From an optimization exercise on the open Yosys and OpenROAD flow, aimed at small area; shortcuts taken in it are not production practice. Only simulation tests tie the RTL to the original design; equivalence was not proved. Some runs may be left out. An edit can pass the tests and still lose a function that they never use. Power is estimated from default activity; no workload was simulated.

### Signal metal coverage by tile, run 1

23 x 23 tiles, from dark blue (low) to red (high), scaled to the fullest tile. Values are wire area over tile area, all layers added.
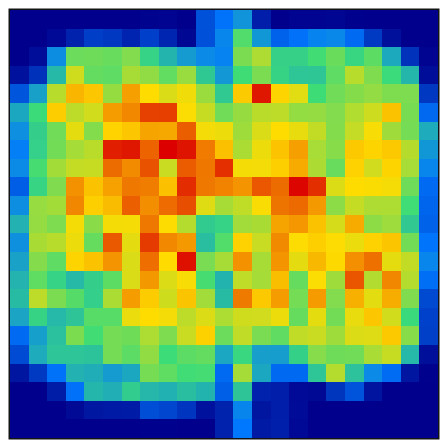
### Clock tree after CTS, run 1

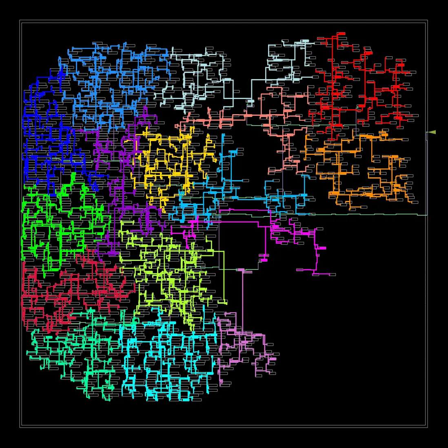
### Signal wires by layer, run 1

The bar under the picture is 100 µm long. Only two layers are drawn.
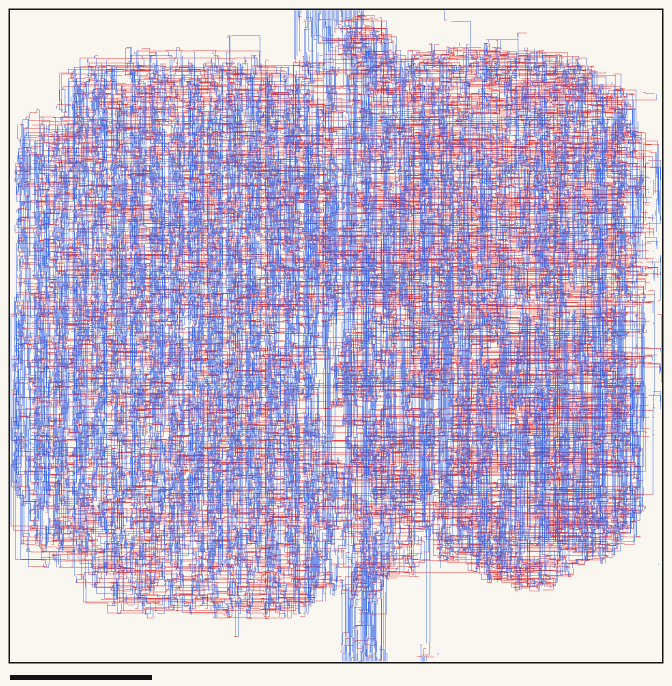
[design/flow/run.sh]
#!/bin/bash
# synth_recipe.tcl (not shown) runs the flow's synth.tcl, then flattens the netlist and writes it again
# the make line also repeats each setting of config.mk as NAME=value (left out here)
make -C /OpenROAD-flow-scripts/flow DESIGN_CONFIG=/design/flow/config.mk WORK_HOME=/design/flow/orfs CLKGATE_MAP_FILE= SYNTH_SCRIPT=/design/flow/synth_recipe.tcl finish
[design/flow/design.v]
module ALU (
    input logic  [4:0]  alu_op,
    input logic  [31:0] SrcA,SrcB,
    output logic [31:0] ALUResult
);
 always_comb begin
    case(alu_op)
    5'b00000: ALUResult = SrcA + SrcB ;                              
    5'b00001: ALUResult = SrcA - SrcB ;                              
    5'b00010: ALUResult = SrcA << SrcB[4:0];                         
    5'b00011: ALUResult = ($signed(SrcA) < $signed(SrcB)) ? 1 : 0;   
    5'b00100: ALUResult = (SrcA < SrcB) ? 1 : 0;                     
    5'b00101: ALUResult = SrcA ^ SrcB;                               
    5'b00110: ALUResult = SrcA >> SrcB[4:0];                            
    5'b00111: ALUResult = $signed(SrcA) >>> SrcB[4:0];                       
    5'b01000: ALUResult = SrcA | SrcB;                               
    5'b01001: ALUResult = SrcA & SrcB;                               
    5'b01010: ALUResult = SrcB;                                       
    default:  ALUResult = SrcA + SrcB;
    endcase
  end
endmodule
module AddrPlus4 (
  input  logic [31:0] Addr_MW,
  output logic [31:0] AddrPlus4
);
  assign AddrPlus4 = Addr_MW + 32'd4;
endmodule
module BranchCond (
    input logic [2:0]  funct3,
    input logic [6:0]  instr_opcode,
    input logic [31:0] SrcAE,SrcBE,
    output logic br_taken
);
parameter [2:0] BEQ  = 3'b000;
parameter [2:0] BNE  = 3'b001;
parameter [2:0] BLT  = 3'b100;
parameter [2:0] BGE  = 3'b101;
parameter [2:0] BLTU = 3'b110;
parameter [2:0] BGEU = 3'b111;
logic [32:0] cmp_output;
logic [31:0] cmp_operand_1,cmp_operand_2;
logic        cmp_not_zero,cmp_neg,cmp_overflow;
assign cmp_operand_1 = SrcAE;
assign cmp_operand_2 = SrcBE;
assign cmp_output    = {1'b0, cmp_operand_1} - {1'b0, cmp_operand_2};
assign cmp_not_zero  = |cmp_output [31:0];
assign cmp_neg       = cmp_output [31];
assign cmp_overflow  = (cmp_neg & ~cmp_operand_1[31] & cmp_operand_2 [31] ) | ( ~cmp_neg & cmp_operand_1[31] & ~cmp_operand_2[31] );
always_comb begin
    case (instr_opcode)
        7'b1100011 :begin   
            case(funct3) 
                BEQ    : br_taken = ~cmp_not_zero;
                BNE    : br_taken = cmp_not_zero; 
                BLT    : br_taken = (cmp_neg ^ cmp_overflow);
                BLTU   : br_taken = cmp_output[32];
                BGE    : br_taken = ~( cmp_neg ^ cmp_overflow); 
                BGEU   : br_taken = ~cmp_output[32];
                default: br_taken = 1'b0;
            endcase
        end
        7'b1101111 , 7'b1100111: br_taken = 1'b1;  
        default   : br_taken = 1'b0;
    endcase
end
endmodule
module First_Register (
    input               clk ,rst,Stall,Flush,csr_Flush,is_mret,
    input  logic [31:0] Addr,Inst,
    output logic        is_mretF,
    output logic [31:0] AddrF,InstF
);
    always_ff @( posedge clk ) begin 
        if(rst) begin
            AddrF <= 32'b0;
            InstF <= 32'b0;
            is_mretF <= 1'b0;
        end
        else if(Stall) begin
            AddrF <= AddrF;
            InstF <= InstF;
            is_mretF <= is_mretF;
        end
        else if (Flush || csr_Flush) begin
            InstF <= 32'h00000013;
        end
        else begin
            AddrF <= Addr;
            InstF <= Inst;
            is_mretF <= is_mret;
        end
    end
endmodule
module Hazard_Controller (
input  logic        clk,rst,reg_wr,Stall_MW,csr_reg_rd,csr_reg_wr,is_mret,csr_kill,
input  logic [1:0]  wb_sel,
input  logic [31:0] InstF,
output logic        reg_wrMW,csr_reg_rdMW,csr_reg_wrMW,is_mretMW,valid_DM,
output logic [1:0]  wb_selMW,
output logic [2:0]  InstF_MW_funct3,
output logic [4:0]  InstF_MW_rs1,
output logic [6:0]  InstF_MW_opcode
);
always_ff @ ( posedge clk ) begin 
    if ( rst ) begin
        InstF_MW_funct3 <= 3'b0;
        InstF_MW_rs1    <= 5'b0;
        InstF_MW_opcode <= 7'b0;
        wb_selMW        <= 2'b0;
        reg_wrMW        <= 1'b0;  
        csr_reg_wrMW    <= 1'b0;
        csr_reg_rdMW    <= 1'b0;
        is_mretMW       <= 1'b0;
    end
     else if ( Stall_MW ) begin
        InstF_MW_funct3 <= InstF_MW_funct3;
        InstF_MW_rs1    <= InstF_MW_rs1;
        InstF_MW_opcode <= InstF_MW_opcode;
        wb_selMW        <= wb_selMW; 
        reg_wrMW        <= reg_wrMW;    
        csr_reg_wrMW    <= csr_reg_wrMW;
        csr_reg_rdMW    <= csr_reg_rdMW;  
        is_mretMW       <= is_mretMW;   
    end
    else if ( csr_kill ) begin    
        InstF_MW_funct3 <= 3'b0;
        InstF_MW_rs1    <= 5'b0;
        InstF_MW_opcode <= 7'b0;
        wb_selMW        <= 2'b0;
        reg_wrMW        <= 1'b0;
        csr_reg_wrMW    <= 1'b0;
        csr_reg_rdMW    <= 1'b0;
        is_mretMW       <= 1'b0;
    end
    else begin
        InstF_MW_funct3 <= InstF [14:12];
        InstF_MW_rs1    <= InstF [19:15];
        InstF_MW_opcode <= InstF [6:0];
        wb_selMW        <= wb_sel;
        reg_wrMW        <= reg_wr;
        csr_reg_wrMW    <= csr_reg_wr;
        csr_reg_rdMW    <= csr_reg_rd; 
        is_mretMW       <= is_mret;
    end
end
always_ff @(posedge clk) begin
    if ( rst )
        valid_DM <= 1'b0;
    else if ( Stall_MW )
        valid_DM <= 1'b1;
    else
        valid_DM <= 1'b0;
end
endmodule
module Hazard_Unit (
    input  logic       reg_wrMW,br_taken,valid,          
    input  logic [1:0] wb_selMW,                 
    input  logic [4:0] raddr1,raddr2,waddr_MW,  
    output logic       For_A, For_B,Stall,Stall_MW,Flush
);
  logic rs1_valid;
  logic rs2_valid;
  assign rs1_valid = |raddr1;
  assign rs2_valid = |raddr2;
  always_comb begin
    if (((raddr1 == waddr_MW) & (reg_wrMW)) & (rs1_valid)  & (valid==0)) begin
      For_A = 1'b0;
    end
    else begin
      For_A = 1'b1;
    end
  end
  always_comb begin
    if (((raddr2 == waddr_MW) & (reg_wrMW)) & (rs2_valid) & ( valid == 0) ) begin
      For_B = 1'b0;
    end
    else begin
      For_B = 1'b1;
    end
  end
  logic lwStall;
  assign  lwStall  = ( wb_selMW[1] & (( raddr1 == waddr_MW ) | ( raddr2 == waddr_MW )) & ( valid == 0) & (reg_wrMW));
  assign  Stall    = lwStall;
  assign  Stall_MW = lwStall;  
always_comb begin
  if (br_taken)
      Flush  = 1'b1;
  else Flush = 1'b0;
end
endmodule
module immediate_gen (
  input  logic [31:0] InstF,
  input  logic [2:0]  ImmSrcD,
  output logic [31:0] ImmExtD
);
logic [24:0] Imm;
assign Imm = InstF [31:7];
  always_comb begin
    casex(ImmSrcD)
    3'b000:   ImmExtD = {{20{Imm[24]}}, Imm[24:13]};
    3'b001:   ImmExtD = {{20{Imm[24]}}, Imm[24:18], Imm[4:0]};
    3'b010:   ImmExtD = {{20{Imm[24]}}, Imm[0],  Imm[23:18], Imm[4:1], 1'b0};
    3'b011:   ImmExtD = {{12{Imm[24]}}, Imm[12:5],  Imm[13], Imm[23:14], 1'b0};
    3'b100:   ImmExtD = {Imm[24:5],12'b000000000000};
    default: 	ImmExtD = 32'd0;  
    endcase
  end
endmodule
module Instruction_Fetch (
    input logic [31:0] InstF,
    output logic [4:0] raddr1,raddr2,waddr
);
always_comb begin
        raddr1 = InstF [19:15];
        raddr2 = InstF [24:20];
        waddr  = InstF [11:7];  
end
endmodule
module LoadStore_Unit (
    input  logic        Stall_MW,valid_DM,
    input  logic [2:0]  InstF_MW_funct3,
    input  logic [6:0]  InstF_MW_opcode,
    input  logic [31:0] data_rd,       
	input  logic [31:0] rdata2_MW,        
    input  logic [31:0] ALUResult_MW,    
    output logic        cs,wr,Stall_MW_DM,valid, 
    output logic [3:0]  mask,
    output logic [31:0] addr,data_wr,   
	output logic [31:0] rdata           
);
parameter Byte              = 3'b000; 
parameter HalfWord          = 3'b001;
parameter Word              = 3'b010;
parameter Byte_Unsigned     = 3'b100;
parameter HalfWord_Unsigned = 3'b101;
assign addr                 = ALUResult_MW;
assign Stall_MW_DM          = Stall_MW;
assign valid                = valid_DM;
always_comb begin
    wr = 1;
    cs = 1;
	case (InstF_MW_opcode)
	7'b0000011: begin 
		wr = 1;
	    cs = 0;   
	end
	7'b0100011: begin 
		wr = 0; 
	    cs = 0;   
	end
	endcase
end
logic [7:0]  rdata_byte;
logic [15:0] rdata_hword;
logic [31:0] rdata_word;
    always_comb begin
        rdata_byte  = '0;
        rdata_hword = '0;
        rdata_word  = '0;
        case(InstF_MW_opcode) 
            7'b0000011: begin  
                case (InstF_MW_funct3)
                    Byte , Byte_Unsigned: case( addr[1:0] )
                            2'b00 : rdata_byte = data_rd [7:0];
                            2'b01 : rdata_byte = data_rd [15:8];     
                            2'b10 : rdata_byte = data_rd [23:16];
                            2'b11 : rdata_byte = data_rd [31:24]; 
                        endcase     
                    HalfWord , HalfWord_Unsigned: case( addr[1] )
                            1'b0 : rdata_hword = data_rd [15:0];       
                            1'b1 : rdata_hword = data_rd [31:16];
                        endcase
                    Word: rdata_word = data_rd; 
                endcase
            end
        endcase
    end
 always_comb
   begin 
        case (InstF_MW_funct3)
            Byte              : rdata = {{24{rdata_byte[7]}},   rdata_byte}; 
            Byte_Unsigned     : rdata = {24'b0,                 rdata_byte};
            HalfWord          : rdata = {{16{rdata_hword[15]}}, rdata_hword}; 
            HalfWord_Unsigned : rdata = {16'b0,                 rdata_hword};
            Word              : rdata = {                       rdata_word};
            default           : rdata = '0;        
        endcase 
  end
always_comb begin
    data_wr = '0;
    mask    = '0;
    case (InstF_MW_opcode)
       7'b0100011 : begin  
            case (InstF_MW_funct3)
            	Byte :  begin
            		case (addr[1:0])
                    2'b00 : begin
                        data_wr[7:0] = rdata2_MW[7:0];
                        mask         = 4'b0001;
                    end 
                    2'b01: begin
                        data_wr [15:8] = rdata2_MW[7:0];
                        mask           = 4'b0010;
                    end
                    2'b10: begin
                       data_wr[23:16]  = rdata2_MW [7:0];
                        mask           = 4'b0100;
                    end
                    2'b11:begin
                        data_wr[31:24] = rdata2_MW[7:0];
                        mask           = 4'b1000;
                    end
                    default: begin
                    end
                    endcase
            	end
                HalfWord: begin
                    case(addr[1]) 
                        1'b0 : begin data_wr [15:0]  = rdata2_MW[15:0];
                        mask                         = 4'b0011;
						end
                        1'b1 : begin data_wr [31:16] = rdata2_MW [15:0];
                        mask                         = 4'b1100;
						end
                    endcase
                end
				Word: begin 
					data_wr = rdata2_MW;
					mask 	= 4'b1111;
				end 		
            endcase
       end 
    endcase
end
endmodule
module Mux_PC (
    input logic         PCsrc, csr_epc_taken,               
    input logic  [31:0] PCF,ALUResult, csr_evec,
    output logic [31:0] PC
);
logic [31:0] PCnew;
 always_comb 
 begin 
    case (PCsrc)
        1'b0 :   PCnew = PCF;
        1'b1 :   PCnew = {ALUResult[31:1], 1'b0}; 
    endcase
 end 
assign PC = (csr_epc_taken) ? csr_evec : PCnew;
endmodule
module MuxResult (
    input logic  [1:0]  wb_selMW,  
    input logic  [31:0] ALUResult_MW,rdata,AddrPlus4, csr_rdata,
    output logic [31:0] wdata
);
always_comb begin 
    case (wb_selMW)
       2'b00 : wdata = AddrPlus4;
       2'b01 : wdata = ALUResult_MW;
       2'b10 : wdata = rdata;
       2'b11 : wdata = csr_rdata;
    endcase
    end
endmodule
module PCPlus4 (
  input  logic [31:0] Addr,
  output logic [31:0] PCF
);
  assign PCF = Addr + 32'd4;
endmodule
module Register_file (
     input logic         clk,rst,reg_wrMW,
     input logic  [4:0]  raddr1,raddr2,waddr_MW,
     input logic  [31:0] wdata,
     output logic [31:0] rdata1,rdata2
);
    logic [31:0] register_file[31:0];
    always_comb begin
        rdata1 = (|raddr1) ? register_file[raddr1] : '0 ;
        rdata2 = (|raddr2) ? register_file[raddr2] : '0 ;
    end
  always_ff @(negedge clk) begin
    if (rst)
				for (int i = 0; i < 32; i++) register_file[i] <= '0;
    if (reg_wrMW && (|waddr_MW)) begin
        register_file[waddr_MW] <= wdata;
    end 
  end
endmodule
module Second_Register (
    input  logic         clk,rst,Stall_MW,  
    input  logic  [4:0]  waddr,
    input  logic  [31:0] AddrF,ALUResult,SrcBE, SrcAE, ImmExtD,
    output logic  [4:0]  waddr_MW,
    output logic  [31:0] Addr_MW,ALUResult_MW,rdata2_MW, SrcA_MW, ImmExt_MW
);
always_ff @( posedge clk ) begin
    if (rst) begin
        Addr_MW      <= 32'b0;
        ALUResult_MW <= 32'b0;
        rdata2_MW    <= 32'b0;
        waddr_MW     <= 5'b0;
        SrcA_MW      <= 32'b0;
        ImmExt_MW    <= 32'b0;
    end 
    else if (Stall_MW) begin
        Addr_MW      <= Addr_MW;
        ALUResult_MW <= ALUResult_MW;
        rdata2_MW    <= rdata2_MW;
        waddr_MW     <= waddr_MW; 
        SrcA_MW      <= SrcA_MW;  
        ImmExt_MW    <= ImmExt_MW;   
    end 
    else begin
        Addr_MW      <= AddrF;
        ALUResult_MW <= ALUResult;
        rdata2_MW    <= SrcBE;
        waddr_MW     <= waddr; 
        SrcA_MW      <= SrcAE; 
        ImmExt_MW    <= ImmExtD;
    end
end
endmodule
module controller (
    input  logic        br_taken,
    input  logic [31:0] InstF,
    output logic        PCsrc,reg_wr,sel_A,sel_B, csr_reg_wr, csr_reg_rd,is_mret,
    output logic [1:0]  wb_sel,
    output logic [2:0]  ImmSrcD,funct3,
    output logic [4:0]  alu_op,
    output logic [6:0]  instr_opcode
);
logic       Btype;
logic [6:0] funct7;
parameter [4:0] ADD  = 5'b00000;
parameter [4:0] SUB  = 5'b00001;
parameter [4:0] SLL  = 5'b00010;
parameter [4:0] SLT  = 5'b00011;
parameter [4:0] SLTU = 5'b00100;
parameter [4:0] XOR  = 5'b00101;
parameter [4:0] SRL  = 5'b00110;
parameter [4:0] SRA  = 5'b00111;
parameter [4:0] OR   = 5'b01000;
parameter [4:0] AND  = 5'b01001;
parameter [4:0] LUI  = 5'b01010;
assign instr_opcode = InstF[6:0];
assign funct7       = InstF[31:25];
assign funct3       = InstF[14:12];
always_comb
begin
       csr_reg_wr = 1'b0;
       csr_reg_rd = 1'b0;
       reg_wr     = 1'b0;
       sel_A      = 1'b1;
       sel_B      = 1'b0;
       wb_sel     = 2'b01;
       Btype      = 1'b0;
       ImmSrcD    = 3'b000;
       alu_op     = ADD;
    case(instr_opcode)
        7'b0110011:  
        begin 
            reg_wr   = 1'b1;
            sel_A    = 1'b1;
            sel_B    = 1'b0;
            wb_sel   = 2'b01;
            Btype    = 1'b0;
            ImmSrcD  = 3'b000;
            case (funct3)
                3'b000: begin
                    case (funct7) 
                        7'b0000000 : alu_op = ADD; 
                        7'b0100000 : alu_op = SUB; 
                    endcase
                    end
                3'b001: alu_op = SLL;
                3'b010: alu_op = SLT;
                3'b011: alu_op = SLTU;
                3'b100: alu_op = XOR;
                3'b101: begin
                    case (funct7)
                        7'b0000000 : alu_op = SRL;
                        7'b0100000 : alu_op = SRA; 
                    endcase          
                    end
                3'b110: alu_op = OR;
                3'b111: alu_op = AND;   
            endcase
            end
        7'b0010011: begin  
        reg_wr   = 1'b1;
        sel_A    = 1'b1;
        sel_B    = 1'b1;
        wb_sel   = 2'b01;
        Btype    = 1'b0;
        ImmSrcD  = 3'b000;
        case (funct3)
            3'b000: alu_op = ADD;
            3'b001: alu_op = SLL;
            3'b010: alu_op = SLT;
            3'b011: alu_op = SLTU;
            3'b100: alu_op = XOR;
            3'b101: begin
                    case (funct7)
                        7'b0000000: alu_op = SRL;
                        7'b0100000: alu_op = SRA; 
                    endcase
                    end
            3'b110: alu_op = OR;
            3'b111: alu_op = AND; 
        endcase
        end
        7'b0000011: begin  
            reg_wr  = 1'b1;
            sel_A   = 1'b1;
            sel_B   = 1'b1;
            wb_sel  = 2'b10;
            Btype   = 1'b0;
            ImmSrcD = 3'b000;
            alu_op  = ADD;
            end
        7'b0100011: begin  
            reg_wr  = 1'b0;
            sel_A   = 1'b1;
            sel_B   = 1'b1;
            wb_sel  = 2'b01;
            Btype   = 1'b0;
            ImmSrcD = 3'b001;
            alu_op  = ADD;
        end
        7'b0110111: begin  
            reg_wr  = 1'b1;
            sel_B   = 1'b1;
            sel_A   = 1'b1;
            wb_sel  = 2'b01;
            Btype    = 1'b0;
            ImmSrcD = 3'b100;
            alu_op  = LUI;
        end
        7'b0010111: begin  
            reg_wr  = 1'b1;
            sel_B   = 1'b1;
            sel_A   = 1'b0; 
            wb_sel  = 2'b01;
            Btype   = 1'b0;
            ImmSrcD = 3'b100;
            alu_op  = ADD;
        end
        7'b1100011: begin  
            Btype   = 1'b1;
            reg_wr  = 1'b0;
            sel_A   = 1'b0; 
            sel_B   = 1'b1; 
            wb_sel  = 2'b01;
            ImmSrcD = 3'b010;
            alu_op  = ADD;
        end
        7'b1101111: begin  
            Btype   = 1'b1;
            reg_wr  = 1'b1;
            sel_A   = 1'b0; 
            sel_B   = 1'b1; 
            wb_sel  = 2'b00;
            ImmSrcD = 3'b011;
            alu_op  = ADD;
            end
        7'b1100111: begin  
            Btype   = 1'b1;
            reg_wr  = 1'b1;
            sel_A   = 1'b1; 
            sel_B   = 1'b1; 
            wb_sel  = 2'b00;
            ImmSrcD = 3'b000;
            alu_op  = ADD;
        end
        7'b1110011: begin  
            if (funct3 != 3'b000) begin
                csr_reg_wr = 1'b1;
                csr_reg_rd = 1'b1;
                ImmSrcD    = 3'b000;
                wb_sel     = 2'b11;
                reg_wr     = 1'b1;
                Btype      = 1'b0;
            end
        end
        default: begin
        end
    endcase
    PCsrc = Btype && br_taken;
end
    always_comb begin
        is_mret = 1'b0;
        case ( InstF )
        32'h30200073: is_mret = 1'b1;  
        endcase
    end
endmodule
module csr (
    input  logic        clk,rst,csr_reg_wrpin,csr_reg_rdpin,csr_is_mret,interrupt,
    input  logic        csr_stall,csr_ex_sys,
    input  logic [2:0]  csr_funct3,
    input  logic [4:0]  csr_zimm,
    input  logic [31:0] csr_pc ,
    input  logic [31:0] csr_addr32,
    input  logic [31:0] csr_wdata,
    output logic        csr_epc_taken,csr_Flush,csr_kill,
    output logic [31:0] csr_rdata, csr_evec
    );
logic [11:0] csr_addr;
assign csr_addr = csr_addr32[11:0];
localparam logic [11:0] csr_addr_MIP     = 12'h344;
localparam logic [11:0] csr_addr_MIE     = 12'h304;
localparam logic [11:0] csr_addr_MSTATUS = 12'h300;
localparam logic [11:0] csr_addr_MCAUSE  = 12'h342;
localparam logic [11:0] csr_addr_MTVEC   = 12'h305;
localparam logic [11:0] csr_addr_MEPC    = 12'h341;
logic [31:0] csr_mip_ff;
logic [31:0] csr_mie_ff;
logic [31:0] csr_mstatus_ff;
logic [31:0] csr_mcause_ff;
logic [31:0] csr_mtvec_ff;
logic [31:0] csr_mepc_ff;
logic        mstatus_mie, mstatus_mpie, mie_mtie, mtvec_mode;
logic [31:2] mtvec_base, mepc_q;
logic [31:0] mcause_q;
logic csr_mip_wr_flag;
logic csr_mie_wr_flag;
logic csr_mstatus_wr_flag;
logic csr_mcause_wr_flag;
logic csr_mtvec_wr_flag;
logic csr_mepc_wr_flag;
logic csr_interrupt;
logic [31:0] csr_pre_evec;
logic [31:0] csr_wval, csr_new;
logic        csr_we;
always_comb begin
    csr_mip_ff     = '0;
    csr_mip_ff [7] = interrupt;
    csr_mie_ff     = '0;
    csr_mie_ff [7] = mie_mtie;
    csr_mstatus_ff = '0;
    csr_mstatus_ff [3] = mstatus_mie;
    csr_mstatus_ff [7] = mstatus_mpie;
    csr_mcause_ff  = mcause_q;
    csr_mtvec_ff   = {mtvec_base, 1'b0, mtvec_mode};
    csr_mepc_ff    = {mepc_q, 2'b00};
end
logic MTIP,MTIE,MIE;
assign MTIP = csr_mip_ff [7];
assign MTIE = csr_mie_ff [7];
assign MIE  = csr_mstatus_ff [3];
assign csr_interrupt = MTIP & MTIE & MIE & ~csr_stall & ~csr_ex_sys &
                       ~csr_reg_rdpin & ~csr_is_mret;
always_comb begin
    if ( csr_mtvec_ff[0] )
        csr_pre_evec = {csr_mtvec_ff[31:2], 2'b00} + 32'd28;    
    else
        csr_pre_evec = {csr_mtvec_ff[31:2], 2'b00};             
    csr_evec      = csr_is_mret ? csr_mepc_ff : csr_pre_evec;
    csr_epc_taken = csr_interrupt | csr_is_mret;
    csr_Flush     = csr_interrupt | csr_is_mret;
    csr_kill      = csr_is_mret;
end
always_comb begin
    csr_rdata = '0;
    if ( csr_reg_rdpin ) begin
        case (csr_addr)
            csr_addr_MIP     : csr_rdata = csr_mip_ff;
            csr_addr_MIE     : csr_rdata = csr_mie_ff;
            csr_addr_MSTATUS : csr_rdata = csr_mstatus_ff;
            csr_addr_MCAUSE  : csr_rdata = csr_mcause_ff;
            csr_addr_MTVEC   : csr_rdata = csr_mtvec_ff;
            csr_addr_MEPC    : csr_rdata = csr_mepc_ff;
            default          : csr_rdata = '0;
        endcase
    end
end
always_comb begin
    csr_wval = csr_funct3[2] ? {27'b0, csr_zimm} : csr_wdata;
    case (csr_funct3[1:0])
        2'b01:   csr_new = csr_wval;
        2'b10:   csr_new = csr_rdata | csr_wval;
        default: csr_new = csr_rdata & ~csr_wval;
    endcase
    csr_we = csr_reg_wrpin & ~csr_stall & ((csr_funct3[1:0] == 2'b01) | (|csr_zimm));
end
always_comb begin
    csr_mip_wr_flag      = 1'b0;
    csr_mie_wr_flag      = 1'b0;
    csr_mstatus_wr_flag  = 1'b0;
    csr_mcause_wr_flag   = 1'b0;
    csr_mtvec_wr_flag    = 1'b0;
    csr_mepc_wr_flag     = 1'b0;
    if ( csr_we ) begin
        case(csr_addr)
            csr_addr_MIP     : csr_mip_wr_flag     = 1'b1;
            csr_addr_MIE     : csr_mie_wr_flag     = 1'b1;
            csr_addr_MSTATUS : csr_mstatus_wr_flag = 1'b1;
            csr_addr_MCAUSE  : csr_mcause_wr_flag  = 1'b1;
            csr_addr_MTVEC   : csr_mtvec_wr_flag   = 1'b1;
            csr_addr_MEPC    : csr_mepc_wr_flag    = 1'b1;
            default          : ;
        endcase
    end
end
always_ff @( posedge clk) begin
    if( rst ) begin
        mie_mtie <= 1'b0 ;
    end
    else if ( csr_mie_wr_flag ) begin
        mie_mtie <= csr_new[7];
    end
end
always_ff @( posedge clk ) begin
    if( rst ) begin
        mstatus_mie  <= 1'b0;
        mstatus_mpie <= 1'b0;
    end
    else if ( csr_interrupt ) begin
        mstatus_mpie <= mstatus_mie;
        mstatus_mie  <= 1'b0;
    end
    else if ( csr_is_mret ) begin
        mstatus_mie  <= mstatus_mpie;
        mstatus_mpie <= 1'b1;
    end
    else if ( csr_mstatus_wr_flag ) begin
        mstatus_mie  <= csr_new[3];
        mstatus_mpie <= csr_new[7];
    end
end
always_ff @( posedge clk ) begin
    if( rst ) begin
        mcause_q <= 32'b0;
    end
    else if ( csr_interrupt ) begin
        mcause_q <= 32'h80000007;    
    end
    else if ( csr_mcause_wr_flag ) begin
        mcause_q <= csr_new;
    end
end
always_ff @( posedge clk ) begin
    if( rst ) begin
        mtvec_base <= 30'b0;
        mtvec_mode <= 1'b0;
    end
    else if ( csr_mtvec_wr_flag ) begin
        mtvec_base <= csr_new[31:2];
        mtvec_mode <= csr_new[0];
    end
end
always_ff @( posedge clk ) begin
    if( rst ) begin
        mepc_q <= 30'b0;
    end
    else if ( csr_interrupt ) begin
        mepc_q <= csr_pc[31:2];
    end
    else if ( csr_mepc_wr_flag ) begin
        mepc_q <= csr_new[31:2];
    end
end
endmodule
module forward_mux1(
  input  logic [31:0] rdata1, ALUResult_MW,
  input  logic For_A,
  output logic [31:0] SrcAE
);
always_comb begin
    case (For_A)
        1'b0 : SrcAE = ALUResult_MW;
        1'b1 : SrcAE = rdata1;
    default  : SrcAE = rdata1;
    endcase
end
endmodule
module forward_mux2(
  input  logic [31:0] rdata2, ALUResult_MW,
  input  logic For_B,
  output logic [31:0] SrcBE
);
always_comb begin
    case (For_B)
        1'b0 : SrcBE = ALUResult_MW;
        1'b1 : SrcBE = rdata2;
    default  : SrcBE = rdata2;
    endcase
end
endmodule
module mux_selA (
    input logic         sel_A,  
    input logic  [31:0] SrcAE,AddrF,
    output logic [31:0] SrcA
);
always_comb begin 
    case (sel_A)
       1'b0 : SrcA = AddrF;
       1'b1 : SrcA = SrcAE;
    endcase  
end
endmodule
module mux_selB (
    input logic         sel_B,  
    input logic  [31:0] ImmExtD,SrcBE,
    output logic [31:0] SrcB
);
always_comb begin 
    case (sel_B)
       1'b0 : SrcB = SrcBE;
       1'b1 : SrcB = ImmExtD;
    endcase
end
endmodule
module program_counter (
	input  logic 		clk,rst,Stall,
	input  logic [31:0] PC,
	output logic [31:0] Addr
);
	 always_ff @ (posedge clk) begin
	 	if (rst) 
	   		Addr <= 32'd0;
	 	else if( ~Stall )
			Addr <= PC;
	end	
endmodule
module TopLevel (
    input  logic        clk,rst,interrupt,
    output logic [31:0] imem_addr,
    input  logic [31:0] imem_rdata,
    output logic [31:0] dmem_addr,
    output logic [31:0] dmem_wdata,
    output logic [3:0]  dmem_wmask,
    output logic        dmem_we,
    input  logic [31:0] dmem_rdata);
    logic        PCsrc,reg_wr,sel_A,sel_B,cs,wr,br_taken,reg_wrMW,For_A,For_B,Stall,Flush,
                 Stall_MW,valid,valid_DM,Stall_MW_DM, csr_reg_wr, csr_reg_rd, csr_reg_wrMW, csr_reg_rdMW,is_mret,is_mretMW,csr_Flush,
                 csr_epc_taken,csr_kill,is_mretF;
    logic [1:0]  wb_sel,wb_selMW;
    logic [2:0]  ImmSrcD,funct3,InstF_MW_funct3;
    logic [3:0]  mask;
    logic [4:0]  raddr1,raddr2,waddr,alu_op,waddr_MW,InstF_MW_rs1;
    logic [6:0]  instr_opcode,InstF_MW_opcode;
    logic [31:0] Addr,PC,Inst,PCF,wdata,rdata1,SrcAE,rdata2,SrcBE,ImmExtD,SrcA,SrcB,ALUResult,
                 rdata,data_rd,addr,data_wr,AddrPlus4,AddrF,InstF,Addr_MW,ALUResult_MW,rdata2_MW, 
                 SrcA_MW, ImmExt_MW, csr_rdata, csr_evec, csr_pc;
Mux_PC MuxPC(
    .PCF(PCF),
    .ALUResult(ALUResult),
    .PCsrc(PCsrc),
    .PC(PC),
    .csr_epc_taken(csr_epc_taken),
    .csr_evec(csr_evec));
program_counter ProgCounter (
    .clk(clk),
    .rst(rst),
    .Stall(Stall),
    .PC(PC),
    .Addr(Addr));
assign imem_addr = Addr;
assign Inst      = imem_rdata;
Instruction_Fetch Fetch(
    .InstF(InstF),
    .raddr1(raddr1),
    .raddr2(raddr2),
    .waddr(waddr));
PCPlus4 PCplus4 (
    .Addr(Addr),
    .PCF(PCF));
Register_file RegsiterFile(
    .clk(clk),
    .rst(rst),
    .reg_wrMW(reg_wrMW),
    .raddr1(raddr1),
    .raddr2(raddr2),
    .waddr_MW(waddr_MW),
    .wdata(wdata),
    .rdata1(rdata1),
    .rdata2(rdata2));
ALU Alu(
    .alu_op(alu_op),
    .SrcA(SrcA),
    .SrcB(SrcB),
    .ALUResult(ALUResult));
controller Controller(
    .br_taken(br_taken),
    .InstF(InstF),
    .PCsrc(PCsrc),
    .reg_wr(reg_wr),
    .sel_A(sel_A),
    .sel_B(sel_B),
    .wb_sel(wb_sel),
    .ImmSrcD(ImmSrcD),
    .funct3(funct3),
    .alu_op(alu_op),
    .instr_opcode(instr_opcode),
    .csr_reg_wr(csr_reg_wr), 
    .csr_reg_rd(csr_reg_rd),
    .is_mret(is_mret));
LoadStore_Unit loadstore(
    .Stall_MW(Stall_MW),
    .valid_DM(valid_DM),
    .InstF_MW_funct3(InstF_MW_funct3),
    .InstF_MW_opcode(InstF_MW_opcode),
    .data_rd(data_rd),
    .rdata2_MW(rdata2_MW),
    .ALUResult_MW(ALUResult_MW),
    .cs(cs),
    .wr(wr),
    .Stall_MW_DM(Stall_MW_DM),
    .valid(valid),
    .mask(mask),
    .addr(addr),
    .data_wr(data_wr),
    .rdata(rdata));
assign dmem_addr  = addr;
assign dmem_wdata = data_wr;
assign dmem_wmask = mask;
assign dmem_we    = (~cs) & (~wr);
assign data_rd    = dmem_rdata;
immediate_gen Immediate(
    .InstF(InstF),
    .ImmSrcD(ImmSrcD),
    .ImmExtD(ImmExtD));
mux_selA MuxselA(
    .sel_A(sel_A),
    .SrcAE(SrcAE),
    .AddrF(AddrF),
    .SrcA(SrcA));
mux_selB MuxselB(
    .sel_B(sel_B),
    .ImmExtD(ImmExtD),
    .SrcBE(SrcBE),
    .SrcB(SrcB));
MuxResult Muxresult(
    .wb_selMW(wb_selMW),
    .ALUResult_MW(ALUResult_MW),
    .rdata(rdata),
    .AddrPlus4(AddrPlus4),
    .wdata(wdata),
    .csr_rdata(csr_rdata));
BranchCond Branchcond(
    .funct3(funct3),
    .instr_opcode(instr_opcode),
    .SrcAE(SrcAE),
    .SrcBE(SrcBE),
    .br_taken(br_taken));
AddrPlus4 addrplus4(
    .Addr_MW(Addr_MW),
    .AddrPlus4(AddrPlus4));
First_Register firs_register (
    .clk(clk),
    .rst(rst),
    .Stall(Stall),
    .Flush(Flush),
    .csr_Flush(csr_Flush),
    .is_mret(is_mret),
    .Addr(Addr),
    .Inst(Inst),
    .is_mretF(is_mretF),
    .AddrF(AddrF),
    .InstF(InstF));
Second_Register second_register(
    .clk(clk),
    .rst(rst),
    .Stall_MW(Stall_MW),
    .waddr(waddr),
    .AddrF(AddrF),
    .ALUResult(ALUResult),
    .SrcBE(SrcBE),
    .SrcAE(SrcAE),
    .ImmExtD(ImmExtD),
    .waddr_MW(waddr_MW),
    .Addr_MW(Addr_MW),
    .ALUResult_MW(ALUResult_MW),
    .rdata2_MW(rdata2_MW),
    .SrcA_MW(SrcA_MW),
    .ImmExt_MW(ImmExt_MW)
    );
forward_mux1 ForwardMux1(
    .rdata1(rdata1),
    .ALUResult_MW(ALUResult_MW),
    .For_A(For_A),
    .SrcAE(SrcAE));
forward_mux2 ForwardMux2(
    .rdata2(rdata2),
    .ALUResult_MW(ALUResult_MW),
    .For_B(For_B),
    .SrcBE(SrcBE));
Hazard_Unit hazardunit (
    .reg_wrMW(reg_wrMW),
    .br_taken(br_taken),
    .valid(valid),
    .wb_selMW(wb_selMW),
    .raddr1(raddr1),
    .raddr2(raddr2),
    .waddr_MW(waddr_MW),
    .For_A(For_A),
    .For_B(For_B),
    .Stall(Stall),
    .Stall_MW(Stall_MW),
    .Flush(Flush));
Hazard_Controller hazardcontroller(
    .clk(clk),
    .rst(rst),
    .reg_wr(reg_wr),
    .Stall_MW(Stall_MW),
    .csr_reg_rd(csr_reg_rd),
    .csr_reg_wr(csr_reg_wr),
    .is_mret(is_mret),
    .csr_kill(csr_kill),
    .valid_DM(valid_DM),
    .wb_sel(wb_sel),
    .InstF(InstF),
    .reg_wrMW(reg_wrMW),
    .csr_reg_rdMW(csr_reg_rdMW),
    .csr_reg_wrMW(csr_reg_wrMW),
    .is_mretMW(is_mretMW),
    .wb_selMW(wb_selMW),
    .InstF_MW_funct3(InstF_MW_funct3),
    .InstF_MW_rs1(InstF_MW_rs1),
    .InstF_MW_opcode(InstF_MW_opcode));
assign csr_pc = PCsrc ? {ALUResult[31:1], 1'b0} : Addr;
csr csr (
    .clk(clk), 
    .rst(rst), 
    .csr_reg_wrpin(csr_reg_wrMW), 
    .csr_reg_rdpin(csr_reg_rdMW), 
    .csr_is_mret(is_mretMW),
    .interrupt(interrupt),
    .csr_stall(Stall_MW),
    .csr_ex_sys(csr_reg_rd | is_mret),
    .csr_funct3(InstF_MW_funct3),
    .csr_zimm(InstF_MW_rs1),
    .csr_pc(csr_pc),
    .csr_addr32(ImmExt_MW), 
    .csr_wdata(SrcA_MW), 
    .csr_epc_taken(csr_epc_taken),
    .csr_Flush(csr_Flush),
    .csr_kill(csr_kill),
    .csr_rdata(csr_rdata), 
    .csr_evec(csr_evec));
endmodule
[design/flow/config.mk]
export PLATFORM = sky130hd
export DESIGN_NAME = TopLevel
export DESIGN_NICKNAME = TopLevel
export VERILOG_FILES = /design/flow/design.v
export SDC_FILE = /design/flow/constraint.sdc
export NUM_CORES = 8
export LEC_CHECK = 0
export CAP_MARGIN = 20
export CORE_MARGIN = 2
export CORE_UTILIZATION = 40
export SLEW_MARGIN = 20
[design/flow/constraint.sdc]
create_clock -name core_clock -period 20.0 [get_ports {clk}]
set_input_delay 4.0000 -clock core_clock [delete_from_list [all_inputs] [get_ports {clk}]]
set_output_delay 4.0000 -clock core_clock [all_outputs]
set_load 0.01 [all_outputs]
==> results.cfg, run 1 <==
[power_and_ir_drop]
p_int_uw = 5820

[floorplan]
taps = 2704
io_pins = 168
die_h_um = 460

[detailed_routing]
post-route-drc-count = 0
wl_per_cell_um = 35.2
wirelength_um = 410000
drtIter0Drc = 12450
drtPass1Iterations = 8

[finish]
largest_reg_flops = 1024
seq_area_um2 = 37900
n_all_inverters = 135
nNonClkBuffers = 428
stdcell_count = 11667
diodes = 5

[outcome]
status = complete, no violations

[place]
hpwl_um = 268000
place_area_um2 = 88000
place_ws_ns = 1.11

[worst_setup_path]
r2r-start = RegsiterFile.register_file[31][6]
cp-end-kind = flop
worstSetupPathType = flop to flop
crit_path_max_fanout = 31

[synth]
yosysTopAreaCell = edfxtp_1
synthTopCellsByArea = edfxtp_1 37%, mux4_2 13%, dfxtp_1 8.5%
synth_top_area_share_pct = 36.9
yosys.area_share.simple_pct = 14.2
synth_cell_type_count = 107
synth_mux_area_share_pct = 18.3
avgSynthCellArea_um2 = 10.5

[timing]
hold_ws_ns = 0.453
tns_ns = 0
skew_ns = 0.0798
hold_violations = 0
relSlewSlack_pct = 12.0
layout_setup_ws_ns = 0.825

[global_routing]
grtUsageMet3_pct = 11.3
grt_use_met1_pct = 45.7
grt_usage_pct = 37.8
grt_max_degree = 147

[cts]
clkTransAtPathRegs_ns = 0.06
-- 'Signal metal coverage by tile' (at the start) --
- tiles over half the peak: 59%
- nearly empty tiles: 12%
- densest ninth of the die: centre
- mean over tiles: 0.35
- fullest tile: 0.71

-- 'Clock tree after CTS' (at the start) --
CTS Buf Count: 158
root buffer cell: clkbuf_16
num sequential: 1379

-- 'Signal wires by layer' (at the start) --
- blue: metal 2 (wire length 180 mm)
- red: metal 1 (wire length 142 mm)

==> run 1: worst max-delay path by stage <==
stage	cells past startpoint	start	slack [ns]	end
after floorplan	35	RegsiterFile.register_file[15][13]	3.24	firs_register.InstF[13]
final	31	RegsiterFile.register_file[31][6]	0.82	csr.mepc_q[6]
after detailed placement	31	RegsiterFile.register_file[31][6]	1.11	csr.mepc_q[6]
after CTS	31	RegsiterFile.register_file[31][6]	1.12	csr.mepc_q[6]
after global routing	31	RegsiterFile.register_file[31][6]	0.48	csr.mepc_q[6]
after global placement	31	RegsiterFile.register_file[31][6]	1.18	csr.mepc_q[6]
==> run 1: per-layer routing <==
| metal | wire (µm) | up-vias | share of wire [%] |
|---|---|---|---|
| li1 | - | 31558 | - |
| met1 | 142000 | 37984 | 35 |
| met2 | 180000 | 6374 | 44 |
| met3 | 52400 | 1537 | 13 |
| met4 | 35500 | 10 | 8.6 |
| met5 | 71 | - | 0.017 |
==> run 1: kinds of logic after synthesis <==
| group | Yosys count |
|---|---|
| fa+ha+maj | 139 |
| compound gates | 1733 |
| flops | 1379 |
| mux | 926 |
| other cells | 1 |
| buf+inv | 876 |
| xor+xnor | 122 |
| simple gates | 2766 |
==> run 2: a larger rewrite; changed files in full <==
==> design/flow/design.v <==
module TopLevel (
    input  logic        clk, rst, interrupt,
    output logic [31:0] imem_addr,
    input  logic [31:0] imem_rdata,
    output logic [31:0] dmem_addr,
    output logic [31:0] dmem_wdata,
    output logic [3:0]  dmem_wmask,
    output logic        dmem_we,
    input  logic [31:0] dmem_rdata);
  localparam logic [2:0] INIT = 3'd0, EX0 = 3'd1, EX1 = 3'd2,
                         TR0 = 3'd3, TR1 = 3'd4, TR2 = 3'd5;
  localparam int E_MTVEC = 32, E_MEPC = 33, E_MCAUSE = 34;
  logic [2:0]  ph;         
  logic [2:0]  st;
  logic [29:0] pc;
  logic [31:0] a;          
  logic [31:0] t;          
  logic        mie_q, mpie_q, mtie_q;
  logic        carry_q, z_q, aux_q;
  logic [3:0]  prev_q;
  wire ex0  = st == EX0;
  wire ex1  = st == EX1;
  wire tr0  = st == TR0;
  wire tr1  = st == TR1;
  wire tr2  = st == TR2;
  wire init = st == INIT;
  wire ph0  = ph == 3'd0;
  wire ph7  = ph == 3'd7;
  wire [31:0] ir  = imem_rdata;
  wire [4:0]  opc = ir[6:2];
  wire [2:0]  f3  = ir[14:12];
  wire [4:0]  rd  = ir[11:7];
  wire [4:0]  rs1 = ir[19:15];
  wire [4:0]  rs2 = ir[24:20];
  wire is_load  = opc == 5'b00000;
  wire is_opimm = opc == 5'b00100;
  wire is_auipc = opc == 5'b00101;
  wire is_store = opc == 5'b01000;
  wire is_op    = opc == 5'b01100;
  wire is_lui   = opc == 5'b01101;
  wire is_br    = opc == 5'b11000;
  wire is_jalr  = opc == 5'b11001;
  wire is_jal   = opc == 5'b11011;
  wire is_sys   = opc == 5'b11100;
  wire is_csr   = is_sys & (f3 != 3'b000);
  wire is_mret  = is_sys & (f3 == 3'b000) & ir[29];
  wire is_alu   = is_op | is_opimm;
  wire is_shift = is_alu & (f3[1:0] == 2'b01);
  wire is_slt   = is_alu & (f3[2:1] == 2'b01);
  wire is_logic = is_alu & f3[2] & (f3[1:0] != 2'b01);
  wire is_sub   = is_op & ir[30] & (f3 == 3'b000);
  wire [11:0] csra = ir[31:20];
  wire c_mstatus = csra == 12'h300;
  wire c_mie     = csra == 12'h304;
  wire c_mip     = csra == 12'h344;
  wire c_mtvec   = csra == 12'h305;
  wire c_mepc    = csra == 12'h341;
  wire c_mcause  = csra == 12'h342;
  wire csr_wr    = is_csr & ((f3[1:0] == 2'b01) | (rs1 != 5'd0));
  logic [31:0] imm;
  always_comb begin
    if (is_store)                imm = {{20{ir[31]}}, ir[31:25], ir[11:7]};
    else if (is_br)              imm = {{19{ir[31]}}, ir[31], ir[7], ir[30:25], ir[11:8], 1'b0};
    else if (is_lui | is_auipc)  imm = {ir[31:12], 12'b0};
    else if (is_jal)             imm = {{11{ir[31]}}, ir[31], ir[19:12], ir[20], ir[30:21], 1'b0};
    else                         imm = {{20{ir[31]}}, ir[31:20]};
  end
  wire [3:0] immnib = imm[{ph, 2'b00} +: 4];
  wire [31:0] pcw = {pc, 2'b00};
  wire [3:0] pcnib = pcw[{ph, 2'b00} +: 4];
  logic [5:0]  ra2;
  logic [34:0] wen;
  logic [3:0]  wdat;
  logic [139:0] onib;       
  assign onib[3:0] = 4'd0;
  genvar e;
  for (e = 1; e <= 34; e++) begin : g_rf
    logic [31:0] r;
    always_ff @(posedge clk) r <= {wen[e] ? wdat : r[3:0], r[31:4]};
    assign onib[4*e +: 4] = r[3:0];
  end
  always_comb begin
    ra2 = {1'b0, rs2};
    if (tr2) ra2 = 6'd32;
    else if (is_mret) ra2 = 6'd33;
    else if (is_csr) begin
      ra2 = 6'd0;
      if (c_mtvec)  ra2 = 6'd32;
      if (c_mepc)   ra2 = 6'd33;
      if (c_mcause) ra2 = 6'd34;
    end
  end
  wire [3:0] p1 = onib[{rs1, 2'b00} +: 4];
  wire [3:0] p2 = onib[{ra2, 2'b00} +: 4];
  logic [3:0] csyn;
  always_comb begin
    csyn = 4'd0;
    if (is_csr) begin
      if (c_mstatus & ph == 3'd0) csyn = {mie_q, 3'b0};
      if (c_mstatus & ph == 3'd1) csyn = {mpie_q, 3'b0};
      if (c_mie     & ph == 3'd1) csyn = {mtie_q, 3'b0};
      if (c_mip     & ph == 3'd1) csyn = {interrupt, 3'b0};
    end
  end
  wire [3:0] p2x = p2 | csyn;
  logic [3:0] xo, yo;
  logic       sub;
  always_comb begin
    xo = 4'd0;
    yo = immnib;
    sub = 1'b0;
    case (st)
      EX0: begin
        if (is_alu | is_load | is_store | is_jalr | is_br) xo = p1;
        if (is_auipc | is_jal) xo = pcw[{ph, 2'b00} +: 4];
        if (is_shift) xo = 4'd0;
        if (is_csr) xo = f3[2] ? ((ph == 3'd0) ? rs1[3:0] : (ph == 3'd1) ? {3'b0, rs1[4]} : 4'd0) : p1;
        if (is_op | is_br | is_csr | is_mret) yo = p2x;
        sub = is_sub | is_slt | is_br;
      end
      EX1: begin
        if (is_jal | is_jalr | is_br) xo = pcnib;
        if (is_jal | is_jalr) yo = (ph == 3'd0) ? 4'd4 : 4'd0;
        if (is_slt) yo = (ph == 3'd0) ? {3'b0, aux_q} : 4'd0;
      end
      TR0: begin xo = pcnib; yo = 4'd0; end
      TR1: begin yo = (ph == 3'd0) ? 4'h7 : (ph == 3'd7) ? 4'h8 : 4'h0; end
      TR2: begin
        yo = p2;
        xo = (ph == 3'd0) ? {p2[0], p2[0], 2'b00} : (ph == 3'd1) ? {3'b0, aux_q} : 4'd0;
      end
      default: ;
    endcase
  end
  wire [3:0] yv  = yo ^ {4{sub}};
  wire       cin = ph0 ? sub : carry_q;
  wire [4:0] sum5 = {1'b0, xo} + {1'b0, yv} + {4'd0, cin};
  wire [3:0] sum = sum5[3:0];
  wire       cout = sum5[4];
  logic [3:0] lut;
  always_comb begin
    if (is_csr) lut = (f3[1:0] == 2'b01) ? 4'b1100 : (f3[1:0] == 2'b10) ? 4'b1110 : 4'b0010;
    else        lut = (f3[1:0] == 2'b00) ? 4'b0110 : (f3[1:0] == 2'b10) ? 4'b1110 : 4'b1000;
  end
  logic [3:0] lres;
  always_comb for (int i = 0; i < 4; i++) lres[i] = lut[{xo[i], yo[i]}];
  wire use_logic = ex0 & (is_logic | is_csr);
  wire [3:0] res = use_logic ? lres : sum;
  wire uns   = is_br ? f3[1] : f3[0];
  wire lt    = uns ? ~cout : ((xo[3] ^ yo[3]) ? xo[3] : sum[3]);
  wire eq    = z_q & (sum == 4'd0);
  wire taken = f3[2] ? (lt ^ f3[0]) : (eq ^ f3[0]);
  wire [4:0] shamt = is_csr ? 5'd0 : a[4:0];
  wire [2:0] q = shamt[4:2];
  wire [1:0] r = shamt[1:0];
  wire left = is_csr | ~f3[2];
  logic [3:0] depth;
  always_comb begin
    if (left) depth = (q == 3'd0) ? 4'd8 : {1'b0, q};
    else      depth = {1'b0, 3'd7 - q};
  end
  logic [3:0] tap;
  always_comb begin
    case (depth)
      4'd0: tap = p1;
      4'd1: tap = t[31:28];
      4'd2: tap = t[27:24];
      4'd3: tap = t[23:20];
      4'd4: tap = t[19:16];
      4'd5: tap = t[15:12];
      4'd6: tap = t[11:8];
      4'd7: tap = t[7:4];
      default: tap = t[3:0];
    endcase
  end
  wire [3:0] phq = {1'b0, ph} + {1'b0, q};
  logic [3:0] tapv;
  always_comb begin
    if (left) tapv = (ex1 & (ph >= q)) ? tap : 4'd0;
    else      tapv = (ex0 | (phq <= 4'd6)) ? tap : {4{aux_q}};
  end
  wire [2:0] shr = left ? (3'd4 - {1'b0, r}) : {1'b0, r};
  wire [7:0] win = {tapv, prev_q} >> shr;
  wire [3:0] shout = win[3:0];
  wire [1:0] off = a[1:0];
  wire [2:0] lidx = ph + {off, 1'b0};
  wire [3:0] lraw = dmem_rdata[{lidx, 2'b00} +: 4];
  wire lsgn = ~f3[2] & ((f3[1:0] == 2'b00) ? dmem_rdata[{off, 3'b111}] : dmem_rdata[{off[1], 4'b1111}]);
  wire lfill = ((f3[1:0] == 2'b00) & (ph >= 3'd2)) | ((f3[1:0] == 2'b01) & (ph >= 3'd4));
  wire [3:0] ldnib = lfill ? {4{lsgn}} : lraw;
  wire single = ~(is_load | is_jal | is_jalr | is_shift | is_slt | is_csr |
                  (is_store & (off != 2'd0)) | (is_br & taken));
  wire done = ph7 & ((ex0 & single) | ex1 | tr2);
  wire jump = (ex1 & (is_jal | is_jalr | is_br)) | (ex0 & is_mret) | tr2;
  wire irq  = interrupt & mie_q & mtie_q;
  wire a_we = (ex0 & (is_load | is_store | is_jal | is_jalr | is_shift | is_mret)) |
              (ex1 & is_br) | tr2;
  wire [31:0] a_eff = {(a_we & ph7) ? res : a[31:28], a[27:0]};
  wire gwe = (ex0 & ((is_alu & ~is_shift & ~is_slt) | is_lui | is_auipc)) |
             (ex1 & (is_jal | is_jalr | is_slt | is_shift | is_load | is_csr));
  wire cwe = ex0 & csr_wr;
  always_comb begin
    wdat = res;
    if (ex1 & is_load) wdat = ldnib;
    if (ex1 & (is_shift | is_csr)) wdat = shout;
    if (ph0 & cwe & c_mtvec) wdat[1] = 1'b0;
    if (ph0 & cwe & c_mepc)  wdat[1:0] = 2'b00;
    if (init) wdat = 4'd0;
  end
  always_comb begin
    wen = '0;
    for (int i = 1; i < 32; i++) wen[i] = gwe & (rd == i);
    wen[E_MTVEC]  = init | (cwe & c_mtvec);
    wen[E_MEPC]   = init | (cwe & c_mepc) | tr0;
    wen[E_MCAUSE] = init | (cwe & c_mcause) | tr1;
  end
  assign imem_addr = pcw;
  assign dmem_addr = a_eff;
  assign dmem_wdata = {(is_store | is_csr) ? p2x : p1, t[31:4]};
  assign dmem_we = is_store & (ph == {~off, 1'b1}) & ((ex0 & (off == 2'd0)) | (ex1 & (off != 2'd0)));
  always_comb begin
    case (f3[1:0])
      2'b00:   dmem_wmask = 4'b0001 << off;
      2'b01:   dmem_wmask = off[1] ? 4'b1100 : 4'b0011;
      default: dmem_wmask = 4'b1111;
    endcase
  end
  always_ff @(posedge clk) begin
    t <= {(is_store | is_csr) ? p2x : p1, t[31:4]};
    carry_q <= cout;
    z_q <= (ph0 | z_q) & (sum == 4'd0);
    prev_q <= tapv;
    if (a_we) a[{ph, 2'b00} +: 4] <= res;
    if (tr2 & ph0) aux_q <= p2[0];
    else if (ex0 & ph7) aux_q <= is_slt ? lt : (p1[3] & ir[30]);
  end
  always_ff @(posedge clk) begin
    if (rst) begin
      ph <= 3'd0;
      st <= INIT;
      pc <= 30'd0;
      mie_q <= 1'b0;
      mpie_q <= 1'b0;
      mtie_q <= 1'b0;
    end else begin
      ph <= ph + 3'd1;
      if (done) pc <= jump ? a_eff[31:2] : pc + 30'd1;
      if (ph7) begin
        case (st)
          INIT: st <= irq ? TR0 : EX0;
          EX0:  st <= single ? (irq ? TR0 : EX0) : EX1;
          EX1:  st <= irq ? TR0 : EX0;
          TR0:  st <= TR1;
          TR1:  st <= TR2;
          default: st <= EX0;
        endcase
      end
      if (cwe & c_mstatus & (ph == 3'd0)) mie_q <= res[3];
      if (cwe & c_mstatus & (ph == 3'd1)) mpie_q <= res[3];
      if (cwe & c_mie & (ph == 3'd1)) mtie_q <= res[3];
      if (ex0 & is_mret & ph7) begin
        mie_q <= mpie_q;
        mpie_q <= 1'b1;
      end
      if (tr0 & ph0) begin
        mpie_q <= mie_q;
        mie_q <= 1'b0;
      end
    end
  end
endmodule
==> design/flow/config.mk <==
export PLATFORM = sky130hd
export DESIGN_NAME = TopLevel
export DESIGN_NICKNAME = TopLevel
export VERILOG_FILES = /design/flow/design.v
export SDC_FILE = /design/flow/constraint.sdc
export NUM_CORES = 8
export LEC_CHECK = 0
export CAP_MARGIN = 20
export CORE_MARGIN = 2
export CORE_UTILIZATION = 40
export CTS_BUF_LIST = sky130_fd_sc_hd__clkbuf_2 sky130_fd_sc_hd__clkbuf_4 sky130_fd_sc_hd__clkbuf_8
export SLEW_MARGIN = 20
### Clock wires, drivers and flops, run 2

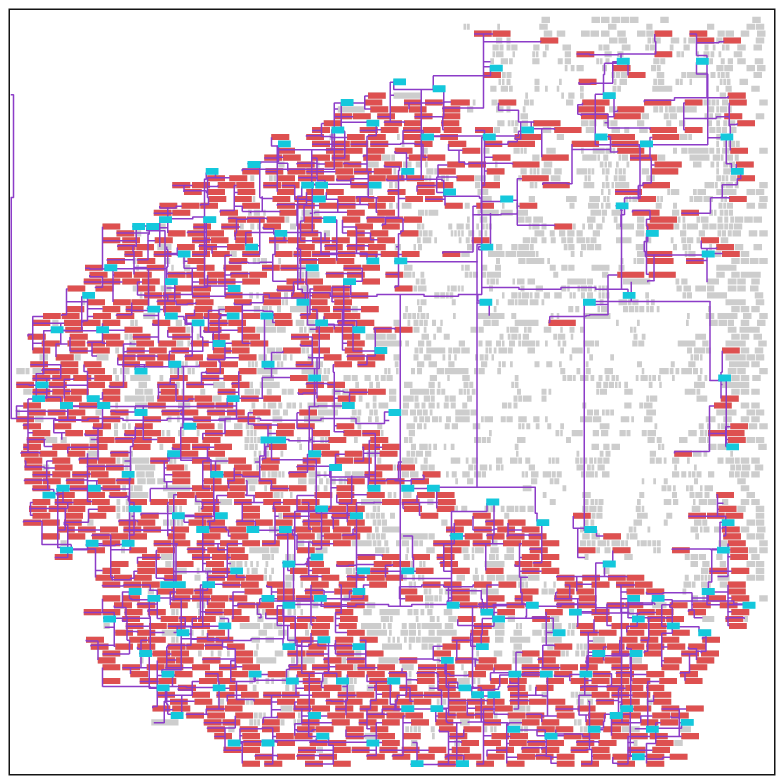
- cyan: clock drivers (count 177)
- purple: clock wires (length 13200 µm)
- red: flip-flops (count 1198)
- flops lie: widely spread

### Gate-type map, run 2

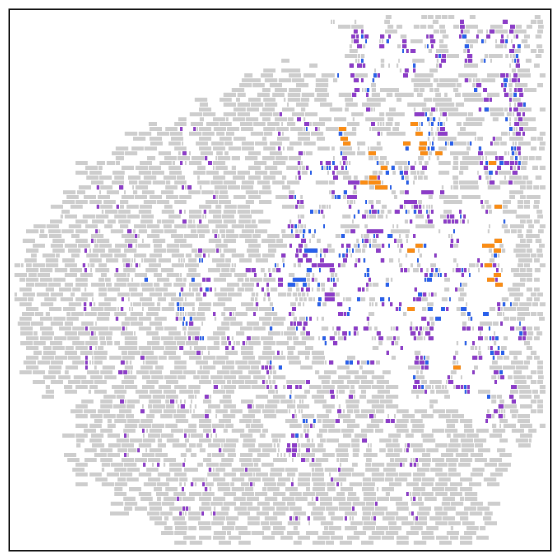
- orange: fa/ha/maj cells (cells 29; most used ha_1)
- blue: nor cells (cells 203; most used nor2_1)
- purple: aoi and oai cells (cells 506; most used o21ai_0)
fin cells: 4420
most common cell after layout, fill and taps aside: dfxtp_1
multi-input gate share of total cell area: 24.0%

### Clock tree after CTS, run 2

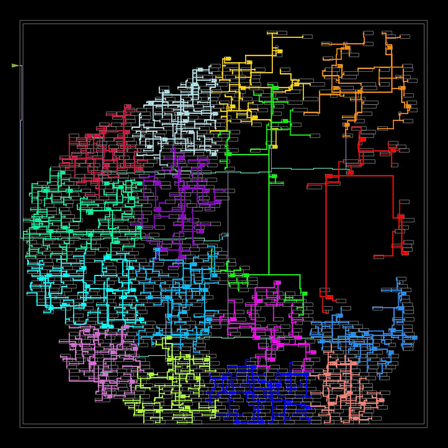
CTS Buf Count: 177
H-tree depth: 4
root buffer cell: clkbuf_8
num sequential: 1198
# clock sinks: 1198

==> run 2 against run 1 <==
Worst setup slack gained 3.7 ns. Die area is 57% lower. Utilization is 0.62 points higher.
==> results.cfg, run 2 <==
[detailed_routing]
post-route-drc-count = 0
routed-wl-met2_um = 41700
highest_layer = met5
routed-wl-met3_um = 6960
drt-met1-wl_um = 45000
antenna_left = 0
wl_per_cell_um = 21.8
drtIter0Drc = 1891
num_vias = 22977
drtPass1Iterations = 7

[synth]
synth_top_area_share_pct = 65.8
synth_mux_area_share_pct = 5.85
avgSynthCellArea_um2 = 12.1
synth_cell_type_count = 94
yosys.area_share.simple_pct = 9.74
synthTopCellsByArea = dfxtp_1 66%, nand2_1 3.7%, mux4_2 3.0%

[outcome]
status = complete, no violations

[floorplan]
row_count = 109
die_h_um = 302
io_pins = 168

[place]
place_area_um2 = 37800
place_ws_ns = 4.62
place_inst = 4095
hpwl_um = 66000

[cts]
clkTransAtPathRegs_ns = 0.07

[global_routing]
grt_max_degree = 71
grt_usage_pct = 21.0

[power_and_ir_drop]
p_int_uw = 3700
power.density_nw_per_um2 = 114
pwr-share-seq_pct = 50.6

[finish]
diodes = 3
seq_area_um2 = 24300
num-nets-final = 3204
largest_reg_flops = 1088
nNonClkBuffers = 194
multi_input_area_um2 = 10100
finalInstanceArea_um2 = 41900
n_all_inverters = 34

[timing]
layout_setup_ws_ns = 4.56
tns_ns = 0
skew_ns = 0.0428
relSlewSlack_pct = 24.5
hold_violations = 0
hold_ws_ns = 0.298

[hold_path]
hp-class = flop to flop

[worst_setup_path]
crit_path_max_fanout = 22
worstSetupPathType = input port to primary output
-- run 2: cell types whose count changed after synthesis, moves of 74 or more --
cell	before	now
a22oi_1	158	14
a21oi_1	496	88
ha_1	135	25
nor2_1	1531	99
edfxtp_1	1024	33
inv_1	129	30
o22ai_1	86	11
buf_2	89	15
dfxtp_1	355	1165
clkbuf_1	543	100
mux2i_1	412	72
nand2_1	626	345
a211oi_1	143	12
mux4_2	470	48
-- run 2: path summary, 6_finish.rpt --
| path | start | to | slack, ns | depth (start not counted) |
|---|---|---|---|---|
| hold reg to reg | g_rf[10].r[30] | g_rf[10].r[26] | 0.30 | 0 |
| setup reg to reg | ph[0] | pc[29] | 10.98 | 23 |
| hold / removal | g_rf[10].r[30] | g_rf[10].r[26] | 0.30 | 0 |
| setup / recovery | imem_rdata[2] | dmem_addr[30] | 4.56 | 17 |
-- run 2: routing by layer --
metal / vias to the layer above / GRT usage [%]
met5: - / 0
met4: 6 / 8.13
met3: 178 / 4.40
met2: 948 / 31.8
met1: 11151 / 29.5
li1: 10694 / -
==> run 3: changes to the inputs <==
--- a/design/flow/config.mk
+++ b/design/flow/config.mk
@@ -8,5 +8,5 @@
 export CAP_MARGIN = 20
 export CORE_MARGIN = 2
 export CORE_UTILIZATION = 40
-export CTS_BUF_LIST = sky130_fd_sc_hd__clkbuf_2 sky130_fd_sc_hd__clkbuf_4 sky130_fd_sc_hd__clkbuf_8
+export CTS_BUF_LIST = sky130_fd_sc_hd__clkbuf_4
 export SLEW_MARGIN = 20
### Clock wires, drivers and flops, run 3

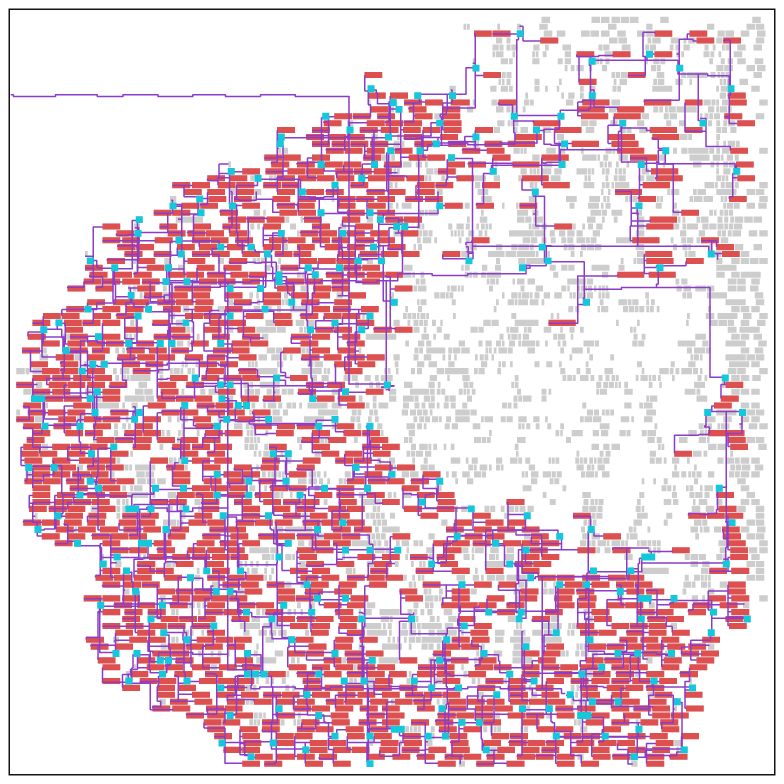
- cyan: clock drivers (count 305)
- red: flip-flops (count 1198)
- purple: clock wires (length 13800 µm)
- flops lie: widely spread
- routed clock nets: 306

### Signal wires by layer, run 3

The bar under the picture is 100 µm long. Only two layers are drawn.
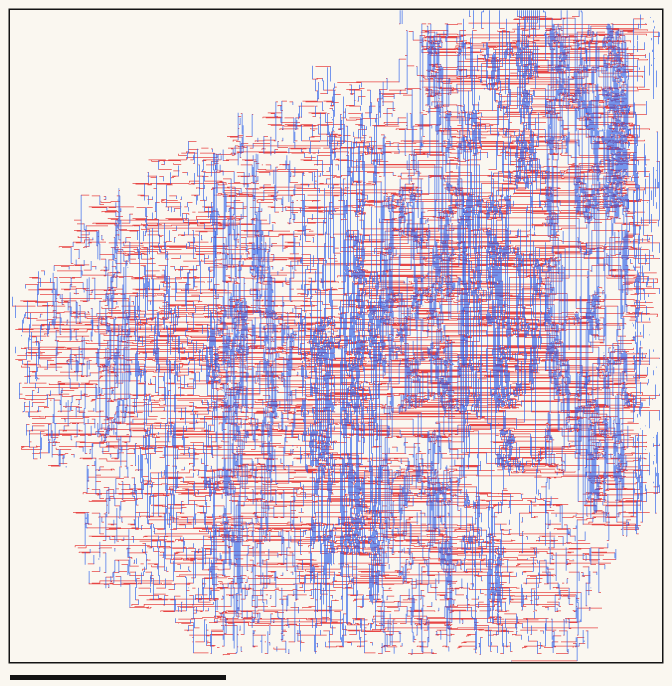
- red: metal 1 (wire length 44.4 mm)
- blue: metal 2 (wire length 42.3 mm)
GRT Util Overall: 21.2%
drt total wl: 97200 µm

### Gate-type map, run 3

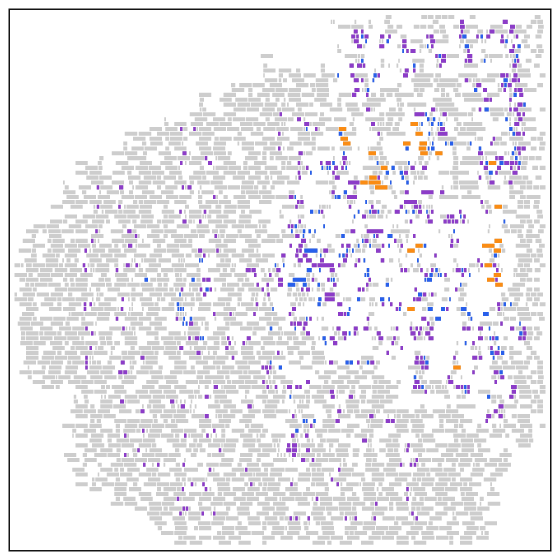
- blue: nor cells (cells 203; most used nor2_1)
- purple: aoi and oai cells (cells 506; most used o21ai_0)
- orange: fa/ha/maj cells (cells 29; most used ha_1)

==> run 3 against run 2 <==
Utilization fell by 0.56 points. First-iteration DRC count rose by 6.7%. Flip-flop and latch count did not move. Critical endpoint unchanged. Largest cell class unchanged.
==> results.cfg, run 3 <==
[floorplan]
io_pins = 168

[finish]
nNonClkBuffers = 195
n_all_inverters = 34
multi_input_area_um2 = 10100
multi_input_area_share_pct = 24.3

[power_and_ir_drop]
power.density_nw_per_um2 = 109
pwr-share-seq_pct = 53.5

[hold_path]
hp-start = g_rf[22].r[17]
hold-path-endpoint = g_rf[22].r[13]
hp-class = flop to flop

[cts]
numCtsBuffers = 305
cts_root_buffer = clkbuf_4
cts_sinks = 1198

[place]
place_ws_ns = 4.62
hpwl_um = 66000

[synth]
synth_cell_type_count = 94
yosysTopAreaCell = dfxtp_1

[detailed_routing]
routed-wl-met3_um = 7780
highest_layer = met5
num_vias = 23709
drt-met1-wl_um = 44400

[worst_setup_path]
cp-end-kind = primary output
worstSetupPathType = input port to primary output
r2r-start = ph[0]

[global_routing]
grt_max_degree = 71

[outcome]
status = complete, no violations
-- run 3: cell count changes in the layout (fill, tap and decap cells not counted), moves of 3 or more --
cell,before,now
clkinv_2,21,10
clkbuf_8,214,0
clkbuf_4,62,416
inv_12,3,0
bufinv_16,9,4
inv_2,1,5
clkinv_1,4,57
inv_8,3,0
inv_16,4,0
-- run 3: worst max path at each step --
| stage | startpoint | to | slack [ns] | depth (start not counted) |
|---|---|---|---|---|
| after floorplan | imem_rdata[12] | dmem_addr[29] | 7.25 | 20 |
| after global placement | imem_rdata[2] | dmem_addr[30] | 4.69 | 17 |
| after detailed placement | imem_rdata[2] | dmem_addr[30] | 4.62 | 17 |
| after CTS | imem_rdata[2] | dmem_addr[30] | 4.62 | 17 |
| after global routing | imem_rdata[2] | dmem_addr[30] | 4.26 | 18 |
| final | imem_rdata[2] | dmem_addr[30] | 4.50 | 17 |
-- run 3: power groups by stage --
| stage | registers, µW | clock network [µW] | logic [µW] |
|---|---|---|---|
| floorplan | 2460 | 0 | 117 |
| global placement | 2460 | 0 | 190 |
| detailed placement | 2460 | 0 | 191 |
| CTS | 2410 | 1970 | 192 |
| global route | 2410 | 2100 | 206 |
| finish | 2410 | 1900 | 194 |
==> run 4: changes to the inputs <==
--- a/design/flow/config.mk
+++ b/design/flow/config.mk
@@ -8,5 +8,4 @@
 export CAP_MARGIN = 20
 export CORE_MARGIN = 2
 export CORE_UTILIZATION = 40
-export CTS_BUF_LIST = sky130_fd_sc_hd__clkbuf_4
 export SLEW_MARGIN = 20
### Signal metal coverage by tile, run 4

30 x 30 tiles, from dark blue (low) to red (high), scaled to the fullest tile. Values are wire area over tile area, all layers added.
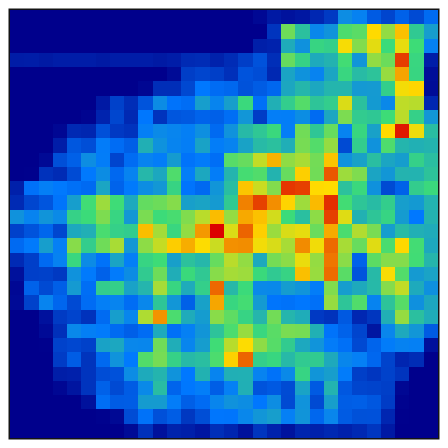
- fullest tile: 0.56
- emptiest ninth of the die: north-west
- mean over tiles: 0.17
- tiles over half the peak: 20%
- nearly empty tiles: 17%

### Signal wires by layer, run 4

The bar under the picture is 100 µm long. Only two layers are drawn.
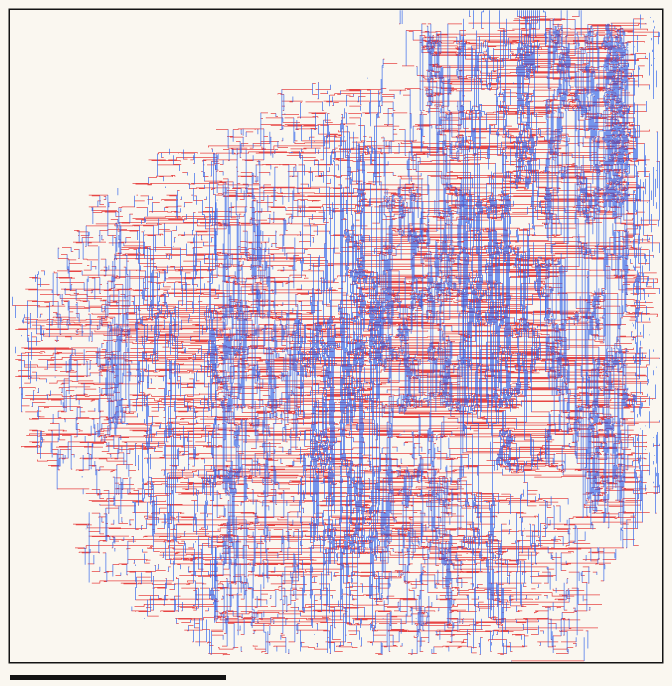
- blue: metal 2 (wire length 41.7 mm)
- red: metal 1 (wire length 44.9 mm)

### Clock tree after CTS, run 4

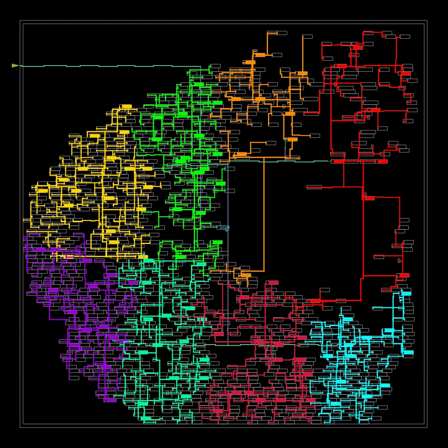
root buffer cell: clkbuf_16
CTS Buf Count: 111
H-tree depth: 3

==> run 4 against run 3 <==
Sequential share of layout area shrank 0.54 points. Via count fell by 4.3%. Still clean. Clock-buffer cell count decreased by 267. Clock skew is 0.050 ns lower. Synthesized cell count unchanged. Cell count is 6.3% lower. Flip-flop and latch count did not move. Highest routed layer unchanged. Largest power group unchanged.
==> results.cfg, run 4 <==
[timing]
hold_ws_ns = 0.296
relSlewSlack_pct = 24.3
hold_violations = 0

[floorplan]
row_count = 109
die_h_um = 302
io_pins = 168

[worst_setup_path]
cp-end-kind = primary output
worstSetupPathType = input port to primary output

[outcome]
status = complete, no violations

[detailed_routing]
wirelength_um = 95900
highest_layer = met5
num_vias = 22685
routed-wl-met3_um = 6610
post-route-drc-count = 0
antenna_left = 0
wl_per_cell_um = 22.3

[finish]
multi_input_area_um2 = 10100
mostFrequentLayoutCell = dfxtp_1
multi_input_area_share_pct = 24.1
num-nets-final = 3138
seq_area_um2 = 24300

[place]
place_area_um2 = 37800

[synth]
synth_cell_type_count = 94
synthTopCellsByArea = dfxtp_1 66%, nand2_1 3.7%, mux4_2 3.0%

[global_routing]
grtUsageMet3_pct = 3.81
run 4: logic make-up (layout without fill, tap and decap cells):
kind of cell,after synthesis,after routing,share of synthesized area [%]
muxes,144,144,5.85
and+or+nand+nor,730,730,9.74
buffers and inverters,225,433,3.27
adders and majority gates,29,29,1.08
other,1,3,0.0106
xor gates and xnor gates,11,11,0.272
AOI/OAI and AO/OA,588,588,11.2
DFF,1198,1198,68.6
run 4: report_power, final:
part           switching (µW)  total (µW)  internal, µW
clock                     903        2210          1300
combinational             126         194          68.7
sequential               5.47        2410          2400
run 4: worst max-delay path, delay by kind of cell:
kind | cells | cell delay [ns]
AOI/OAI and AO/OA | 3 | 0.94
xor gates and xnor gates | 2 | 0.41
adders and majority gates | 2 | 0.89
buffers and inverters | 2 | 1.45
muxes | 1 | 0.29
and+or+nand+nor | 7 | 3.49
run 4: path summary, 6_finish.rpt:
check,start,endpoint,cells past startpoint
hold reg to reg,g_rf[33].r[9],g_rf[33].r[5],0
setup reg to reg,ph[0],pc[29],23
hold / removal,g_rf[33].r[9],g_rf[33].r[5],0
setup / recovery,imem_rdata[2],dmem_addr[30],17
==> run 5: changes to the inputs <==
--- a/design/flow/config.mk
+++ b/design/flow/config.mk
@@ -8,4 +8,7 @@
 export CAP_MARGIN = 20
 export CORE_MARGIN = 2
 export CORE_UTILIZATION = 40
+export CTS_BUF_LIST = sky130_fd_sc_hd__clkbuf_8
+export CTS_CLUSTER_DIAMETER = 50
+export CTS_CLUSTER_SIZE = 16
 export SLEW_MARGIN = 20
### Clock tree after CTS, run 5

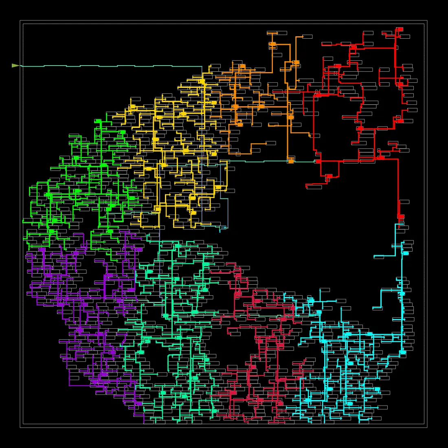
root buffer cell: clkbuf_8
CTS Buf Count: 101

### Signal metal coverage by tile, run 5

30 x 30 tiles, from dark blue (low) to red (high), scaled to the fullest tile. Values are wire area over tile area, all layers added.
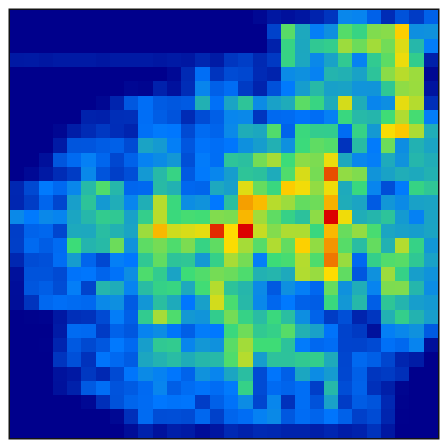
- mean over tiles: 0.17
- tiles over half the peak: 16%
- emptiest ninth of the die: north-west
drt total wl: 94600 µm
WL/cell: 22.3 µm

### Gate-type map, run 5

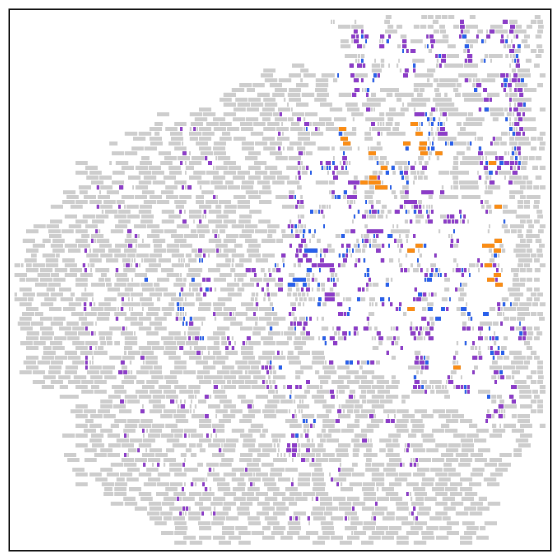
- orange: fa/ha/maj cells (cells 29; most used ha_1)
- blue: nor cells (cells 203; most used nor2_1)
- purple: aoi and oai cells (cells 506; most used o21ai_0)
fin cells: 4243
multi-input gate share of total cell area: 25.3%

==> run 5 against run 4 <==
Clock power fell by 39%. Power is 18% lower. Clock-buffer cell count decreased by 46. Synthesized cell count stayed put. Clock skew is 0.0048 ns higher. Synthesized area unchanged. Flip-flop and latch count did not move. Critical path type unchanged. Largest cell class unchanged. Largest power group unchanged.
==> results.cfg, run 5 <==
[outcome]
status = complete, no violations

[synth]
synthAdderAreaFrac_pct = 1.08
synth_cell_type_count = 94
yosysTopAreaCell = dfxtp_1
synth-xor-area-share_pct = 0.272

[timing]
skew_ns = 0.0533
hold_violations = 0

[worst_setup_path]
crit_end = dmem_addr[30]
crit_cells = 17
critPathTopFamily = simple AND/OR/NAND/NOR gates
regToRegSetupSlack_ns = 10.93
path_buf_inv = 2

[hold_path]
min_path_cells = 0
hold-path-endpoint = g_rf[3].r[21]

[detailed_routing]
highest_layer = met5
drt-met1-wl_um = 44600
routed-wl-met3_um = 6360

[power_and_ir_drop]
pwr-share-comb_pct = 4.9
swShare_pct = 23.0
switching_power_uw = 908
p_int_uw = 3040
power.density_nw_per_um2 = 99.4
powerComb_uw = 194
p_clk_share_pct = 34.1

[global_routing]
grtUsageMet3_pct = 3.57

[floorplan]
die_h_um = 302
run 5: cell counts after synthesis:
Identical to the previous run, type by type.
run 5: cell type report:
type / count / area [µm²]
clock buffer: 103 / 1420
inverter: 34 / 128
sequential: 1198 / 24300
timing repair buffer: 194 / 1850
clock inverter: 44 / 489
multi-input combinational: 1504 / 10100
fill: 8119 / 48400
antenna: 1 / 2.50
tap: 1165 / 1460
run 5: logic make-up (layout without fill, tap and decap cells):
| logic type | after synthesis | count (layout) |
|---|---|---|
| mux | 144 | 144 |
| xor+xnor | 11 | 11 |
| fa+ha+maj | 29 | 29 |
| buf+inv | 225 | 375 |
| compound gates | 588 | 588 |
| flops | 1198 | 1198 |
| simple gates | 730 | 730 |
| other cells | 1 | 3 |
run 5: through the flow:
stage / setup WS [ns] / cell area [µm²] / utilization, % / instances / hold WS (ns)
5_1_grt: 4.21 / 39700 / 45.1 / 4243 / 0.304
4_1_cts: 4.63 / 39700 / 45.1 / 4242 / 0.287
6_report: 4.51 / 39700 / 45.1 / 4243 / 0.297
3_3_place_gp: 4.69 / 37800 / 42.9 / 4095 / 0.310
2_1_floorplan: 7.25 / 35500 / - / 2927 / 0.310
3_5_place_dp: 4.62 / 37800 / 42.9 / 4095 / 0.312
==> run 6: changes to the inputs <==
==> design/flow/config.mk (replaced) <==
export PLATFORM = sky130hd
export DESIGN_NAME = TopLevel
export DESIGN_NICKNAME = TopLevel
export VERILOG_FILES = /design/flow/design.v
export SDC_FILE = /design/flow/constraint.sdc
export NUM_CORES = 8
export LEC_CHECK = 0
export CAP_MARGIN = 20
export CORE_MARGIN = 2
export CORE_UTILIZATION = 60
export CTS_BUF_LIST = sky130_fd_sc_hd__clkbuf_4
export CTS_CLUSTER_DIAMETER = 40
export CTS_CLUSTER_SIZE = 10
export SLEW_MARGIN = 20
### Clock tree after CTS, run 6

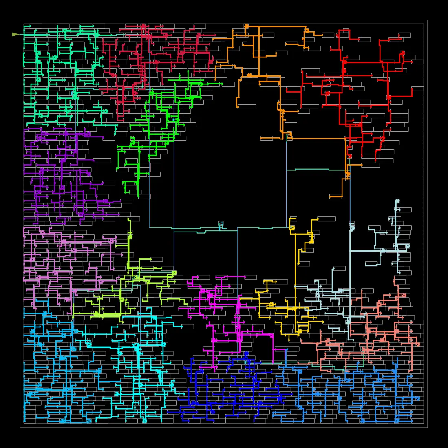
CTS Buf Count: 147
root buffer cell: clkbuf_4
H-tree depth: 4

### Gate-type map, run 6

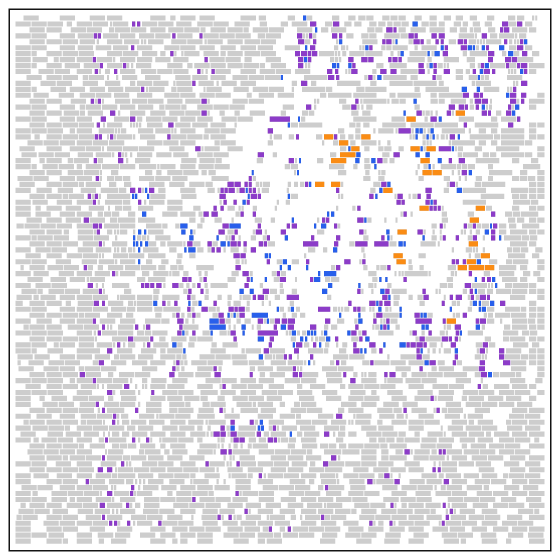
- orange: fa/ha/maj cells (cells 29; most used ha_1)
- blue: nor cells (cells 203; most used nor2_1)
- purple: aoi and oai cells (cells 506; most used o21ai_0; where widely spread)
fin cells: 3896
multi-input gate share of total cell area: 25.9%

### Clock wires, drivers and flops, run 6

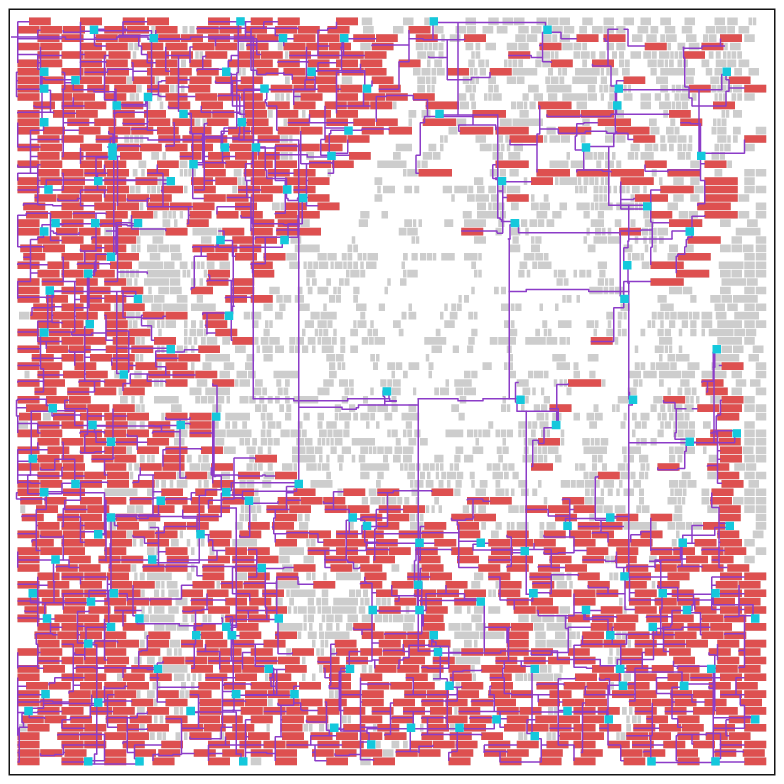
- cyan: clock drivers (count 147)
- red: flip-flops (count 1198)
- purple: clock wires (length 11100 µm)
- flops lie: widely spread
- routed clock nets: 148
P_clk: 1140 µW
Clock Latency Late Sink: 1.03 ns

==> run 6 against run 5 <==
Combinational power barely moved. Flip-flop and latch count did not move. Final area fell by 2.2%. Clock skew rose by 0.015 ns. Sequential share of layout area rose by 1.4 points. Die area fell by 33%. Synthesized area did not move. Global-route usage rose by 9.5 points. Sequential power barely moved. Power fell by 5.1%. Via count rose by 0.93%. Critical path type unchanged. Highest routed layer unchanged.
==> results.cfg, run 6 <==
[power_and_ir_drop]
pwr-share-comb_pct = 5.2
p_seq_uw = 2410
p_clk_share_pct = 30.6
switching_power_uw = 865

[hold_path]
hold-path-endpoint = g_rf[22].r[15]
hp-class = flop to flop

[floorplan]
row_count = 89

[place]
hpwl_um = 64100
place_ws_ns = 4.62

[worst_setup_path]
critPathTopFamily = simple AND/OR/NAND/NOR gates
worstRegToRegCells = 21
worstSetupPathType = input port to primary output

[finish]
seq_area_um2 = 24300
finalInstanceArea_um2 = 38800
num-nets-final = 3178
largest_reg_flops = 1088

[detailed_routing]
routed-wl-met3_um = 7220
post-route-drc-count = 0
wl_per_cell_um = 23.3
drtIter0Drc = 2437

[timing]
skew_ns = 0.0688
layout_setup_ws_ns = 4.40
hold_violations = 0
relSlewSlack_pct = 23.3

[synth]
synth_cell_type_count = 94
synthAdderAreaFrac_pct = 1.08

[outcome]
status = complete, no violations

[global_routing]
grt_max_degree = 71

[cts]
cts_sinks = 1198
run 6: cell types whose count changed in the layout (fill, tap and decap cells not counted), moves of 4 or more:
cell | previous run | this run
clkinv_1 | 3 | 8
clkinv_2 | 10 | 0
diode_2 | 1 | 5
inv_1 | 34 | 30
clkbuf_4 | 0 | 152
clkbuf_8 | 103 | 0
run 6: worst reg2reg max path, stage by stage, from the launching register on:
cell and delay (ns):
dfxtp_1 0.56, nand3b_1 0.62, nand2b_1 0.28, or4_1 0.72, nand2_2 0.54, mux2_2 0.41
a221oi_1 0.31, o2111ai_1 0.29, a41oi_1 0.49, nor2_1 0.10, xor2_1 0.18, fa_1 0.48
fa_1 0.42, xor2_1 0.22, nor4_1 0.10, a22oi_1 0.28, nor3_1 0.11, nor2_1 0.12
o21ai_0 0.14, a21boi_4 0.87, nand3_4 0.51, o32ai_1 0.48
run 6: area by class of cell:
cell class	count	share of cell area, %
well taps	773	2.49
clock inverters	32	0.764
clock buffers	152	2.94
repair buffers	198	4.90
multi-input cells	1504	25.9
flip-flops and latches	1198	62.6
diodes	5	0.0322
inverters	34	0.329
--- run 7 (changed files replaced; the others as in run 6) ---
==> design/flow/design.v <==
module TopLevel (
    input  logic        clk, rst, interrupt,
    output logic [31:0] imem_addr,
    input  logic [31:0] imem_rdata,
    output logic [31:0] dmem_addr,
    output logic [31:0] dmem_wdata,
    output logic [3:0]  dmem_wmask,
    output logic        dmem_we,
    input  logic [31:0] dmem_rdata);
  localparam logic [2:0] INIT = 3'd0, S0 = 3'd1, S1 = 3'd2, S2 = 3'd3,
                         T0 = 3'd4, T1 = 3'd5, T2 = 3'd6;
  logic [2:0]  ph;         
  logic [2:0]  st;
  logic [29:0] pc;
  logic [31:0] a;          
  logic [31:0] t;          
  logic        mie_q, mpie_q, mtie_q;
  logic        carry_q, z_q, aux_q;
  logic [3:0]  prev_q;
  wire s0   = st == S0;
  wire s1   = st == S1;
  wire s2   = st == S2;
  wire t0   = st == T0;
  wire t1   = st == T1;
  wire t2   = st == T2;
  wire init = st == INIT;
  wire trap = t0 | t1 | t2;
  wire ph0  = ph == 3'd0;
  wire ph7  = ph == 3'd7;
  wire [31:0] ir  = imem_rdata;
  wire [4:0]  opc = ir[6:2];
  wire [2:0]  f3  = ir[14:12];
  wire [4:0]  rd  = ir[11:7];
  wire [4:0]  rs1 = ir[19:15];
  wire [4:0]  rs2 = ir[24:20];
  wire is_load  = opc == 5'b00000;
  wire is_opimm = opc == 5'b00100;
  wire is_auipc = opc == 5'b00101;
  wire is_store = opc == 5'b01000;
  wire is_op    = opc == 5'b01100;
  wire is_lui   = opc == 5'b01101;
  wire is_br    = opc == 5'b11000;
  wire is_jalr  = opc == 5'b11001;
  wire is_jal   = opc == 5'b11011;
  wire is_sys   = opc == 5'b11100;
  wire is_csr   = is_sys & (f3 != 3'b000);
  wire is_mret  = is_sys & (f3 == 3'b000) & ir[29];
  wire is_alu   = is_op | is_opimm;
  wire is_shift = is_alu & (f3[1:0] == 2'b01);
  wire is_slt   = is_alu & (f3[2:1] == 2'b01);
  wire is_logic = is_alu & f3[2] & (f3[1:0] != 2'b01);
  wire is_sub   = is_op & ir[30] & (f3 == 3'b000);
  wire csr_imm  = is_csr & f3[2];
  wire csr_reg  = is_csr & ~f3[2];
  wire len3 = (is_op & (is_shift | is_slt)) | csr_reg;
  wire len2 = is_jal | is_jalr | is_br | is_load | is_store | is_mret |
              (is_opimm & (is_shift | is_slt)) | (is_op & ~is_shift & ~is_slt) | csr_imm;
  wire last = (s0 & ~len2 & ~len3) | (s1 & ~len3) | s2 | t2;
  wire [11:0] csra = ir[31:20];
  wire c_mstatus = csra == 12'h300;
  wire c_mie     = csra == 12'h304;
  wire c_mip     = csra == 12'h344;
  wire c_mtvec   = csra == 12'h305;
  wire c_mepc    = csra == 12'h341;
  wire c_mcause  = csra == 12'h342;
  wire csr_wr    = (f3[1:0] == 2'b01) | (rs1 != 5'd0);
  wire cstep     = (csr_imm & s0) | (csr_reg & s1);    
  wire cwe       = cstep & csr_wr;
  wire sh_pre = is_shift & ((is_opimm & s0) | (is_op & s1));
  wire sh_wr  = is_shift & ((is_opimm & s1) | (is_op & s2));
  logic [5:0]   pa;
  logic [34:0]  wen;
  logic [3:0]   wdat;
  logic [139:0] onib;       
  assign onib[3:0] = 4'd0;
  genvar e;
  for (e = 1; e <= 34; e++) begin : g_rf
    logic [31:0] r;
    always_ff @(posedge clk) r <= {wen[e] ? wdat : r[3:0], r[31:4]};
    assign onib[4*e +: 4] = r[3:0];
  end
  always_comb begin
    pa = {1'b0, rs1};
    if (trap) pa = 6'd32;
    else if (is_mret) pa = 6'd33;
    else if (cstep) begin
      pa = 6'd0;
      if (c_mtvec)  pa = 6'd32;
      if (c_mepc)   pa = 6'd33;
      if (c_mcause) pa = 6'd34;
    end
    else if (((is_br | is_op) & s0) | (is_store & s1)) pa = {1'b0, rs2};
  end
  wire [3:0] p = onib[{pa, 2'b00} +: 4];
  logic [3:0] csyn;
  always_comb begin
    csyn = 4'd0;
    if (cstep) begin
      if (c_mstatus & ph == 3'd0) csyn = {mie_q, 3'b0};
      if (c_mstatus & ph == 3'd1) csyn = {mpie_q, 3'b0};
      if (c_mie     & ph == 3'd1) csyn = {mtie_q, 3'b0};
      if (c_mip     & ph == 3'd1) csyn = {interrupt, 3'b0};
    end
  end
  wire [3:0] pb = p | csyn;
  logic [31:0] imm;
  always_comb begin
    if (t1)                      imm = {27'd0, aux_q, aux_q, aux_q, 2'b00};
    else if (t2)                 imm = 32'h80000007;
    else if (t0)                 imm = 32'd0;
    else if (~s0)                imm = (is_jal | is_jalr) ? 32'd4 : {31'd0, aux_q};
    else if (is_store)           imm = {{20{ir[31]}}, ir[31:25], ir[11:7]};
    else if (is_br)              imm = {{19{ir[31]}}, ir[31], ir[7], ir[30:25], ir[11:8], 1'b0};
    else if (is_lui | is_auipc)  imm = {ir[31:12], 12'b0};
    else if (is_jal)             imm = {{11{ir[31]}}, ir[31], ir[19:12], ir[20], ir[30:21], 1'b0};
    else if (is_csr)             imm = {27'd0, rs1};
    else if (is_op | is_mret)     imm = 32'd0;
    else                         imm = {{20{ir[31]}}, ir[31:20]};
  end
  wire [3:0] immnib = imm[{ph, 2'b00} +: 4];
  wire [31:0] pcw = {pc, 2'b00};
  wire [3:0] pcnib = pcw[{ph, 2'b00} +: 4];
  wire xsel_pc = (s0 & (is_auipc | is_jal | is_br)) | (s1 & (is_jal | is_jalr)) | t0;
  wire xsel_p  = (s0 & (is_jalr | is_load | is_store | (is_opimm & ~is_shift) | csr_imm | is_mret | is_op)) |
                 (s1 & (is_br | is_op | csr_reg)) | t1;
  wire ysel_t  = (s1 & (is_op | is_br | is_csr)) | (s2 & csr_reg);
  wire [3:0] xo = xsel_pc ? pcnib : xsel_p ? pb : 4'd0;
  wire [3:0] yo = ysel_t ? t[3:0] : immnib;
  wire sub = (s0 & is_opimm & is_slt) | (s1 & (is_br | (is_op & (is_slt | is_sub))));
  wire [3:0] yv  = yo ^ {4{sub}};
  wire       cin = ph0 ? sub : carry_q;
  wire [4:0] sum5 = {1'b0, xo} + {1'b0, yv} + {4'd0, cin};
  wire [3:0] sum = sum5[3:0];
  wire       cout = sum5[4];
  logic [3:0] lut;
  always_comb begin
    if (is_csr) lut = (f3[1:0] == 2'b01) ? 4'b1010 : (f3[1:0] == 2'b10) ? 4'b1110 : 4'b0100;
    else        lut = (f3[1:0] == 2'b00) ? 4'b0110 : (f3[1:0] == 2'b10) ? 4'b1110 : 4'b1000;
  end
  logic [3:0] lres;
  always_comb for (int i = 0; i < 4; i++) lres[i] = lut[{xo[i], yo[i]}];
  wire use_logic = (s0 & is_opimm & is_logic) | (s1 & is_op & is_logic) | cstep;
  wire [3:0] res = use_logic ? lres : sum;
  wire uns   = is_br ? f3[1] : f3[0];
  wire lt    = uns ? ~cout : ((xo[3] ^ yo[3]) ? xo[3] : sum[3]);
  wire eq    = z_q & (sum == 4'd0);
  wire taken = f3[2] ? (lt ^ f3[0]) : (eq ^ f3[0]);
  wire [2:0] q = a[4:2];
  wire [1:0] r = a[1:0];
  wire left = ~f3[2];
  wire [2:0] depth = left ? q : 3'd7 - q;
  logic [3:0] tap;
  always_comb begin
    case (depth)
      3'd0: tap = pb;
      3'd1: tap = t[31:28];
      3'd2: tap = t[27:24];
      3'd3: tap = t[23:20];
      3'd4: tap = t[19:16];
      3'd5: tap = t[15:12];
      3'd6: tap = t[11:8];
      default: tap = t[7:4];
    endcase
  end
  wire [3:0] phq = {1'b0, ph} + {1'b0, q};
  logic [3:0] tapv;
  always_comb begin
    if (left) tapv = (sh_wr & (ph >= q)) ? tap : 4'd0;
    else      tapv = (sh_pre | (phq <= 4'd6)) ? tap : {4{aux_q}};
  end
  wire [2:0] shr = left ? (3'd4 - {1'b0, r}) : {1'b0, r};
  wire [7:0] win = {tapv, prev_q} >> shr;
  wire [3:0] shout = win[3:0];
  wire [1:0] off = a[1:0];
  wire [2:0] lidx = ph + {off, 1'b0};
  wire [3:0] lraw = dmem_rdata[{lidx, 2'b00} +: 4];
  wire lsgn = ~f3[2] & ((f3[1:0] == 2'b00) ? dmem_rdata[{off, 3'b111}] : dmem_rdata[{off[1], 4'b1111}]);
  wire lfill = ((f3[1:0] == 2'b00) & (ph >= 3'd2)) | ((f3[1:0] == 2'b01) & (ph >= 3'd4));
  wire [3:0] ldnib = lfill ? {4{lsgn}} : lraw;
  wire done = ph7 & last;
  wire jump = (s1 & (is_jal | is_jalr | (is_br & taken) | is_mret)) | t2;
  wire irq  = interrupt & mie_q & mtie_q;
  logic [29:0] pc_base, pc_next;
  logic [30:0] pc_c;
  always_comb begin
    pc_base = jump ? a[31:2] : pc;
    pc_c[0] = ~jump;
    for (int i = 0; i < 30; i++) begin
      pc_next[i] = pc_base[i] ^ pc_c[i];
      pc_c[i+1] = pc_base[i] & pc_c[i];
    end
  end
  wire a_we = (s0 & (is_load | is_store | is_jal | is_jalr | is_br | is_shift | is_mret)) | t1;
  wire gwe = (s0 & (is_lui | is_auipc | (is_opimm & ~is_shift & ~is_slt))) |
             (s1 & (is_jal | is_jalr | (is_opimm & (is_shift | is_slt)) |
                    (is_op & ~is_shift & ~is_slt) | is_load | csr_imm)) |
             (s2 & len3);
  always_comb begin
    wdat = res;
    if (s1 & is_load) wdat = ldnib;
    if (sh_wr) wdat = shout;
    if (ph0 & cwe & c_mtvec) wdat[1] = 1'b0;
    if (ph0 & cwe & c_mepc)  wdat[1:0] = 2'b00;
    if (init) wdat = 4'd0;
  end
  always_comb begin
    wen = '0;
    for (int i = 1; i < 32; i++) wen[i] = gwe & (rd == i);
    wen[32] = init | (cwe & c_mtvec);
    wen[33] = init | (cwe & c_mepc) | t0;
    wen[34] = init | (cwe & c_mcause) | t2;
  end
  assign imem_addr = pcw;
  assign dmem_addr = a;
  assign dmem_wdata = {pb, t[31:4]};
  assign dmem_we = is_store & s1 & (ph == {~off, 1'b1});
  always_comb begin
    case (f3[1:0])
      2'b00:   dmem_wmask = 4'b0001 << off;
      2'b01:   dmem_wmask = off[1] ? 4'b1100 : 4'b0011;
      default: dmem_wmask = 4'b1111;
    endcase
  end
  always_ff @(posedge clk) begin
    t <= {pb, t[31:4]};
    carry_q <= cout;
    z_q <= (ph0 | z_q) & (sum == 4'd0);
    prev_q <= tapv;
    for (int j = 0; j < 8; j++) if (a_we && ph == j) a[4*j +: 4] <= res;
    if (t0 & ph0) aux_q <= p[0];
    else if (ph7 & ((s0 & is_opimm & is_slt) | (s1 & is_op & is_slt))) aux_q <= lt;
    else if (ph7 & sh_pre) aux_q <= pb[3] & ir[30];
  end
  always_ff @(posedge clk) begin
    if (rst) begin
      ph <= 3'd0;
      st <= INIT;
      pc <= 30'd0;
      mie_q <= 1'b0;
      mpie_q <= 1'b0;
      mtie_q <= 1'b0;
    end else begin
      ph <= ph + 3'd1;
      if (done) pc <= pc_next;
      if (ph7) begin
        case (st)
          INIT:    st <= irq ? T0 : S0;
          S0:      st <= last ? (irq ? T0 : S0) : S1;
          S1:      st <= last ? (irq ? T0 : S0) : S2;
          S2:      st <= irq ? T0 : S0;
          T0:      st <= T1;
          T1:      st <= T2;
          default: st <= S0;
        endcase
      end
      if (cwe & c_mstatus & (ph == 3'd0)) mie_q <= res[3];
      if (cwe & c_mstatus & (ph == 3'd1)) mpie_q <= res[3];
      if (cwe & c_mie & (ph == 3'd1)) mtie_q <= res[3];
      if (s1 & is_mret & ph7) begin
        mie_q <= mpie_q;
        mpie_q <= 1'b1;
      end
      if (t0 & ph0) begin
        mpie_q <= mie_q;
        mie_q <= 1'b0;
      end
    end
  end
endmodule
==> design/flow/config.mk <==
export PLATFORM = sky130hd
export DESIGN_NAME = TopLevel
export DESIGN_NICKNAME = TopLevel
export VERILOG_FILES = /design/flow/design.v
export SDC_FILE = /design/flow/constraint.sdc
export NUM_CORES = 8
export LEC_CHECK = 0
export CAP_MARGIN = 20
export CORE_MARGIN = 2
export CORE_UTILIZATION = 60
export CTS_BUF_LIST = sky130_fd_sc_hd__clkbuf_8
export CTS_CLUSTER_DIAMETER = 50
export CTS_CLUSTER_SIZE = 20
export SLEW_MARGIN = 20
### Clock wires, drivers and flops, run 7

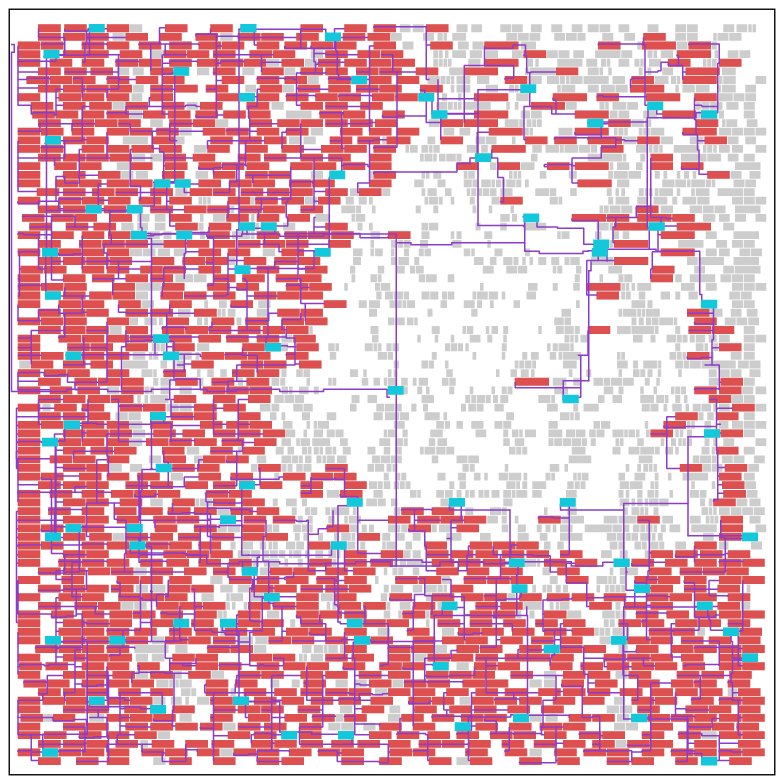
- cyan: clock drivers (count 84)
- red: flip-flops (count 1198)
- purple: clock wires (length 10500 µm)
- flops lie: widely spread
- routed clock nets: 85
Clock Latency Late Sink: 0.73 ns
Clock Power Share: 32.8%

### Clock tree after CTS, run 7

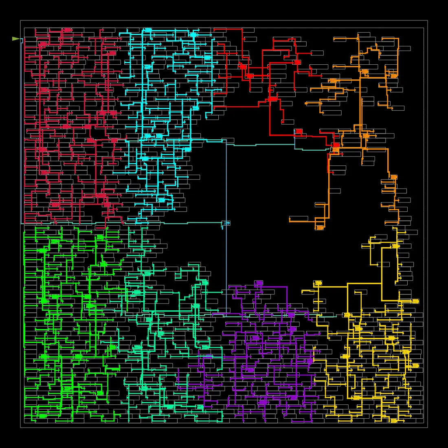
CTS Buf Count: 84
root buffer cell: clkbuf_8
H-tree depth: 3

### Signal wires by layer, run 7

The bar under the picture is 50 µm long. Only two layers are drawn.
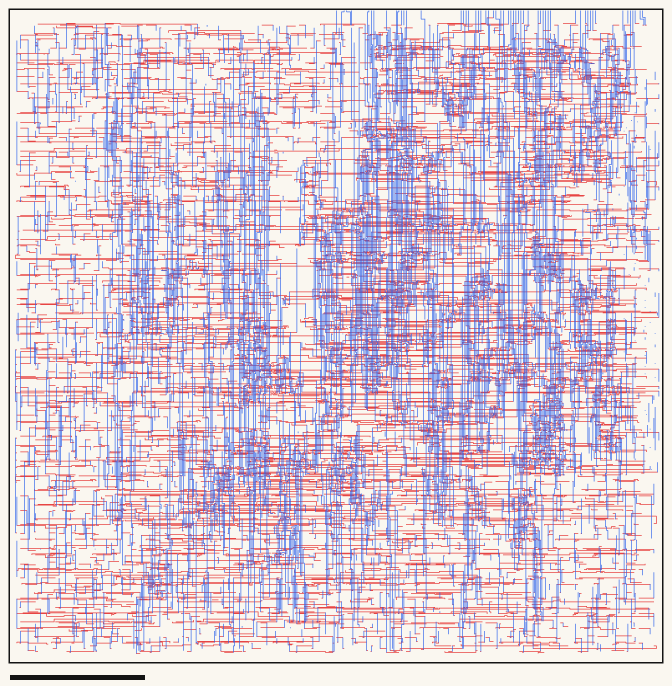
- blue: metal 2 (wire length 35.1 mm)
- red: metal 1 (wire length 35.1 mm)

==> run 7 against run 6 <==
Power grew 2.5%. Critical endpoint is now pc[29]. Clock skew grew 0.012 ns. Still clean. Maximum frequency shrank 13%. Final area shrank 3.2%. First-iteration DRC count shrank 43%. Critical path depth grew 39. Sequential power is essentially flat.
==> results.cfg, run 7 <==
[power_and_ir_drop]
swShare_pct = 22.8
pwr-share-comb_pct = 4.3
pwr-share-seq_pct = 62.9
power_clock_uw = 1260
powerComb_uw = 164
maxPowerGroup = registers

[synth]
synthTopCellsByArea = dfxtp_1 69%, mux2_2 5.3%, edfxtp_1 2.9%
synth_top_family_by_area = multiplexers
yosys.area_share.simple_pct = 7.37
synth_mux_area_share_pct = 8.34
synthAdderAreaFrac_pct = 2.07
yosysTopAreaCell = dfxtp_1

[hold_path]
hp-class = flop to flop
min_path_cells = 0
hp-start = g_rf[30].r[14]

[detailed_routing]
post-route-drc-count = 0
routed-wl-met2_um = 35100
drtIter0Drc = 1389
routed-wl-met3_um = 4760
drt-met1-wl_um = 35100
drtPass1Iterations = 5
num_vias = 19286
wl_per_cell_um = 22.2
wirelength_um = 77500

[timing]
relSlewSlack_pct = 24.1
layout_setup_ws_ns = 2.16
hold_violations = 0
skew_ns = 0.0804

[place]
hpwl_um = 54800
place_area_um2 = 35800
place_ws_ns = 1.64

[global_routing]
grt_max_degree = 41
busiest_layer = met2
grt_use_met1_pct = 36.9
grtUsageMet3_pct = 4.27

[cts]
clkTransAtPathRegs_ns = 0.10

[worst_setup_path]
crit_path_start = imem_rdata[12]
worstSetupPathType = input port to flop
crit_path_max_fanout = 16
worstRegToRegCells = 54
r2r-start = st[2]

[outcome]
status = complete, no violations

[floorplan]
row_count = 86
io_pins = 168
die_h_um = 241

[finish]
num-nets-final = 2813
stdcell_count = 3487
finalInstanceArea_um2 = 37600
post-route-util_pct = 67.9
run 7: changes by cell type after synthesis, moves of 14 or more:
cell,delta
nand2_1,-158
mux2_2,+135
o21ai_0,-124
o31ai_1,-66
clkbuf_1,-47
mux4_2,-27
ha_1,+26
mux2i_1,-24
buf_4,-22
o311ai_0,-22
a22o_1,-21
nor3_1,-17
nand3_1,-14
run 7: path summary, 6_finish.rpt:
check                                       to  slack [ns]
worst max register to register          pc[29]        6.08
worst max-delay path                    pc[29]        2.16
worst min-delay path            g_rf[30].r[10]        0.28
worst min register to register  g_rf[30].r[10]        0.28
run 7: area by class of cell:
type,count,area [µm²]
Tap cell,748,936
Fill cell,4007,17700
Antenna cell,3,7.51
Clock inverter,38,462
Inverter,36,135
Clock buffer,92,1270
Timing Repair Buffer,193,1860
Sequential cell,1198,24300
Multi-Input combinational cell,1179,8600
run 7: critical path, delay by kind of cell:
family / cells / cell delay (ns)
buf+inv: 5 / 1.42
compound gates: 14 / 3.93
xor+xnor: 1 / 0.16
simple gates: 4 / 1.97
fa+ha+maj: 30 / 6.08
mux: 3 / 0.74
==> run 8: changes to the inputs <==
--- a/design/flow/config.mk
+++ b/design/flow/config.mk
@@ -8,7 +8,7 @@
 export CAP_MARGIN = 20
 export CORE_MARGIN = 2
 export CORE_UTILIZATION = 60
-export CTS_BUF_LIST = sky130_fd_sc_hd__clkbuf_8
-export CTS_CLUSTER_DIAMETER = 50
-export CTS_CLUSTER_SIZE = 20
+export CTS_BUF_LIST = sky130_fd_sc_hd__clkbuf_4
+export CTS_CLUSTER_DIAMETER = 40
+export CTS_CLUSTER_SIZE = 8
 export SLEW_MARGIN = 20
### Clock tree after CTS, run 8

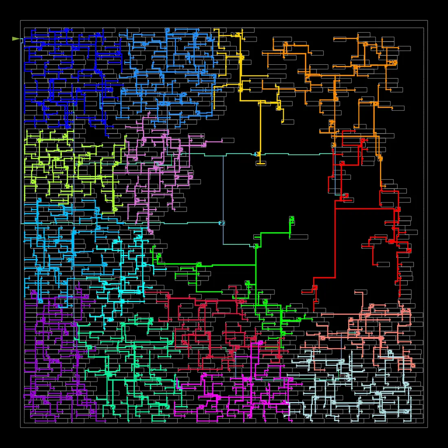
root buffer cell: clkbuf_4
H-tree depth: 4
CTS Buf Count: 177

### Gate-type map, run 8

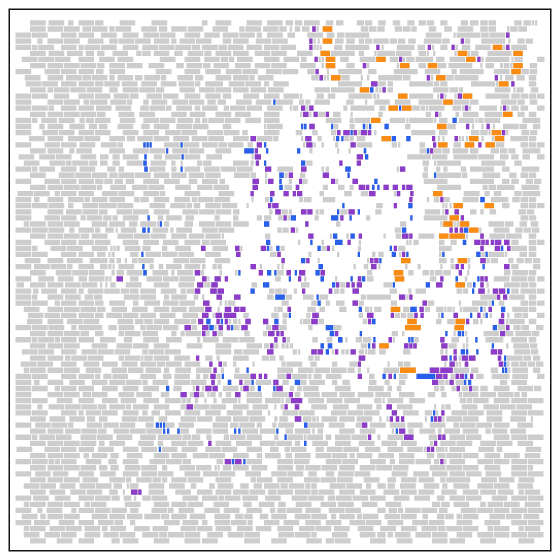
- purple: aoi and oai cells (cells 305; most used a21oi_1)
- blue: nor cells (cells 178; most used nor2_1)
- orange: fa/ha/maj cells (cells 54; most used ha_1)
fin cells: 3573
multi-input gate share of total cell area: 22.9%

### Clock wires, drivers and flops, run 8

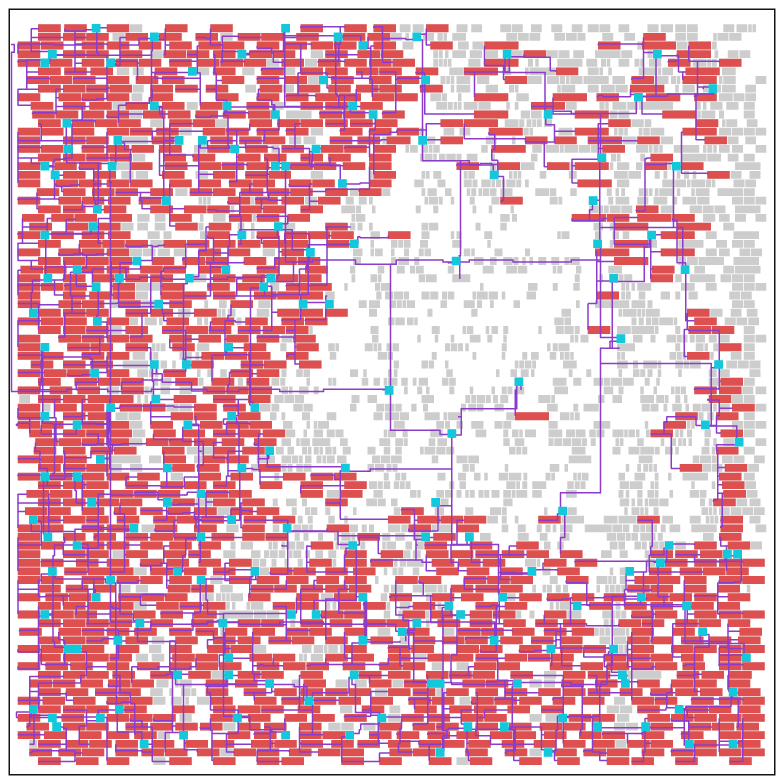
- cyan: clock drivers (count 177)
- red: flip-flops (count 1198)
- purple: clock wires (length 11400 µm)
- routed clock nets: 178
- flops lie: widely spread
skew final: 0.0648 ns
Clock Latency Late Sink: 1.01 ns
P_clk: 1260 µW

==> run 8 against run 7 <==
Sequential power is essentially flat. Clock power is essentially flat. Clock-buffer cell count up 90. Largest power group unchanged.
==> results.cfg, run 8 <==
[timing]
hold_violations = 0
hold_ws_ns = 0.283
tns_ns = 0
layout_setup_ws_ns = 2.56
rsz0062_at_grt = no
relSlewSlack_pct = 28.3

[power_and_ir_drop]
power.density_nw_per_um2 = 102

[outcome]
status = complete, no violations

[cts]
cts_tree = done
cts_sinks = 1198

[finish]
finalInstanceArea_um2 = 37600
post-route-util_pct = 68.0
largest_reg_flops = 1088
num-nets-final = 2906
mostFrequentLayoutCell = dfxtp_1

[detailed_routing]
antenna_left = 0
drtPass1Iterations = 6
wl_per_cell_um = 21.8
routed-wl-met2_um = 35600
post-route-drc-count = 0
num_vias = 19792
wirelength_um = 77900
drtIter0Drc = 1366
routed-wl-met3_um = 5500

[synth]
synth_top_area_share_pct = 69.2
synth_common_cells = 1165 x dfxtp_1, 187 x nand2_1, 158 x mux2_2, 107 x nor2_1, 92 x a21oi_1
synthAdderAreaFrac_pct = 2.07
yosys.area_share.simple_pct = 7.37
synth-xor-area-share_pct = 0.364
avgSynthCellArea_um2 = 13.3
synth_mux_area_share_pct = 8.34
synth_top_family_by_area = multiplexers
yosysWarnings = 1
yosysTopAreaCell = dfxtp_1

[hold_path]
hp-class = flop to flop

[floorplan]
die_h_um = 241
io_pins = 168
row_count = 86

[global_routing]
busiest_layer = met2
grt_max_degree = 41
grtUsageMet3_pct = 5.90
grt_pass1_vias = 19630
gr-usage-met2_pct = 42.7
grt_usage_pct = 27.0
grt_use_met1_pct = 36.3

[worst_setup_path]
cp_slowest_cell = o31a_1
path_buf_inv = 4
critPathTopFamily = adder cells
worstSetupPathType = input port to flop
cp_data_arrival_time_ns = 18.32

[place]
gp_congestion = 0.959
place_ws_ns = 1.64
hpwl_um = 54800
place_area_um2 = 35800
==> run 8: cell types whose count changed in the layout (fill, tap and decap cells not counted), sizes merged <==
| cell | previous run | this run |
|---|---|---|
| inv | 49 | 41 |
| diode | 3 | 5 |
| bufinv | 3 | 5 |
| clkinvlp | 8 | 4 |
| clkbuf | 92 | 182 |
| clkinv | 14 | 18 |
==> run 8: final timing paths <==
kind	end	depth (start not counted)	slack, ns	start
worst max-delay path	pc[29]	57	2.56	imem_rdata[12]
worst min-delay path	g_rf[2].r[23]	0	0.28	g_rf[2].r[27]
worst min register to register	g_rf[2].r[23]	0	0.28	g_rf[2].r[27]
worst max register to register	pc[29]	54	6.14	st[2]
==> run 8: where the power goes <==
part	leakage (µW)	switching, µW	total [µW]	internal (µW)
clock network	0.000999	756	1260	503
logic	0.00422	99.2	164	64.4
registers	0.00969	9.83	2410	2400
==> run 8: layout make-up <==
class / count / area (µm²)
timing repair buffer: 193 / 1860
clock inverter: 32 / 360
tap: 748 / 936
sequential: 1198 / 24300
clock buffer: 182 / 1370
antenna: 5 / 12.5
fill: 4055 / 17700
multi-input combinational: 1179 / 8600
inverter: 36 / 135
==> run 9: changes to the inputs <==
==> design/flow/flow/run.sh (new file) <==
#!/bin/bash
# The standard layout, with the smallest buffer on every port.
set -euo pipefail
bash standard.sh BUFFER_PORTS_ARGS="-buffer_cell sky130_fd_sc_hd__buf_1" finish > standard.log 2>&1
==> design/flow/standard.sh (new file) <==
#!/bin/bash
# synth_recipe.tcl (not shown) runs the flow's synth.tcl, then flattens the netlist and writes it again
# the make line also repeats each setting of config.mk as NAME=value (left out here)
make -C /OpenROAD-flow-scripts/flow DESIGN_CONFIG=/design/flow/config.mk WORK_HOME=/design/flow/orfs CLKGATE_MAP_FILE= SYNTH_SCRIPT=/design/flow/synth_recipe.tcl "${@:-finish}"
removed: design/flow/run.sh
### Gate-type map, run 9

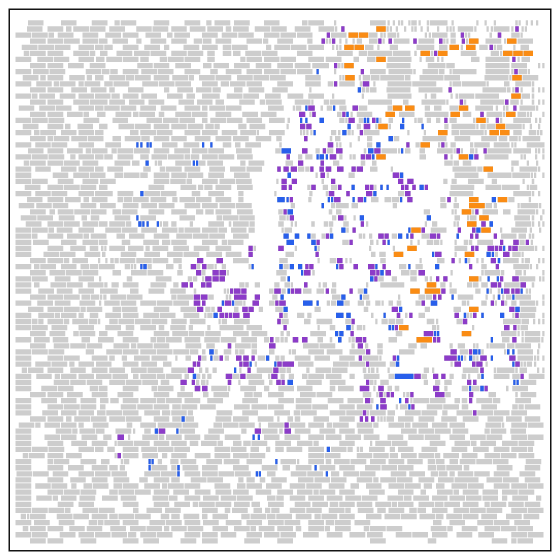
- blue: nor cells (cells 178; most used nor2_1)
- orange: fa/ha/maj cells (cells 54; most used ha_1)
- purple: aoi and oai cells (cells 305; most used a21oi_1)

### Clock tree after CTS, run 9

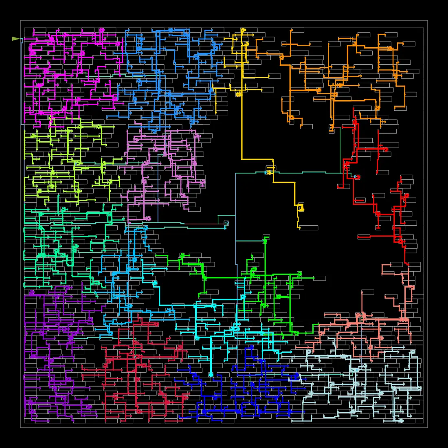
CTS Buf Count: 175

### Clock wires, drivers and flops, run 9

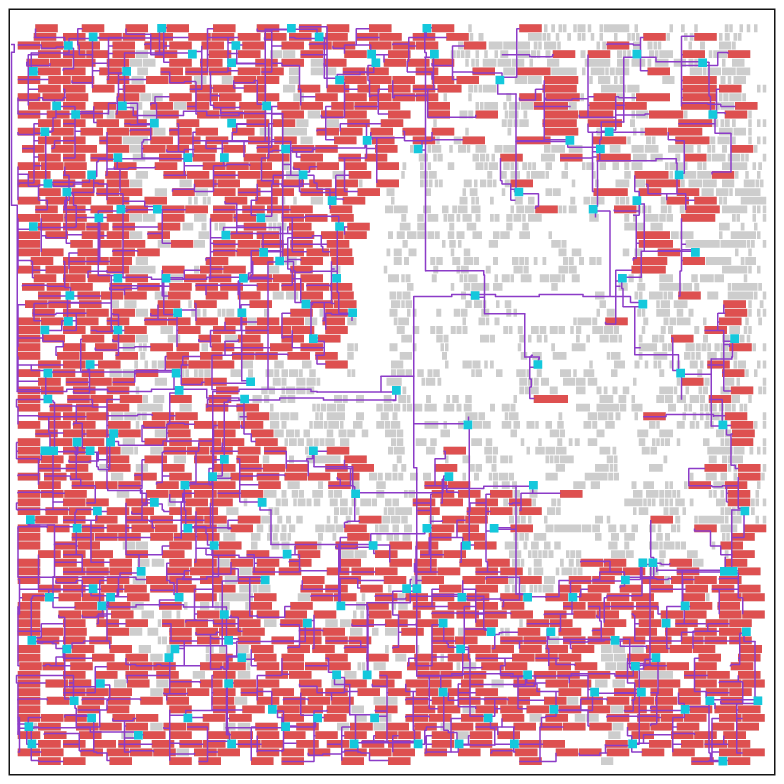
- purple: clock wires (length 11500 µm)
- cyan: clock drivers (count 175)
- red: flip-flops (count 1198)
- flops lie: widely spread
- routed clock nets: 176
skew final: 0.0848 ns
P_clk: 1240 µW

==> run 9 against run 8 <==
Die area unchanged. Clock skew increased by 0.020 ns. Critical endpoint unchanged. Clock-buffer cell count increased by 2. Worst hold slack improved by 0.0024 ns. Power decreased by 0.98%. Maximum frequency increased by 4.0%. Global-route usage decreased by 0.32 points. Critical path type unchanged. Non-clock buffer count increased by 2.
==> results.cfg, run 9 <==
[outcome]
status = complete, no violations

[synth]
synth_top_area_share_pct = 69.2
synthTopCellsByArea = dfxtp_1 69%, mux2_2 5.3%, edfxtp_1 2.9%
avgSynthCellArea_um2 = 13.3
yosysWarnings = 1

[place]
place_inst = 3356
place_area_um2 = 34800
place_ws_ns = 2.32
gp_congestion = 0.929

[floorplan]
row_count = 86

[finish]
clkCellAreaFrac_pct = 4.64
multi_input_area_um2 = 8600
largest_class = sequential cells
post-route-util_pct = 66.1
diodes = 9
seq_area_um2 = 24300
n_fill_cell = 4191
comb.multi_input.count = 1179

[hold_path]
hp-class = flop to flop
min_path_cells = 0
hold-path-endpoint = g_rf[4].r[18]

[timing]
layout_setup_ws_ns = 3.23
hold_ws_ns = 0.285
hold_violations = 0

[detailed_routing]
drtPass1Iterations = 6
num_vias = 19591
highest_layer = met5

[global_routing]
grtUsageMet3_pct = 6.42
grt_pass1_vias = 19360
grt_max_degree = 41
grt_use_met1_pct = 35.8
gr-usage-met2_pct = 41.0

[worst_setup_path]
cp_slowest_cell = a311oi_1
regToRegSetupSlack_ns = 6.52
cp-end-kind = flop
cp_data_arrival_time_ns = 17.68
worstRegToRegCells = 53

[cts]
cts_root_buffer = clkbuf_4
htreeDepth = 4
clkTransAtPathRegs_ns = 0.09
cts_sinks = 1198
cts_tree = done

[power_and_ir_drop]
pwr-share-comb_pct = 3.7
switching_power_uw = 856
pwr-share-seq_pct = 63.6
p_int_uw = 2940
run 9: cell counts after synthesis:
Identical to the previous run, type by type.
run 9: logic make-up (layout without fill, tap and decap cells):
family	count (synthesis)	after routing	synth area share (%)
AOI/OAI and AO/OA	361	361	7.30
xor gates and xnor gates	14	14	0.364
adders and majority gates	54	54	2.07
buffers and inverters	162	443	2.43
DFF	1198	1198	72.1
muxes	234	234	8.34
other	1	11	0.0111
and+or+nand+nor	514	514	7.37
run 9: power by group through the flow:
stage | clock network, µW | logic (µW) | registers, µW
after global placement | 0 | 138 | 2470
after CTS | 1290 | 140 | 2410
after detailed placement | 0 | 139 | 2470
final | 1240 | 142 | 2410
after floorplan | 0 | 95.6 | 2470
after global routing | 1390 | 152 | 2420
run 9: worst max-delay path by stage:
stage | from | to | slack, ns | cells past startpoint
finish | imem_rdata[12] | pc[29] | 3.23 | 55
global route | imem_rdata[12] | pc[29] | 2.63 | 57
CTS | imem_rdata[12] | pc[29] | 3.47 | 55
detailed placement | imem_rdata[12] | pc[29] | 2.32 | 55
global placement | imem_rdata[12] | pc[29] | 2.40 | 55
floorplan | imem_rdata[12] | pc[29] | 4.93 | 56
==> run 10: changes to the inputs <==
--- a/design/flow/design.v
+++ b/design/flow/design.v
@@ -211,7 +211,7 @@
     wen[34] = init | (cwe & c_mcause) | t2;
   end
   assign imem_addr = pcw;
-  assign dmem_addr = a;
+  assign dmem_addr = {a[31:2], 2'b00};
   assign dmem_wdata = {pb, t[31:4]};
   assign dmem_we = is_store & s1 & (ph == {~off, 1'b1});
   always_comb begin
==> design/flow/flow/run.sh (replaced) <==
#!/bin/bash
# The standard layout, with two changes:
#  - after the standard synthesis, its combinational logic is mapped again by
#    ABC for area; flip-flops keep their instances, names and cell types;
#  - every port gets the smallest buffer.
# Each tool's output goes to a log file of its own in this folder.
set -euo pipefail
RES="$PWD/orfs/results/$FLOW_PLATFORM/TopLevel/base"
BP="BUFFER_PORTS_ARGS=-buffer_cell sky130_fd_sc_hd__buf_1"
YOSYS="${FLOW_HOME}/../tools/install/yosys/bin/yosys"
command -v yosys >/dev/null 2>&1 && YOSYS="$(command -v yosys)"
LIB="${FLOW_HOME}/platforms/${FLOW_PLATFORM}/lib/sky130_fd_sc_hd__tt_025C_1v80.lib"

# standard synthesis
bash standard.sh "$BP" "$RES/1_2_yosys.v" > standard_synth.log 2>&1
cp "$RES/1_2_yosys.v" "$RES/1_2_yosys_std.v"

# area remap of the combinational cells
DU=""
for c in $(cat flow/dont_use.txt); do DU="$DU -dont_use $c"; done
cat > remap.ys <<EOT
read_liberty -ignore_miss_func $LIB
delete sky130_fd_sc_hd__*df* sky130_fd_sc_hd__*dl* sky130_fd_sc_hd__conb_*
write_verilog -noattr remap_models.v
design -reset
read_liberty -lib $LIB
read_verilog -sv $RES/1_2_yosys_std.v
hierarchy -top $FLOW_TOP
techmap -map remap_models.v
techmap
rename -hide w:*.*
opt -fast -purge
abc -liberty $LIB $DU -script $PWD/flow/area.abc
opt_clean -purge
hilomap -singleton -hicell sky130_fd_sc_hd__conb_1 HI -locell sky130_fd_sc_hd__conb_1 LO
rename -hide w:*.*
splitnets
opt_clean -purge
insbuf -buf sky130_fd_sc_hd__buf_4 A X
check -assert
stat -liberty $LIB
write_verilog -noattr -nohex -nodec $RES/1_2_yosys.v
EOT
"$YOSYS" -s remap.ys > remap.log 2>&1

# the rest of the standard flow
bash standard.sh "$BP" finish > standard.log 2>&1
==> design/flow/flow/area.abc (new file) <==
strash
dch -f
map -a
topo
==> design/flow/flow/dont_use.txt (new file) <==
sky130_fd_sc_hd__probe_p_8
sky130_fd_sc_hd__probec_p_8
sky130_fd_sc_hd__lpflow_bleeder_1
sky130_fd_sc_hd__lpflow_clkbufkapwr_1
sky130_fd_sc_hd__lpflow_clkbufkapwr_16
sky130_fd_sc_hd__lpflow_clkbufkapwr_2
sky130_fd_sc_hd__lpflow_clkbufkapwr_4
sky130_fd_sc_hd__lpflow_clkbufkapwr_8
sky130_fd_sc_hd__lpflow_clkinvkapwr_1
sky130_fd_sc_hd__lpflow_clkinvkapwr_16
sky130_fd_sc_hd__lpflow_clkinvkapwr_2
sky130_fd_sc_hd__lpflow_clkinvkapwr_4
sky130_fd_sc_hd__lpflow_clkinvkapwr_8
sky130_fd_sc_hd__lpflow_decapkapwr_12
sky130_fd_sc_hd__lpflow_decapkapwr_3
sky130_fd_sc_hd__lpflow_decapkapwr_4
sky130_fd_sc_hd__lpflow_decapkapwr_6
sky130_fd_sc_hd__lpflow_decapkapwr_8
sky130_fd_sc_hd__lpflow_inputiso0n_1
sky130_fd_sc_hd__lpflow_inputiso0p_1
sky130_fd_sc_hd__lpflow_inputiso1n_1
sky130_fd_sc_hd__lpflow_inputiso1p_1
sky130_fd_sc_hd__lpflow_inputisolatch_1
sky130_fd_sc_hd__lpflow_isobufsrc_1
sky130_fd_sc_hd__lpflow_isobufsrc_16
sky130_fd_sc_hd__lpflow_isobufsrc_2
sky130_fd_sc_hd__lpflow_isobufsrc_4
sky130_fd_sc_hd__lpflow_isobufsrc_8
sky130_fd_sc_hd__lpflow_isobufsrckapwr_16
sky130_fd_sc_hd__lpflow_lsbuf_lh_hl_isowell_tap_1
sky130_fd_sc_hd__lpflow_lsbuf_lh_hl_isowell_tap_2
sky130_fd_sc_hd__lpflow_lsbuf_lh_hl_isowell_tap_4
sky130_fd_sc_hd__lpflow_lsbuf_lh_isowell_4
sky130_fd_sc_hd__lpflow_lsbuf_lh_isowell_tap_1
sky130_fd_sc_hd__lpflow_lsbuf_lh_isowell_tap_2
sky130_fd_sc_hd__lpflow_lsbuf_lh_isowell_tap_4
--- a/design/flow/config.mk
+++ b/design/flow/config.mk
@@ -8,7 +8,7 @@
 export CAP_MARGIN = 20
 export CORE_MARGIN = 2
 export CORE_UTILIZATION = 60
-export CTS_BUF_LIST = sky130_fd_sc_hd__clkbuf_4
-export CTS_CLUSTER_DIAMETER = 40
-export CTS_CLUSTER_SIZE = 8
+export CTS_BUF_LIST = sky130_fd_sc_hd__clkbuf_16
+export CTS_CLUSTER_DIAMETER = 60
+export CTS_CLUSTER_SIZE = 30
 export SLEW_MARGIN = 20
### Signal metal coverage by tile, run 10

24 x 24 tiles, from dark blue (low) to red (high), scaled to the fullest tile. Values are wire area over tile area, all layers added.
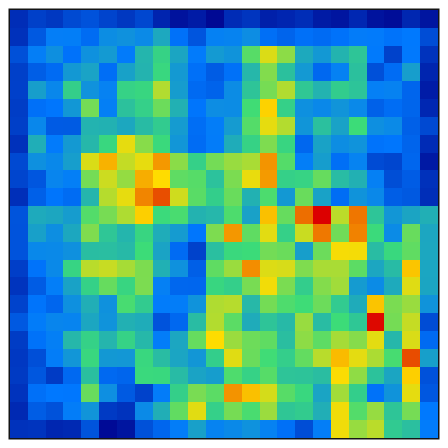
- mean over tiles: 0.23
- tiles over half the peak: 28%
- nearly empty tiles: 0.20%
- fullest tile: 0.59
routed vias: 20406
WL/cell: 21.5 µm

### Signal wires by layer, run 10

The bar under the picture is 50 µm long. Only two layers are drawn.
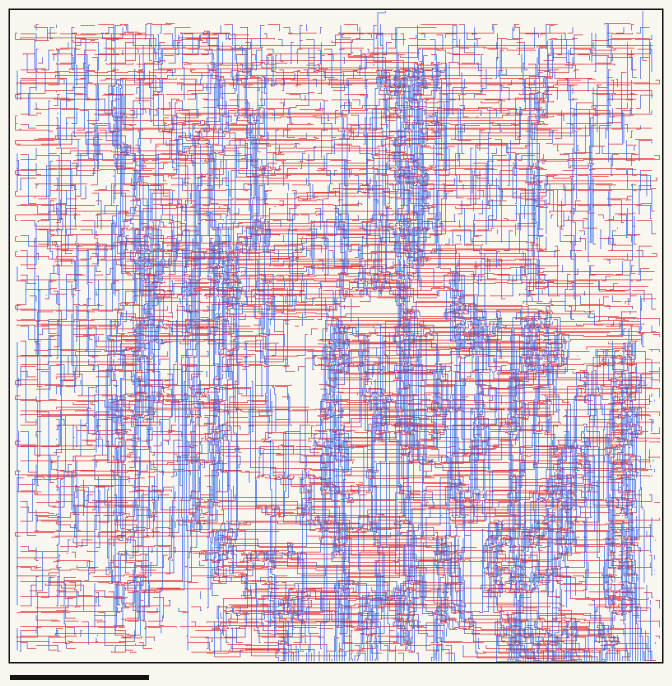
- blue: metal 2 (wire length 34.8 mm)
- red: metal 1 (wire length 36.9 mm)
drt total wl: 79200 µm
GRT Util Overall: 28.2%

### Clock wires, drivers and flops, run 10

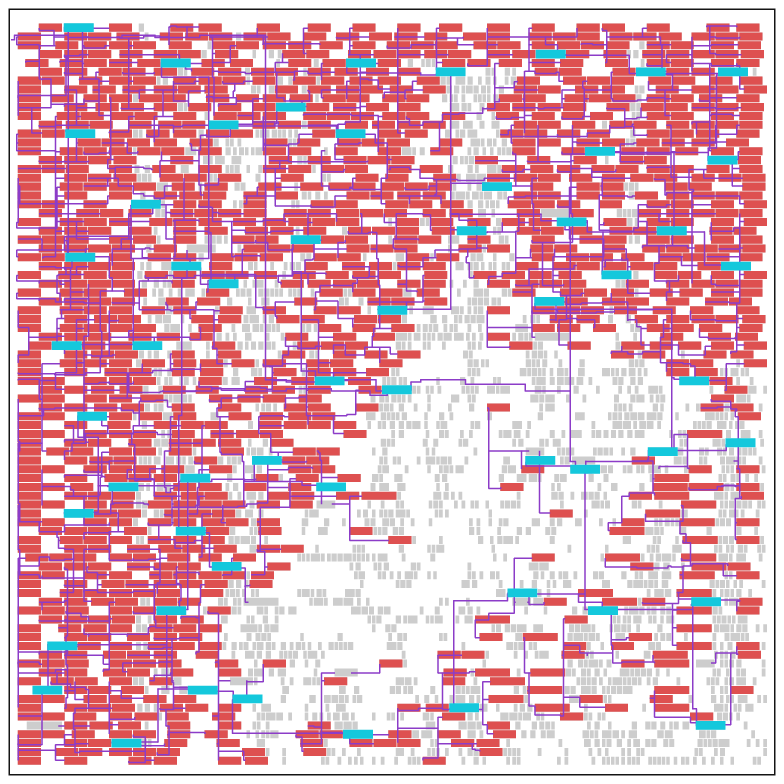
- purple: clock wires (length 10400 µm)
- red: flip-flops (count 1198)
- cyan: clock drivers (count 55)
- routed clock nets: 56
- flops lie: widely spread

==> run 10 against run 9 <==
Worst setup slack worse by 0.80 ns. Maximum frequency shrank 4.6%. Die area decreased by 4.7%. Largest cell class unchanged. Sequential share of layout area rose by 3.0 points. Worst hold slack improved by 0.012 ns. Clock skew is 0.036 ns lower. Critical endpoint unchanged. Power is 1.4% higher. Synthesized cell count grew 9.8%. Clock-buffer cell count fell by 127. Still clean on timing, DRC and antenna.
==> results.cfg, run 10 <==
[detailed_routing]
antenna_left = 0
drtIter0Drc = 2150
drt-met1-wl_um = 36900
drtPass1Iterations = 7
post-route-drc-count = 0
routed-wl-met2_um = 34800
routed-wl-met3_um = 5530

[timing]
relSlewSlack_pct = 9.01
rsz0062_at_grt = no
skew_ns = 0.0487
hold_violations = 0
tns_ns = 0

[worst_setup_path]
regToRegSetupSlack_ns = 6.47
cp_data_arrival_time_ns = 18.08
worstRegToRegCells = 73
crit_path_max_fanout = 45
crit_end = pc[29]
cp_slowest_cell = nor2_1
worstSetupPathType = input port to flop
crit_path_start = imem_rdata[5]
regToRegEndpoint = pc[29]
r2r-start = st[0]

[power_and_ir_drop]
p_int_uw = 2990
p_clk_share_pct = 33.6
swShare_pct = 22.3
power.density_nw_per_um2 = 110
pwr-share-comb_pct = 3.6
pwr-share-seq_pct = 62.8

[finish]
largest_reg_flops = 1088
top_register = g_rf.r
num-nets-final = 3038
finalInstanceArea_um2 = 35000
stdcell_count = 3682
mostFrequentLayoutCell = dfxtp_1

[hold_path]
hp-class = flop to flop
hp-start = g_rf[29].r[19]
hold-path-endpoint = g_rf[29].r[15]

[cts]
cts_sinks = 1198
clkTransAtPathRegs_ns = 0.11
numCtsBuffers = 55
worstSkewPairLatency_ns = 0.66
cts_root_buffer = clkbuf_16

[floorplan]
die_h_um = 235
io_pins = 168
row_count = 84

[global_routing]
grt_use_met1_pct = 42.0
grt_max_degree = 46

[place]
gp_congestion = 0.963
hpwl_um = 55400
place_area_um2 = 33300
place_inst = 3601

[synth]
yosysWarnings = 1
avgSynthCellArea_um2 = 11.5

[outcome]
status = complete, no violations
[run 10: changes by cell type in the layout (fill, tap and decap cells not counted), sizes merged, moves of 29 or more]
cell and change:
a21oi +29, nor2 +133, o21ai +182, nand2 +154, mux2i -44, mux2 -164, ha -51, clkinv +199
clkbuf -127
[run 10: layout make-up]
cell class,instances,area (µm²)
Clock buffer,57,1430
Sequential cell,1198,24300
Timing Repair Buffer,186,790
Antenna cell,4,10.0
Fill cell,3952,17800
Multi-Input combinational cell,1320,6550
Inverter,210,788
Tap cell,688,861
Clock inverter,19,270
[run 10: power groups by stage]
stage | combinational, µW | sequential (µW) | clock (µW)
floorplan | 79.7 | 2470 | 0
global placement | 133 | 2470 | 0
detailed placement | 133 | 2480 | 0
CTS | 134 | 2420 | 1310
global route | 146 | 2420 | 1390
finish | 137 | 2420 | 1300
[run 10: per-stage QoR]
stage	worst slack [ns]	util, %
after floorplan	4.87	-
after global placement	2.58	63.1
after detailed placement	2.18	63.1
after CTS	2.80	66.3
after global routing	0.941	66.3
final	2.43	66.3
[run 10: worst max-delay path, delay by kind of cell]
kind,cells,cell delay [ns]
AOI/OAI and AO/OA,11,1.91
buffers and inverters,20,4.14
and+or+nand+nor,43,7.98
==> run 11: changes to the inputs <==
--- a/design/flow/config.mk
+++ b/design/flow/config.mk
@@ -8,7 +8,7 @@
 export CAP_MARGIN = 20
 export CORE_MARGIN = 2
 export CORE_UTILIZATION = 60
-export CTS_BUF_LIST = sky130_fd_sc_hd__clkbuf_16
-export CTS_CLUSTER_DIAMETER = 60
-export CTS_CLUSTER_SIZE = 30
+export CTS_BUF_LIST = sky130_fd_sc_hd__clkbuf_8
+export CTS_CLUSTER_DIAMETER = 40
+export CTS_CLUSTER_SIZE = 20
 export SLEW_MARGIN = 20
### Signal metal coverage by tile, run 11

24 x 24 tiles, from dark blue (low) to red (high), scaled to the fullest tile. Values are wire area over tile area, all layers added.
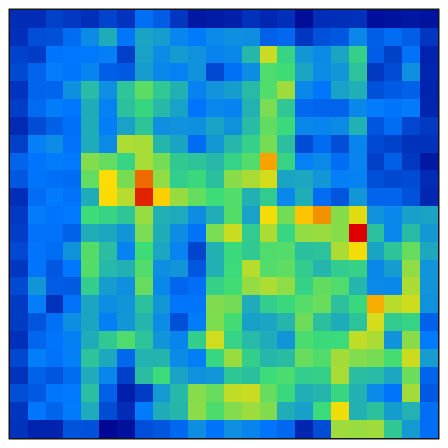
- nearly empty tiles: 0.20%
- mean over tiles: 0.23
- emptiest ninth of the die: north-east
- tiles over half the peak: 20%
drt total wl: 78700 µm
routed vias: 20687
GRT Util Overall: 28.1%

### Clock tree after CTS, run 11

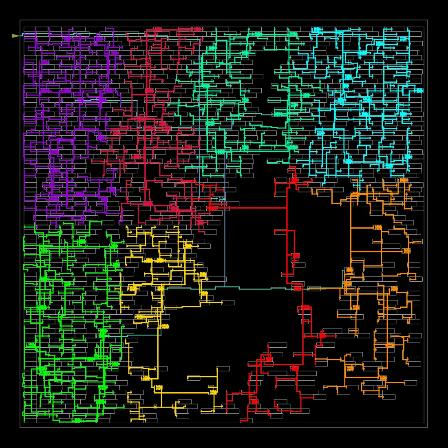
root buffer cell: clkbuf_8
H-tree depth: 3
CTS Buf Count: 107

### Signal wires by layer, run 11

The bar under the picture is 50 µm long. Only two layers are drawn.
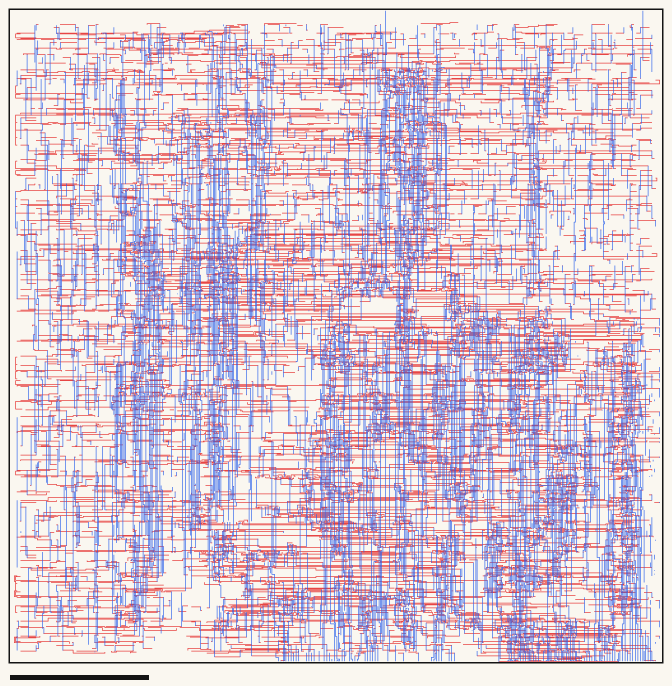
- blue: metal 2 (wire length 34.3 mm)
- red: metal 1 (wire length 36.9 mm)

==> run 11 against run 10 <==
Register-to-register slack better by 0.06 ns. Sequential power about the same. Worst setup slack better by 0.17 ns. Clock-buffer cell count up 56. Largest cell class unchanged. Cell count up 3.4%.
==> results.cfg, run 11 <==
[detailed_routing]
drtPass1Iterations = 6
drtIter0Drc = 2204
routed-wl-met2_um = 34300

[place]
place_inst = 3601
gp_congestion = 0.963
place_ws_ns = 2.18
place_area_um2 = 33300

[timing]
hold_ws_ns = 0.299
tns_ns = 0
skew_ns = 0.0554
layout_setup_ws_ns = 2.60
hold_violations = 0

[global_routing]
grt_pass1_vias = 19645
grtUsageMet3_pct = 5.41

[finish]
top_register = g_rf.r
n_fill_cell = 3887
largest_reg_flops = 1088
stdcell_count = 3807

[power_and_ir_drop]
p_clk_share_pct = 38.6
pwr-share-seq_pct = 58.1
power.density_nw_per_um2 = 116
switching_power_uw = 1000
p_int_uw = 3160

[worst_setup_path]
cp-end-kind = flop
crit_end = pc[29]
regToRegSetupSlack_ns = 6.53
worstSetupPathType = input port to flop
r2r-start = st[0]
worstRegToRegCells = 69
cp_slowest_cell = nor2_1
regToRegEndpoint = pc[29]

[cts]
clkTransAtPathRegs_ns = 0.10

[floorplan]
io_pins = 168

[hold_path]
min_path_cells = 0
hold-path-endpoint = g_rf[1].r[5]

[outcome]
status = complete, no violations
[run 11: cell count changes in the layout (fill, tap and decap cells not counted), sizes merged]
cell,change
clkinv,+25
bufinv,+9
inv,+28
clkinvlp,+8
clkbuf,+56
diode,-1
[run 11: power groups by stage]
| stage | registers (µW) | logic, µW | clock network, µW |
|---|---|---|---|
| 2_1_floorplan | 2470 | 79.7 | 0 |
| 3_3_place_gp | 2470 | 133 | 0 |
| 3_5_place_dp | 2480 | 133 | 0 |
| 4_1_cts | 2420 | 134 | 1630 |
| 5_1_grt | 2420 | 146 | 1720 |
| 6_report | 2420 | 137 | 1610 |
[run 11: area by class of cell]
| class | instances | area share [%] |
|---|---|---|
| antenna | 3 | 0.0209 |
| clock buffer | 113 | 4.33 |
| clock inverter | 89 | 2.89 |
| inverter | 210 | 2.20 |
| multi-input combinational | 1320 | 18.2 |
| sequential | 1198 | 67.7 |
| tap | 688 | 2.40 |
| timing repair buffer | 186 | 2.20 |
[run 11: worst max-delay path: cells and delay by family]
kind	cells	cell delay, ns
AOI/OAI and AO/OA	11	1.91
and+or+nand+nor	43	7.96
buffers and inverters	20	4.11
==> run 12: changes to the inputs <==
--- a/design/flow/flow/run.sh
+++ b/design/flow/flow/run.sh
@@ -44,4 +44,5 @@
 "$YOSYS" -s remap.ys > remap.log 2>&1
 
 # the rest of the standard flow
-bash standard.sh "$BP" finish > standard.log 2>&1
+CTS="CTS_ARGS=-sink_clustering_enable -repair_clock_nets -sink_clustering_size 30 -sink_clustering_max_diameter 60 -buf_list sky130_fd_sc_hd__clkbuf_16 -tree_buf sky130_fd_sc_hd__clkbuf_4 -dont_use_dummy_load"
+bash standard.sh "$BP" "$CTS" finish > standard.log 2>&1
--- a/design/flow/config.mk
+++ b/design/flow/config.mk
@@ -8,7 +8,7 @@
 export CAP_MARGIN = 20
 export CORE_MARGIN = 2
 export CORE_UTILIZATION = 60
-export CTS_BUF_LIST = sky130_fd_sc_hd__clkbuf_8
+export CTS_BUF_LIST = sky130_fd_sc_hd__clkbuf_4
 export CTS_CLUSTER_DIAMETER = 40
-export CTS_CLUSTER_SIZE = 20
+export CTS_CLUSTER_SIZE = 8
 export SLEW_MARGIN = 20
### Signal metal coverage by tile, run 12

24 x 24 tiles, from dark blue (low) to red (high), scaled to the fullest tile. Values are wire area over tile area, all layers added.
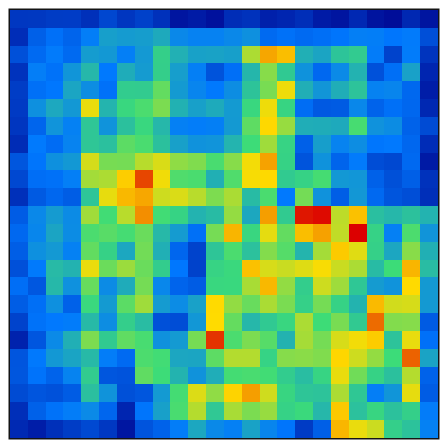
- emptiest ninth of the die: north-east
- tiles over half the peak: 30%
- mean over tiles: 0.23
- fullest tile: 0.58
drt total wl: 78600 µm
GRT Util Overall: 27.9%
routed vias: 20309
WL/cell: 21.5 µm

### Clock tree after CTS, run 12

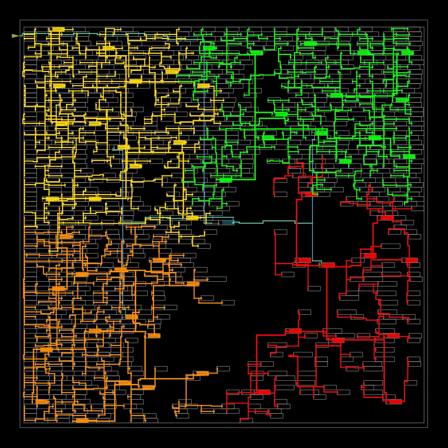
H-tree depth: 2
CTS Buf Count: 55
root buffer cell: clkbuf_16

### Signal wires by layer, run 12

The bar under the picture is 50 µm long. Only two layers are drawn.
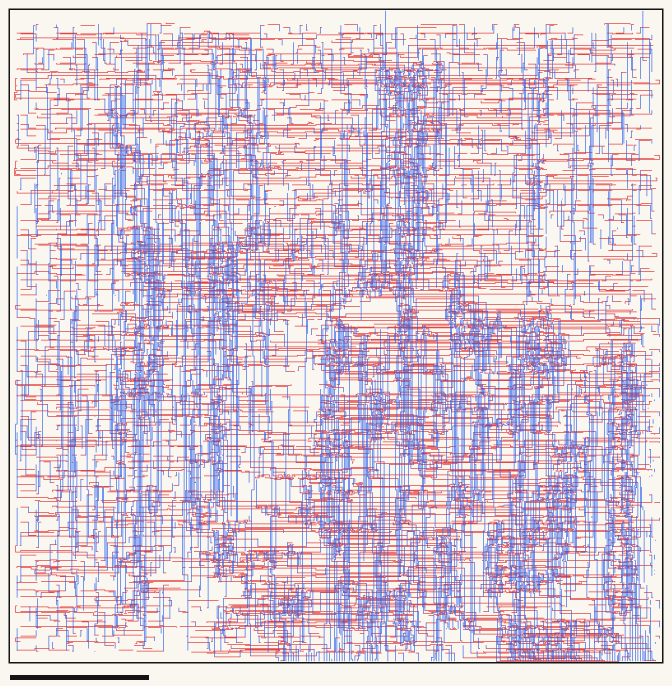
- red: metal 1 (wire length 36.6 mm)
- blue: metal 2 (wire length 34.3 mm)

==> run 12 against run 11 <==
Critical path type unchanged. Still clean on timing, DRC and antenna. Register-to-register slack better by 0.05 ns. Critical path depth up 1. Sequential power barely moved. Highest routed layer is now met4. Clock power is 27% lower. Utilization is 2.3 points lower. Non-clock buffer count unchanged. Critical endpoint unchanged. Via count is 1.8% lower.
==> results.cfg, run 12 <==
[timing]
hold_ws_ns = 0.263
relSlewSlack_pct = 18.1
tns_ns = 0
layout_setup_ws_ns = 2.43

[finish]
seq_share_pct = 70.1
finalInstanceArea_um2 = 34700
clkbuf_count = 55
clkCellAreaFrac_pct = 3.97
n_fill_cell = 3991
num-nets-final = 3038
largest_reg_flops = 1088
n_all_inverters = 210
seq_cells = 1198
multi_input_area_share_pct = 18.9
seq_area_um2 = 24300
post-route-util_pct = 65.7
comb.multi_input.count = 1320
multi_input_area_um2 = 6550
largest_class = sequential cells
diodes = 5

[worst_setup_path]
regToRegEndpoint = pc[29]
worstSetupPathType = input port to flop
regToRegSetupSlack_ns = 6.58
worstRegToRegCells = 73
cp_data_arrival_time_ns = 18.05
cp_slowest_cell = nor2_1
critPathTopFamily = simple AND/OR/NAND/NOR gates
crit_path_start = imem_rdata[2]
r2r-start = st[0]
crit_path_max_fanout = 45
path_buf_inv = 20
crit_cells = 75
cp-end-kind = flop

[floorplan]
io_pins = 168
row_count = 84
taps = 688

[power_and_ir_drop]
pwr-share-seq_pct = 65.0
power_uw = 3720
p_clk_share_pct = 31.3
pwr-share-comb_pct = 3.7
power.density_nw_per_um2 = 107
p_int_uw = 2930

[cts]
cts_buffer_depth = 3
cts_tree = done
worstSkewPairLatency_ns = 0.65
clkTransAtPathRegs_ns = 0.10
post-cts-setup-buffer-count = 0

[synth]
yosysWarnings = 1
avgSynthCellArea_um2 = 11.5

[place]
place_inst = 3601
place_area_um2 = 33300
hpwl_um = 55400
place_ws_ns = 2.18
gp_congestion = 0.963

[global_routing]
grt_pass1_vias = 19118
grt_max_degree = 46

[hold_path]
hp-class = flop to flop

[detailed_routing]
post-route-drc-count = 0
drtPass1Iterations = 6

[outcome]
status = complete, no violations
==> run 12: how the worst min path moves through the flow <==
stage                   start              to  slack, ns  cells past startpoint
2_1_floorplan   g_rf[10].r[4]   g_rf[10].r[0]       0.31                      0
3_3_place_gp   g_rf[12].r[12]   g_rf[12].r[8]       0.31                      0
3_5_place_dp    g_rf[12].r[4]   g_rf[12].r[0]       0.31                      0
4_1_cts        g_rf[29].r[19]  g_rf[29].r[15]       0.26                      0
5_1_grt        g_rf[29].r[19]  g_rf[29].r[15]       0.25                      0
6_report       g_rf[29].r[19]  g_rf[29].r[15]       0.26                      0
==> run 12: power by group through the flow <==
| stage | sequential (µW) | combinational, µW | clock (µW) |
|---|---|---|---|
| floorplan | 2470 | 79.7 | 0 |
| global placement | 2470 | 133 | 0 |
| detailed placement | 2480 | 133 | 0 |
| CTS | 2420 | 134 | 1180 |
| global route | 2420 | 146 | 1260 |
| finish | 2420 | 137 | 1170 |
==> run 12: routing by layer <==
layer  routed length, µm  part of all wire [%]  up-vias  global-route usage [%]
li1                    -                     -     9613                       -
met1               36600                    47     9733                    41.5
met2               34300                    44      823                    42.6
met3                5610                   7.1      140                    4.24
met4                2050                   2.6        0                    8.36
met5                   0                     0        -                       0
==> run 13: changes to the inputs <==
--- a/design/flow/flow/run.sh
+++ b/design/flow/flow/run.sh
@@ -44,5 +44,5 @@
 "$YOSYS" -s remap.ys > remap.log 2>&1
 
 # the rest of the standard flow
-CTS="CTS_ARGS=-sink_clustering_enable -repair_clock_nets -sink_clustering_size 30 -sink_clustering_max_diameter 60 -buf_list sky130_fd_sc_hd__clkbuf_16 -tree_buf sky130_fd_sc_hd__clkbuf_4 -dont_use_dummy_load"
+CTS="CTS_ARGS=-sink_clustering_enable -repair_clock_nets -sink_clustering_size 36 -sink_clustering_max_diameter 60 -buf_list sky130_fd_sc_hd__clkbuf_16 -tree_buf sky130_fd_sc_hd__clkbuf_4 -root_buf sky130_fd_sc_hd__clkbuf_4 -dont_use_dummy_load"
 bash standard.sh "$BP" "$CTS" finish > standard.log 2>&1
### Signal metal coverage by tile, run 13

24 x 24 tiles, from dark blue (low) to red (high), scaled to the fullest tile. Values are wire area over tile area, all layers added.
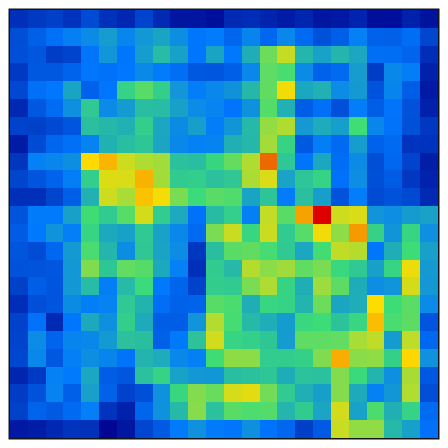
- mean over tiles: 0.23
- fullest tile: 0.65
- tiles over half the peak: 20%
GRT Util Overall: 27.6%
WL/cell: 21.3 µm
drt total wl: 77800 µm
routed vias: 20323

### Clock tree after CTS, run 13

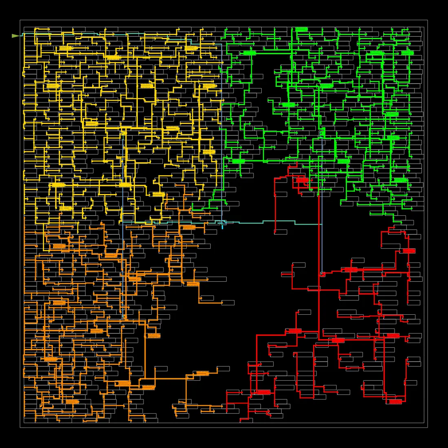
root buffer cell: clkbuf_4
CTS Buf Count: 50

### Gate-type map, run 13

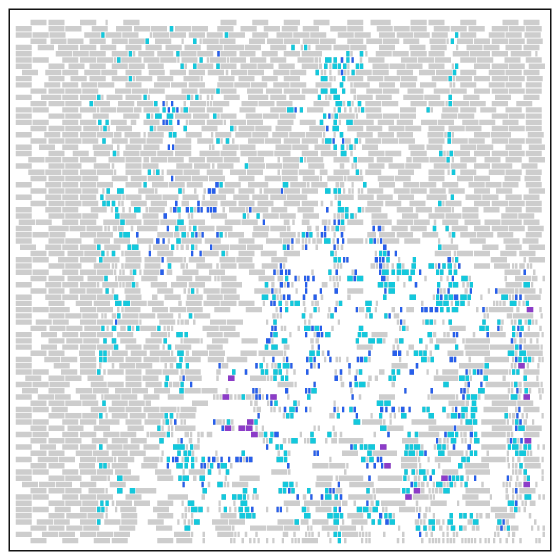
- cyan: aoi and oai cells (cells 553; most used o21ai_0; where widely spread)
- blue: nor cells (cells 287; most used nor2_1)
- purple: xor and xnor cells (cells 18)

==> run 13 against run 12 <==
Final area is 0.61% lower. Routed wire length decreased by 1.0%. Worst hold slack lost 0.050 ns. Sequential share of layout area grew 0.43 points. Cell count is 0.14% lower. Critical endpoint unchanged. Power is 2.7% lower. Register-to-register slack lost 0.12 ns. First-iteration DRC count fell by 1.4%. Maximum frequency increased by 1.7%. Die area is the same.
==> results.cfg, run 13 <==
[worst_setup_path]
crit_path_max_fanout = 45
worstRegToRegCells = 73
crit_end = pc[29]
worstSetupPathType = input port to flop
crit_path_start = imem_rdata[2]
cp-end-kind = flop
path_buf_inv = 20
cp_slowest_cell = nor2_1
regToRegSetupSlack_ns = 6.46
worstSetupStartpointType = input port
regToRegEndpoint = pc[29]
cp_data_arrival_time_ns = 18.04

[cts]
htreeDepth = 2
worstSkewPairLatency_ns = 1.03
clkTransAtPathRegs_ns = 0.12
cts_buffer_depth = 3
post-cts-setup-buffer-count = 0
cts_tree = done
cts_sinks = 1198

[global_routing]
grt_max_degree = 46
gr-usage-met2_pct = 41.6
busiest_layer = met2
grtUsageMet3_pct = 4.01
grt_pass1_vias = 18985
grt_use_met1_pct = 41.4

[detailed_routing]
routed-wl-met3_um = 5330
drtPass1Iterations = 6
routed-wl-met2_um = 33900
antenna_left = 0
post-route-drc-count = 0
drtIter0Drc = 2192
highest_layer = met4

[synth]
avgSynthCellArea_um2 = 11.5
yosysWarnings = 1

[floorplan]
row_count = 84
io_pins = 168
die_h_um = 235

[place]
hpwl_um = 55400
gp_congestion = 0.963

[power_and_ir_drop]
power.density_nw_per_um2 = 105

[hold_path]
hp-start = g_rf[29].r[23]
min_path_cells = 0

[timing]
worst_pin_slew_ns = 1.21
tns_ns = 0
relSlewSlack_pct = 18.3
hold_violations = 0
rsz0062_at_grt = no

[finish]
top_register = g_rf.r
num-nets-final = 3033
mostFrequentLayoutCell = dfxtp_1
finalInstanceArea_um2 = 34500
largest_reg_flops = 1088

[outcome]
status = complete, no violations
==> run 13: layout make-up <==
cell class,instances,area [µm²]
Sequential cell,1198,24300
Clock buffer,50,1160
Fill cell,4026,18300
Tap cell,688,861
Antenna cell,5,12.5
Multi-Input combinational cell,1320,6550
Timing Repair Buffer,186,790
Inverter,210,788
==> run 13: how the worst min path moves through the flow <==
stage / end / slack [ns]
after CTS: g_rf[27].r[7] / 0.19
after floorplan: g_rf[10].r[0] / 0.31
after global routing: g_rf[26].r[15] / 0.20
after global placement: g_rf[12].r[8] / 0.31
final: g_rf[29].r[19] / 0.21
after detailed placement: g_rf[12].r[0] / 0.31
==> run 13: stage by stage <==
step	hold slack, ns	utilization (%)	power (µW)	cells	setup WS [ns]
after floorplan	0.310	-	2550	2790	4.87
after global placement	0.309	63.1	2610	3601	2.58
after detailed placement	0.312	63.1	2610	3601	2.18
after CTS	0.192	65.3	3640	3651	3.10
after global routing	0.198	65.3	3730	3656	1.22
final	0.213	65.3	3620	3657	2.72
==> run 13: power breakdown <==
| group | switching (µW) | internal, µW |
|---|---|---|
| Sequential | 11.4 | 2410 |
| Clock | 659 | 405 |
| Combinational | 103 | 34.2 |
| Total | 773 | 2850 |
==> run 14: changes to the inputs <==
--- a/design/flow/flow/run.sh
+++ b/design/flow/flow/run.sh
@@ -44,5 +44,5 @@
 "$YOSYS" -s remap.ys > remap.log 2>&1
 
 # the rest of the standard flow
-CTS="CTS_ARGS=-sink_clustering_enable -repair_clock_nets -sink_clustering_size 36 -sink_clustering_max_diameter 60 -buf_list sky130_fd_sc_hd__clkbuf_16 -tree_buf sky130_fd_sc_hd__clkbuf_4 -root_buf sky130_fd_sc_hd__clkbuf_4 -dont_use_dummy_load"
+CTS="CTS_ARGS=-sink_clustering_enable -repair_clock_nets -sink_clustering_size 18 -sink_clustering_max_diameter 40 -buf_list sky130_fd_sc_hd__clkbuf_8 -dont_use_dummy_load"
 bash standard.sh "$BP" "$CTS" finish > standard.log 2>&1
### Clock tree after CTS, run 14

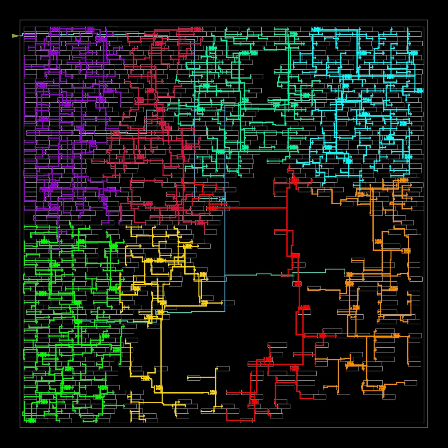
H-tree depth: 3
root buffer cell: clkbuf_8
CTS Buf Count: 107

### Clock wires, drivers and flops, run 14

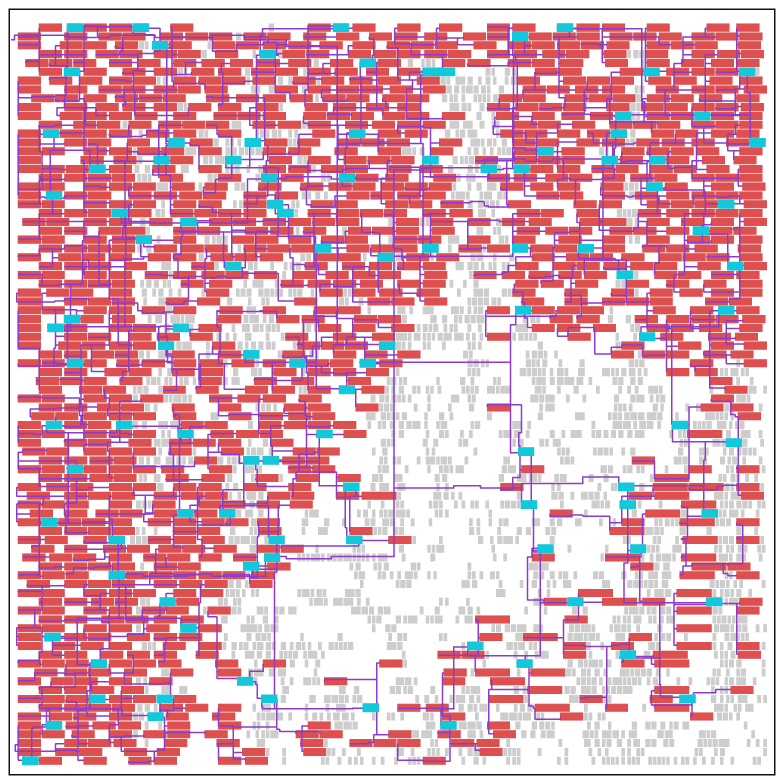
- red: flip-flops (count 1198)
- purple: clock wires (length 10600 µm)
- cyan: clock drivers (count 107)
- routed clock nets: 108

### Signal metal coverage by tile, run 14

24 x 24 tiles, from dark blue (low) to red (high), scaled to the fullest tile. Values are wire area over tile area, all layers added.
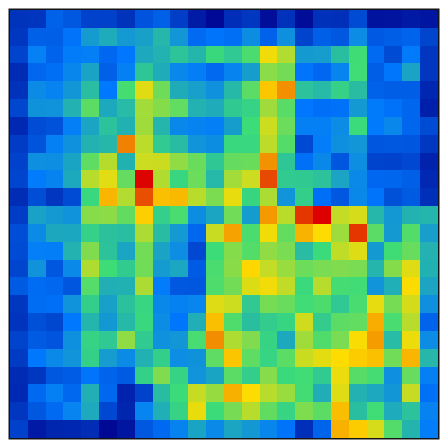
- mean over tiles: 0.23
- fullest tile: 0.57
- tiles over half the peak: 32%
- nearly empty tiles: 0.30%

==> run 14 against run 13 <==
Register-to-register slack better by 0.02 ns. Combinational power hardly changed. Flip-flop and latch count stayed put. Non-clock buffer count stayed put. Utilization is 0.59 points higher. First-iteration DRC count is 6.9% lower. Cell count is 1.6% higher. Sequential share of layout area is 0.63 points lower. Clock skew is 0.074 ns lower. Critical endpoint unchanged. Highest routed layer is now met5.
==> results.cfg, run 14 <==
[finish]
num-nets-final = 3090
stdcell_count = 3714
mostFrequentLayoutCell = dfxtp_1
largest_reg_flops = 1088
drive_gt1_share_pct = 4.87
finalInstanceArea_um2 = 34800

[power_and_ir_drop]
switching_power_uw = 800
p_clk_share_pct = 31.2
pwr-share-comb_pct = 3.7
powerComb_uw = 137
swShare_pct = 21.5
power_uw = 3720
maxPowerGroup = registers
p_seq_uw = 2420
power.density_nw_per_um2 = 107
power_clock_uw = 1160
p_int_uw = 2920
pwr-share-seq_pct = 65.1

[synth]
synthCells = 2787
yosysWarnings = 1
avgSynthCellArea_um2 = 11.5

[cts]
worstSkewPairLatency_ns = 0.74
post-cts-setup-buffer-count = 0
cts_tree = done
clkTransAtPathRegs_ns = 0.09
cts_buffer_depth = 3
cts_sinks = 1198

[floorplan]
row_count = 84
io_pins = 168
die_h_um = 235

[detailed_routing]
wirelength_um = 77100
num_vias = 20417
drtIter0Drc = 2041
antenna_left = 0
wl_per_cell_um = 20.8
drtPass1Iterations = 5

[global_routing]
gr-total-overflow = 0
grt_usage_pct = 27.6
grt_max_degree = 46
grt_pass1_vias = 19238

[worst_setup_path]
critPathTopFamily = simple AND/OR/NAND/NOR gates
cp_slowest_cell = nor2_1
worstSetupStartpointType = input port
worstSetupPathType = input port to flop
crit_cells = 74
cp-end-kind = flop
path_buf_inv = 20
worstRegToRegCells = 73
crit_path_max_fanout = 45
cp_data_arrival_time_ns = 18.09

[timing]
tns_ns = 0
relSlewSlack_pct = 14.7
rsz0062_at_grt = no
worst_pin_slew_ns = 1.26
skew_ns = 0.117

[place]
place_area_um2 = 33300
hpwl_um = 55400

[outcome]
status = complete, no violations

[hold_path]
min_path_cells = 0
run 14: final timing paths:
kind,start,slack (ns),end
hold reg to reg,g_rf[34].r[12],0.27,g_rf[34].r[8]
setup / recovery,imem_rdata[5],2.46,pc[29]
setup reg to reg,st[0],6.48,pc[29]
hold / removal,g_rf[34].r[12],0.27,g_rf[34].r[8]
run 14: final cells by class:
type	count	area (µm²)
Inverter	210	788
Clock buffer	107	1470
Sequential cell	1198	24300
Tap cell	688	861
Multi-Input combinational cell	1320	6550
Antenna cell	5	12.5
Timing Repair Buffer	186	790
Fill cell	4033	18000
run 14: stage by stage:
stage                     worst slack (ns)  hold slack (ns)  util, %
after CTS                             2.85            0.251     65.9
final                                 2.46            0.266     65.9
after global placement                2.58            0.309     63.1
after global routing                 0.991            0.242     65.9
after floorplan                       4.87            0.310        -
after detailed placement              2.18            0.312     63.1
run 14: layer usage:
layer	track usage [%]	share of wire (%)
met1	40.8	47
met3	5.50	7.2
met4	8.94	2.6
met5	0	0.014
met2	41.0	43
run 14: worst reg2reg max path, delay by kind of cell (launching register included):
family,cells,cell delay [ns]
simple gates,42,7.11
buf+inv,20,3.81
compound gates,11,1.92
flops,1,0.62
==> run 15: changes to the inputs <==
--- a/design/flow/flow/run.sh
+++ b/design/flow/flow/run.sh
@@ -44,5 +44,5 @@
 "$YOSYS" -s remap.ys > remap.log 2>&1
 
 # the rest of the standard flow
-CTS="CTS_ARGS=-sink_clustering_enable -repair_clock_nets -sink_clustering_size 18 -sink_clustering_max_diameter 40 -buf_list sky130_fd_sc_hd__clkbuf_8 -dont_use_dummy_load"
+CTS="CTS_ARGS=-sink_clustering_enable -repair_clock_nets -sink_clustering_size 32 -sink_clustering_max_diameter 50 -buf_list sky130_fd_sc_hd__clkbuf_16 -root_buf sky130_fd_sc_hd__clkbuf_4 -dont_use_dummy_load"
 bash standard.sh "$BP" "$CTS" finish > standard.log 2>&1
### Signal metal coverage by tile, run 15

24 x 24 tiles, from dark blue (low) to red (high), scaled to the fullest tile. Values are wire area over tile area, all layers added.
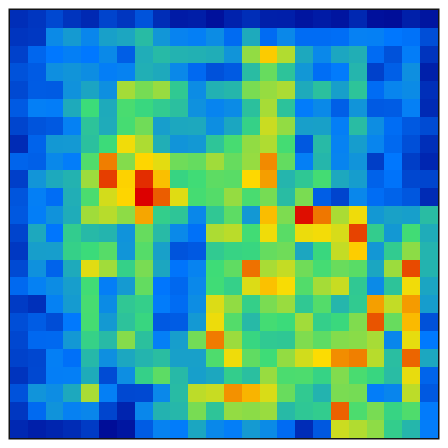
- mean over tiles: 0.23
- emptiest ninth of the die: north-east
- fullest tile: 0.58
drt total wl: 78900 µm
routed vias: 20472

### Clock wires, drivers and flops, run 15

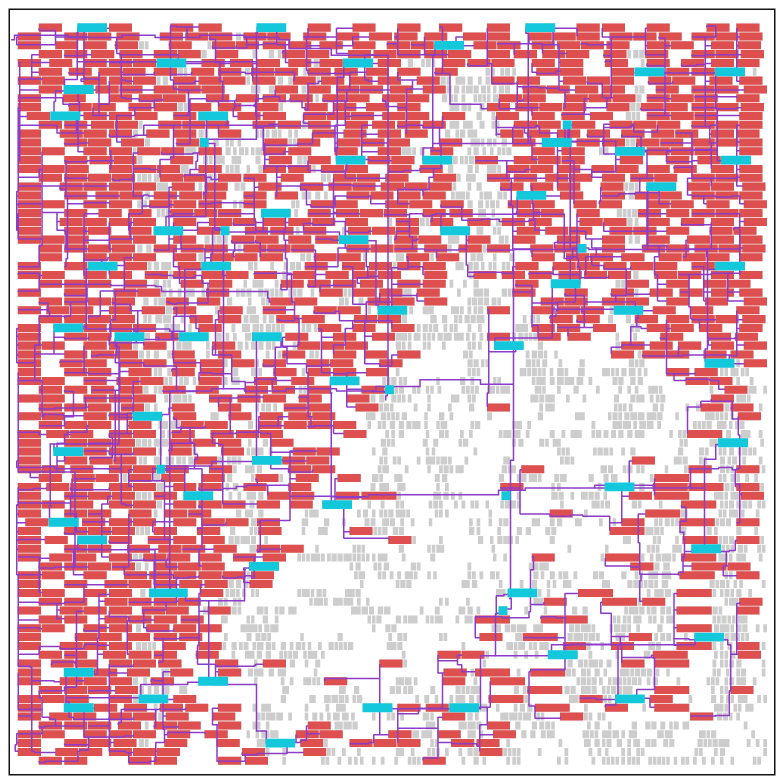
- red: flip-flops (count 1198)
- purple: clock wires (length 10400 µm)
- cyan: clock drivers (count 67)
- routed clock nets: 68
P_clk: 1220 µW
skew final: 0.159 ns
Clock Latency Late Sink: 0.97 ns
Clock Power Share: 32.3%

### Signal wires by layer, run 15

The bar under the picture is 50 µm long. Only two layers are drawn.
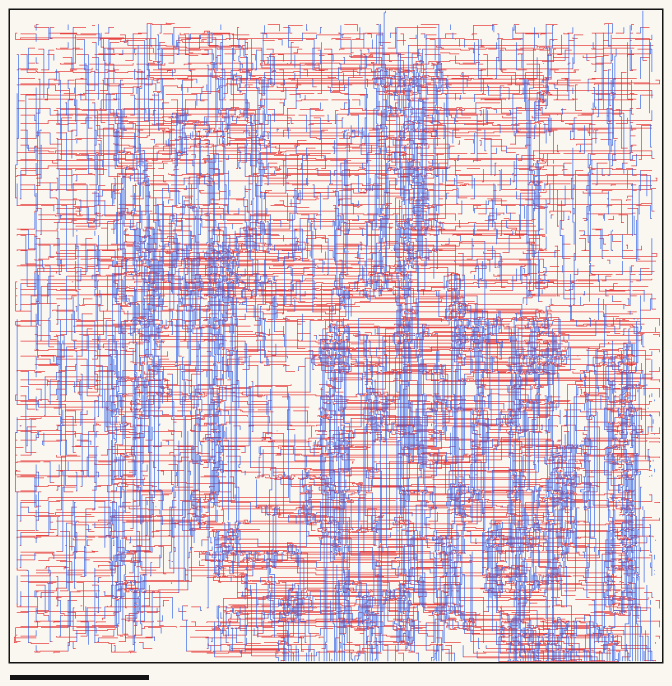
- red: metal 1 (wire length 36.7 mm)
- blue: metal 2 (wire length 34.4 mm)

==> run 15 against run 14 <==
Clock-buffer cell count decreased by 40. Global-route usage increased by 0.55 points. Largest power group unchanged. Critical endpoint unchanged. Synthesized cell count is the same. Clock skew increased by 0.042 ns.
==> results.cfg, run 15 <==
[power_and_ir_drop]
p_int_uw = 2970
pwr-share-seq_pct = 64.1
powerComb_uw = 136
p_seq_uw = 2420

[detailed_routing]
post-route-drc-count = 0
drtIter0Drc = 2463
antenna_left = 0
drtPass1Iterations = 6

[finish]
multi_input_area_um2 = 6550
diodes = 4
top_register = g_rf.r
multi_input_area_share_pct = 18.8
seq_area_um2 = 24300
comb.multi_input.count = 1320
clkbuf_count = 67
clkCellAreaFrac_pct = 4.36
largest_reg_flops = 1088
mostFrequentLayoutCell = dfxtp_1
nNonClkBuffers = 186
seq_share_pct = 69.8
drive_gt1_share_pct = 3.59
n_fill_cell = 3967
nonClkBufAreaFrac_pct = 2.27
n_all_inverters = 210
largest_class = sequential cells
seq_cells = 1198

[global_routing]
gr-total-overflow = 0
grt_max_degree = 46
grt_usage_pct = 28.2
grt_pass1_vias = 19312

[place]
place_area_um2 = 33300
place_ws_ns = 2.18
gp_congestion = 0.963

[hold_path]
hp-class = flop to flop

[cts]
cts_tree = done
post-cts-setup-buffer-count = 0
cts_root_buffer = clkbuf_4
clkTransAtPathRegs_ns = 0.11
htreeDepth = 3
cts_sinks = 1198
cts_buffer_depth = 3

[timing]
worst_pin_slew_ns = 1.32
relSlewSlack_pct = 10.9
hold_violations = 0
tns_ns = 0

[worst_setup_path]
cp_data_arrival_time_ns = 18.11
worstSetupPathType = input port to flop
worstSetupStartpointType = input port
cp-end-kind = flop

[outcome]
status = complete, no violations

[synth]
avgSynthCellArea_um2 = 11.5

[floorplan]
taps = 688
io_pins = 168
row_count = 84
die_h_um = 235
## run 15: cell types whose count changed in the layout (fill, tap and decap cells not counted)
cell,before,now
clkbuf_16,0,58
clkbuf_4,0,9
clkbuf_8,107,0
diode_2,5,4
## run 15: path summary, 6_finish.rpt
| kind | startpoint | to | slack, ns | cells past startpoint |
|---|---|---|---|---|
| min reg2reg | g_rf[17].r[25] | g_rf[17].r[21] | 0.24 | 0 |
| min | g_rf[17].r[25] | g_rf[17].r[21] | 0.24 | 0 |
| max | imem_rdata[5] | pc[29] | 2.62 | 74 |
| max reg2reg | st[0] | pc[29] | 6.40 | 73 |
## run 15: metrics by stage
stage                     cells  util [%]  hold slack [ns]
after floorplan            2790         -            0.310
after global placement     3601      63.1            0.309
after detailed placement   3601      63.1            0.312
after CTS                  3668      66.0            0.239
after global routing       3673      66.0            0.250
final                      3673      66.0            0.244
## run 15: metal layers
layer	track usage, %	up-vias	part of all wire, %
met5	0	-	0.016
met4	9.38	2	2.8
met3	4.60	170	7.2
met2	42.6	838	44
met1	41.6	9839	47
li1	-	9623	-
## run 15: critical path: cells and delay by family
family                 cells  cell delay [ns]
AOI/OAI and AO/OA         11             1.88
and+or+nand+nor           43             8.03
buffers and inverters     20             4.14
==> run 16: changes to the inputs <==
--- a/design/flow/flow/run.sh
+++ b/design/flow/flow/run.sh
@@ -44,5 +44,5 @@
 "$YOSYS" -s remap.ys > remap.log 2>&1
 
 # the rest of the standard flow
-CTS="CTS_ARGS=-sink_clustering_enable -repair_clock_nets -sink_clustering_size 32 -sink_clustering_max_diameter 50 -buf_list sky130_fd_sc_hd__clkbuf_16 -root_buf sky130_fd_sc_hd__clkbuf_4 -dont_use_dummy_load"
+CTS="CTS_ARGS=-sink_clustering_enable -repair_clock_nets -sink_clustering_size 24 -sink_clustering_max_diameter 50 -buf_list {sky130_fd_sc_hd__clkbuf_4 sky130_fd_sc_hd__clkbuf_8 sky130_fd_sc_hd__clkbuf_16} -dont_use_dummy_load"
 bash standard.sh "$BP" "$CTS" finish > standard.log 2>&1
==> design/flow/flow/area.abc (replaced) <==
strash
dc2
dch -f
amap
strash
dc2
dch -f
amap
topo
### Signal metal coverage by tile, run 16

23 x 23 tiles, from dark blue (low) to red (high), scaled to the fullest tile. Values are wire area over tile area, all layers added.
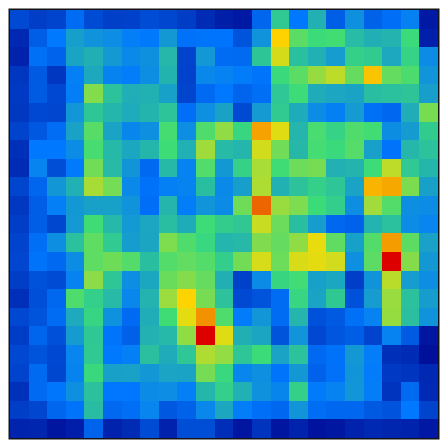
- tiles over half the peak: 19%
- mean over tiles: 0.23
- fullest tile: 0.67

### Signal wires by layer, run 16

The bar under the picture is 50 µm long. Only two layers are drawn.
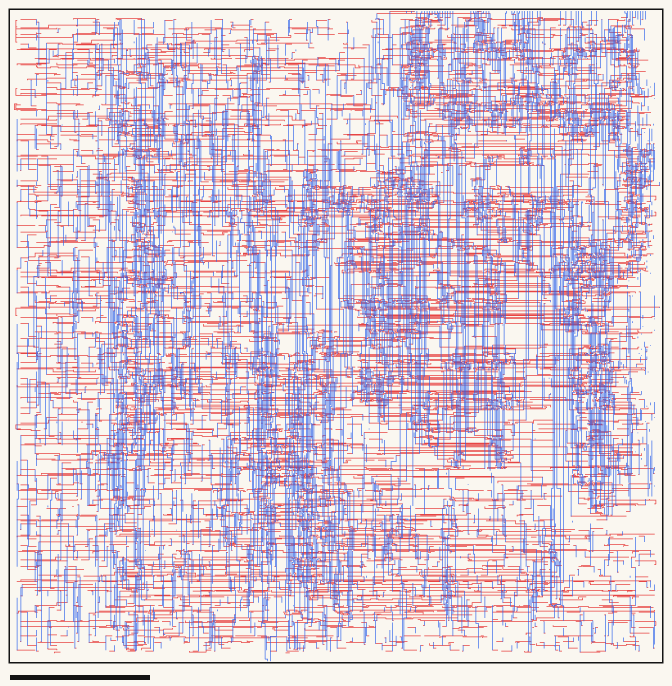
- red: metal 1 (wire length 34.0 mm)
- blue: metal 2 (wire length 34.9 mm)
drt total wl: 76800 µm
WL/cell: 22.0 µm
routed vias: 19531
GRT Util Overall: 28.0%

### Clock wires, drivers and flops, run 16

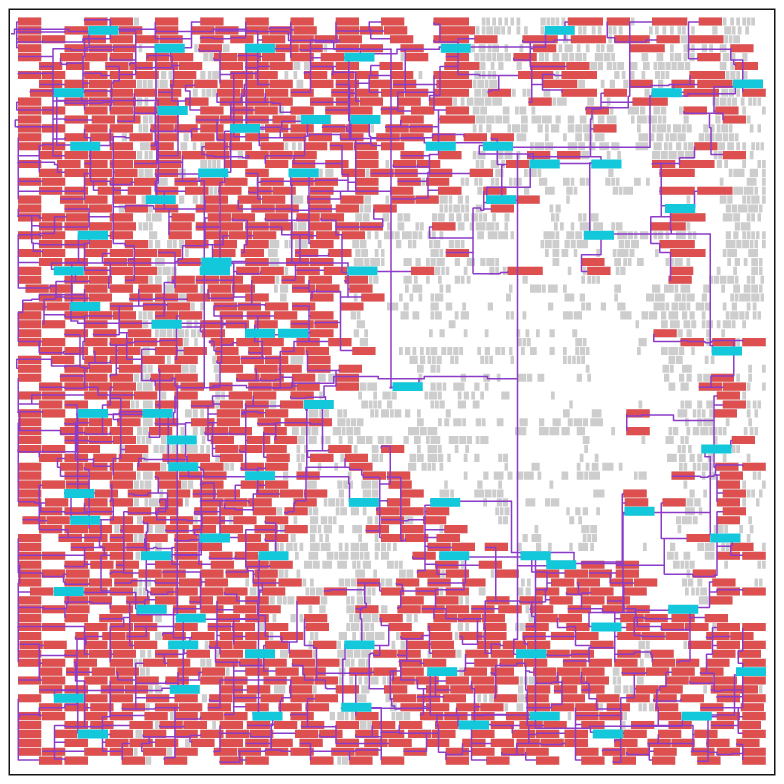
- cyan: clock drivers (count 74)
- red: flip-flops (count 1198)
- purple: clock wires (length 10400 µm)
- flops lie: widely spread
- routed clock nets: 75
P_clk: 1360 µW
Clock Latency Late Sink: 0.63 ns
skew final: 0.109 ns
Clock Power Share: 34.9%

==> run 16 against run 15 <==
Global-route usage fell by 0.14 points. Critical endpoint unchanged. Synthesized cell count fell by 7.6%. Clock-buffer cell count rose by 7. Clock power rose by 11%.
==> results.cfg, run 16 <==
[cts]
post-cts-setup-buffer-count = 0
htreeDepth = 3
clkTransAtPathRegs_ns = 0.07
cts_sinks = 1198
numCtsBuffers = 74

[outcome]
status = complete, no violations

[floorplan]
row_count = 84
io_pins = 168

[global_routing]
gr-total-overflow = 0
grt_pass1_vias = 18887
grt_max_degree = 32

[detailed_routing]
post-route-drc-count = 0

[worst_setup_path]
path_buf_inv = 9
crit_end = pc[29]
worstSetupStartpointType = input port
regToRegEndpoint = pc[29]
crit_cells = 61
cp_slowest_cell = o21ai_0
regToRegSetupSlack_ns = 4.64
critPathTopFamily = simple AND/OR/NAND/NOR gates

[timing]
tns_ns = 0
relSlewSlack_pct = 24.4
rsz0062_at_grt = no
layout_setup_ws_ns = 1.38
worst_pin_slew_ns = 1.13

[synth]
avgSynthCellArea_um2 = 12.3
yosysWarnings = 1
synthCells = 2575

[power_and_ir_drop]
power_uw = 3910

[finish]
post-route-util_pct = 66.8
num-nets-final = 2877
mostFrequentLayoutCell = dfxtp_1

[hold_path]
hp-class = flop to flop

[place]
place_area_um2 = 33000
place_ws_ns = 1.21
## run 16: cell type report
cell class                      count  area (µm²)  share of cell area [%]
Antenna cell                        1        2.50                 0.00718
Timing Repair Buffer              218        1030                    2.96
Sequential cell                  1198       24300                    69.7
Multi-Input combinational cell   1103        6000                    17.2
Tap cell                          688         861                    2.47
Clock buffer                       74        1850                    5.31
Inverter                          215         807                    2.31
## run 16: report_power, final
group,switching (µW),internal [µW]
Combinational,91.4,34.9
Clock,706,656
Sequential,10.2,2410
## run 16: worst min-delay path by stage
stage	to	cells after the start
2_1_floorplan	g_rf[10].r[0]	0
3_3_place_gp	g_rf[7].r[13]	0
3_5_place_dp	g_rf[20].r[25]	0
4_1_cts	g_rf[5].r[11]	0
5_1_grt	g_rf[5].r[11]	0
6_report	g_rf[5].r[11]	0
## run 16: per-layer routing
layer / global-route usage (%) / vias to the layer above / part of all wire, %
met1: 38.4 / 9340 / 44
met5: 0 / - / 0
met2: 44.9 / 803 / 45
met4: 11.4 / 0 / 3.6
met3: 4.25 / 183 / 6.8
li1: - / 9205 / -
==> run 17: changes to the inputs <==
--- a/design/flow/flow/run.sh
+++ b/design/flow/flow/run.sh
@@ -44,5 +44,5 @@
 "$YOSYS" -s remap.ys > remap.log 2>&1
 
 # the rest of the standard flow
-CTS="CTS_ARGS=-sink_clustering_enable -repair_clock_nets -sink_clustering_size 24 -sink_clustering_max_diameter 50 -buf_list {sky130_fd_sc_hd__clkbuf_4 sky130_fd_sc_hd__clkbuf_8 sky130_fd_sc_hd__clkbuf_16} -dont_use_dummy_load"
+CTS="CTS_ARGS=-sink_clustering_enable -repair_clock_nets -sink_clustering_size 28 -sink_clustering_max_diameter 75 -buf_list sky130_fd_sc_hd__clkbuf_16 -dont_use_dummy_load"
 bash standard.sh "$BP" "$CTS" finish > standard.log 2>&1
### Clock tree after CTS, run 17

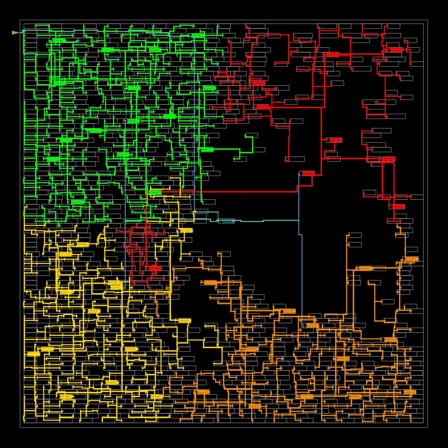
H-tree depth: 2
CTS Buf Count: 53
root buffer cell: clkbuf_16

### Signal wires by layer, run 17

The bar under the picture is 50 µm long. Only two layers are drawn.
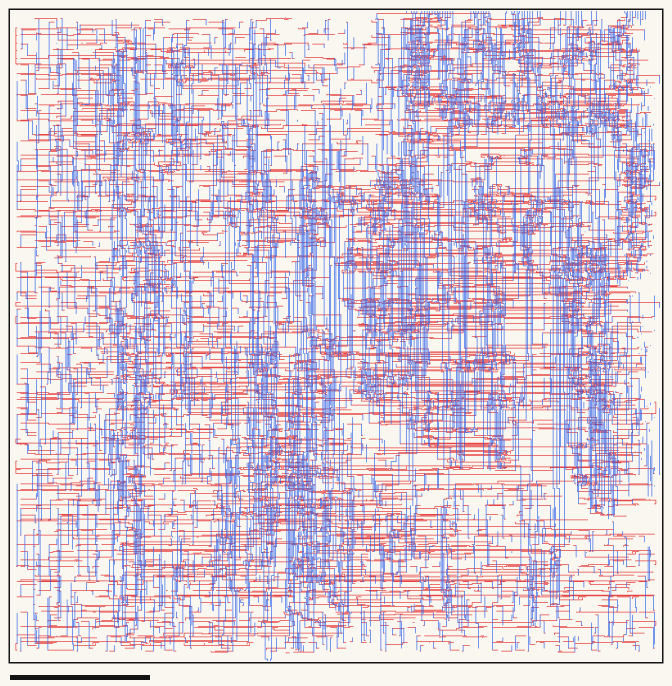
- blue: metal 2 (wire length 34.5 mm)
- red: metal 1 (wire length 34.0 mm)
WL/cell: 22.0 µm
routed vias: 19438
drt total wl: 76400 µm

### Clock wires, drivers and flops, run 17

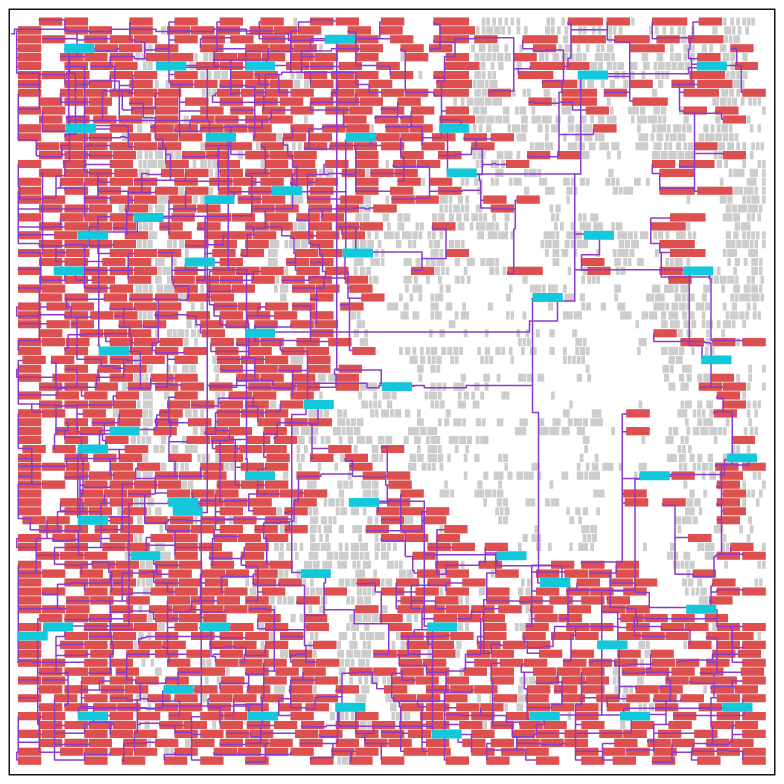
- cyan: clock drivers (count 53)
- red: flip-flops (count 1198)
- purple: clock wires (length 10100 µm)
- routed clock nets: 54
- flops lie: widely spread
Clock Latency Late Sink: 0.65 ns
skew final: 0.120 ns
P_clk: 1140 µW

==> run 17 against run 16 <==
Largest power group unchanged. Highest routed layer unchanged. Sequential share of layout area increased by 1.1 points. Non-clock buffer count unchanged. Clock power decreased by 16%. Routed wire length decreased by 0.64%. Critical path depth unchanged. Sequential power about the same. Die area unchanged.
==> results.cfg, run 17 <==
[outcome]
status = complete, no violations

[finish]
drive_gt1_share_pct = 4.09
top_register = g_rf.r
num-nets-final = 2856
post-route-util_pct = 65.7
stdcell_count = 3476
n_fill_cell = 3814
seq_area_um2 = 24300
finalInstanceArea_um2 = 34300

[cts]
cts_tree = done
post-cts-setup-buffer-count = 0
cts_sinks = 1198
clkTransAtPathRegs_ns = 0.10
cts_buffer_depth = 3

[worst_setup_path]
path_buf_inv = 9
critPathTopFamily = simple AND/OR/NAND/NOR gates
worstSetupPathType = input port to flop
cp_data_arrival_time_ns = 18.90
crit_path_max_fanout = 14
cp_slowest_cell = nor2_1

[global_routing]
gr-total-overflow = 0
gr-usage-met2_pct = 44.1
grt_pass1_vias = 18684
grt_use_met1_pct = 38.8
busiest_layer = met2
grt_max_degree = 32

[synth]
avgSynthCellArea_um2 = 12.3
yosysWarnings = 1
synthCells = 2575

[place]
hpwl_um = 53600
place_ws_ns = 1.21
place_area_um2 = 33000
gp_congestion = 0.965

[detailed_routing]
drtPass1Iterations = 6
drtIter0Drc = 1818
post-route-drc-count = 0

[power_and_ir_drop]
power_uw = 3690

[timing]
hold_violations = 0
hold_ws_ns = 0.272
relSlewSlack_pct = 21.6
layout_setup_ws_ns = 1.56

[floorplan]
die_h_um = 233
[run 17: power breakdown]
group	internal, µW	leakage (µW)	switching, µW
logic	34.9	0.00237	91.4
registers	2410	0.00970	10.1
clock network	473	0.000653	671
[run 17: cell type report]
cell class              instances  area share, %
flip-flops and latches       1198           70.8
multi-input cells            1103           17.5
clock buffers                  53           3.86
repair buffers                218           3.01
well taps                     688           2.51
inverters                     215           2.35
diodes                          1        0.00729
[run 17: path summary, 6_finish.rpt]
path                  from            end  slack, ns  cells past startpoint
max reg2reg          st[2]         pc[29]       4.78                     57
min          g_rf[2].r[20]  g_rf[2].r[16]       0.27                      0
max          imem_rdata[5]         pc[29]       1.56                     61
min reg2reg  g_rf[2].r[20]  g_rf[2].r[16]       0.27                      0
[run 17: metal layers]
| layer | up-vias | wire (µm) | share of wire [%] |
|---|---|---|---|
| met2 | 767 | 34500 | 45 |
| met4 | 0 | 2790 | 3.7 |
| li1 | 9166 | - | - |
| met5 | - | 0 | 0 |
| met3 | 160 | 5120 | 6.7 |
| met1 | 9345 | 34000 | 44 |
==> run 18: changes to the inputs <==
--- a/design/flow/flow/run.sh
+++ b/design/flow/flow/run.sh
@@ -44,5 +44,4 @@
 "$YOSYS" -s remap.ys > remap.log 2>&1
 
 # the rest of the standard flow
-CTS="CTS_ARGS=-sink_clustering_enable -repair_clock_nets -sink_clustering_size 28 -sink_clustering_max_diameter 75 -buf_list sky130_fd_sc_hd__clkbuf_16 -dont_use_dummy_load"
-bash standard.sh "$BP" "$CTS" finish > standard.log 2>&1
+bash standard.sh "$BP" finish > standard.log 2>&1
==> design/flow/flow/area.abc (replaced) <==
strash
dch -f
map -a
topo
### Clock tree after CTS, run 18

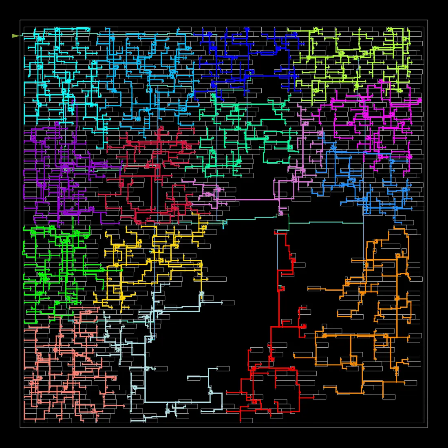
root buffer cell: clkbuf_4
CTS Buf Count: 176
H-tree depth: 4

### Clock wires, drivers and flops, run 18

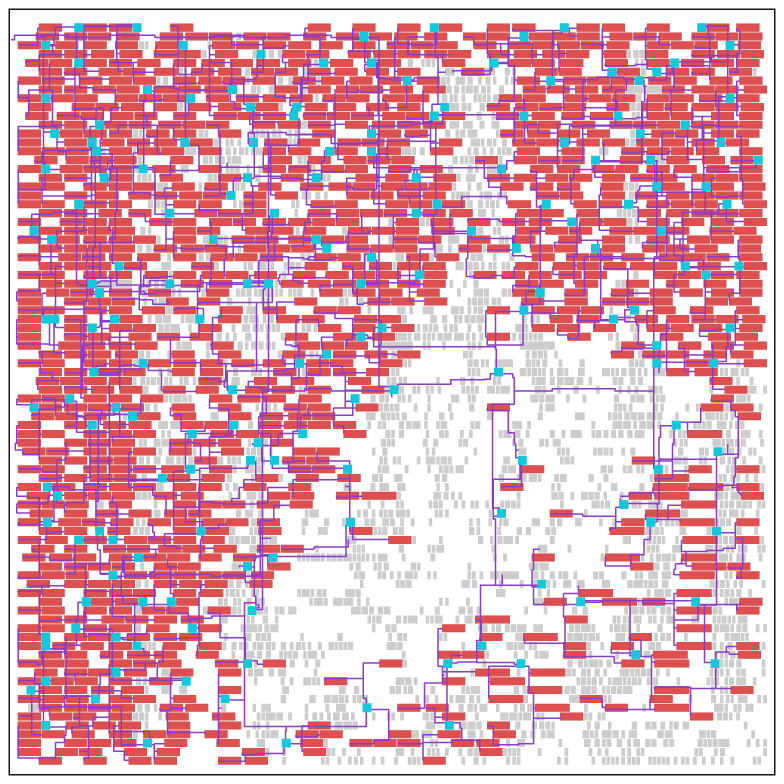
- red: flip-flops (count 1198)
- purple: clock wires (length 11400 µm)
- cyan: clock drivers (count 176)
- flops lie: widely spread

### Signal wires by layer, run 18

The bar under the picture is 50 µm long. Only two layers are drawn.
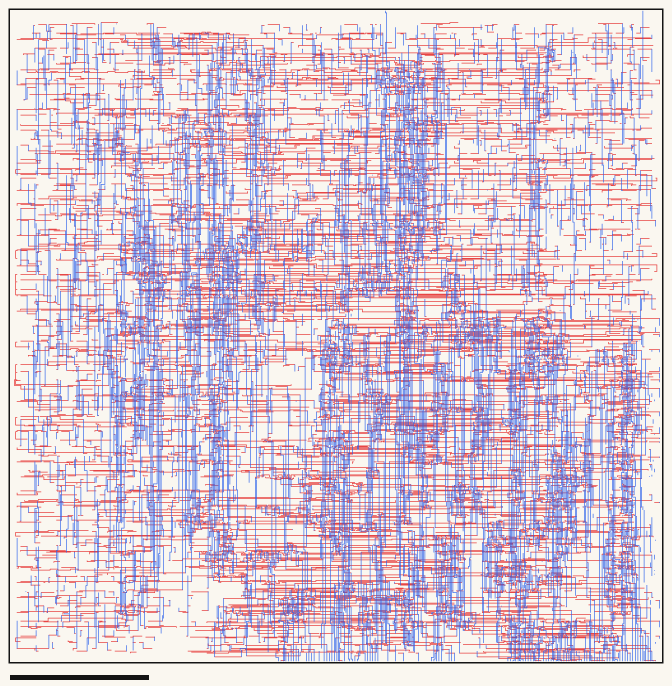
- blue: metal 2 (wire length 33.8 mm)
- red: metal 1 (wire length 36.5 mm)
routed vias: 21008
drt total wl: 78100 µm
WL/cell: 20.4 µm

==> run 18 against run 17 <==
Still clean on timing, DRC and antenna. Synthesized area increased by 1.7%. Non-clock buffer count decreased by 32. Maximum frequency increased by 7.7%. Via count increased by 8.1%. Clock-buffer cell count increased by 130. Largest cell class unchanged. Largest power group unchanged.
==> results.cfg, run 18 <==
[place]
gp_congestion = 0.963
hpwl_um = 55400
place_inst = 3601
place_area_um2 = 33300

[synth]
synthCells = 2787
yosysWarnings = 1
avgSynthCellArea_um2 = 11.5

[cts]
worstSkewPairLatency_ns = 1.02
post-cts-setup-buffer-count = 0
cts_buffer_depth = 3
clkTransAtPathRegs_ns = 0.09
cts_sinks = 1198

[hold_path]
min_path_cells = 0
hp-class = flop to flop
hp-start = g_rf[34].r[18]
hold-path-endpoint = g_rf[34].r[14]

[finish]
num-nets-final = 3159
mostFrequentLayoutCell = dfxtp_1
top_register = g_rf.r
largest_reg_flops = 1088
stdcell_count = 3823
seq_area_um2 = 24300
post-route-util_pct = 66.4
drive_gt1_share_pct = 8.05
multi_input_area_um2 = 6550
finalInstanceArea_um2 = 35000

[worst_setup_path]
worstSetupPathType = input port to flop
worstSetupStartpointType = input port
regToRegSetupSlack_ns = 6.58
cp_data_arrival_time_ns = 18.03
crit_end = pc[29]
regToRegEndpoint = pc[29]
crit_path_max_fanout = 45
crit_path_start = imem_rdata[2]
worstRegToRegCells = 73
cp_slowest_cell = clkinv_1
cp-end-kind = flop
r2r-start = st[0]

[timing]
tns_ns = 0
rsz0062_at_grt = no
worst_pin_slew_ns = 1.24
hold_violations = 0

[detailed_routing]
drtIter0Drc = 2148
post-route-drc-count = 0
antenna_left = 0
drtPass1Iterations = 6

[floorplan]
io_pins = 168
row_count = 84
die_h_um = 235

[global_routing]
grt_max_degree = 46
grt_usage_pct = 28.1
grt_pass1_vias = 19970
gr-total-overflow = 0

[power_and_ir_drop]
power.density_nw_per_um2 = 109

[flow_run]
cap_violations = 0

[outcome]
status = complete, no violations
run 18: layout make-up:
type | instances | share of cell area (%)
antenna | 6 | 0.0429
clock buffer | 183 | 3.92
clock inverter | 32 | 0.957
inverter | 210 | 2.25
multi-input combinational | 1320 | 18.7
sequential | 1198 | 69.4
tap | 688 | 2.46
timing repair buffer | 186 | 2.25
run 18: critical path: cells and delay by family:
family / cells / cell delay (ns)
buf+inv: 20 / 4.05
compound gates: 11 / 1.84
simple gates: 44 / 8.12
run 18: report_power, final:
part | internal (µW) | switching (µW) | total (µW)
sequential | 2410 | 11.4 | 2420
combinational | 34.3 | 103 | 137
clock | 493 | 759 | 1250
total | 2930 | 873 | 3810
run 18: through the flow:
step / hold WS (ns) / setup slack [ns] / power, µW
after detailed placement: 0.312 / 2.18 / 2610
after global routing: 0.301 / 1.36 / 3950
final: 0.311 / 2.87 / 3810
after global placement: 0.309 / 2.58 / 2610
after CTS: 0.297 / 3.29 / 3840
after floorplan: 0.310 / 4.87 / 2550
run 18: routing by layer:
metal,track usage (%),vias to the layer above,part of all wire (%)
met2,41.4,929,43
met5,0,-,0.014
met3,5.95,160,7.3
met4,11.3,2,2.7
met1,40.8,9987,47
li1,-,9930,-
==> run 19: changes to the inputs <==
--- a/design/flow/flow/run.sh
+++ b/design/flow/flow/run.sh
@@ -44,4 +44,5 @@
 "$YOSYS" -s remap.ys > remap.log 2>&1
 
 # the rest of the standard flow
-bash standard.sh "$BP" finish > standard.log 2>&1
+CTS="CTS_ARGS=-sink_clustering_enable -repair_clock_nets -sink_clustering_size 30 -sink_clustering_max_diameter 60 -buf_list sky130_fd_sc_hd__clkbuf_16 -dont_use_dummy_load"
+bash standard.sh "$BP" "$CTS" finish > standard.log 2>&1
==> design/flow/flow/area.abc (replaced) <==
strash
dc2
dch -f
amap
strash
dc2
dch -f
amap
topo
--- a/design/flow/config.mk
+++ b/design/flow/config.mk
@@ -8,7 +8,5 @@
 export CAP_MARGIN = 20
 export CORE_MARGIN = 2
 export CORE_UTILIZATION = 60
-export CTS_BUF_LIST = sky130_fd_sc_hd__clkbuf_4
-export CTS_CLUSTER_DIAMETER = 40
-export CTS_CLUSTER_SIZE = 8
+export GPL_TIMING_DRIVEN = 0
 export SLEW_MARGIN = 20
### Signal metal coverage by tile, run 19

23 x 23 tiles, from dark blue (low) to red (high), scaled to the fullest tile. Values are wire area over tile area, all layers added.
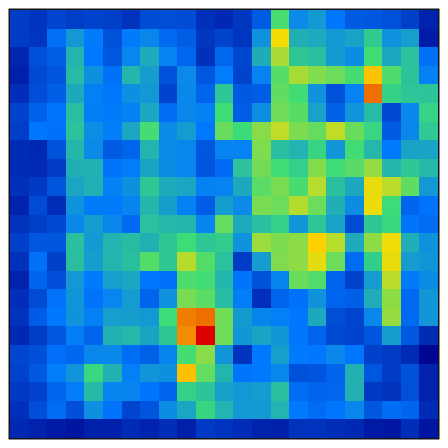
- nearly empty tiles: 0.20%
- mean over tiles: 0.22
- fullest tile: 0.72
- tiles over half the peak: 16%
- densest ninth of the die: east

### Clock wires, drivers and flops, run 19

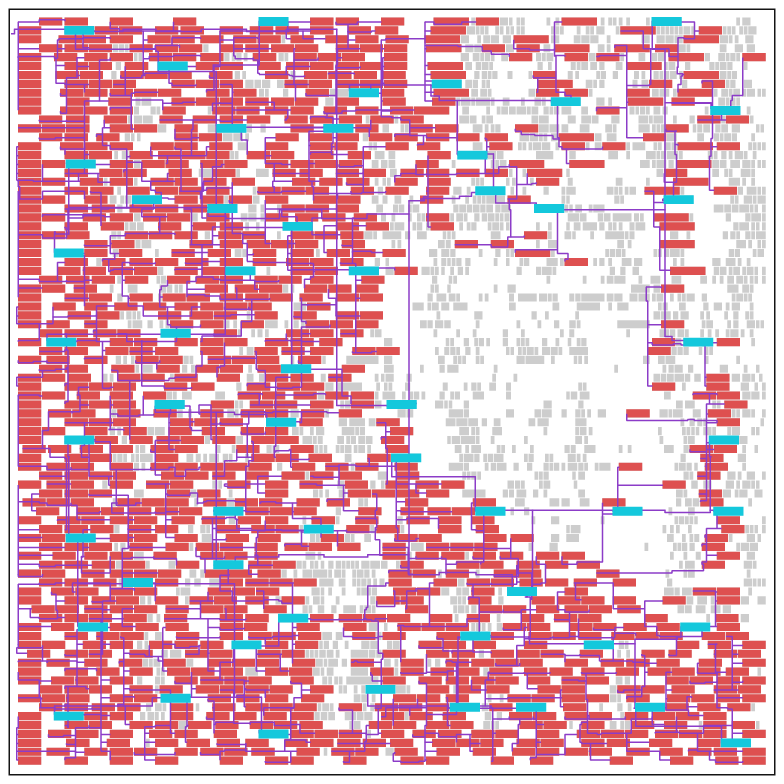
- cyan: clock drivers (count 54)
- purple: clock wires (length 9960 µm)
- red: flip-flops (count 1198)
- flops lie: widely spread

### Clock tree after CTS, run 19

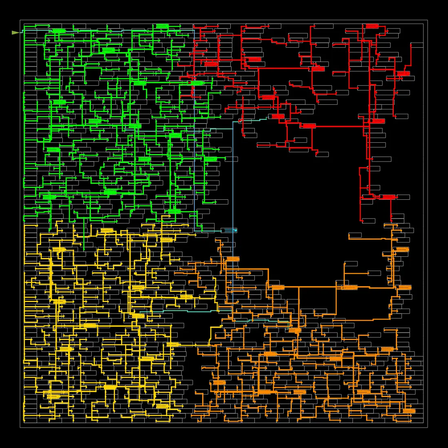
root buffer cell: clkbuf_16
CTS Buf Count: 54

==> run 19 against run 18 <==
Still clean. Cell count decreased by 8.4%. Via count down 7.4%. Maximum frequency fell by 10%. Routed wire length decreased by 3.6%. Sequential share of layout area grew 0.25 points. Die area decreased by 1.6%. Clock-buffer cell count fell by 129. Global-route usage fell by 0.81 points. Sequential power about the same. Final area is 0.36% lower.
==> results.cfg, run 19 <==
[power_and_ir_drop]
p_clk_share_pct = 31.0
p_seq_uw = 2420
maxPowerGroup = registers
power_clock_uw = 1150
pwr-share-comb_pct = 3.8

[worst_setup_path]
worstRegToRegCells = 61
regToRegSetupSlack_ns = 3.93
crit_path_max_fanout = 37
path_buf_inv = 10
cp_data_arrival_time_ns = 19.47

[global_routing]
grt_use_met1_pct = 37.4
grt_usage_pct = 27.3
gr-total-overflow = 0
gr-usage-met2_pct = 44.0

[timing]
hold_violations = 0
skew_ns = 0.119
relSlewSlack_pct = 22.5
hold_ws_ns = 0.293

[finish]
num-nets-final = 2881
n_fill_cell = 3766
mostFrequentLayoutCell = dfxtp_1
stdcell_count = 3501

[hold_path]
min_path_cells = 0

[place]
place_inst = 3434
place_area_um2 = 33300

[floorplan]
die_h_um = 233
io_pins = 168

[detailed_routing]
post-route-drc-count = 0
num_vias = 19451

[flow_run]
cap_violations = 0

[outcome]
status = complete, no violations

[synth]
synthCells = 2575
avgSynthCellArea_um2 = 12.3
[run 19: cell count changes in the layout (fill, tap and decap cells not counted), moves of 19 or more]
cell and change:
a21oi_1 -34, buf_4 +49, clkbuf_16 +54, clkbuf_4 -183
nand2_1 -201, nand3_1 -38, o21ai_0 -112, o22ai_1 +92
or2_0 +24, or3_1 +19
[run 19: worst max-delay path by stage]
stage                        from     end  slack [ns]
detailed placement  imem_rdata[5]  pc[29]       -3.66
global route        imem_rdata[5]  pc[29]      -0.005
floorplan           imem_rdata[5]  pc[29]        0.57
global placement    imem_rdata[5]  pc[29]       -8.56
CTS                 imem_rdata[5]  pc[29]        0.21
finish              imem_rdata[5]  pc[29]        0.96
[run 19: what timing repair did]
action,4_1_cts,5_1_grt
setup buffers,1,10
gates cloned,0,0
pin swaps,1,6
resized for setup,28,15
endpoints found under the setup margin,14,6
[run 19: area by class of cell]
type / instances / area, µm² / area share (%)
clock buffers: 54 / 1350 / 3.87
multi-input cells: 1103 / 6220 / 17.8
plain buffers: 62 / 465 / 1.33
well taps: 688 / 861 / 2.47
repair buffers: 180 / 845 / 2.42
inverters: 215 / 835 / 2.39
flip-flops and latches: 1198 / 24300 / 69.7
diodes: 1 / 2.50 / 0.00717
==> run 20: changes to the inputs <==
--- a/design/flow/config.mk
+++ b/design/flow/config.mk
@@ -8,5 +8,5 @@
 export CAP_MARGIN = 20
 export CORE_MARGIN = 2
 export CORE_UTILIZATION = 60
-export GPL_TIMING_DRIVEN = 0
+export PLACE_DENSITY = 0.75
 export SLEW_MARGIN = 20
### Signal metal coverage by tile, run 20

23 x 23 tiles, from dark blue (low) to red (high), scaled to the fullest tile. Values are wire area over tile area, all layers added.
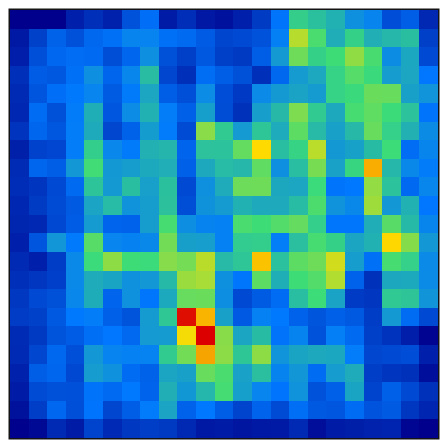
- tiles over half the peak: 13%
- nearly empty tiles: 1.5%
- fullest tile: 0.79
- mean over tiles: 0.23

### Clock tree after CTS, run 20

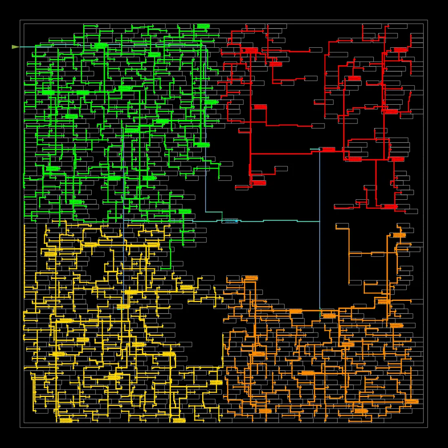
CTS Buf Count: 55
H-tree depth: 2

### Gate-type map, run 20

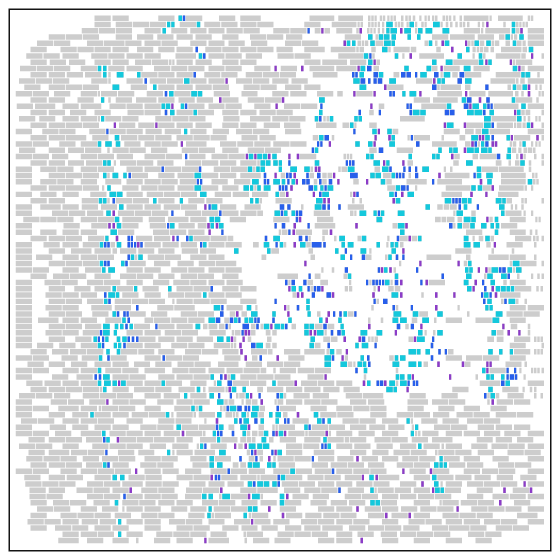
- purple: inv cells (cells 215; most used clkinv_1)
- cyan: aoi and oai cells (cells 525; most used o22ai_1; where widely spread)
- blue: nor cells (cells 299; most used nor2_1)

==> run 20 against run 19 <==
Critical path depth decreased by 2. Synthesized area is the same. Routed wire length grew 3.2%. Power barely moved. Worst setup slack gained 0.56 ns. First-iteration DRC count shrank 5.6%. Clock-buffer cell count grew 1. Sequential power about the same. Flip-flop and latch count unchanged.
==> results.cfg, run 20 <==
[detailed_routing]
routed-wl-met3_um = 5790
wl_per_cell_um = 22.3
wirelength_um = 77700
drtIter0Drc = 1768

[outcome]
status = complete, no violations

[global_routing]
gr-usage-met2_pct = 45.0
grtUsageMet3_pct = 4.63
grt_usage_pct = 28.4
busiest_layer = met2
grt_max_degree = 32

[worst_setup_path]
r2r-start = st[0]
worstSetupStartpointType = input port
crit_path_max_fanout = 8
cp-end-kind = flop

[finish]
top_register = g_rf.r
drive_gt1_share_pct = 4.33
n_fill_cell = 3830
multi_input_area_um2 = 6010
stdcell_count = 3484

[floorplan]
row_count = 84
die_h_um = 233
io_pins = 168

[hold_path]
hp-class = flop to flop

[cts]
cts_sinks = 1198
cts_root_buffer = clkbuf_16
cts_buffer_depth = 3
cts.repair.resized = 0
worstSkewPairLatency_ns = 0.66

[place]
hpwl_um = 55600
gp_congestion = 0.943

[power_and_ir_drop]
swShare_pct = 20.9
power_uw = 3710
switching_power_uw = 775
pwr-share-comb_pct = 3.6
pwr-share-seq_pct = 65.2

[synth]
synthCells = 2575

[timing]
tns_ns = 0
skew_ns = 0.117
relSlewSlack_pct = 25.0
==> run 20: path summary, 6_finish.rpt <==
kind | endpoint | cells after the start
setup reg to reg | pc[29] | 59
hold / removal | g_rf[34].r[20] | 0
setup / recovery | pc[29] | 60
hold reg to reg | g_rf[34].r[20] | 0
==> run 20: critical path, delay by kind of cell <==
family                 cells  cell delay, ns
and+or+nand+nor           36            9.01
AOI/OAI and AO/OA         14            3.38
buffers and inverters     10            2.46
==> run 20: layout make-up <==
cell class / count / share of cell area (%)
antenna: 4 / 0.0291
clock buffer: 55 / 4.00
inverter: 215 / 2.34
multi-input combinational: 1103 / 17.5
sequential: 1198 / 70.6
tap: 688 / 2.50
timing repair buffer: 221 / 3.06
==> run 20: stage by stage <==
step           hold slack, ns  instance area [µm²]  util (%)  setup slack [ns]
2_1_floorplan           0.310                31600         -             0.571
3_3_place_gp            0.310                33000      63.3              1.66
3_5_place_dp            0.312                33000      63.3              1.44
4_1_cts                 0.282                34400      65.9              1.97
5_1_grt                 0.281                34400      65.9             0.418
6_report                0.276                34400      65.9              1.52
==> run 21: changes to the inputs <==
--- a/design/flow/config.mk
+++ b/design/flow/config.mk
@@ -7,6 +7,6 @@
 export LEC_CHECK = 0
 export CAP_MARGIN = 20
 export CORE_MARGIN = 2
-export CORE_UTILIZATION = 60
-export PLACE_DENSITY = 0.75
+export CORE_UTILIZATION = 70
+export PLACE_DENSITY = 0.8
 export SLEW_MARGIN = 20
### Signal metal coverage by tile, run 21

22 x 22 tiles, from dark blue (low) to red (high), scaled to the fullest tile. Values are wire area over tile area, all layers added.
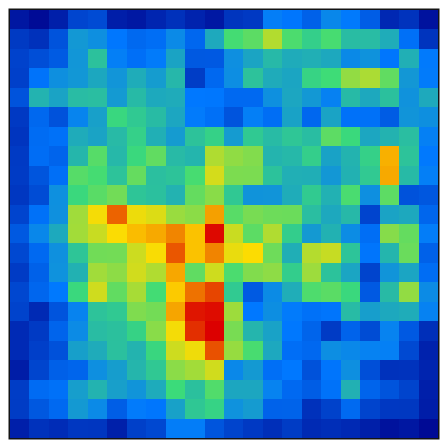
- nearly empty tiles: 0.20%
- densest ninth of the die: centre
- emptiest ninth of the die: south-east
- tiles over half the peak: 23%
- mean over tiles: 0.35
drt total wl: 92500 µm
routed vias: 21433
WL/cell: 27.5 µm

### Clock tree after CTS, run 21

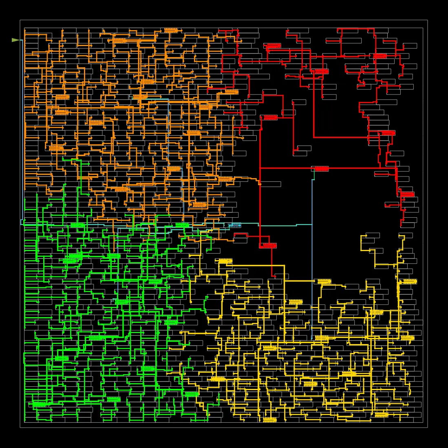
CTS Buf Count: 51

### Signal wires by layer, run 21

The bar under the picture is 50 µm long. Only two layers are drawn.
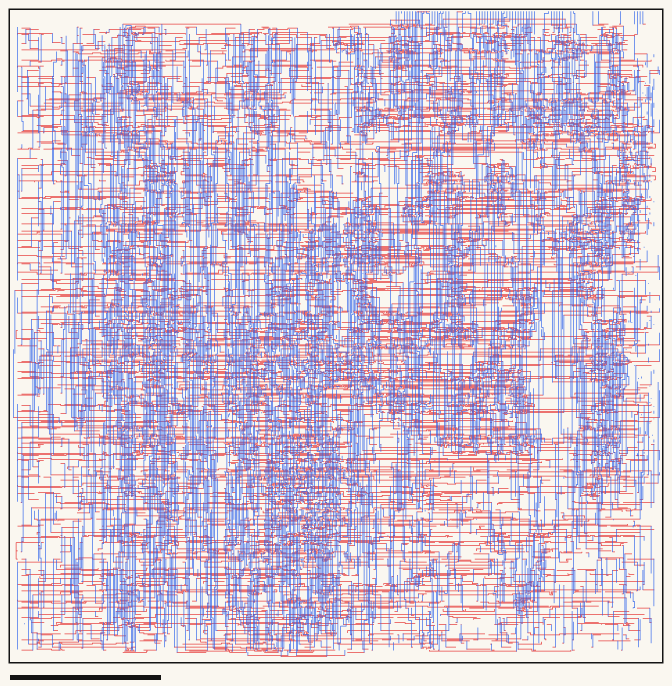
- blue: metal 2 (wire length 41.3 mm)
- red: metal 1 (wire length 34.7 mm)
GRT Util Overall: 39.3%

==> run 21 against run 20 <==
Critical endpoint unchanged. Still clean. Synthesized area unchanged. Worst setup slack got worse by 0.66 ns. Synthesized cell count unchanged. Non-clock buffer count decreased by 16. First-iteration DRC count increased by 110%. Highest routed layer unchanged. Power increased by 0.11%. Combinational power increased by 4%. Global-route usage increased by 11 points. Sequential power about the same.
==> results.cfg, run 21 <==
[finish]
comb.multi_input.count = 1103
n_fill_cell = 2398
nNonClkBuffers = 205
seq_area_um2 = 24300
clkbuf_count = 51
seq_share_pct = 71.2
finalInstanceArea_um2 = 34100
largest_class = sequential cells

[worst_setup_path]
crit_path_start = imem_rdata[5]
cp_data_arrival_time_ns = 19.57
cp-end-kind = flop

[timing]
hold_violations = 0
hold_ws_ns = 0.244

[hold_path]
hold-path-endpoint = g_rf[12].r[1]
hp-start = g_rf[12].r[5]
hp-class = flop to flop

[outcome]
status = complete, no violations

[cts]
worstSkewPairLatency_ns = 0.67
cts_sinks = 1198
clkTransAtPathRegs_ns = 0.10

[synth]
yosysWarnings = 1

[detailed_routing]
drtIter0Drc = 3666
drtPass1Iterations = 13
post-route-drc-count = 0

[power_and_ir_drop]
powerComb_uw = 137
pwr-share-seq_pct = 65.1
switching_power_uw = 811

[global_routing]
grt_pass1_vias = 21007
gr-total-overflow = 0
==> run 21: metrics by stage <==
stage / instances / setup WS, ns / power, µW / TNS (ns)
floorplan: 2578 / 0.571 / 2540 / 0
global route: 3365 / -0.0535 / 3780 / -0.0535
global placement: 3312 / 0.817 / 2590 / 0
CTS: 3363 / 0.531 / 3690 / 0
detailed placement: 3312 / 0.188 / 2600 / 0
finish: 3367 / 0.861 / 3710 / 0
==> run 21: worst reg2reg max path: cells and delay by family, from the launching register on <==
kind | cells | cell delay, ns
AO/OA/AOI/OAI | 13 | 2.91
flip-flops | 1 | 0.51
buffers and inverters | 10 | 2.64
AND/OR/NAND/NOR | 37 | 10.13
==> run 21: routing by layer <==
metal	vias to the layer above	track usage, %	routed length, µm
li1	9120	-	-
met1	10085	50.6	34700
met2	1745	61.8	41300
met3	477	9.61	10000
met4	6	21.3	6380
met5	-	0.313	86
==> run 21: worst max path at each step <==
stage	end	slack, ns
2_1_floorplan	pc[29]	0.57
3_3_place_gp	pc[29]	0.82
3_5_place_dp	pc[29]	0.19
4_1_cts	pc[29]	0.53
5_1_grt	pc[29]	-0.05
6_report	pc[29]	0.86
==> run 22: changes to the inputs <==
==> design/flow/config.mk (replaced) <==
export PLATFORM = sky130hd
export DESIGN_NAME = TopLevel
export DESIGN_NICKNAME = TopLevel
export VERILOG_FILES = /design/flow/design.v
export SDC_FILE = /design/flow/constraint.sdc
export NUM_CORES = 8
export LEC_CHECK = 0
export CAP_MARGIN = 5
export CORE_MARGIN = 2
export CORE_UTILIZATION = 60
export SLEW_MARGIN = 5
### Signal metal coverage by tile, run 22

23 x 23 tiles, from dark blue (low) to red (high), scaled to the fullest tile. Values are wire area over tile area, all layers added.
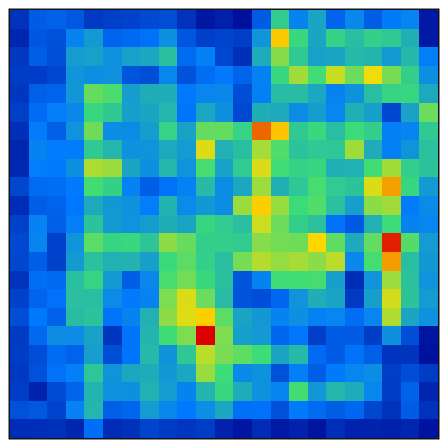
- tiles over half the peak: 16%
- fullest tile: 0.68
- mean over tiles: 0.23
GRT Util Overall: 27.7%
routed vias: 19321
drt total wl: 76200 µm
WL/cell: 21.9 µm

### Gate-type map, run 22

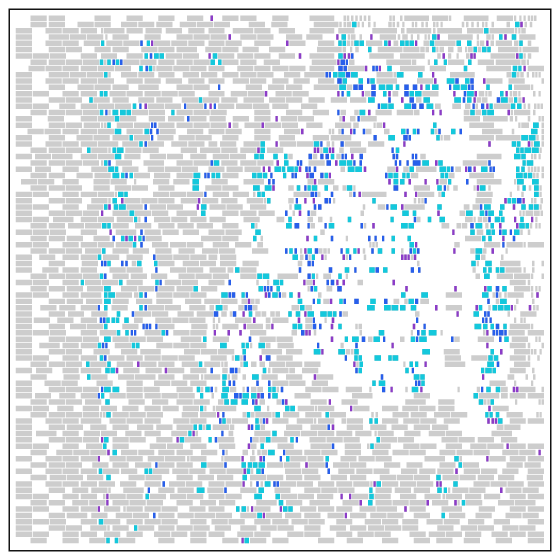
- blue: nor cells (cells 299; most used nor2_1)
- cyan: aoi and oai cells (cells 525; most used o22ai_1; where widely spread)
- purple: inv cells (cells 215; most used clkinv_1)
fin cells: 3477
multi-input gate share of total cell area: 17.5%

### Signal wires by layer, run 22

The bar under the picture is 50 µm long. Only two layers are drawn.
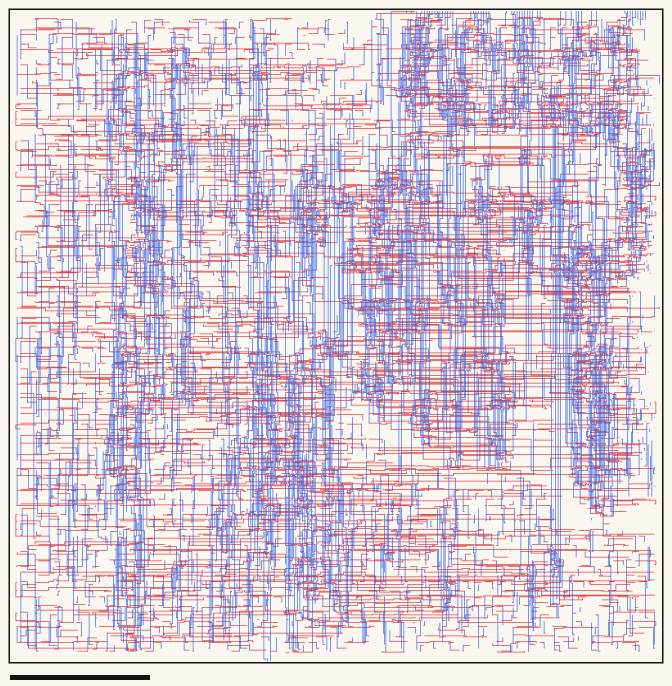
- red: metal 1 (wire length 33.7 mm)
- blue: metal 2 (wire length 34.6 mm)

==> run 22 against run 21 <==
First-iteration DRC count is 52% lower. Routed wire length down 18%. Clock power about the same. Clock-buffer cell count grew 2. Die area is 16% higher. Cell count is 3.3% higher. Synthesized area stayed put. Non-clock buffer count grew 13. Global-route usage is 12 points lower. Maximum frequency is 3.5% higher.
==> results.cfg, run 22 <==
[outcome]
status = complete, no violations

[timing]
hold_ws_ns = 0.244
skew_ns = 0.139
rsz0062_at_grt = no
fin_crit_ns = 18.49
relSlewSlack_pct = 21.7
layout_setup_ws_ns = 1.51

[detailed_routing]
routed-wl-met3_um = 5120
antenna_left = 0
post-route-drc-count = 0
drtIter0Drc = 1744
drt-met1-wl_um = 33700

[worst_setup_path]
crit_path_max_fanout = 8
path_buf_inv = 10
critPathTopFamily = simple AND/OR/NAND/NOR gates
cp_data_arrival_time_ns = 18.92
crit_cells = 63
cp_slowest_cell = nor3_1
r2r-start = st[0]
worstRegToRegCells = 57
regToRegEndpoint = pc[29]
cpPeakStageDelay_ns = 0.59

[floorplan]
row_count = 84
io_pins = 168
die_h_um = 233

[cts]
numCtsBuffers = 53
cts.repair.resized = 0
clkTransAtPathRegs_ns = 0.10
cts_root_buffer = clkbuf_16
cts_tree = done
htreeDepth = 2
worstSkewPairLatency_ns = 0.66

[flow_run]
cap_violations = 0

[finish]
post-route-util_pct = 65.7
num-nets-final = 2856
seq_area_um2 = 24300
top_register = g_rf.r
multi_input_area_um2 = 6000
n_fill_cell = 3827
finalInstanceArea_um2 = 34300
drive_gt1_share_pct = 4.09

[synth]
synthCells = 2575
avgSynthCellArea_um2 = 12.3
yosysWarnings = 1

[hold_path]
hp-class = flop to flop
hold-path-endpoint = g_rf[32].r[8]
hp-start = g_rf[32].r[12]

[place]
place_inst = 3422

[global_routing]
grt_max_degree = 32
gr-total-overflow = 0

[power_and_ir_drop]
power.density_nw_per_um2 = 107
power_uw = 3690
run 22: final cells by class:
cell class	instances	share of cell area [%]
repair buffers	218	3.01
multi-input cells	1103	17.5
clock buffers	53	3.86
inverters	215	2.35
well taps	688	2.51
diodes	2	0.0146
flip-flops and latches	1198	70.8
run 22: where the power goes:
part	switching (µW)	total (µW)	internal, µW	leakage (µW)
combinational	91.3	126	35.0	0.00237
sequential	10.0	2420	2410	0.00970
clock	668	1140	473	0.000653
run 22: how the worst max path moves through the flow:
stage	startpoint	to	slack (ns)
6_report	imem_rdata[5]	pc[29]	1.51
5_1_grt	imem_rdata[5]	pc[29]	0.25
4_1_cts	imem_rdata[5]	pc[29]	1.71
3_5_place_dp	imem_rdata[5]	pc[29]	1.21
3_3_place_gp	imem_rdata[5]	pc[29]	1.44
2_1_floorplan	imem_rdata[5]	pc[29]	0.57
run 22: routing by layer:
| layer | vias up | track usage, % |
|---|---|---|
| met2 | 777 | 44.6 |
| li1 | 9166 | - |
| met4 | 0 | 10.4 |
| met5 | - | 0 |
| met3 | 156 | 3.54 |
| met1 | 9222 | 38.4 |
==> run 23: changes to the inputs <==
--- a/design/flow/config.mk
+++ b/design/flow/config.mk
@@ -5,7 +5,10 @@
 export SDC_FILE = /design/flow/constraint.sdc
 export NUM_CORES = 8
 export LEC_CHECK = 0
-export CAP_MARGIN = 5
+export CAP_MARGIN = 20
 export CORE_MARGIN = 2
 export CORE_UTILIZATION = 60
-export SLEW_MARGIN = 5
+export CTS_BUF_LIST = sky130_fd_sc_hd__clkbuf_4
+export CTS_CLUSTER_DIAMETER = 40
+export CTS_CLUSTER_SIZE = 8
+export SLEW_MARGIN = 20
### Clock wires, drivers and flops, run 23

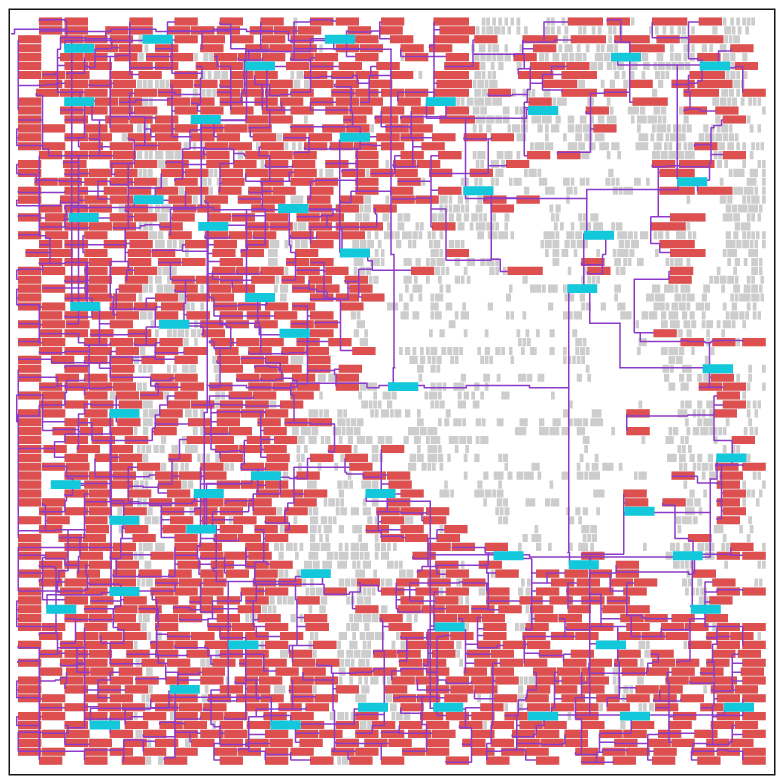
- red: flip-flops (count 1198)
- cyan: clock drivers (count 53)
- purple: clock wires (length 9950 µm)
- flops lie: widely spread

### Clock tree after CTS, run 23

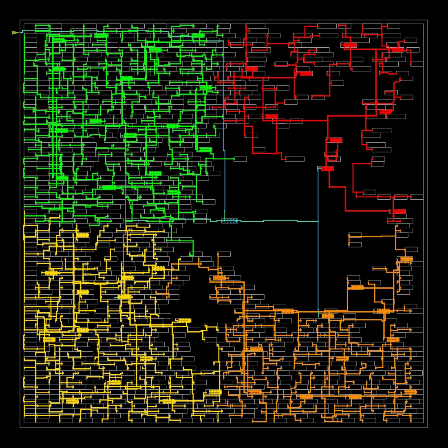
CTS Buf Count: 53

==> run 23 against run 22 <==
Clock skew is the same. Critical path depth is the same. Register-to-register slack is essentially flat. Clock-buffer cell count is the same. Worst setup slack is the same. Utilization is the same. Global-route usage is the same. Still clean.
==> results.cfg, run 23 <==
[detailed_routing]
wl_per_cell_um = 21.9
drt-met1-wl_um = 33700
drtIter0Drc = 1744

[global_routing]
grt_usage_pct = 27.7
gr-total-overflow = 0
grtUsageMet3_pct = 3.54

[worst_setup_path]
cp-end-kind = flop
cp_slowest_cell = nor3_1
worstSetupStartpointType = input port

[cts]
worstSkewPairLatency_ns = 0.66
cts_buffer_depth = 3
clkTransAtPathRegs_ns = 0.10
htreeDepth = 2

[finish]
top_register = g_rf.r
drive_gt1_share_pct = 4.09

[timing]
relSlewSlack_pct = 21.7
tns_ns = 0
hold_ws_ns = 0.244

[power_and_ir_drop]
power_clock_uw = 1140
swShare_pct = 20.9
pwr-share-comb_pct = 3.4

[place]
gp_congestion = 0.965

[floorplan]
die_h_um = 233

[outcome]
status = complete, no violations

[synth]
yosysWarnings = 1
==> run 23: worst paths after layout <==
path | slack [ns] | cells past startpoint | end | start
max | 1.51 | 63 | pc[29] | imem_rdata[5]
max reg2reg | 4.78 | 57 | pc[29] | st[0]
min | 0.24 | 0 | g_rf[32].r[8] | g_rf[32].r[12]
min reg2reg | 0.24 | 0 | g_rf[32].r[8] | g_rf[32].r[12]
==> run 23: cell type report <==
class                           count  area [µm²]
Fill cell                        3827       17900
Tap cell                          688         861
Multi-Input combinational cell   1103        6000
Clock buffer                       53        1330
Sequential cell                  1198       24300
Antenna cell                        2        5.00
Inverter                          215         807
Timing Repair Buffer              218        1030
==> run 23: through the flow <==
| step | instance area [µm²] | worst slack (ns) | instances | utilization, % |
|---|---|---|---|---|
| after CTS | 34300 | 1.71 | 3475 | 65.7 |
| final | 34300 | 1.51 | 3477 | 65.7 |
| after global placement | 33000 | 1.44 | 3422 | 63.2 |
| after global routing | 34300 | 0.253 | 3475 | 65.7 |
| after detailed placement | 33000 | 1.21 | 3422 | 63.2 |
| after floorplan | 31600 | 0.571 | 2578 | - |

==> gallery <==
Signal metal coverage by tile.
picture 1
23 x 23 tiles, from dark blue (low) to red (high), scaled to the fullest tile. Values are wire area over tile area, all layers added.
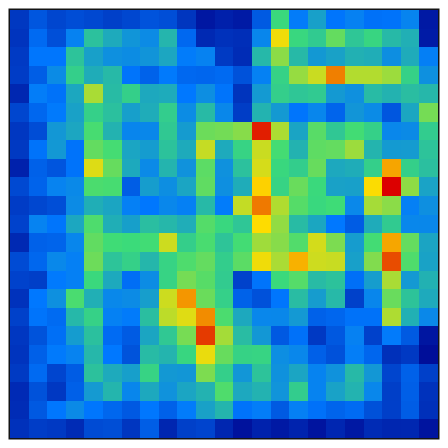
picture 2
25 x 25 tiles, from dark blue (low) to red (high), scaled to the fullest tile. Values are wire area over tile area, all layers added.
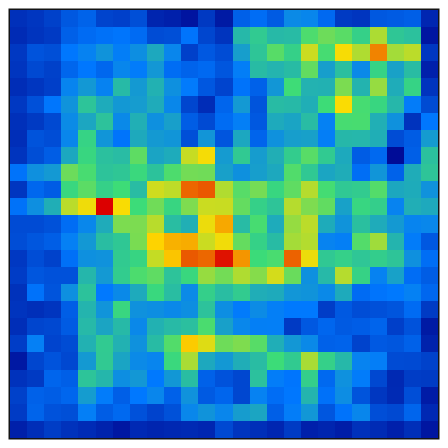
picture 3
30 x 30 tiles, from dark blue (low) to red (high), scaled to the fullest tile. Values are wire area over tile area, all layers added.
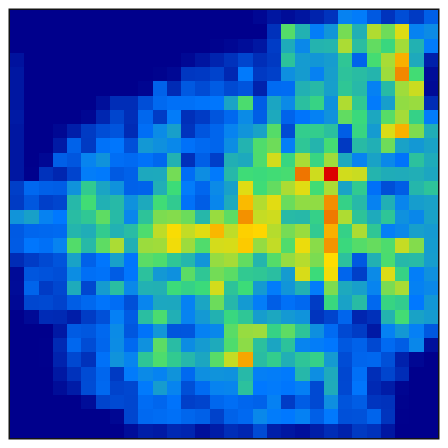
picture 4
24 x 24 tiles, from dark blue (low) to red (high), scaled to the fullest tile. Values are wire area over tile area, all layers added.
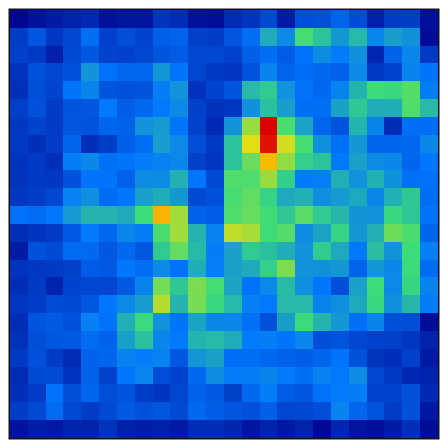
picture 5
24 x 24 tiles, from dark blue (low) to red (high), scaled to the fullest tile. Values are wire area over tile area, all layers added.
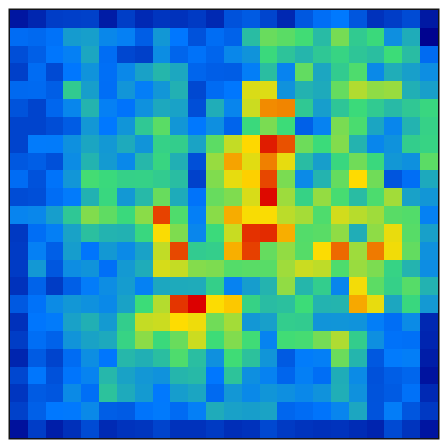
picture 6
24 x 24 tiles, from dark blue (low) to red (high), scaled to the fullest tile. Values are wire area over tile area, all layers added.
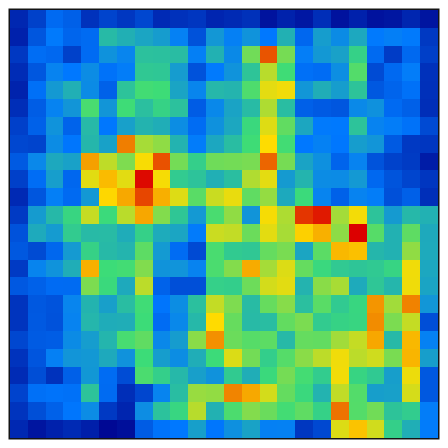
For run 9, see picture 4.
For run 18, see picture 6.
For run 2, see picture 3.
For run 17, see picture 1.
For run 8, see picture 5.
For run 6, see picture 2.

Key to picture 4:
- densest ninth of the die: centre
- fullest tile: 0.85
- tiles over half the peak: 7.3%
- nearly empty tiles: 0.30%
- mean over tiles: 0.21


==> notes/layouts.md <==
Pictures saved along the way, in no particular order.

Clock wires, drivers and flops.
panel A
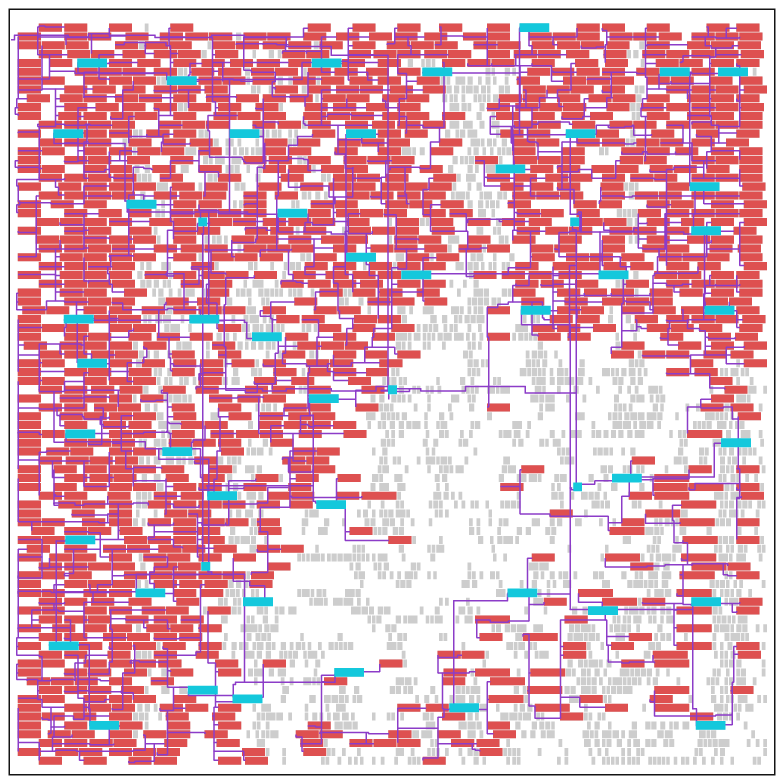
panel B
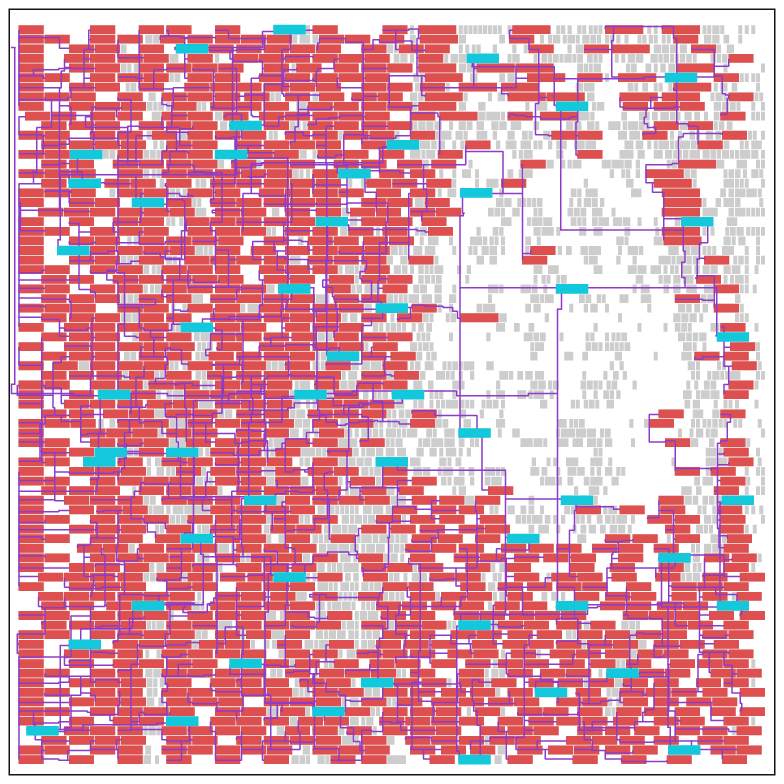
panel C
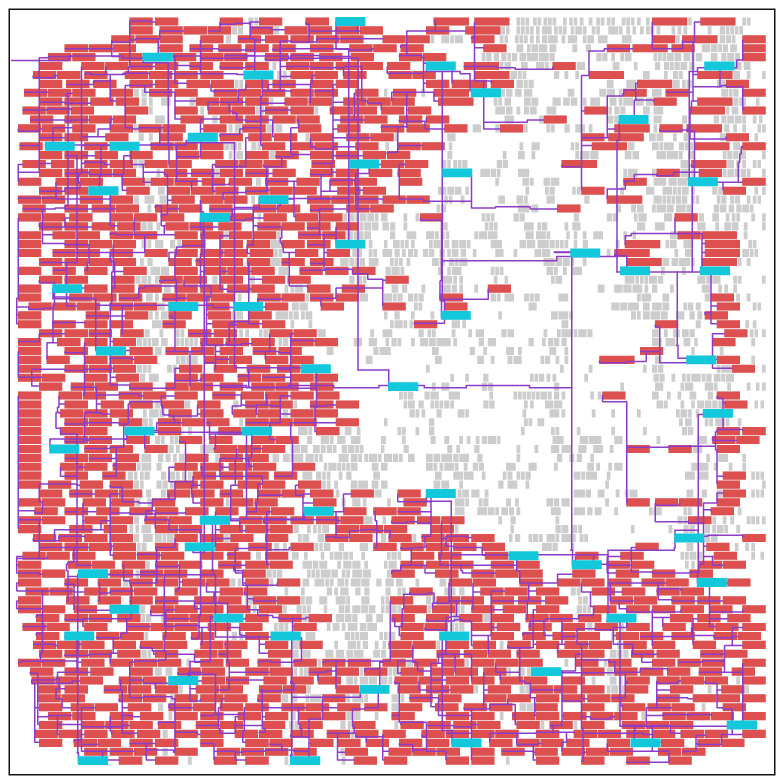
panel D
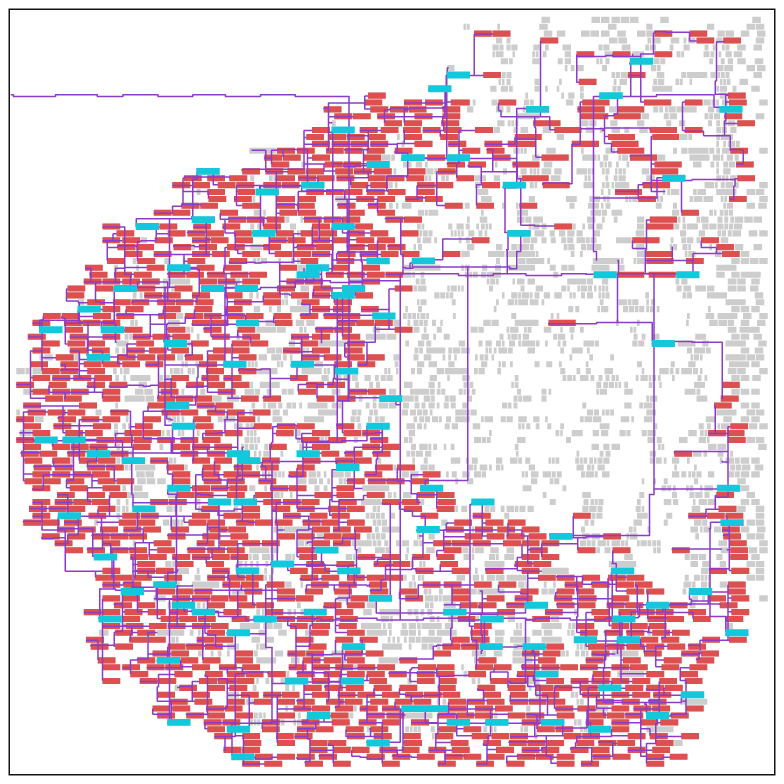
panel E
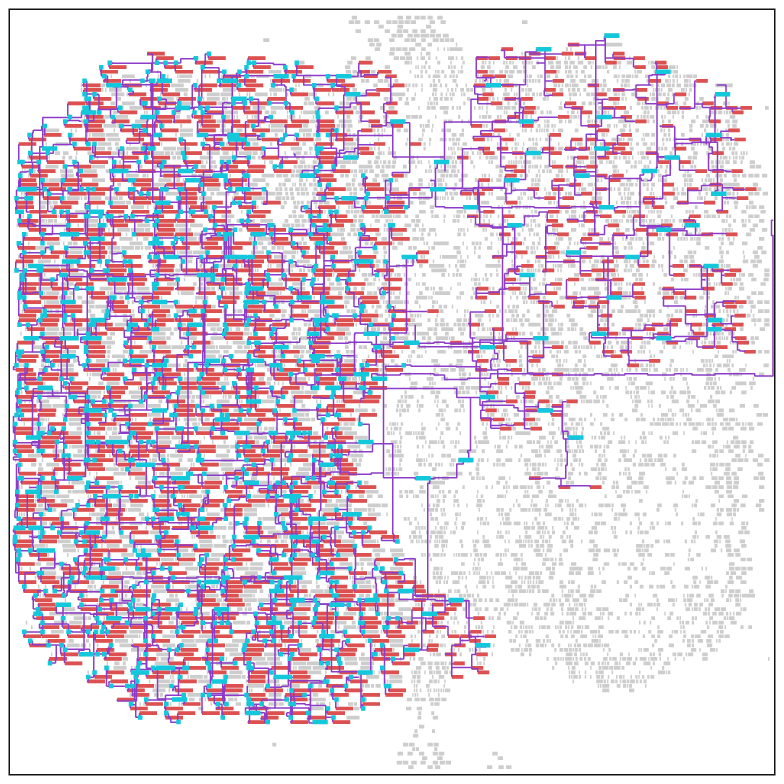
Run 13 is panel A.
Run 20 is panel C.
Run 21 is panel B.
Run 1 is panel E.
Run 4 is panel D.

afterwards: timing with drivers on the ports:
No port has a modelled driver above. Below, the same layouts with a new extraction and two added sets of constraints. Step 1, drivers: a clkbuf_16 drives clk and a buf_2 each remaining input, both assumed. Step 2 adds t to the input delays and takes it off the output delays; t is the mean of the earliest and latest rising clock arrival at the registers after step 1. Input paths then give back, and output paths get back, about the clock's delay inside the block. Three values: ideal, step 1, step 2; two values: the first two.
| run | t, ns | setup slack, ns | worst slew at a driven data input, ns |
|---|---|---|---|
| run 2 | 0.891 | 4.557 / 4.519 / 4.519 | 0.15 |
| run 3 | 1.128 | 4.497 / 4.464 / 4.464 | 0.14 |
| run 4 | 0.733 | 4.520 / 4.488 / 4.488 | 0.15 |
| run 5 | 0.776 | 4.509 / 4.475 / 4.475 | 0.15 |
| run 6 | 1.055 | 4.404 / 4.309 / 4.309 | 0.13 |
| run 7 | 0.748 | 2.164 / 2.148 / 1.400 | 0.11 |
| run 8 | 1.028 | 2.560 / 2.545 / 1.516 | 0.11 |
| run 9 | 1.066 | 3.233 / 3.219 / 2.153 | 0.13 |
| run 10 | 0.691 | 2.430 / 2.398 / 1.708 | 0.12 |
| run 11 | 0.780 | 2.603 / 2.561 / 1.781 | 0.12 |
| run 12 | 0.660 | 2.430 / 2.405 / 1.745 | 0.13 |
| run 13 | 0.990 | 2.724 / 2.700 / 1.710 | 0.12 |
| run 14 | 0.741 | 2.465 / 2.419 / 1.679 | 0.12 |
| run 15 | 0.952 | 2.620 / 2.579 / 1.628 | 0.12 |
| run 16 | 0.638 | 1.380 / 1.348 / 0.709 | 0.12 |
| run 17 | 0.652 | 1.557 / 1.521 / 0.869 | 0.10 |
| run 18 | 1.041 | 2.871 / 2.845 / 1.804 | 0.11 |
| run 19 | 0.649 | 0.959 / 0.985 / 0.336 | 0.08 |
| run 20 | 0.661 | 1.517 / 1.484 / 0.822 | 0.11 |
| run 21 | 0.662 | 0.861 / 0.859 / 0.197 | 0.10 |
| run 22 | 0.651 | 1.512 / 1.469 / 0.818 | 0.11 |
| run 23 | 0.651 | 1.512 / 1.469 / 0.818 | 0.11 |
After both steps every run listed still meets setup and hold. For run 9, which loses most, drivers alone change the setup slack by -0.014 ns; drivers and shift together by -1.080 ns.
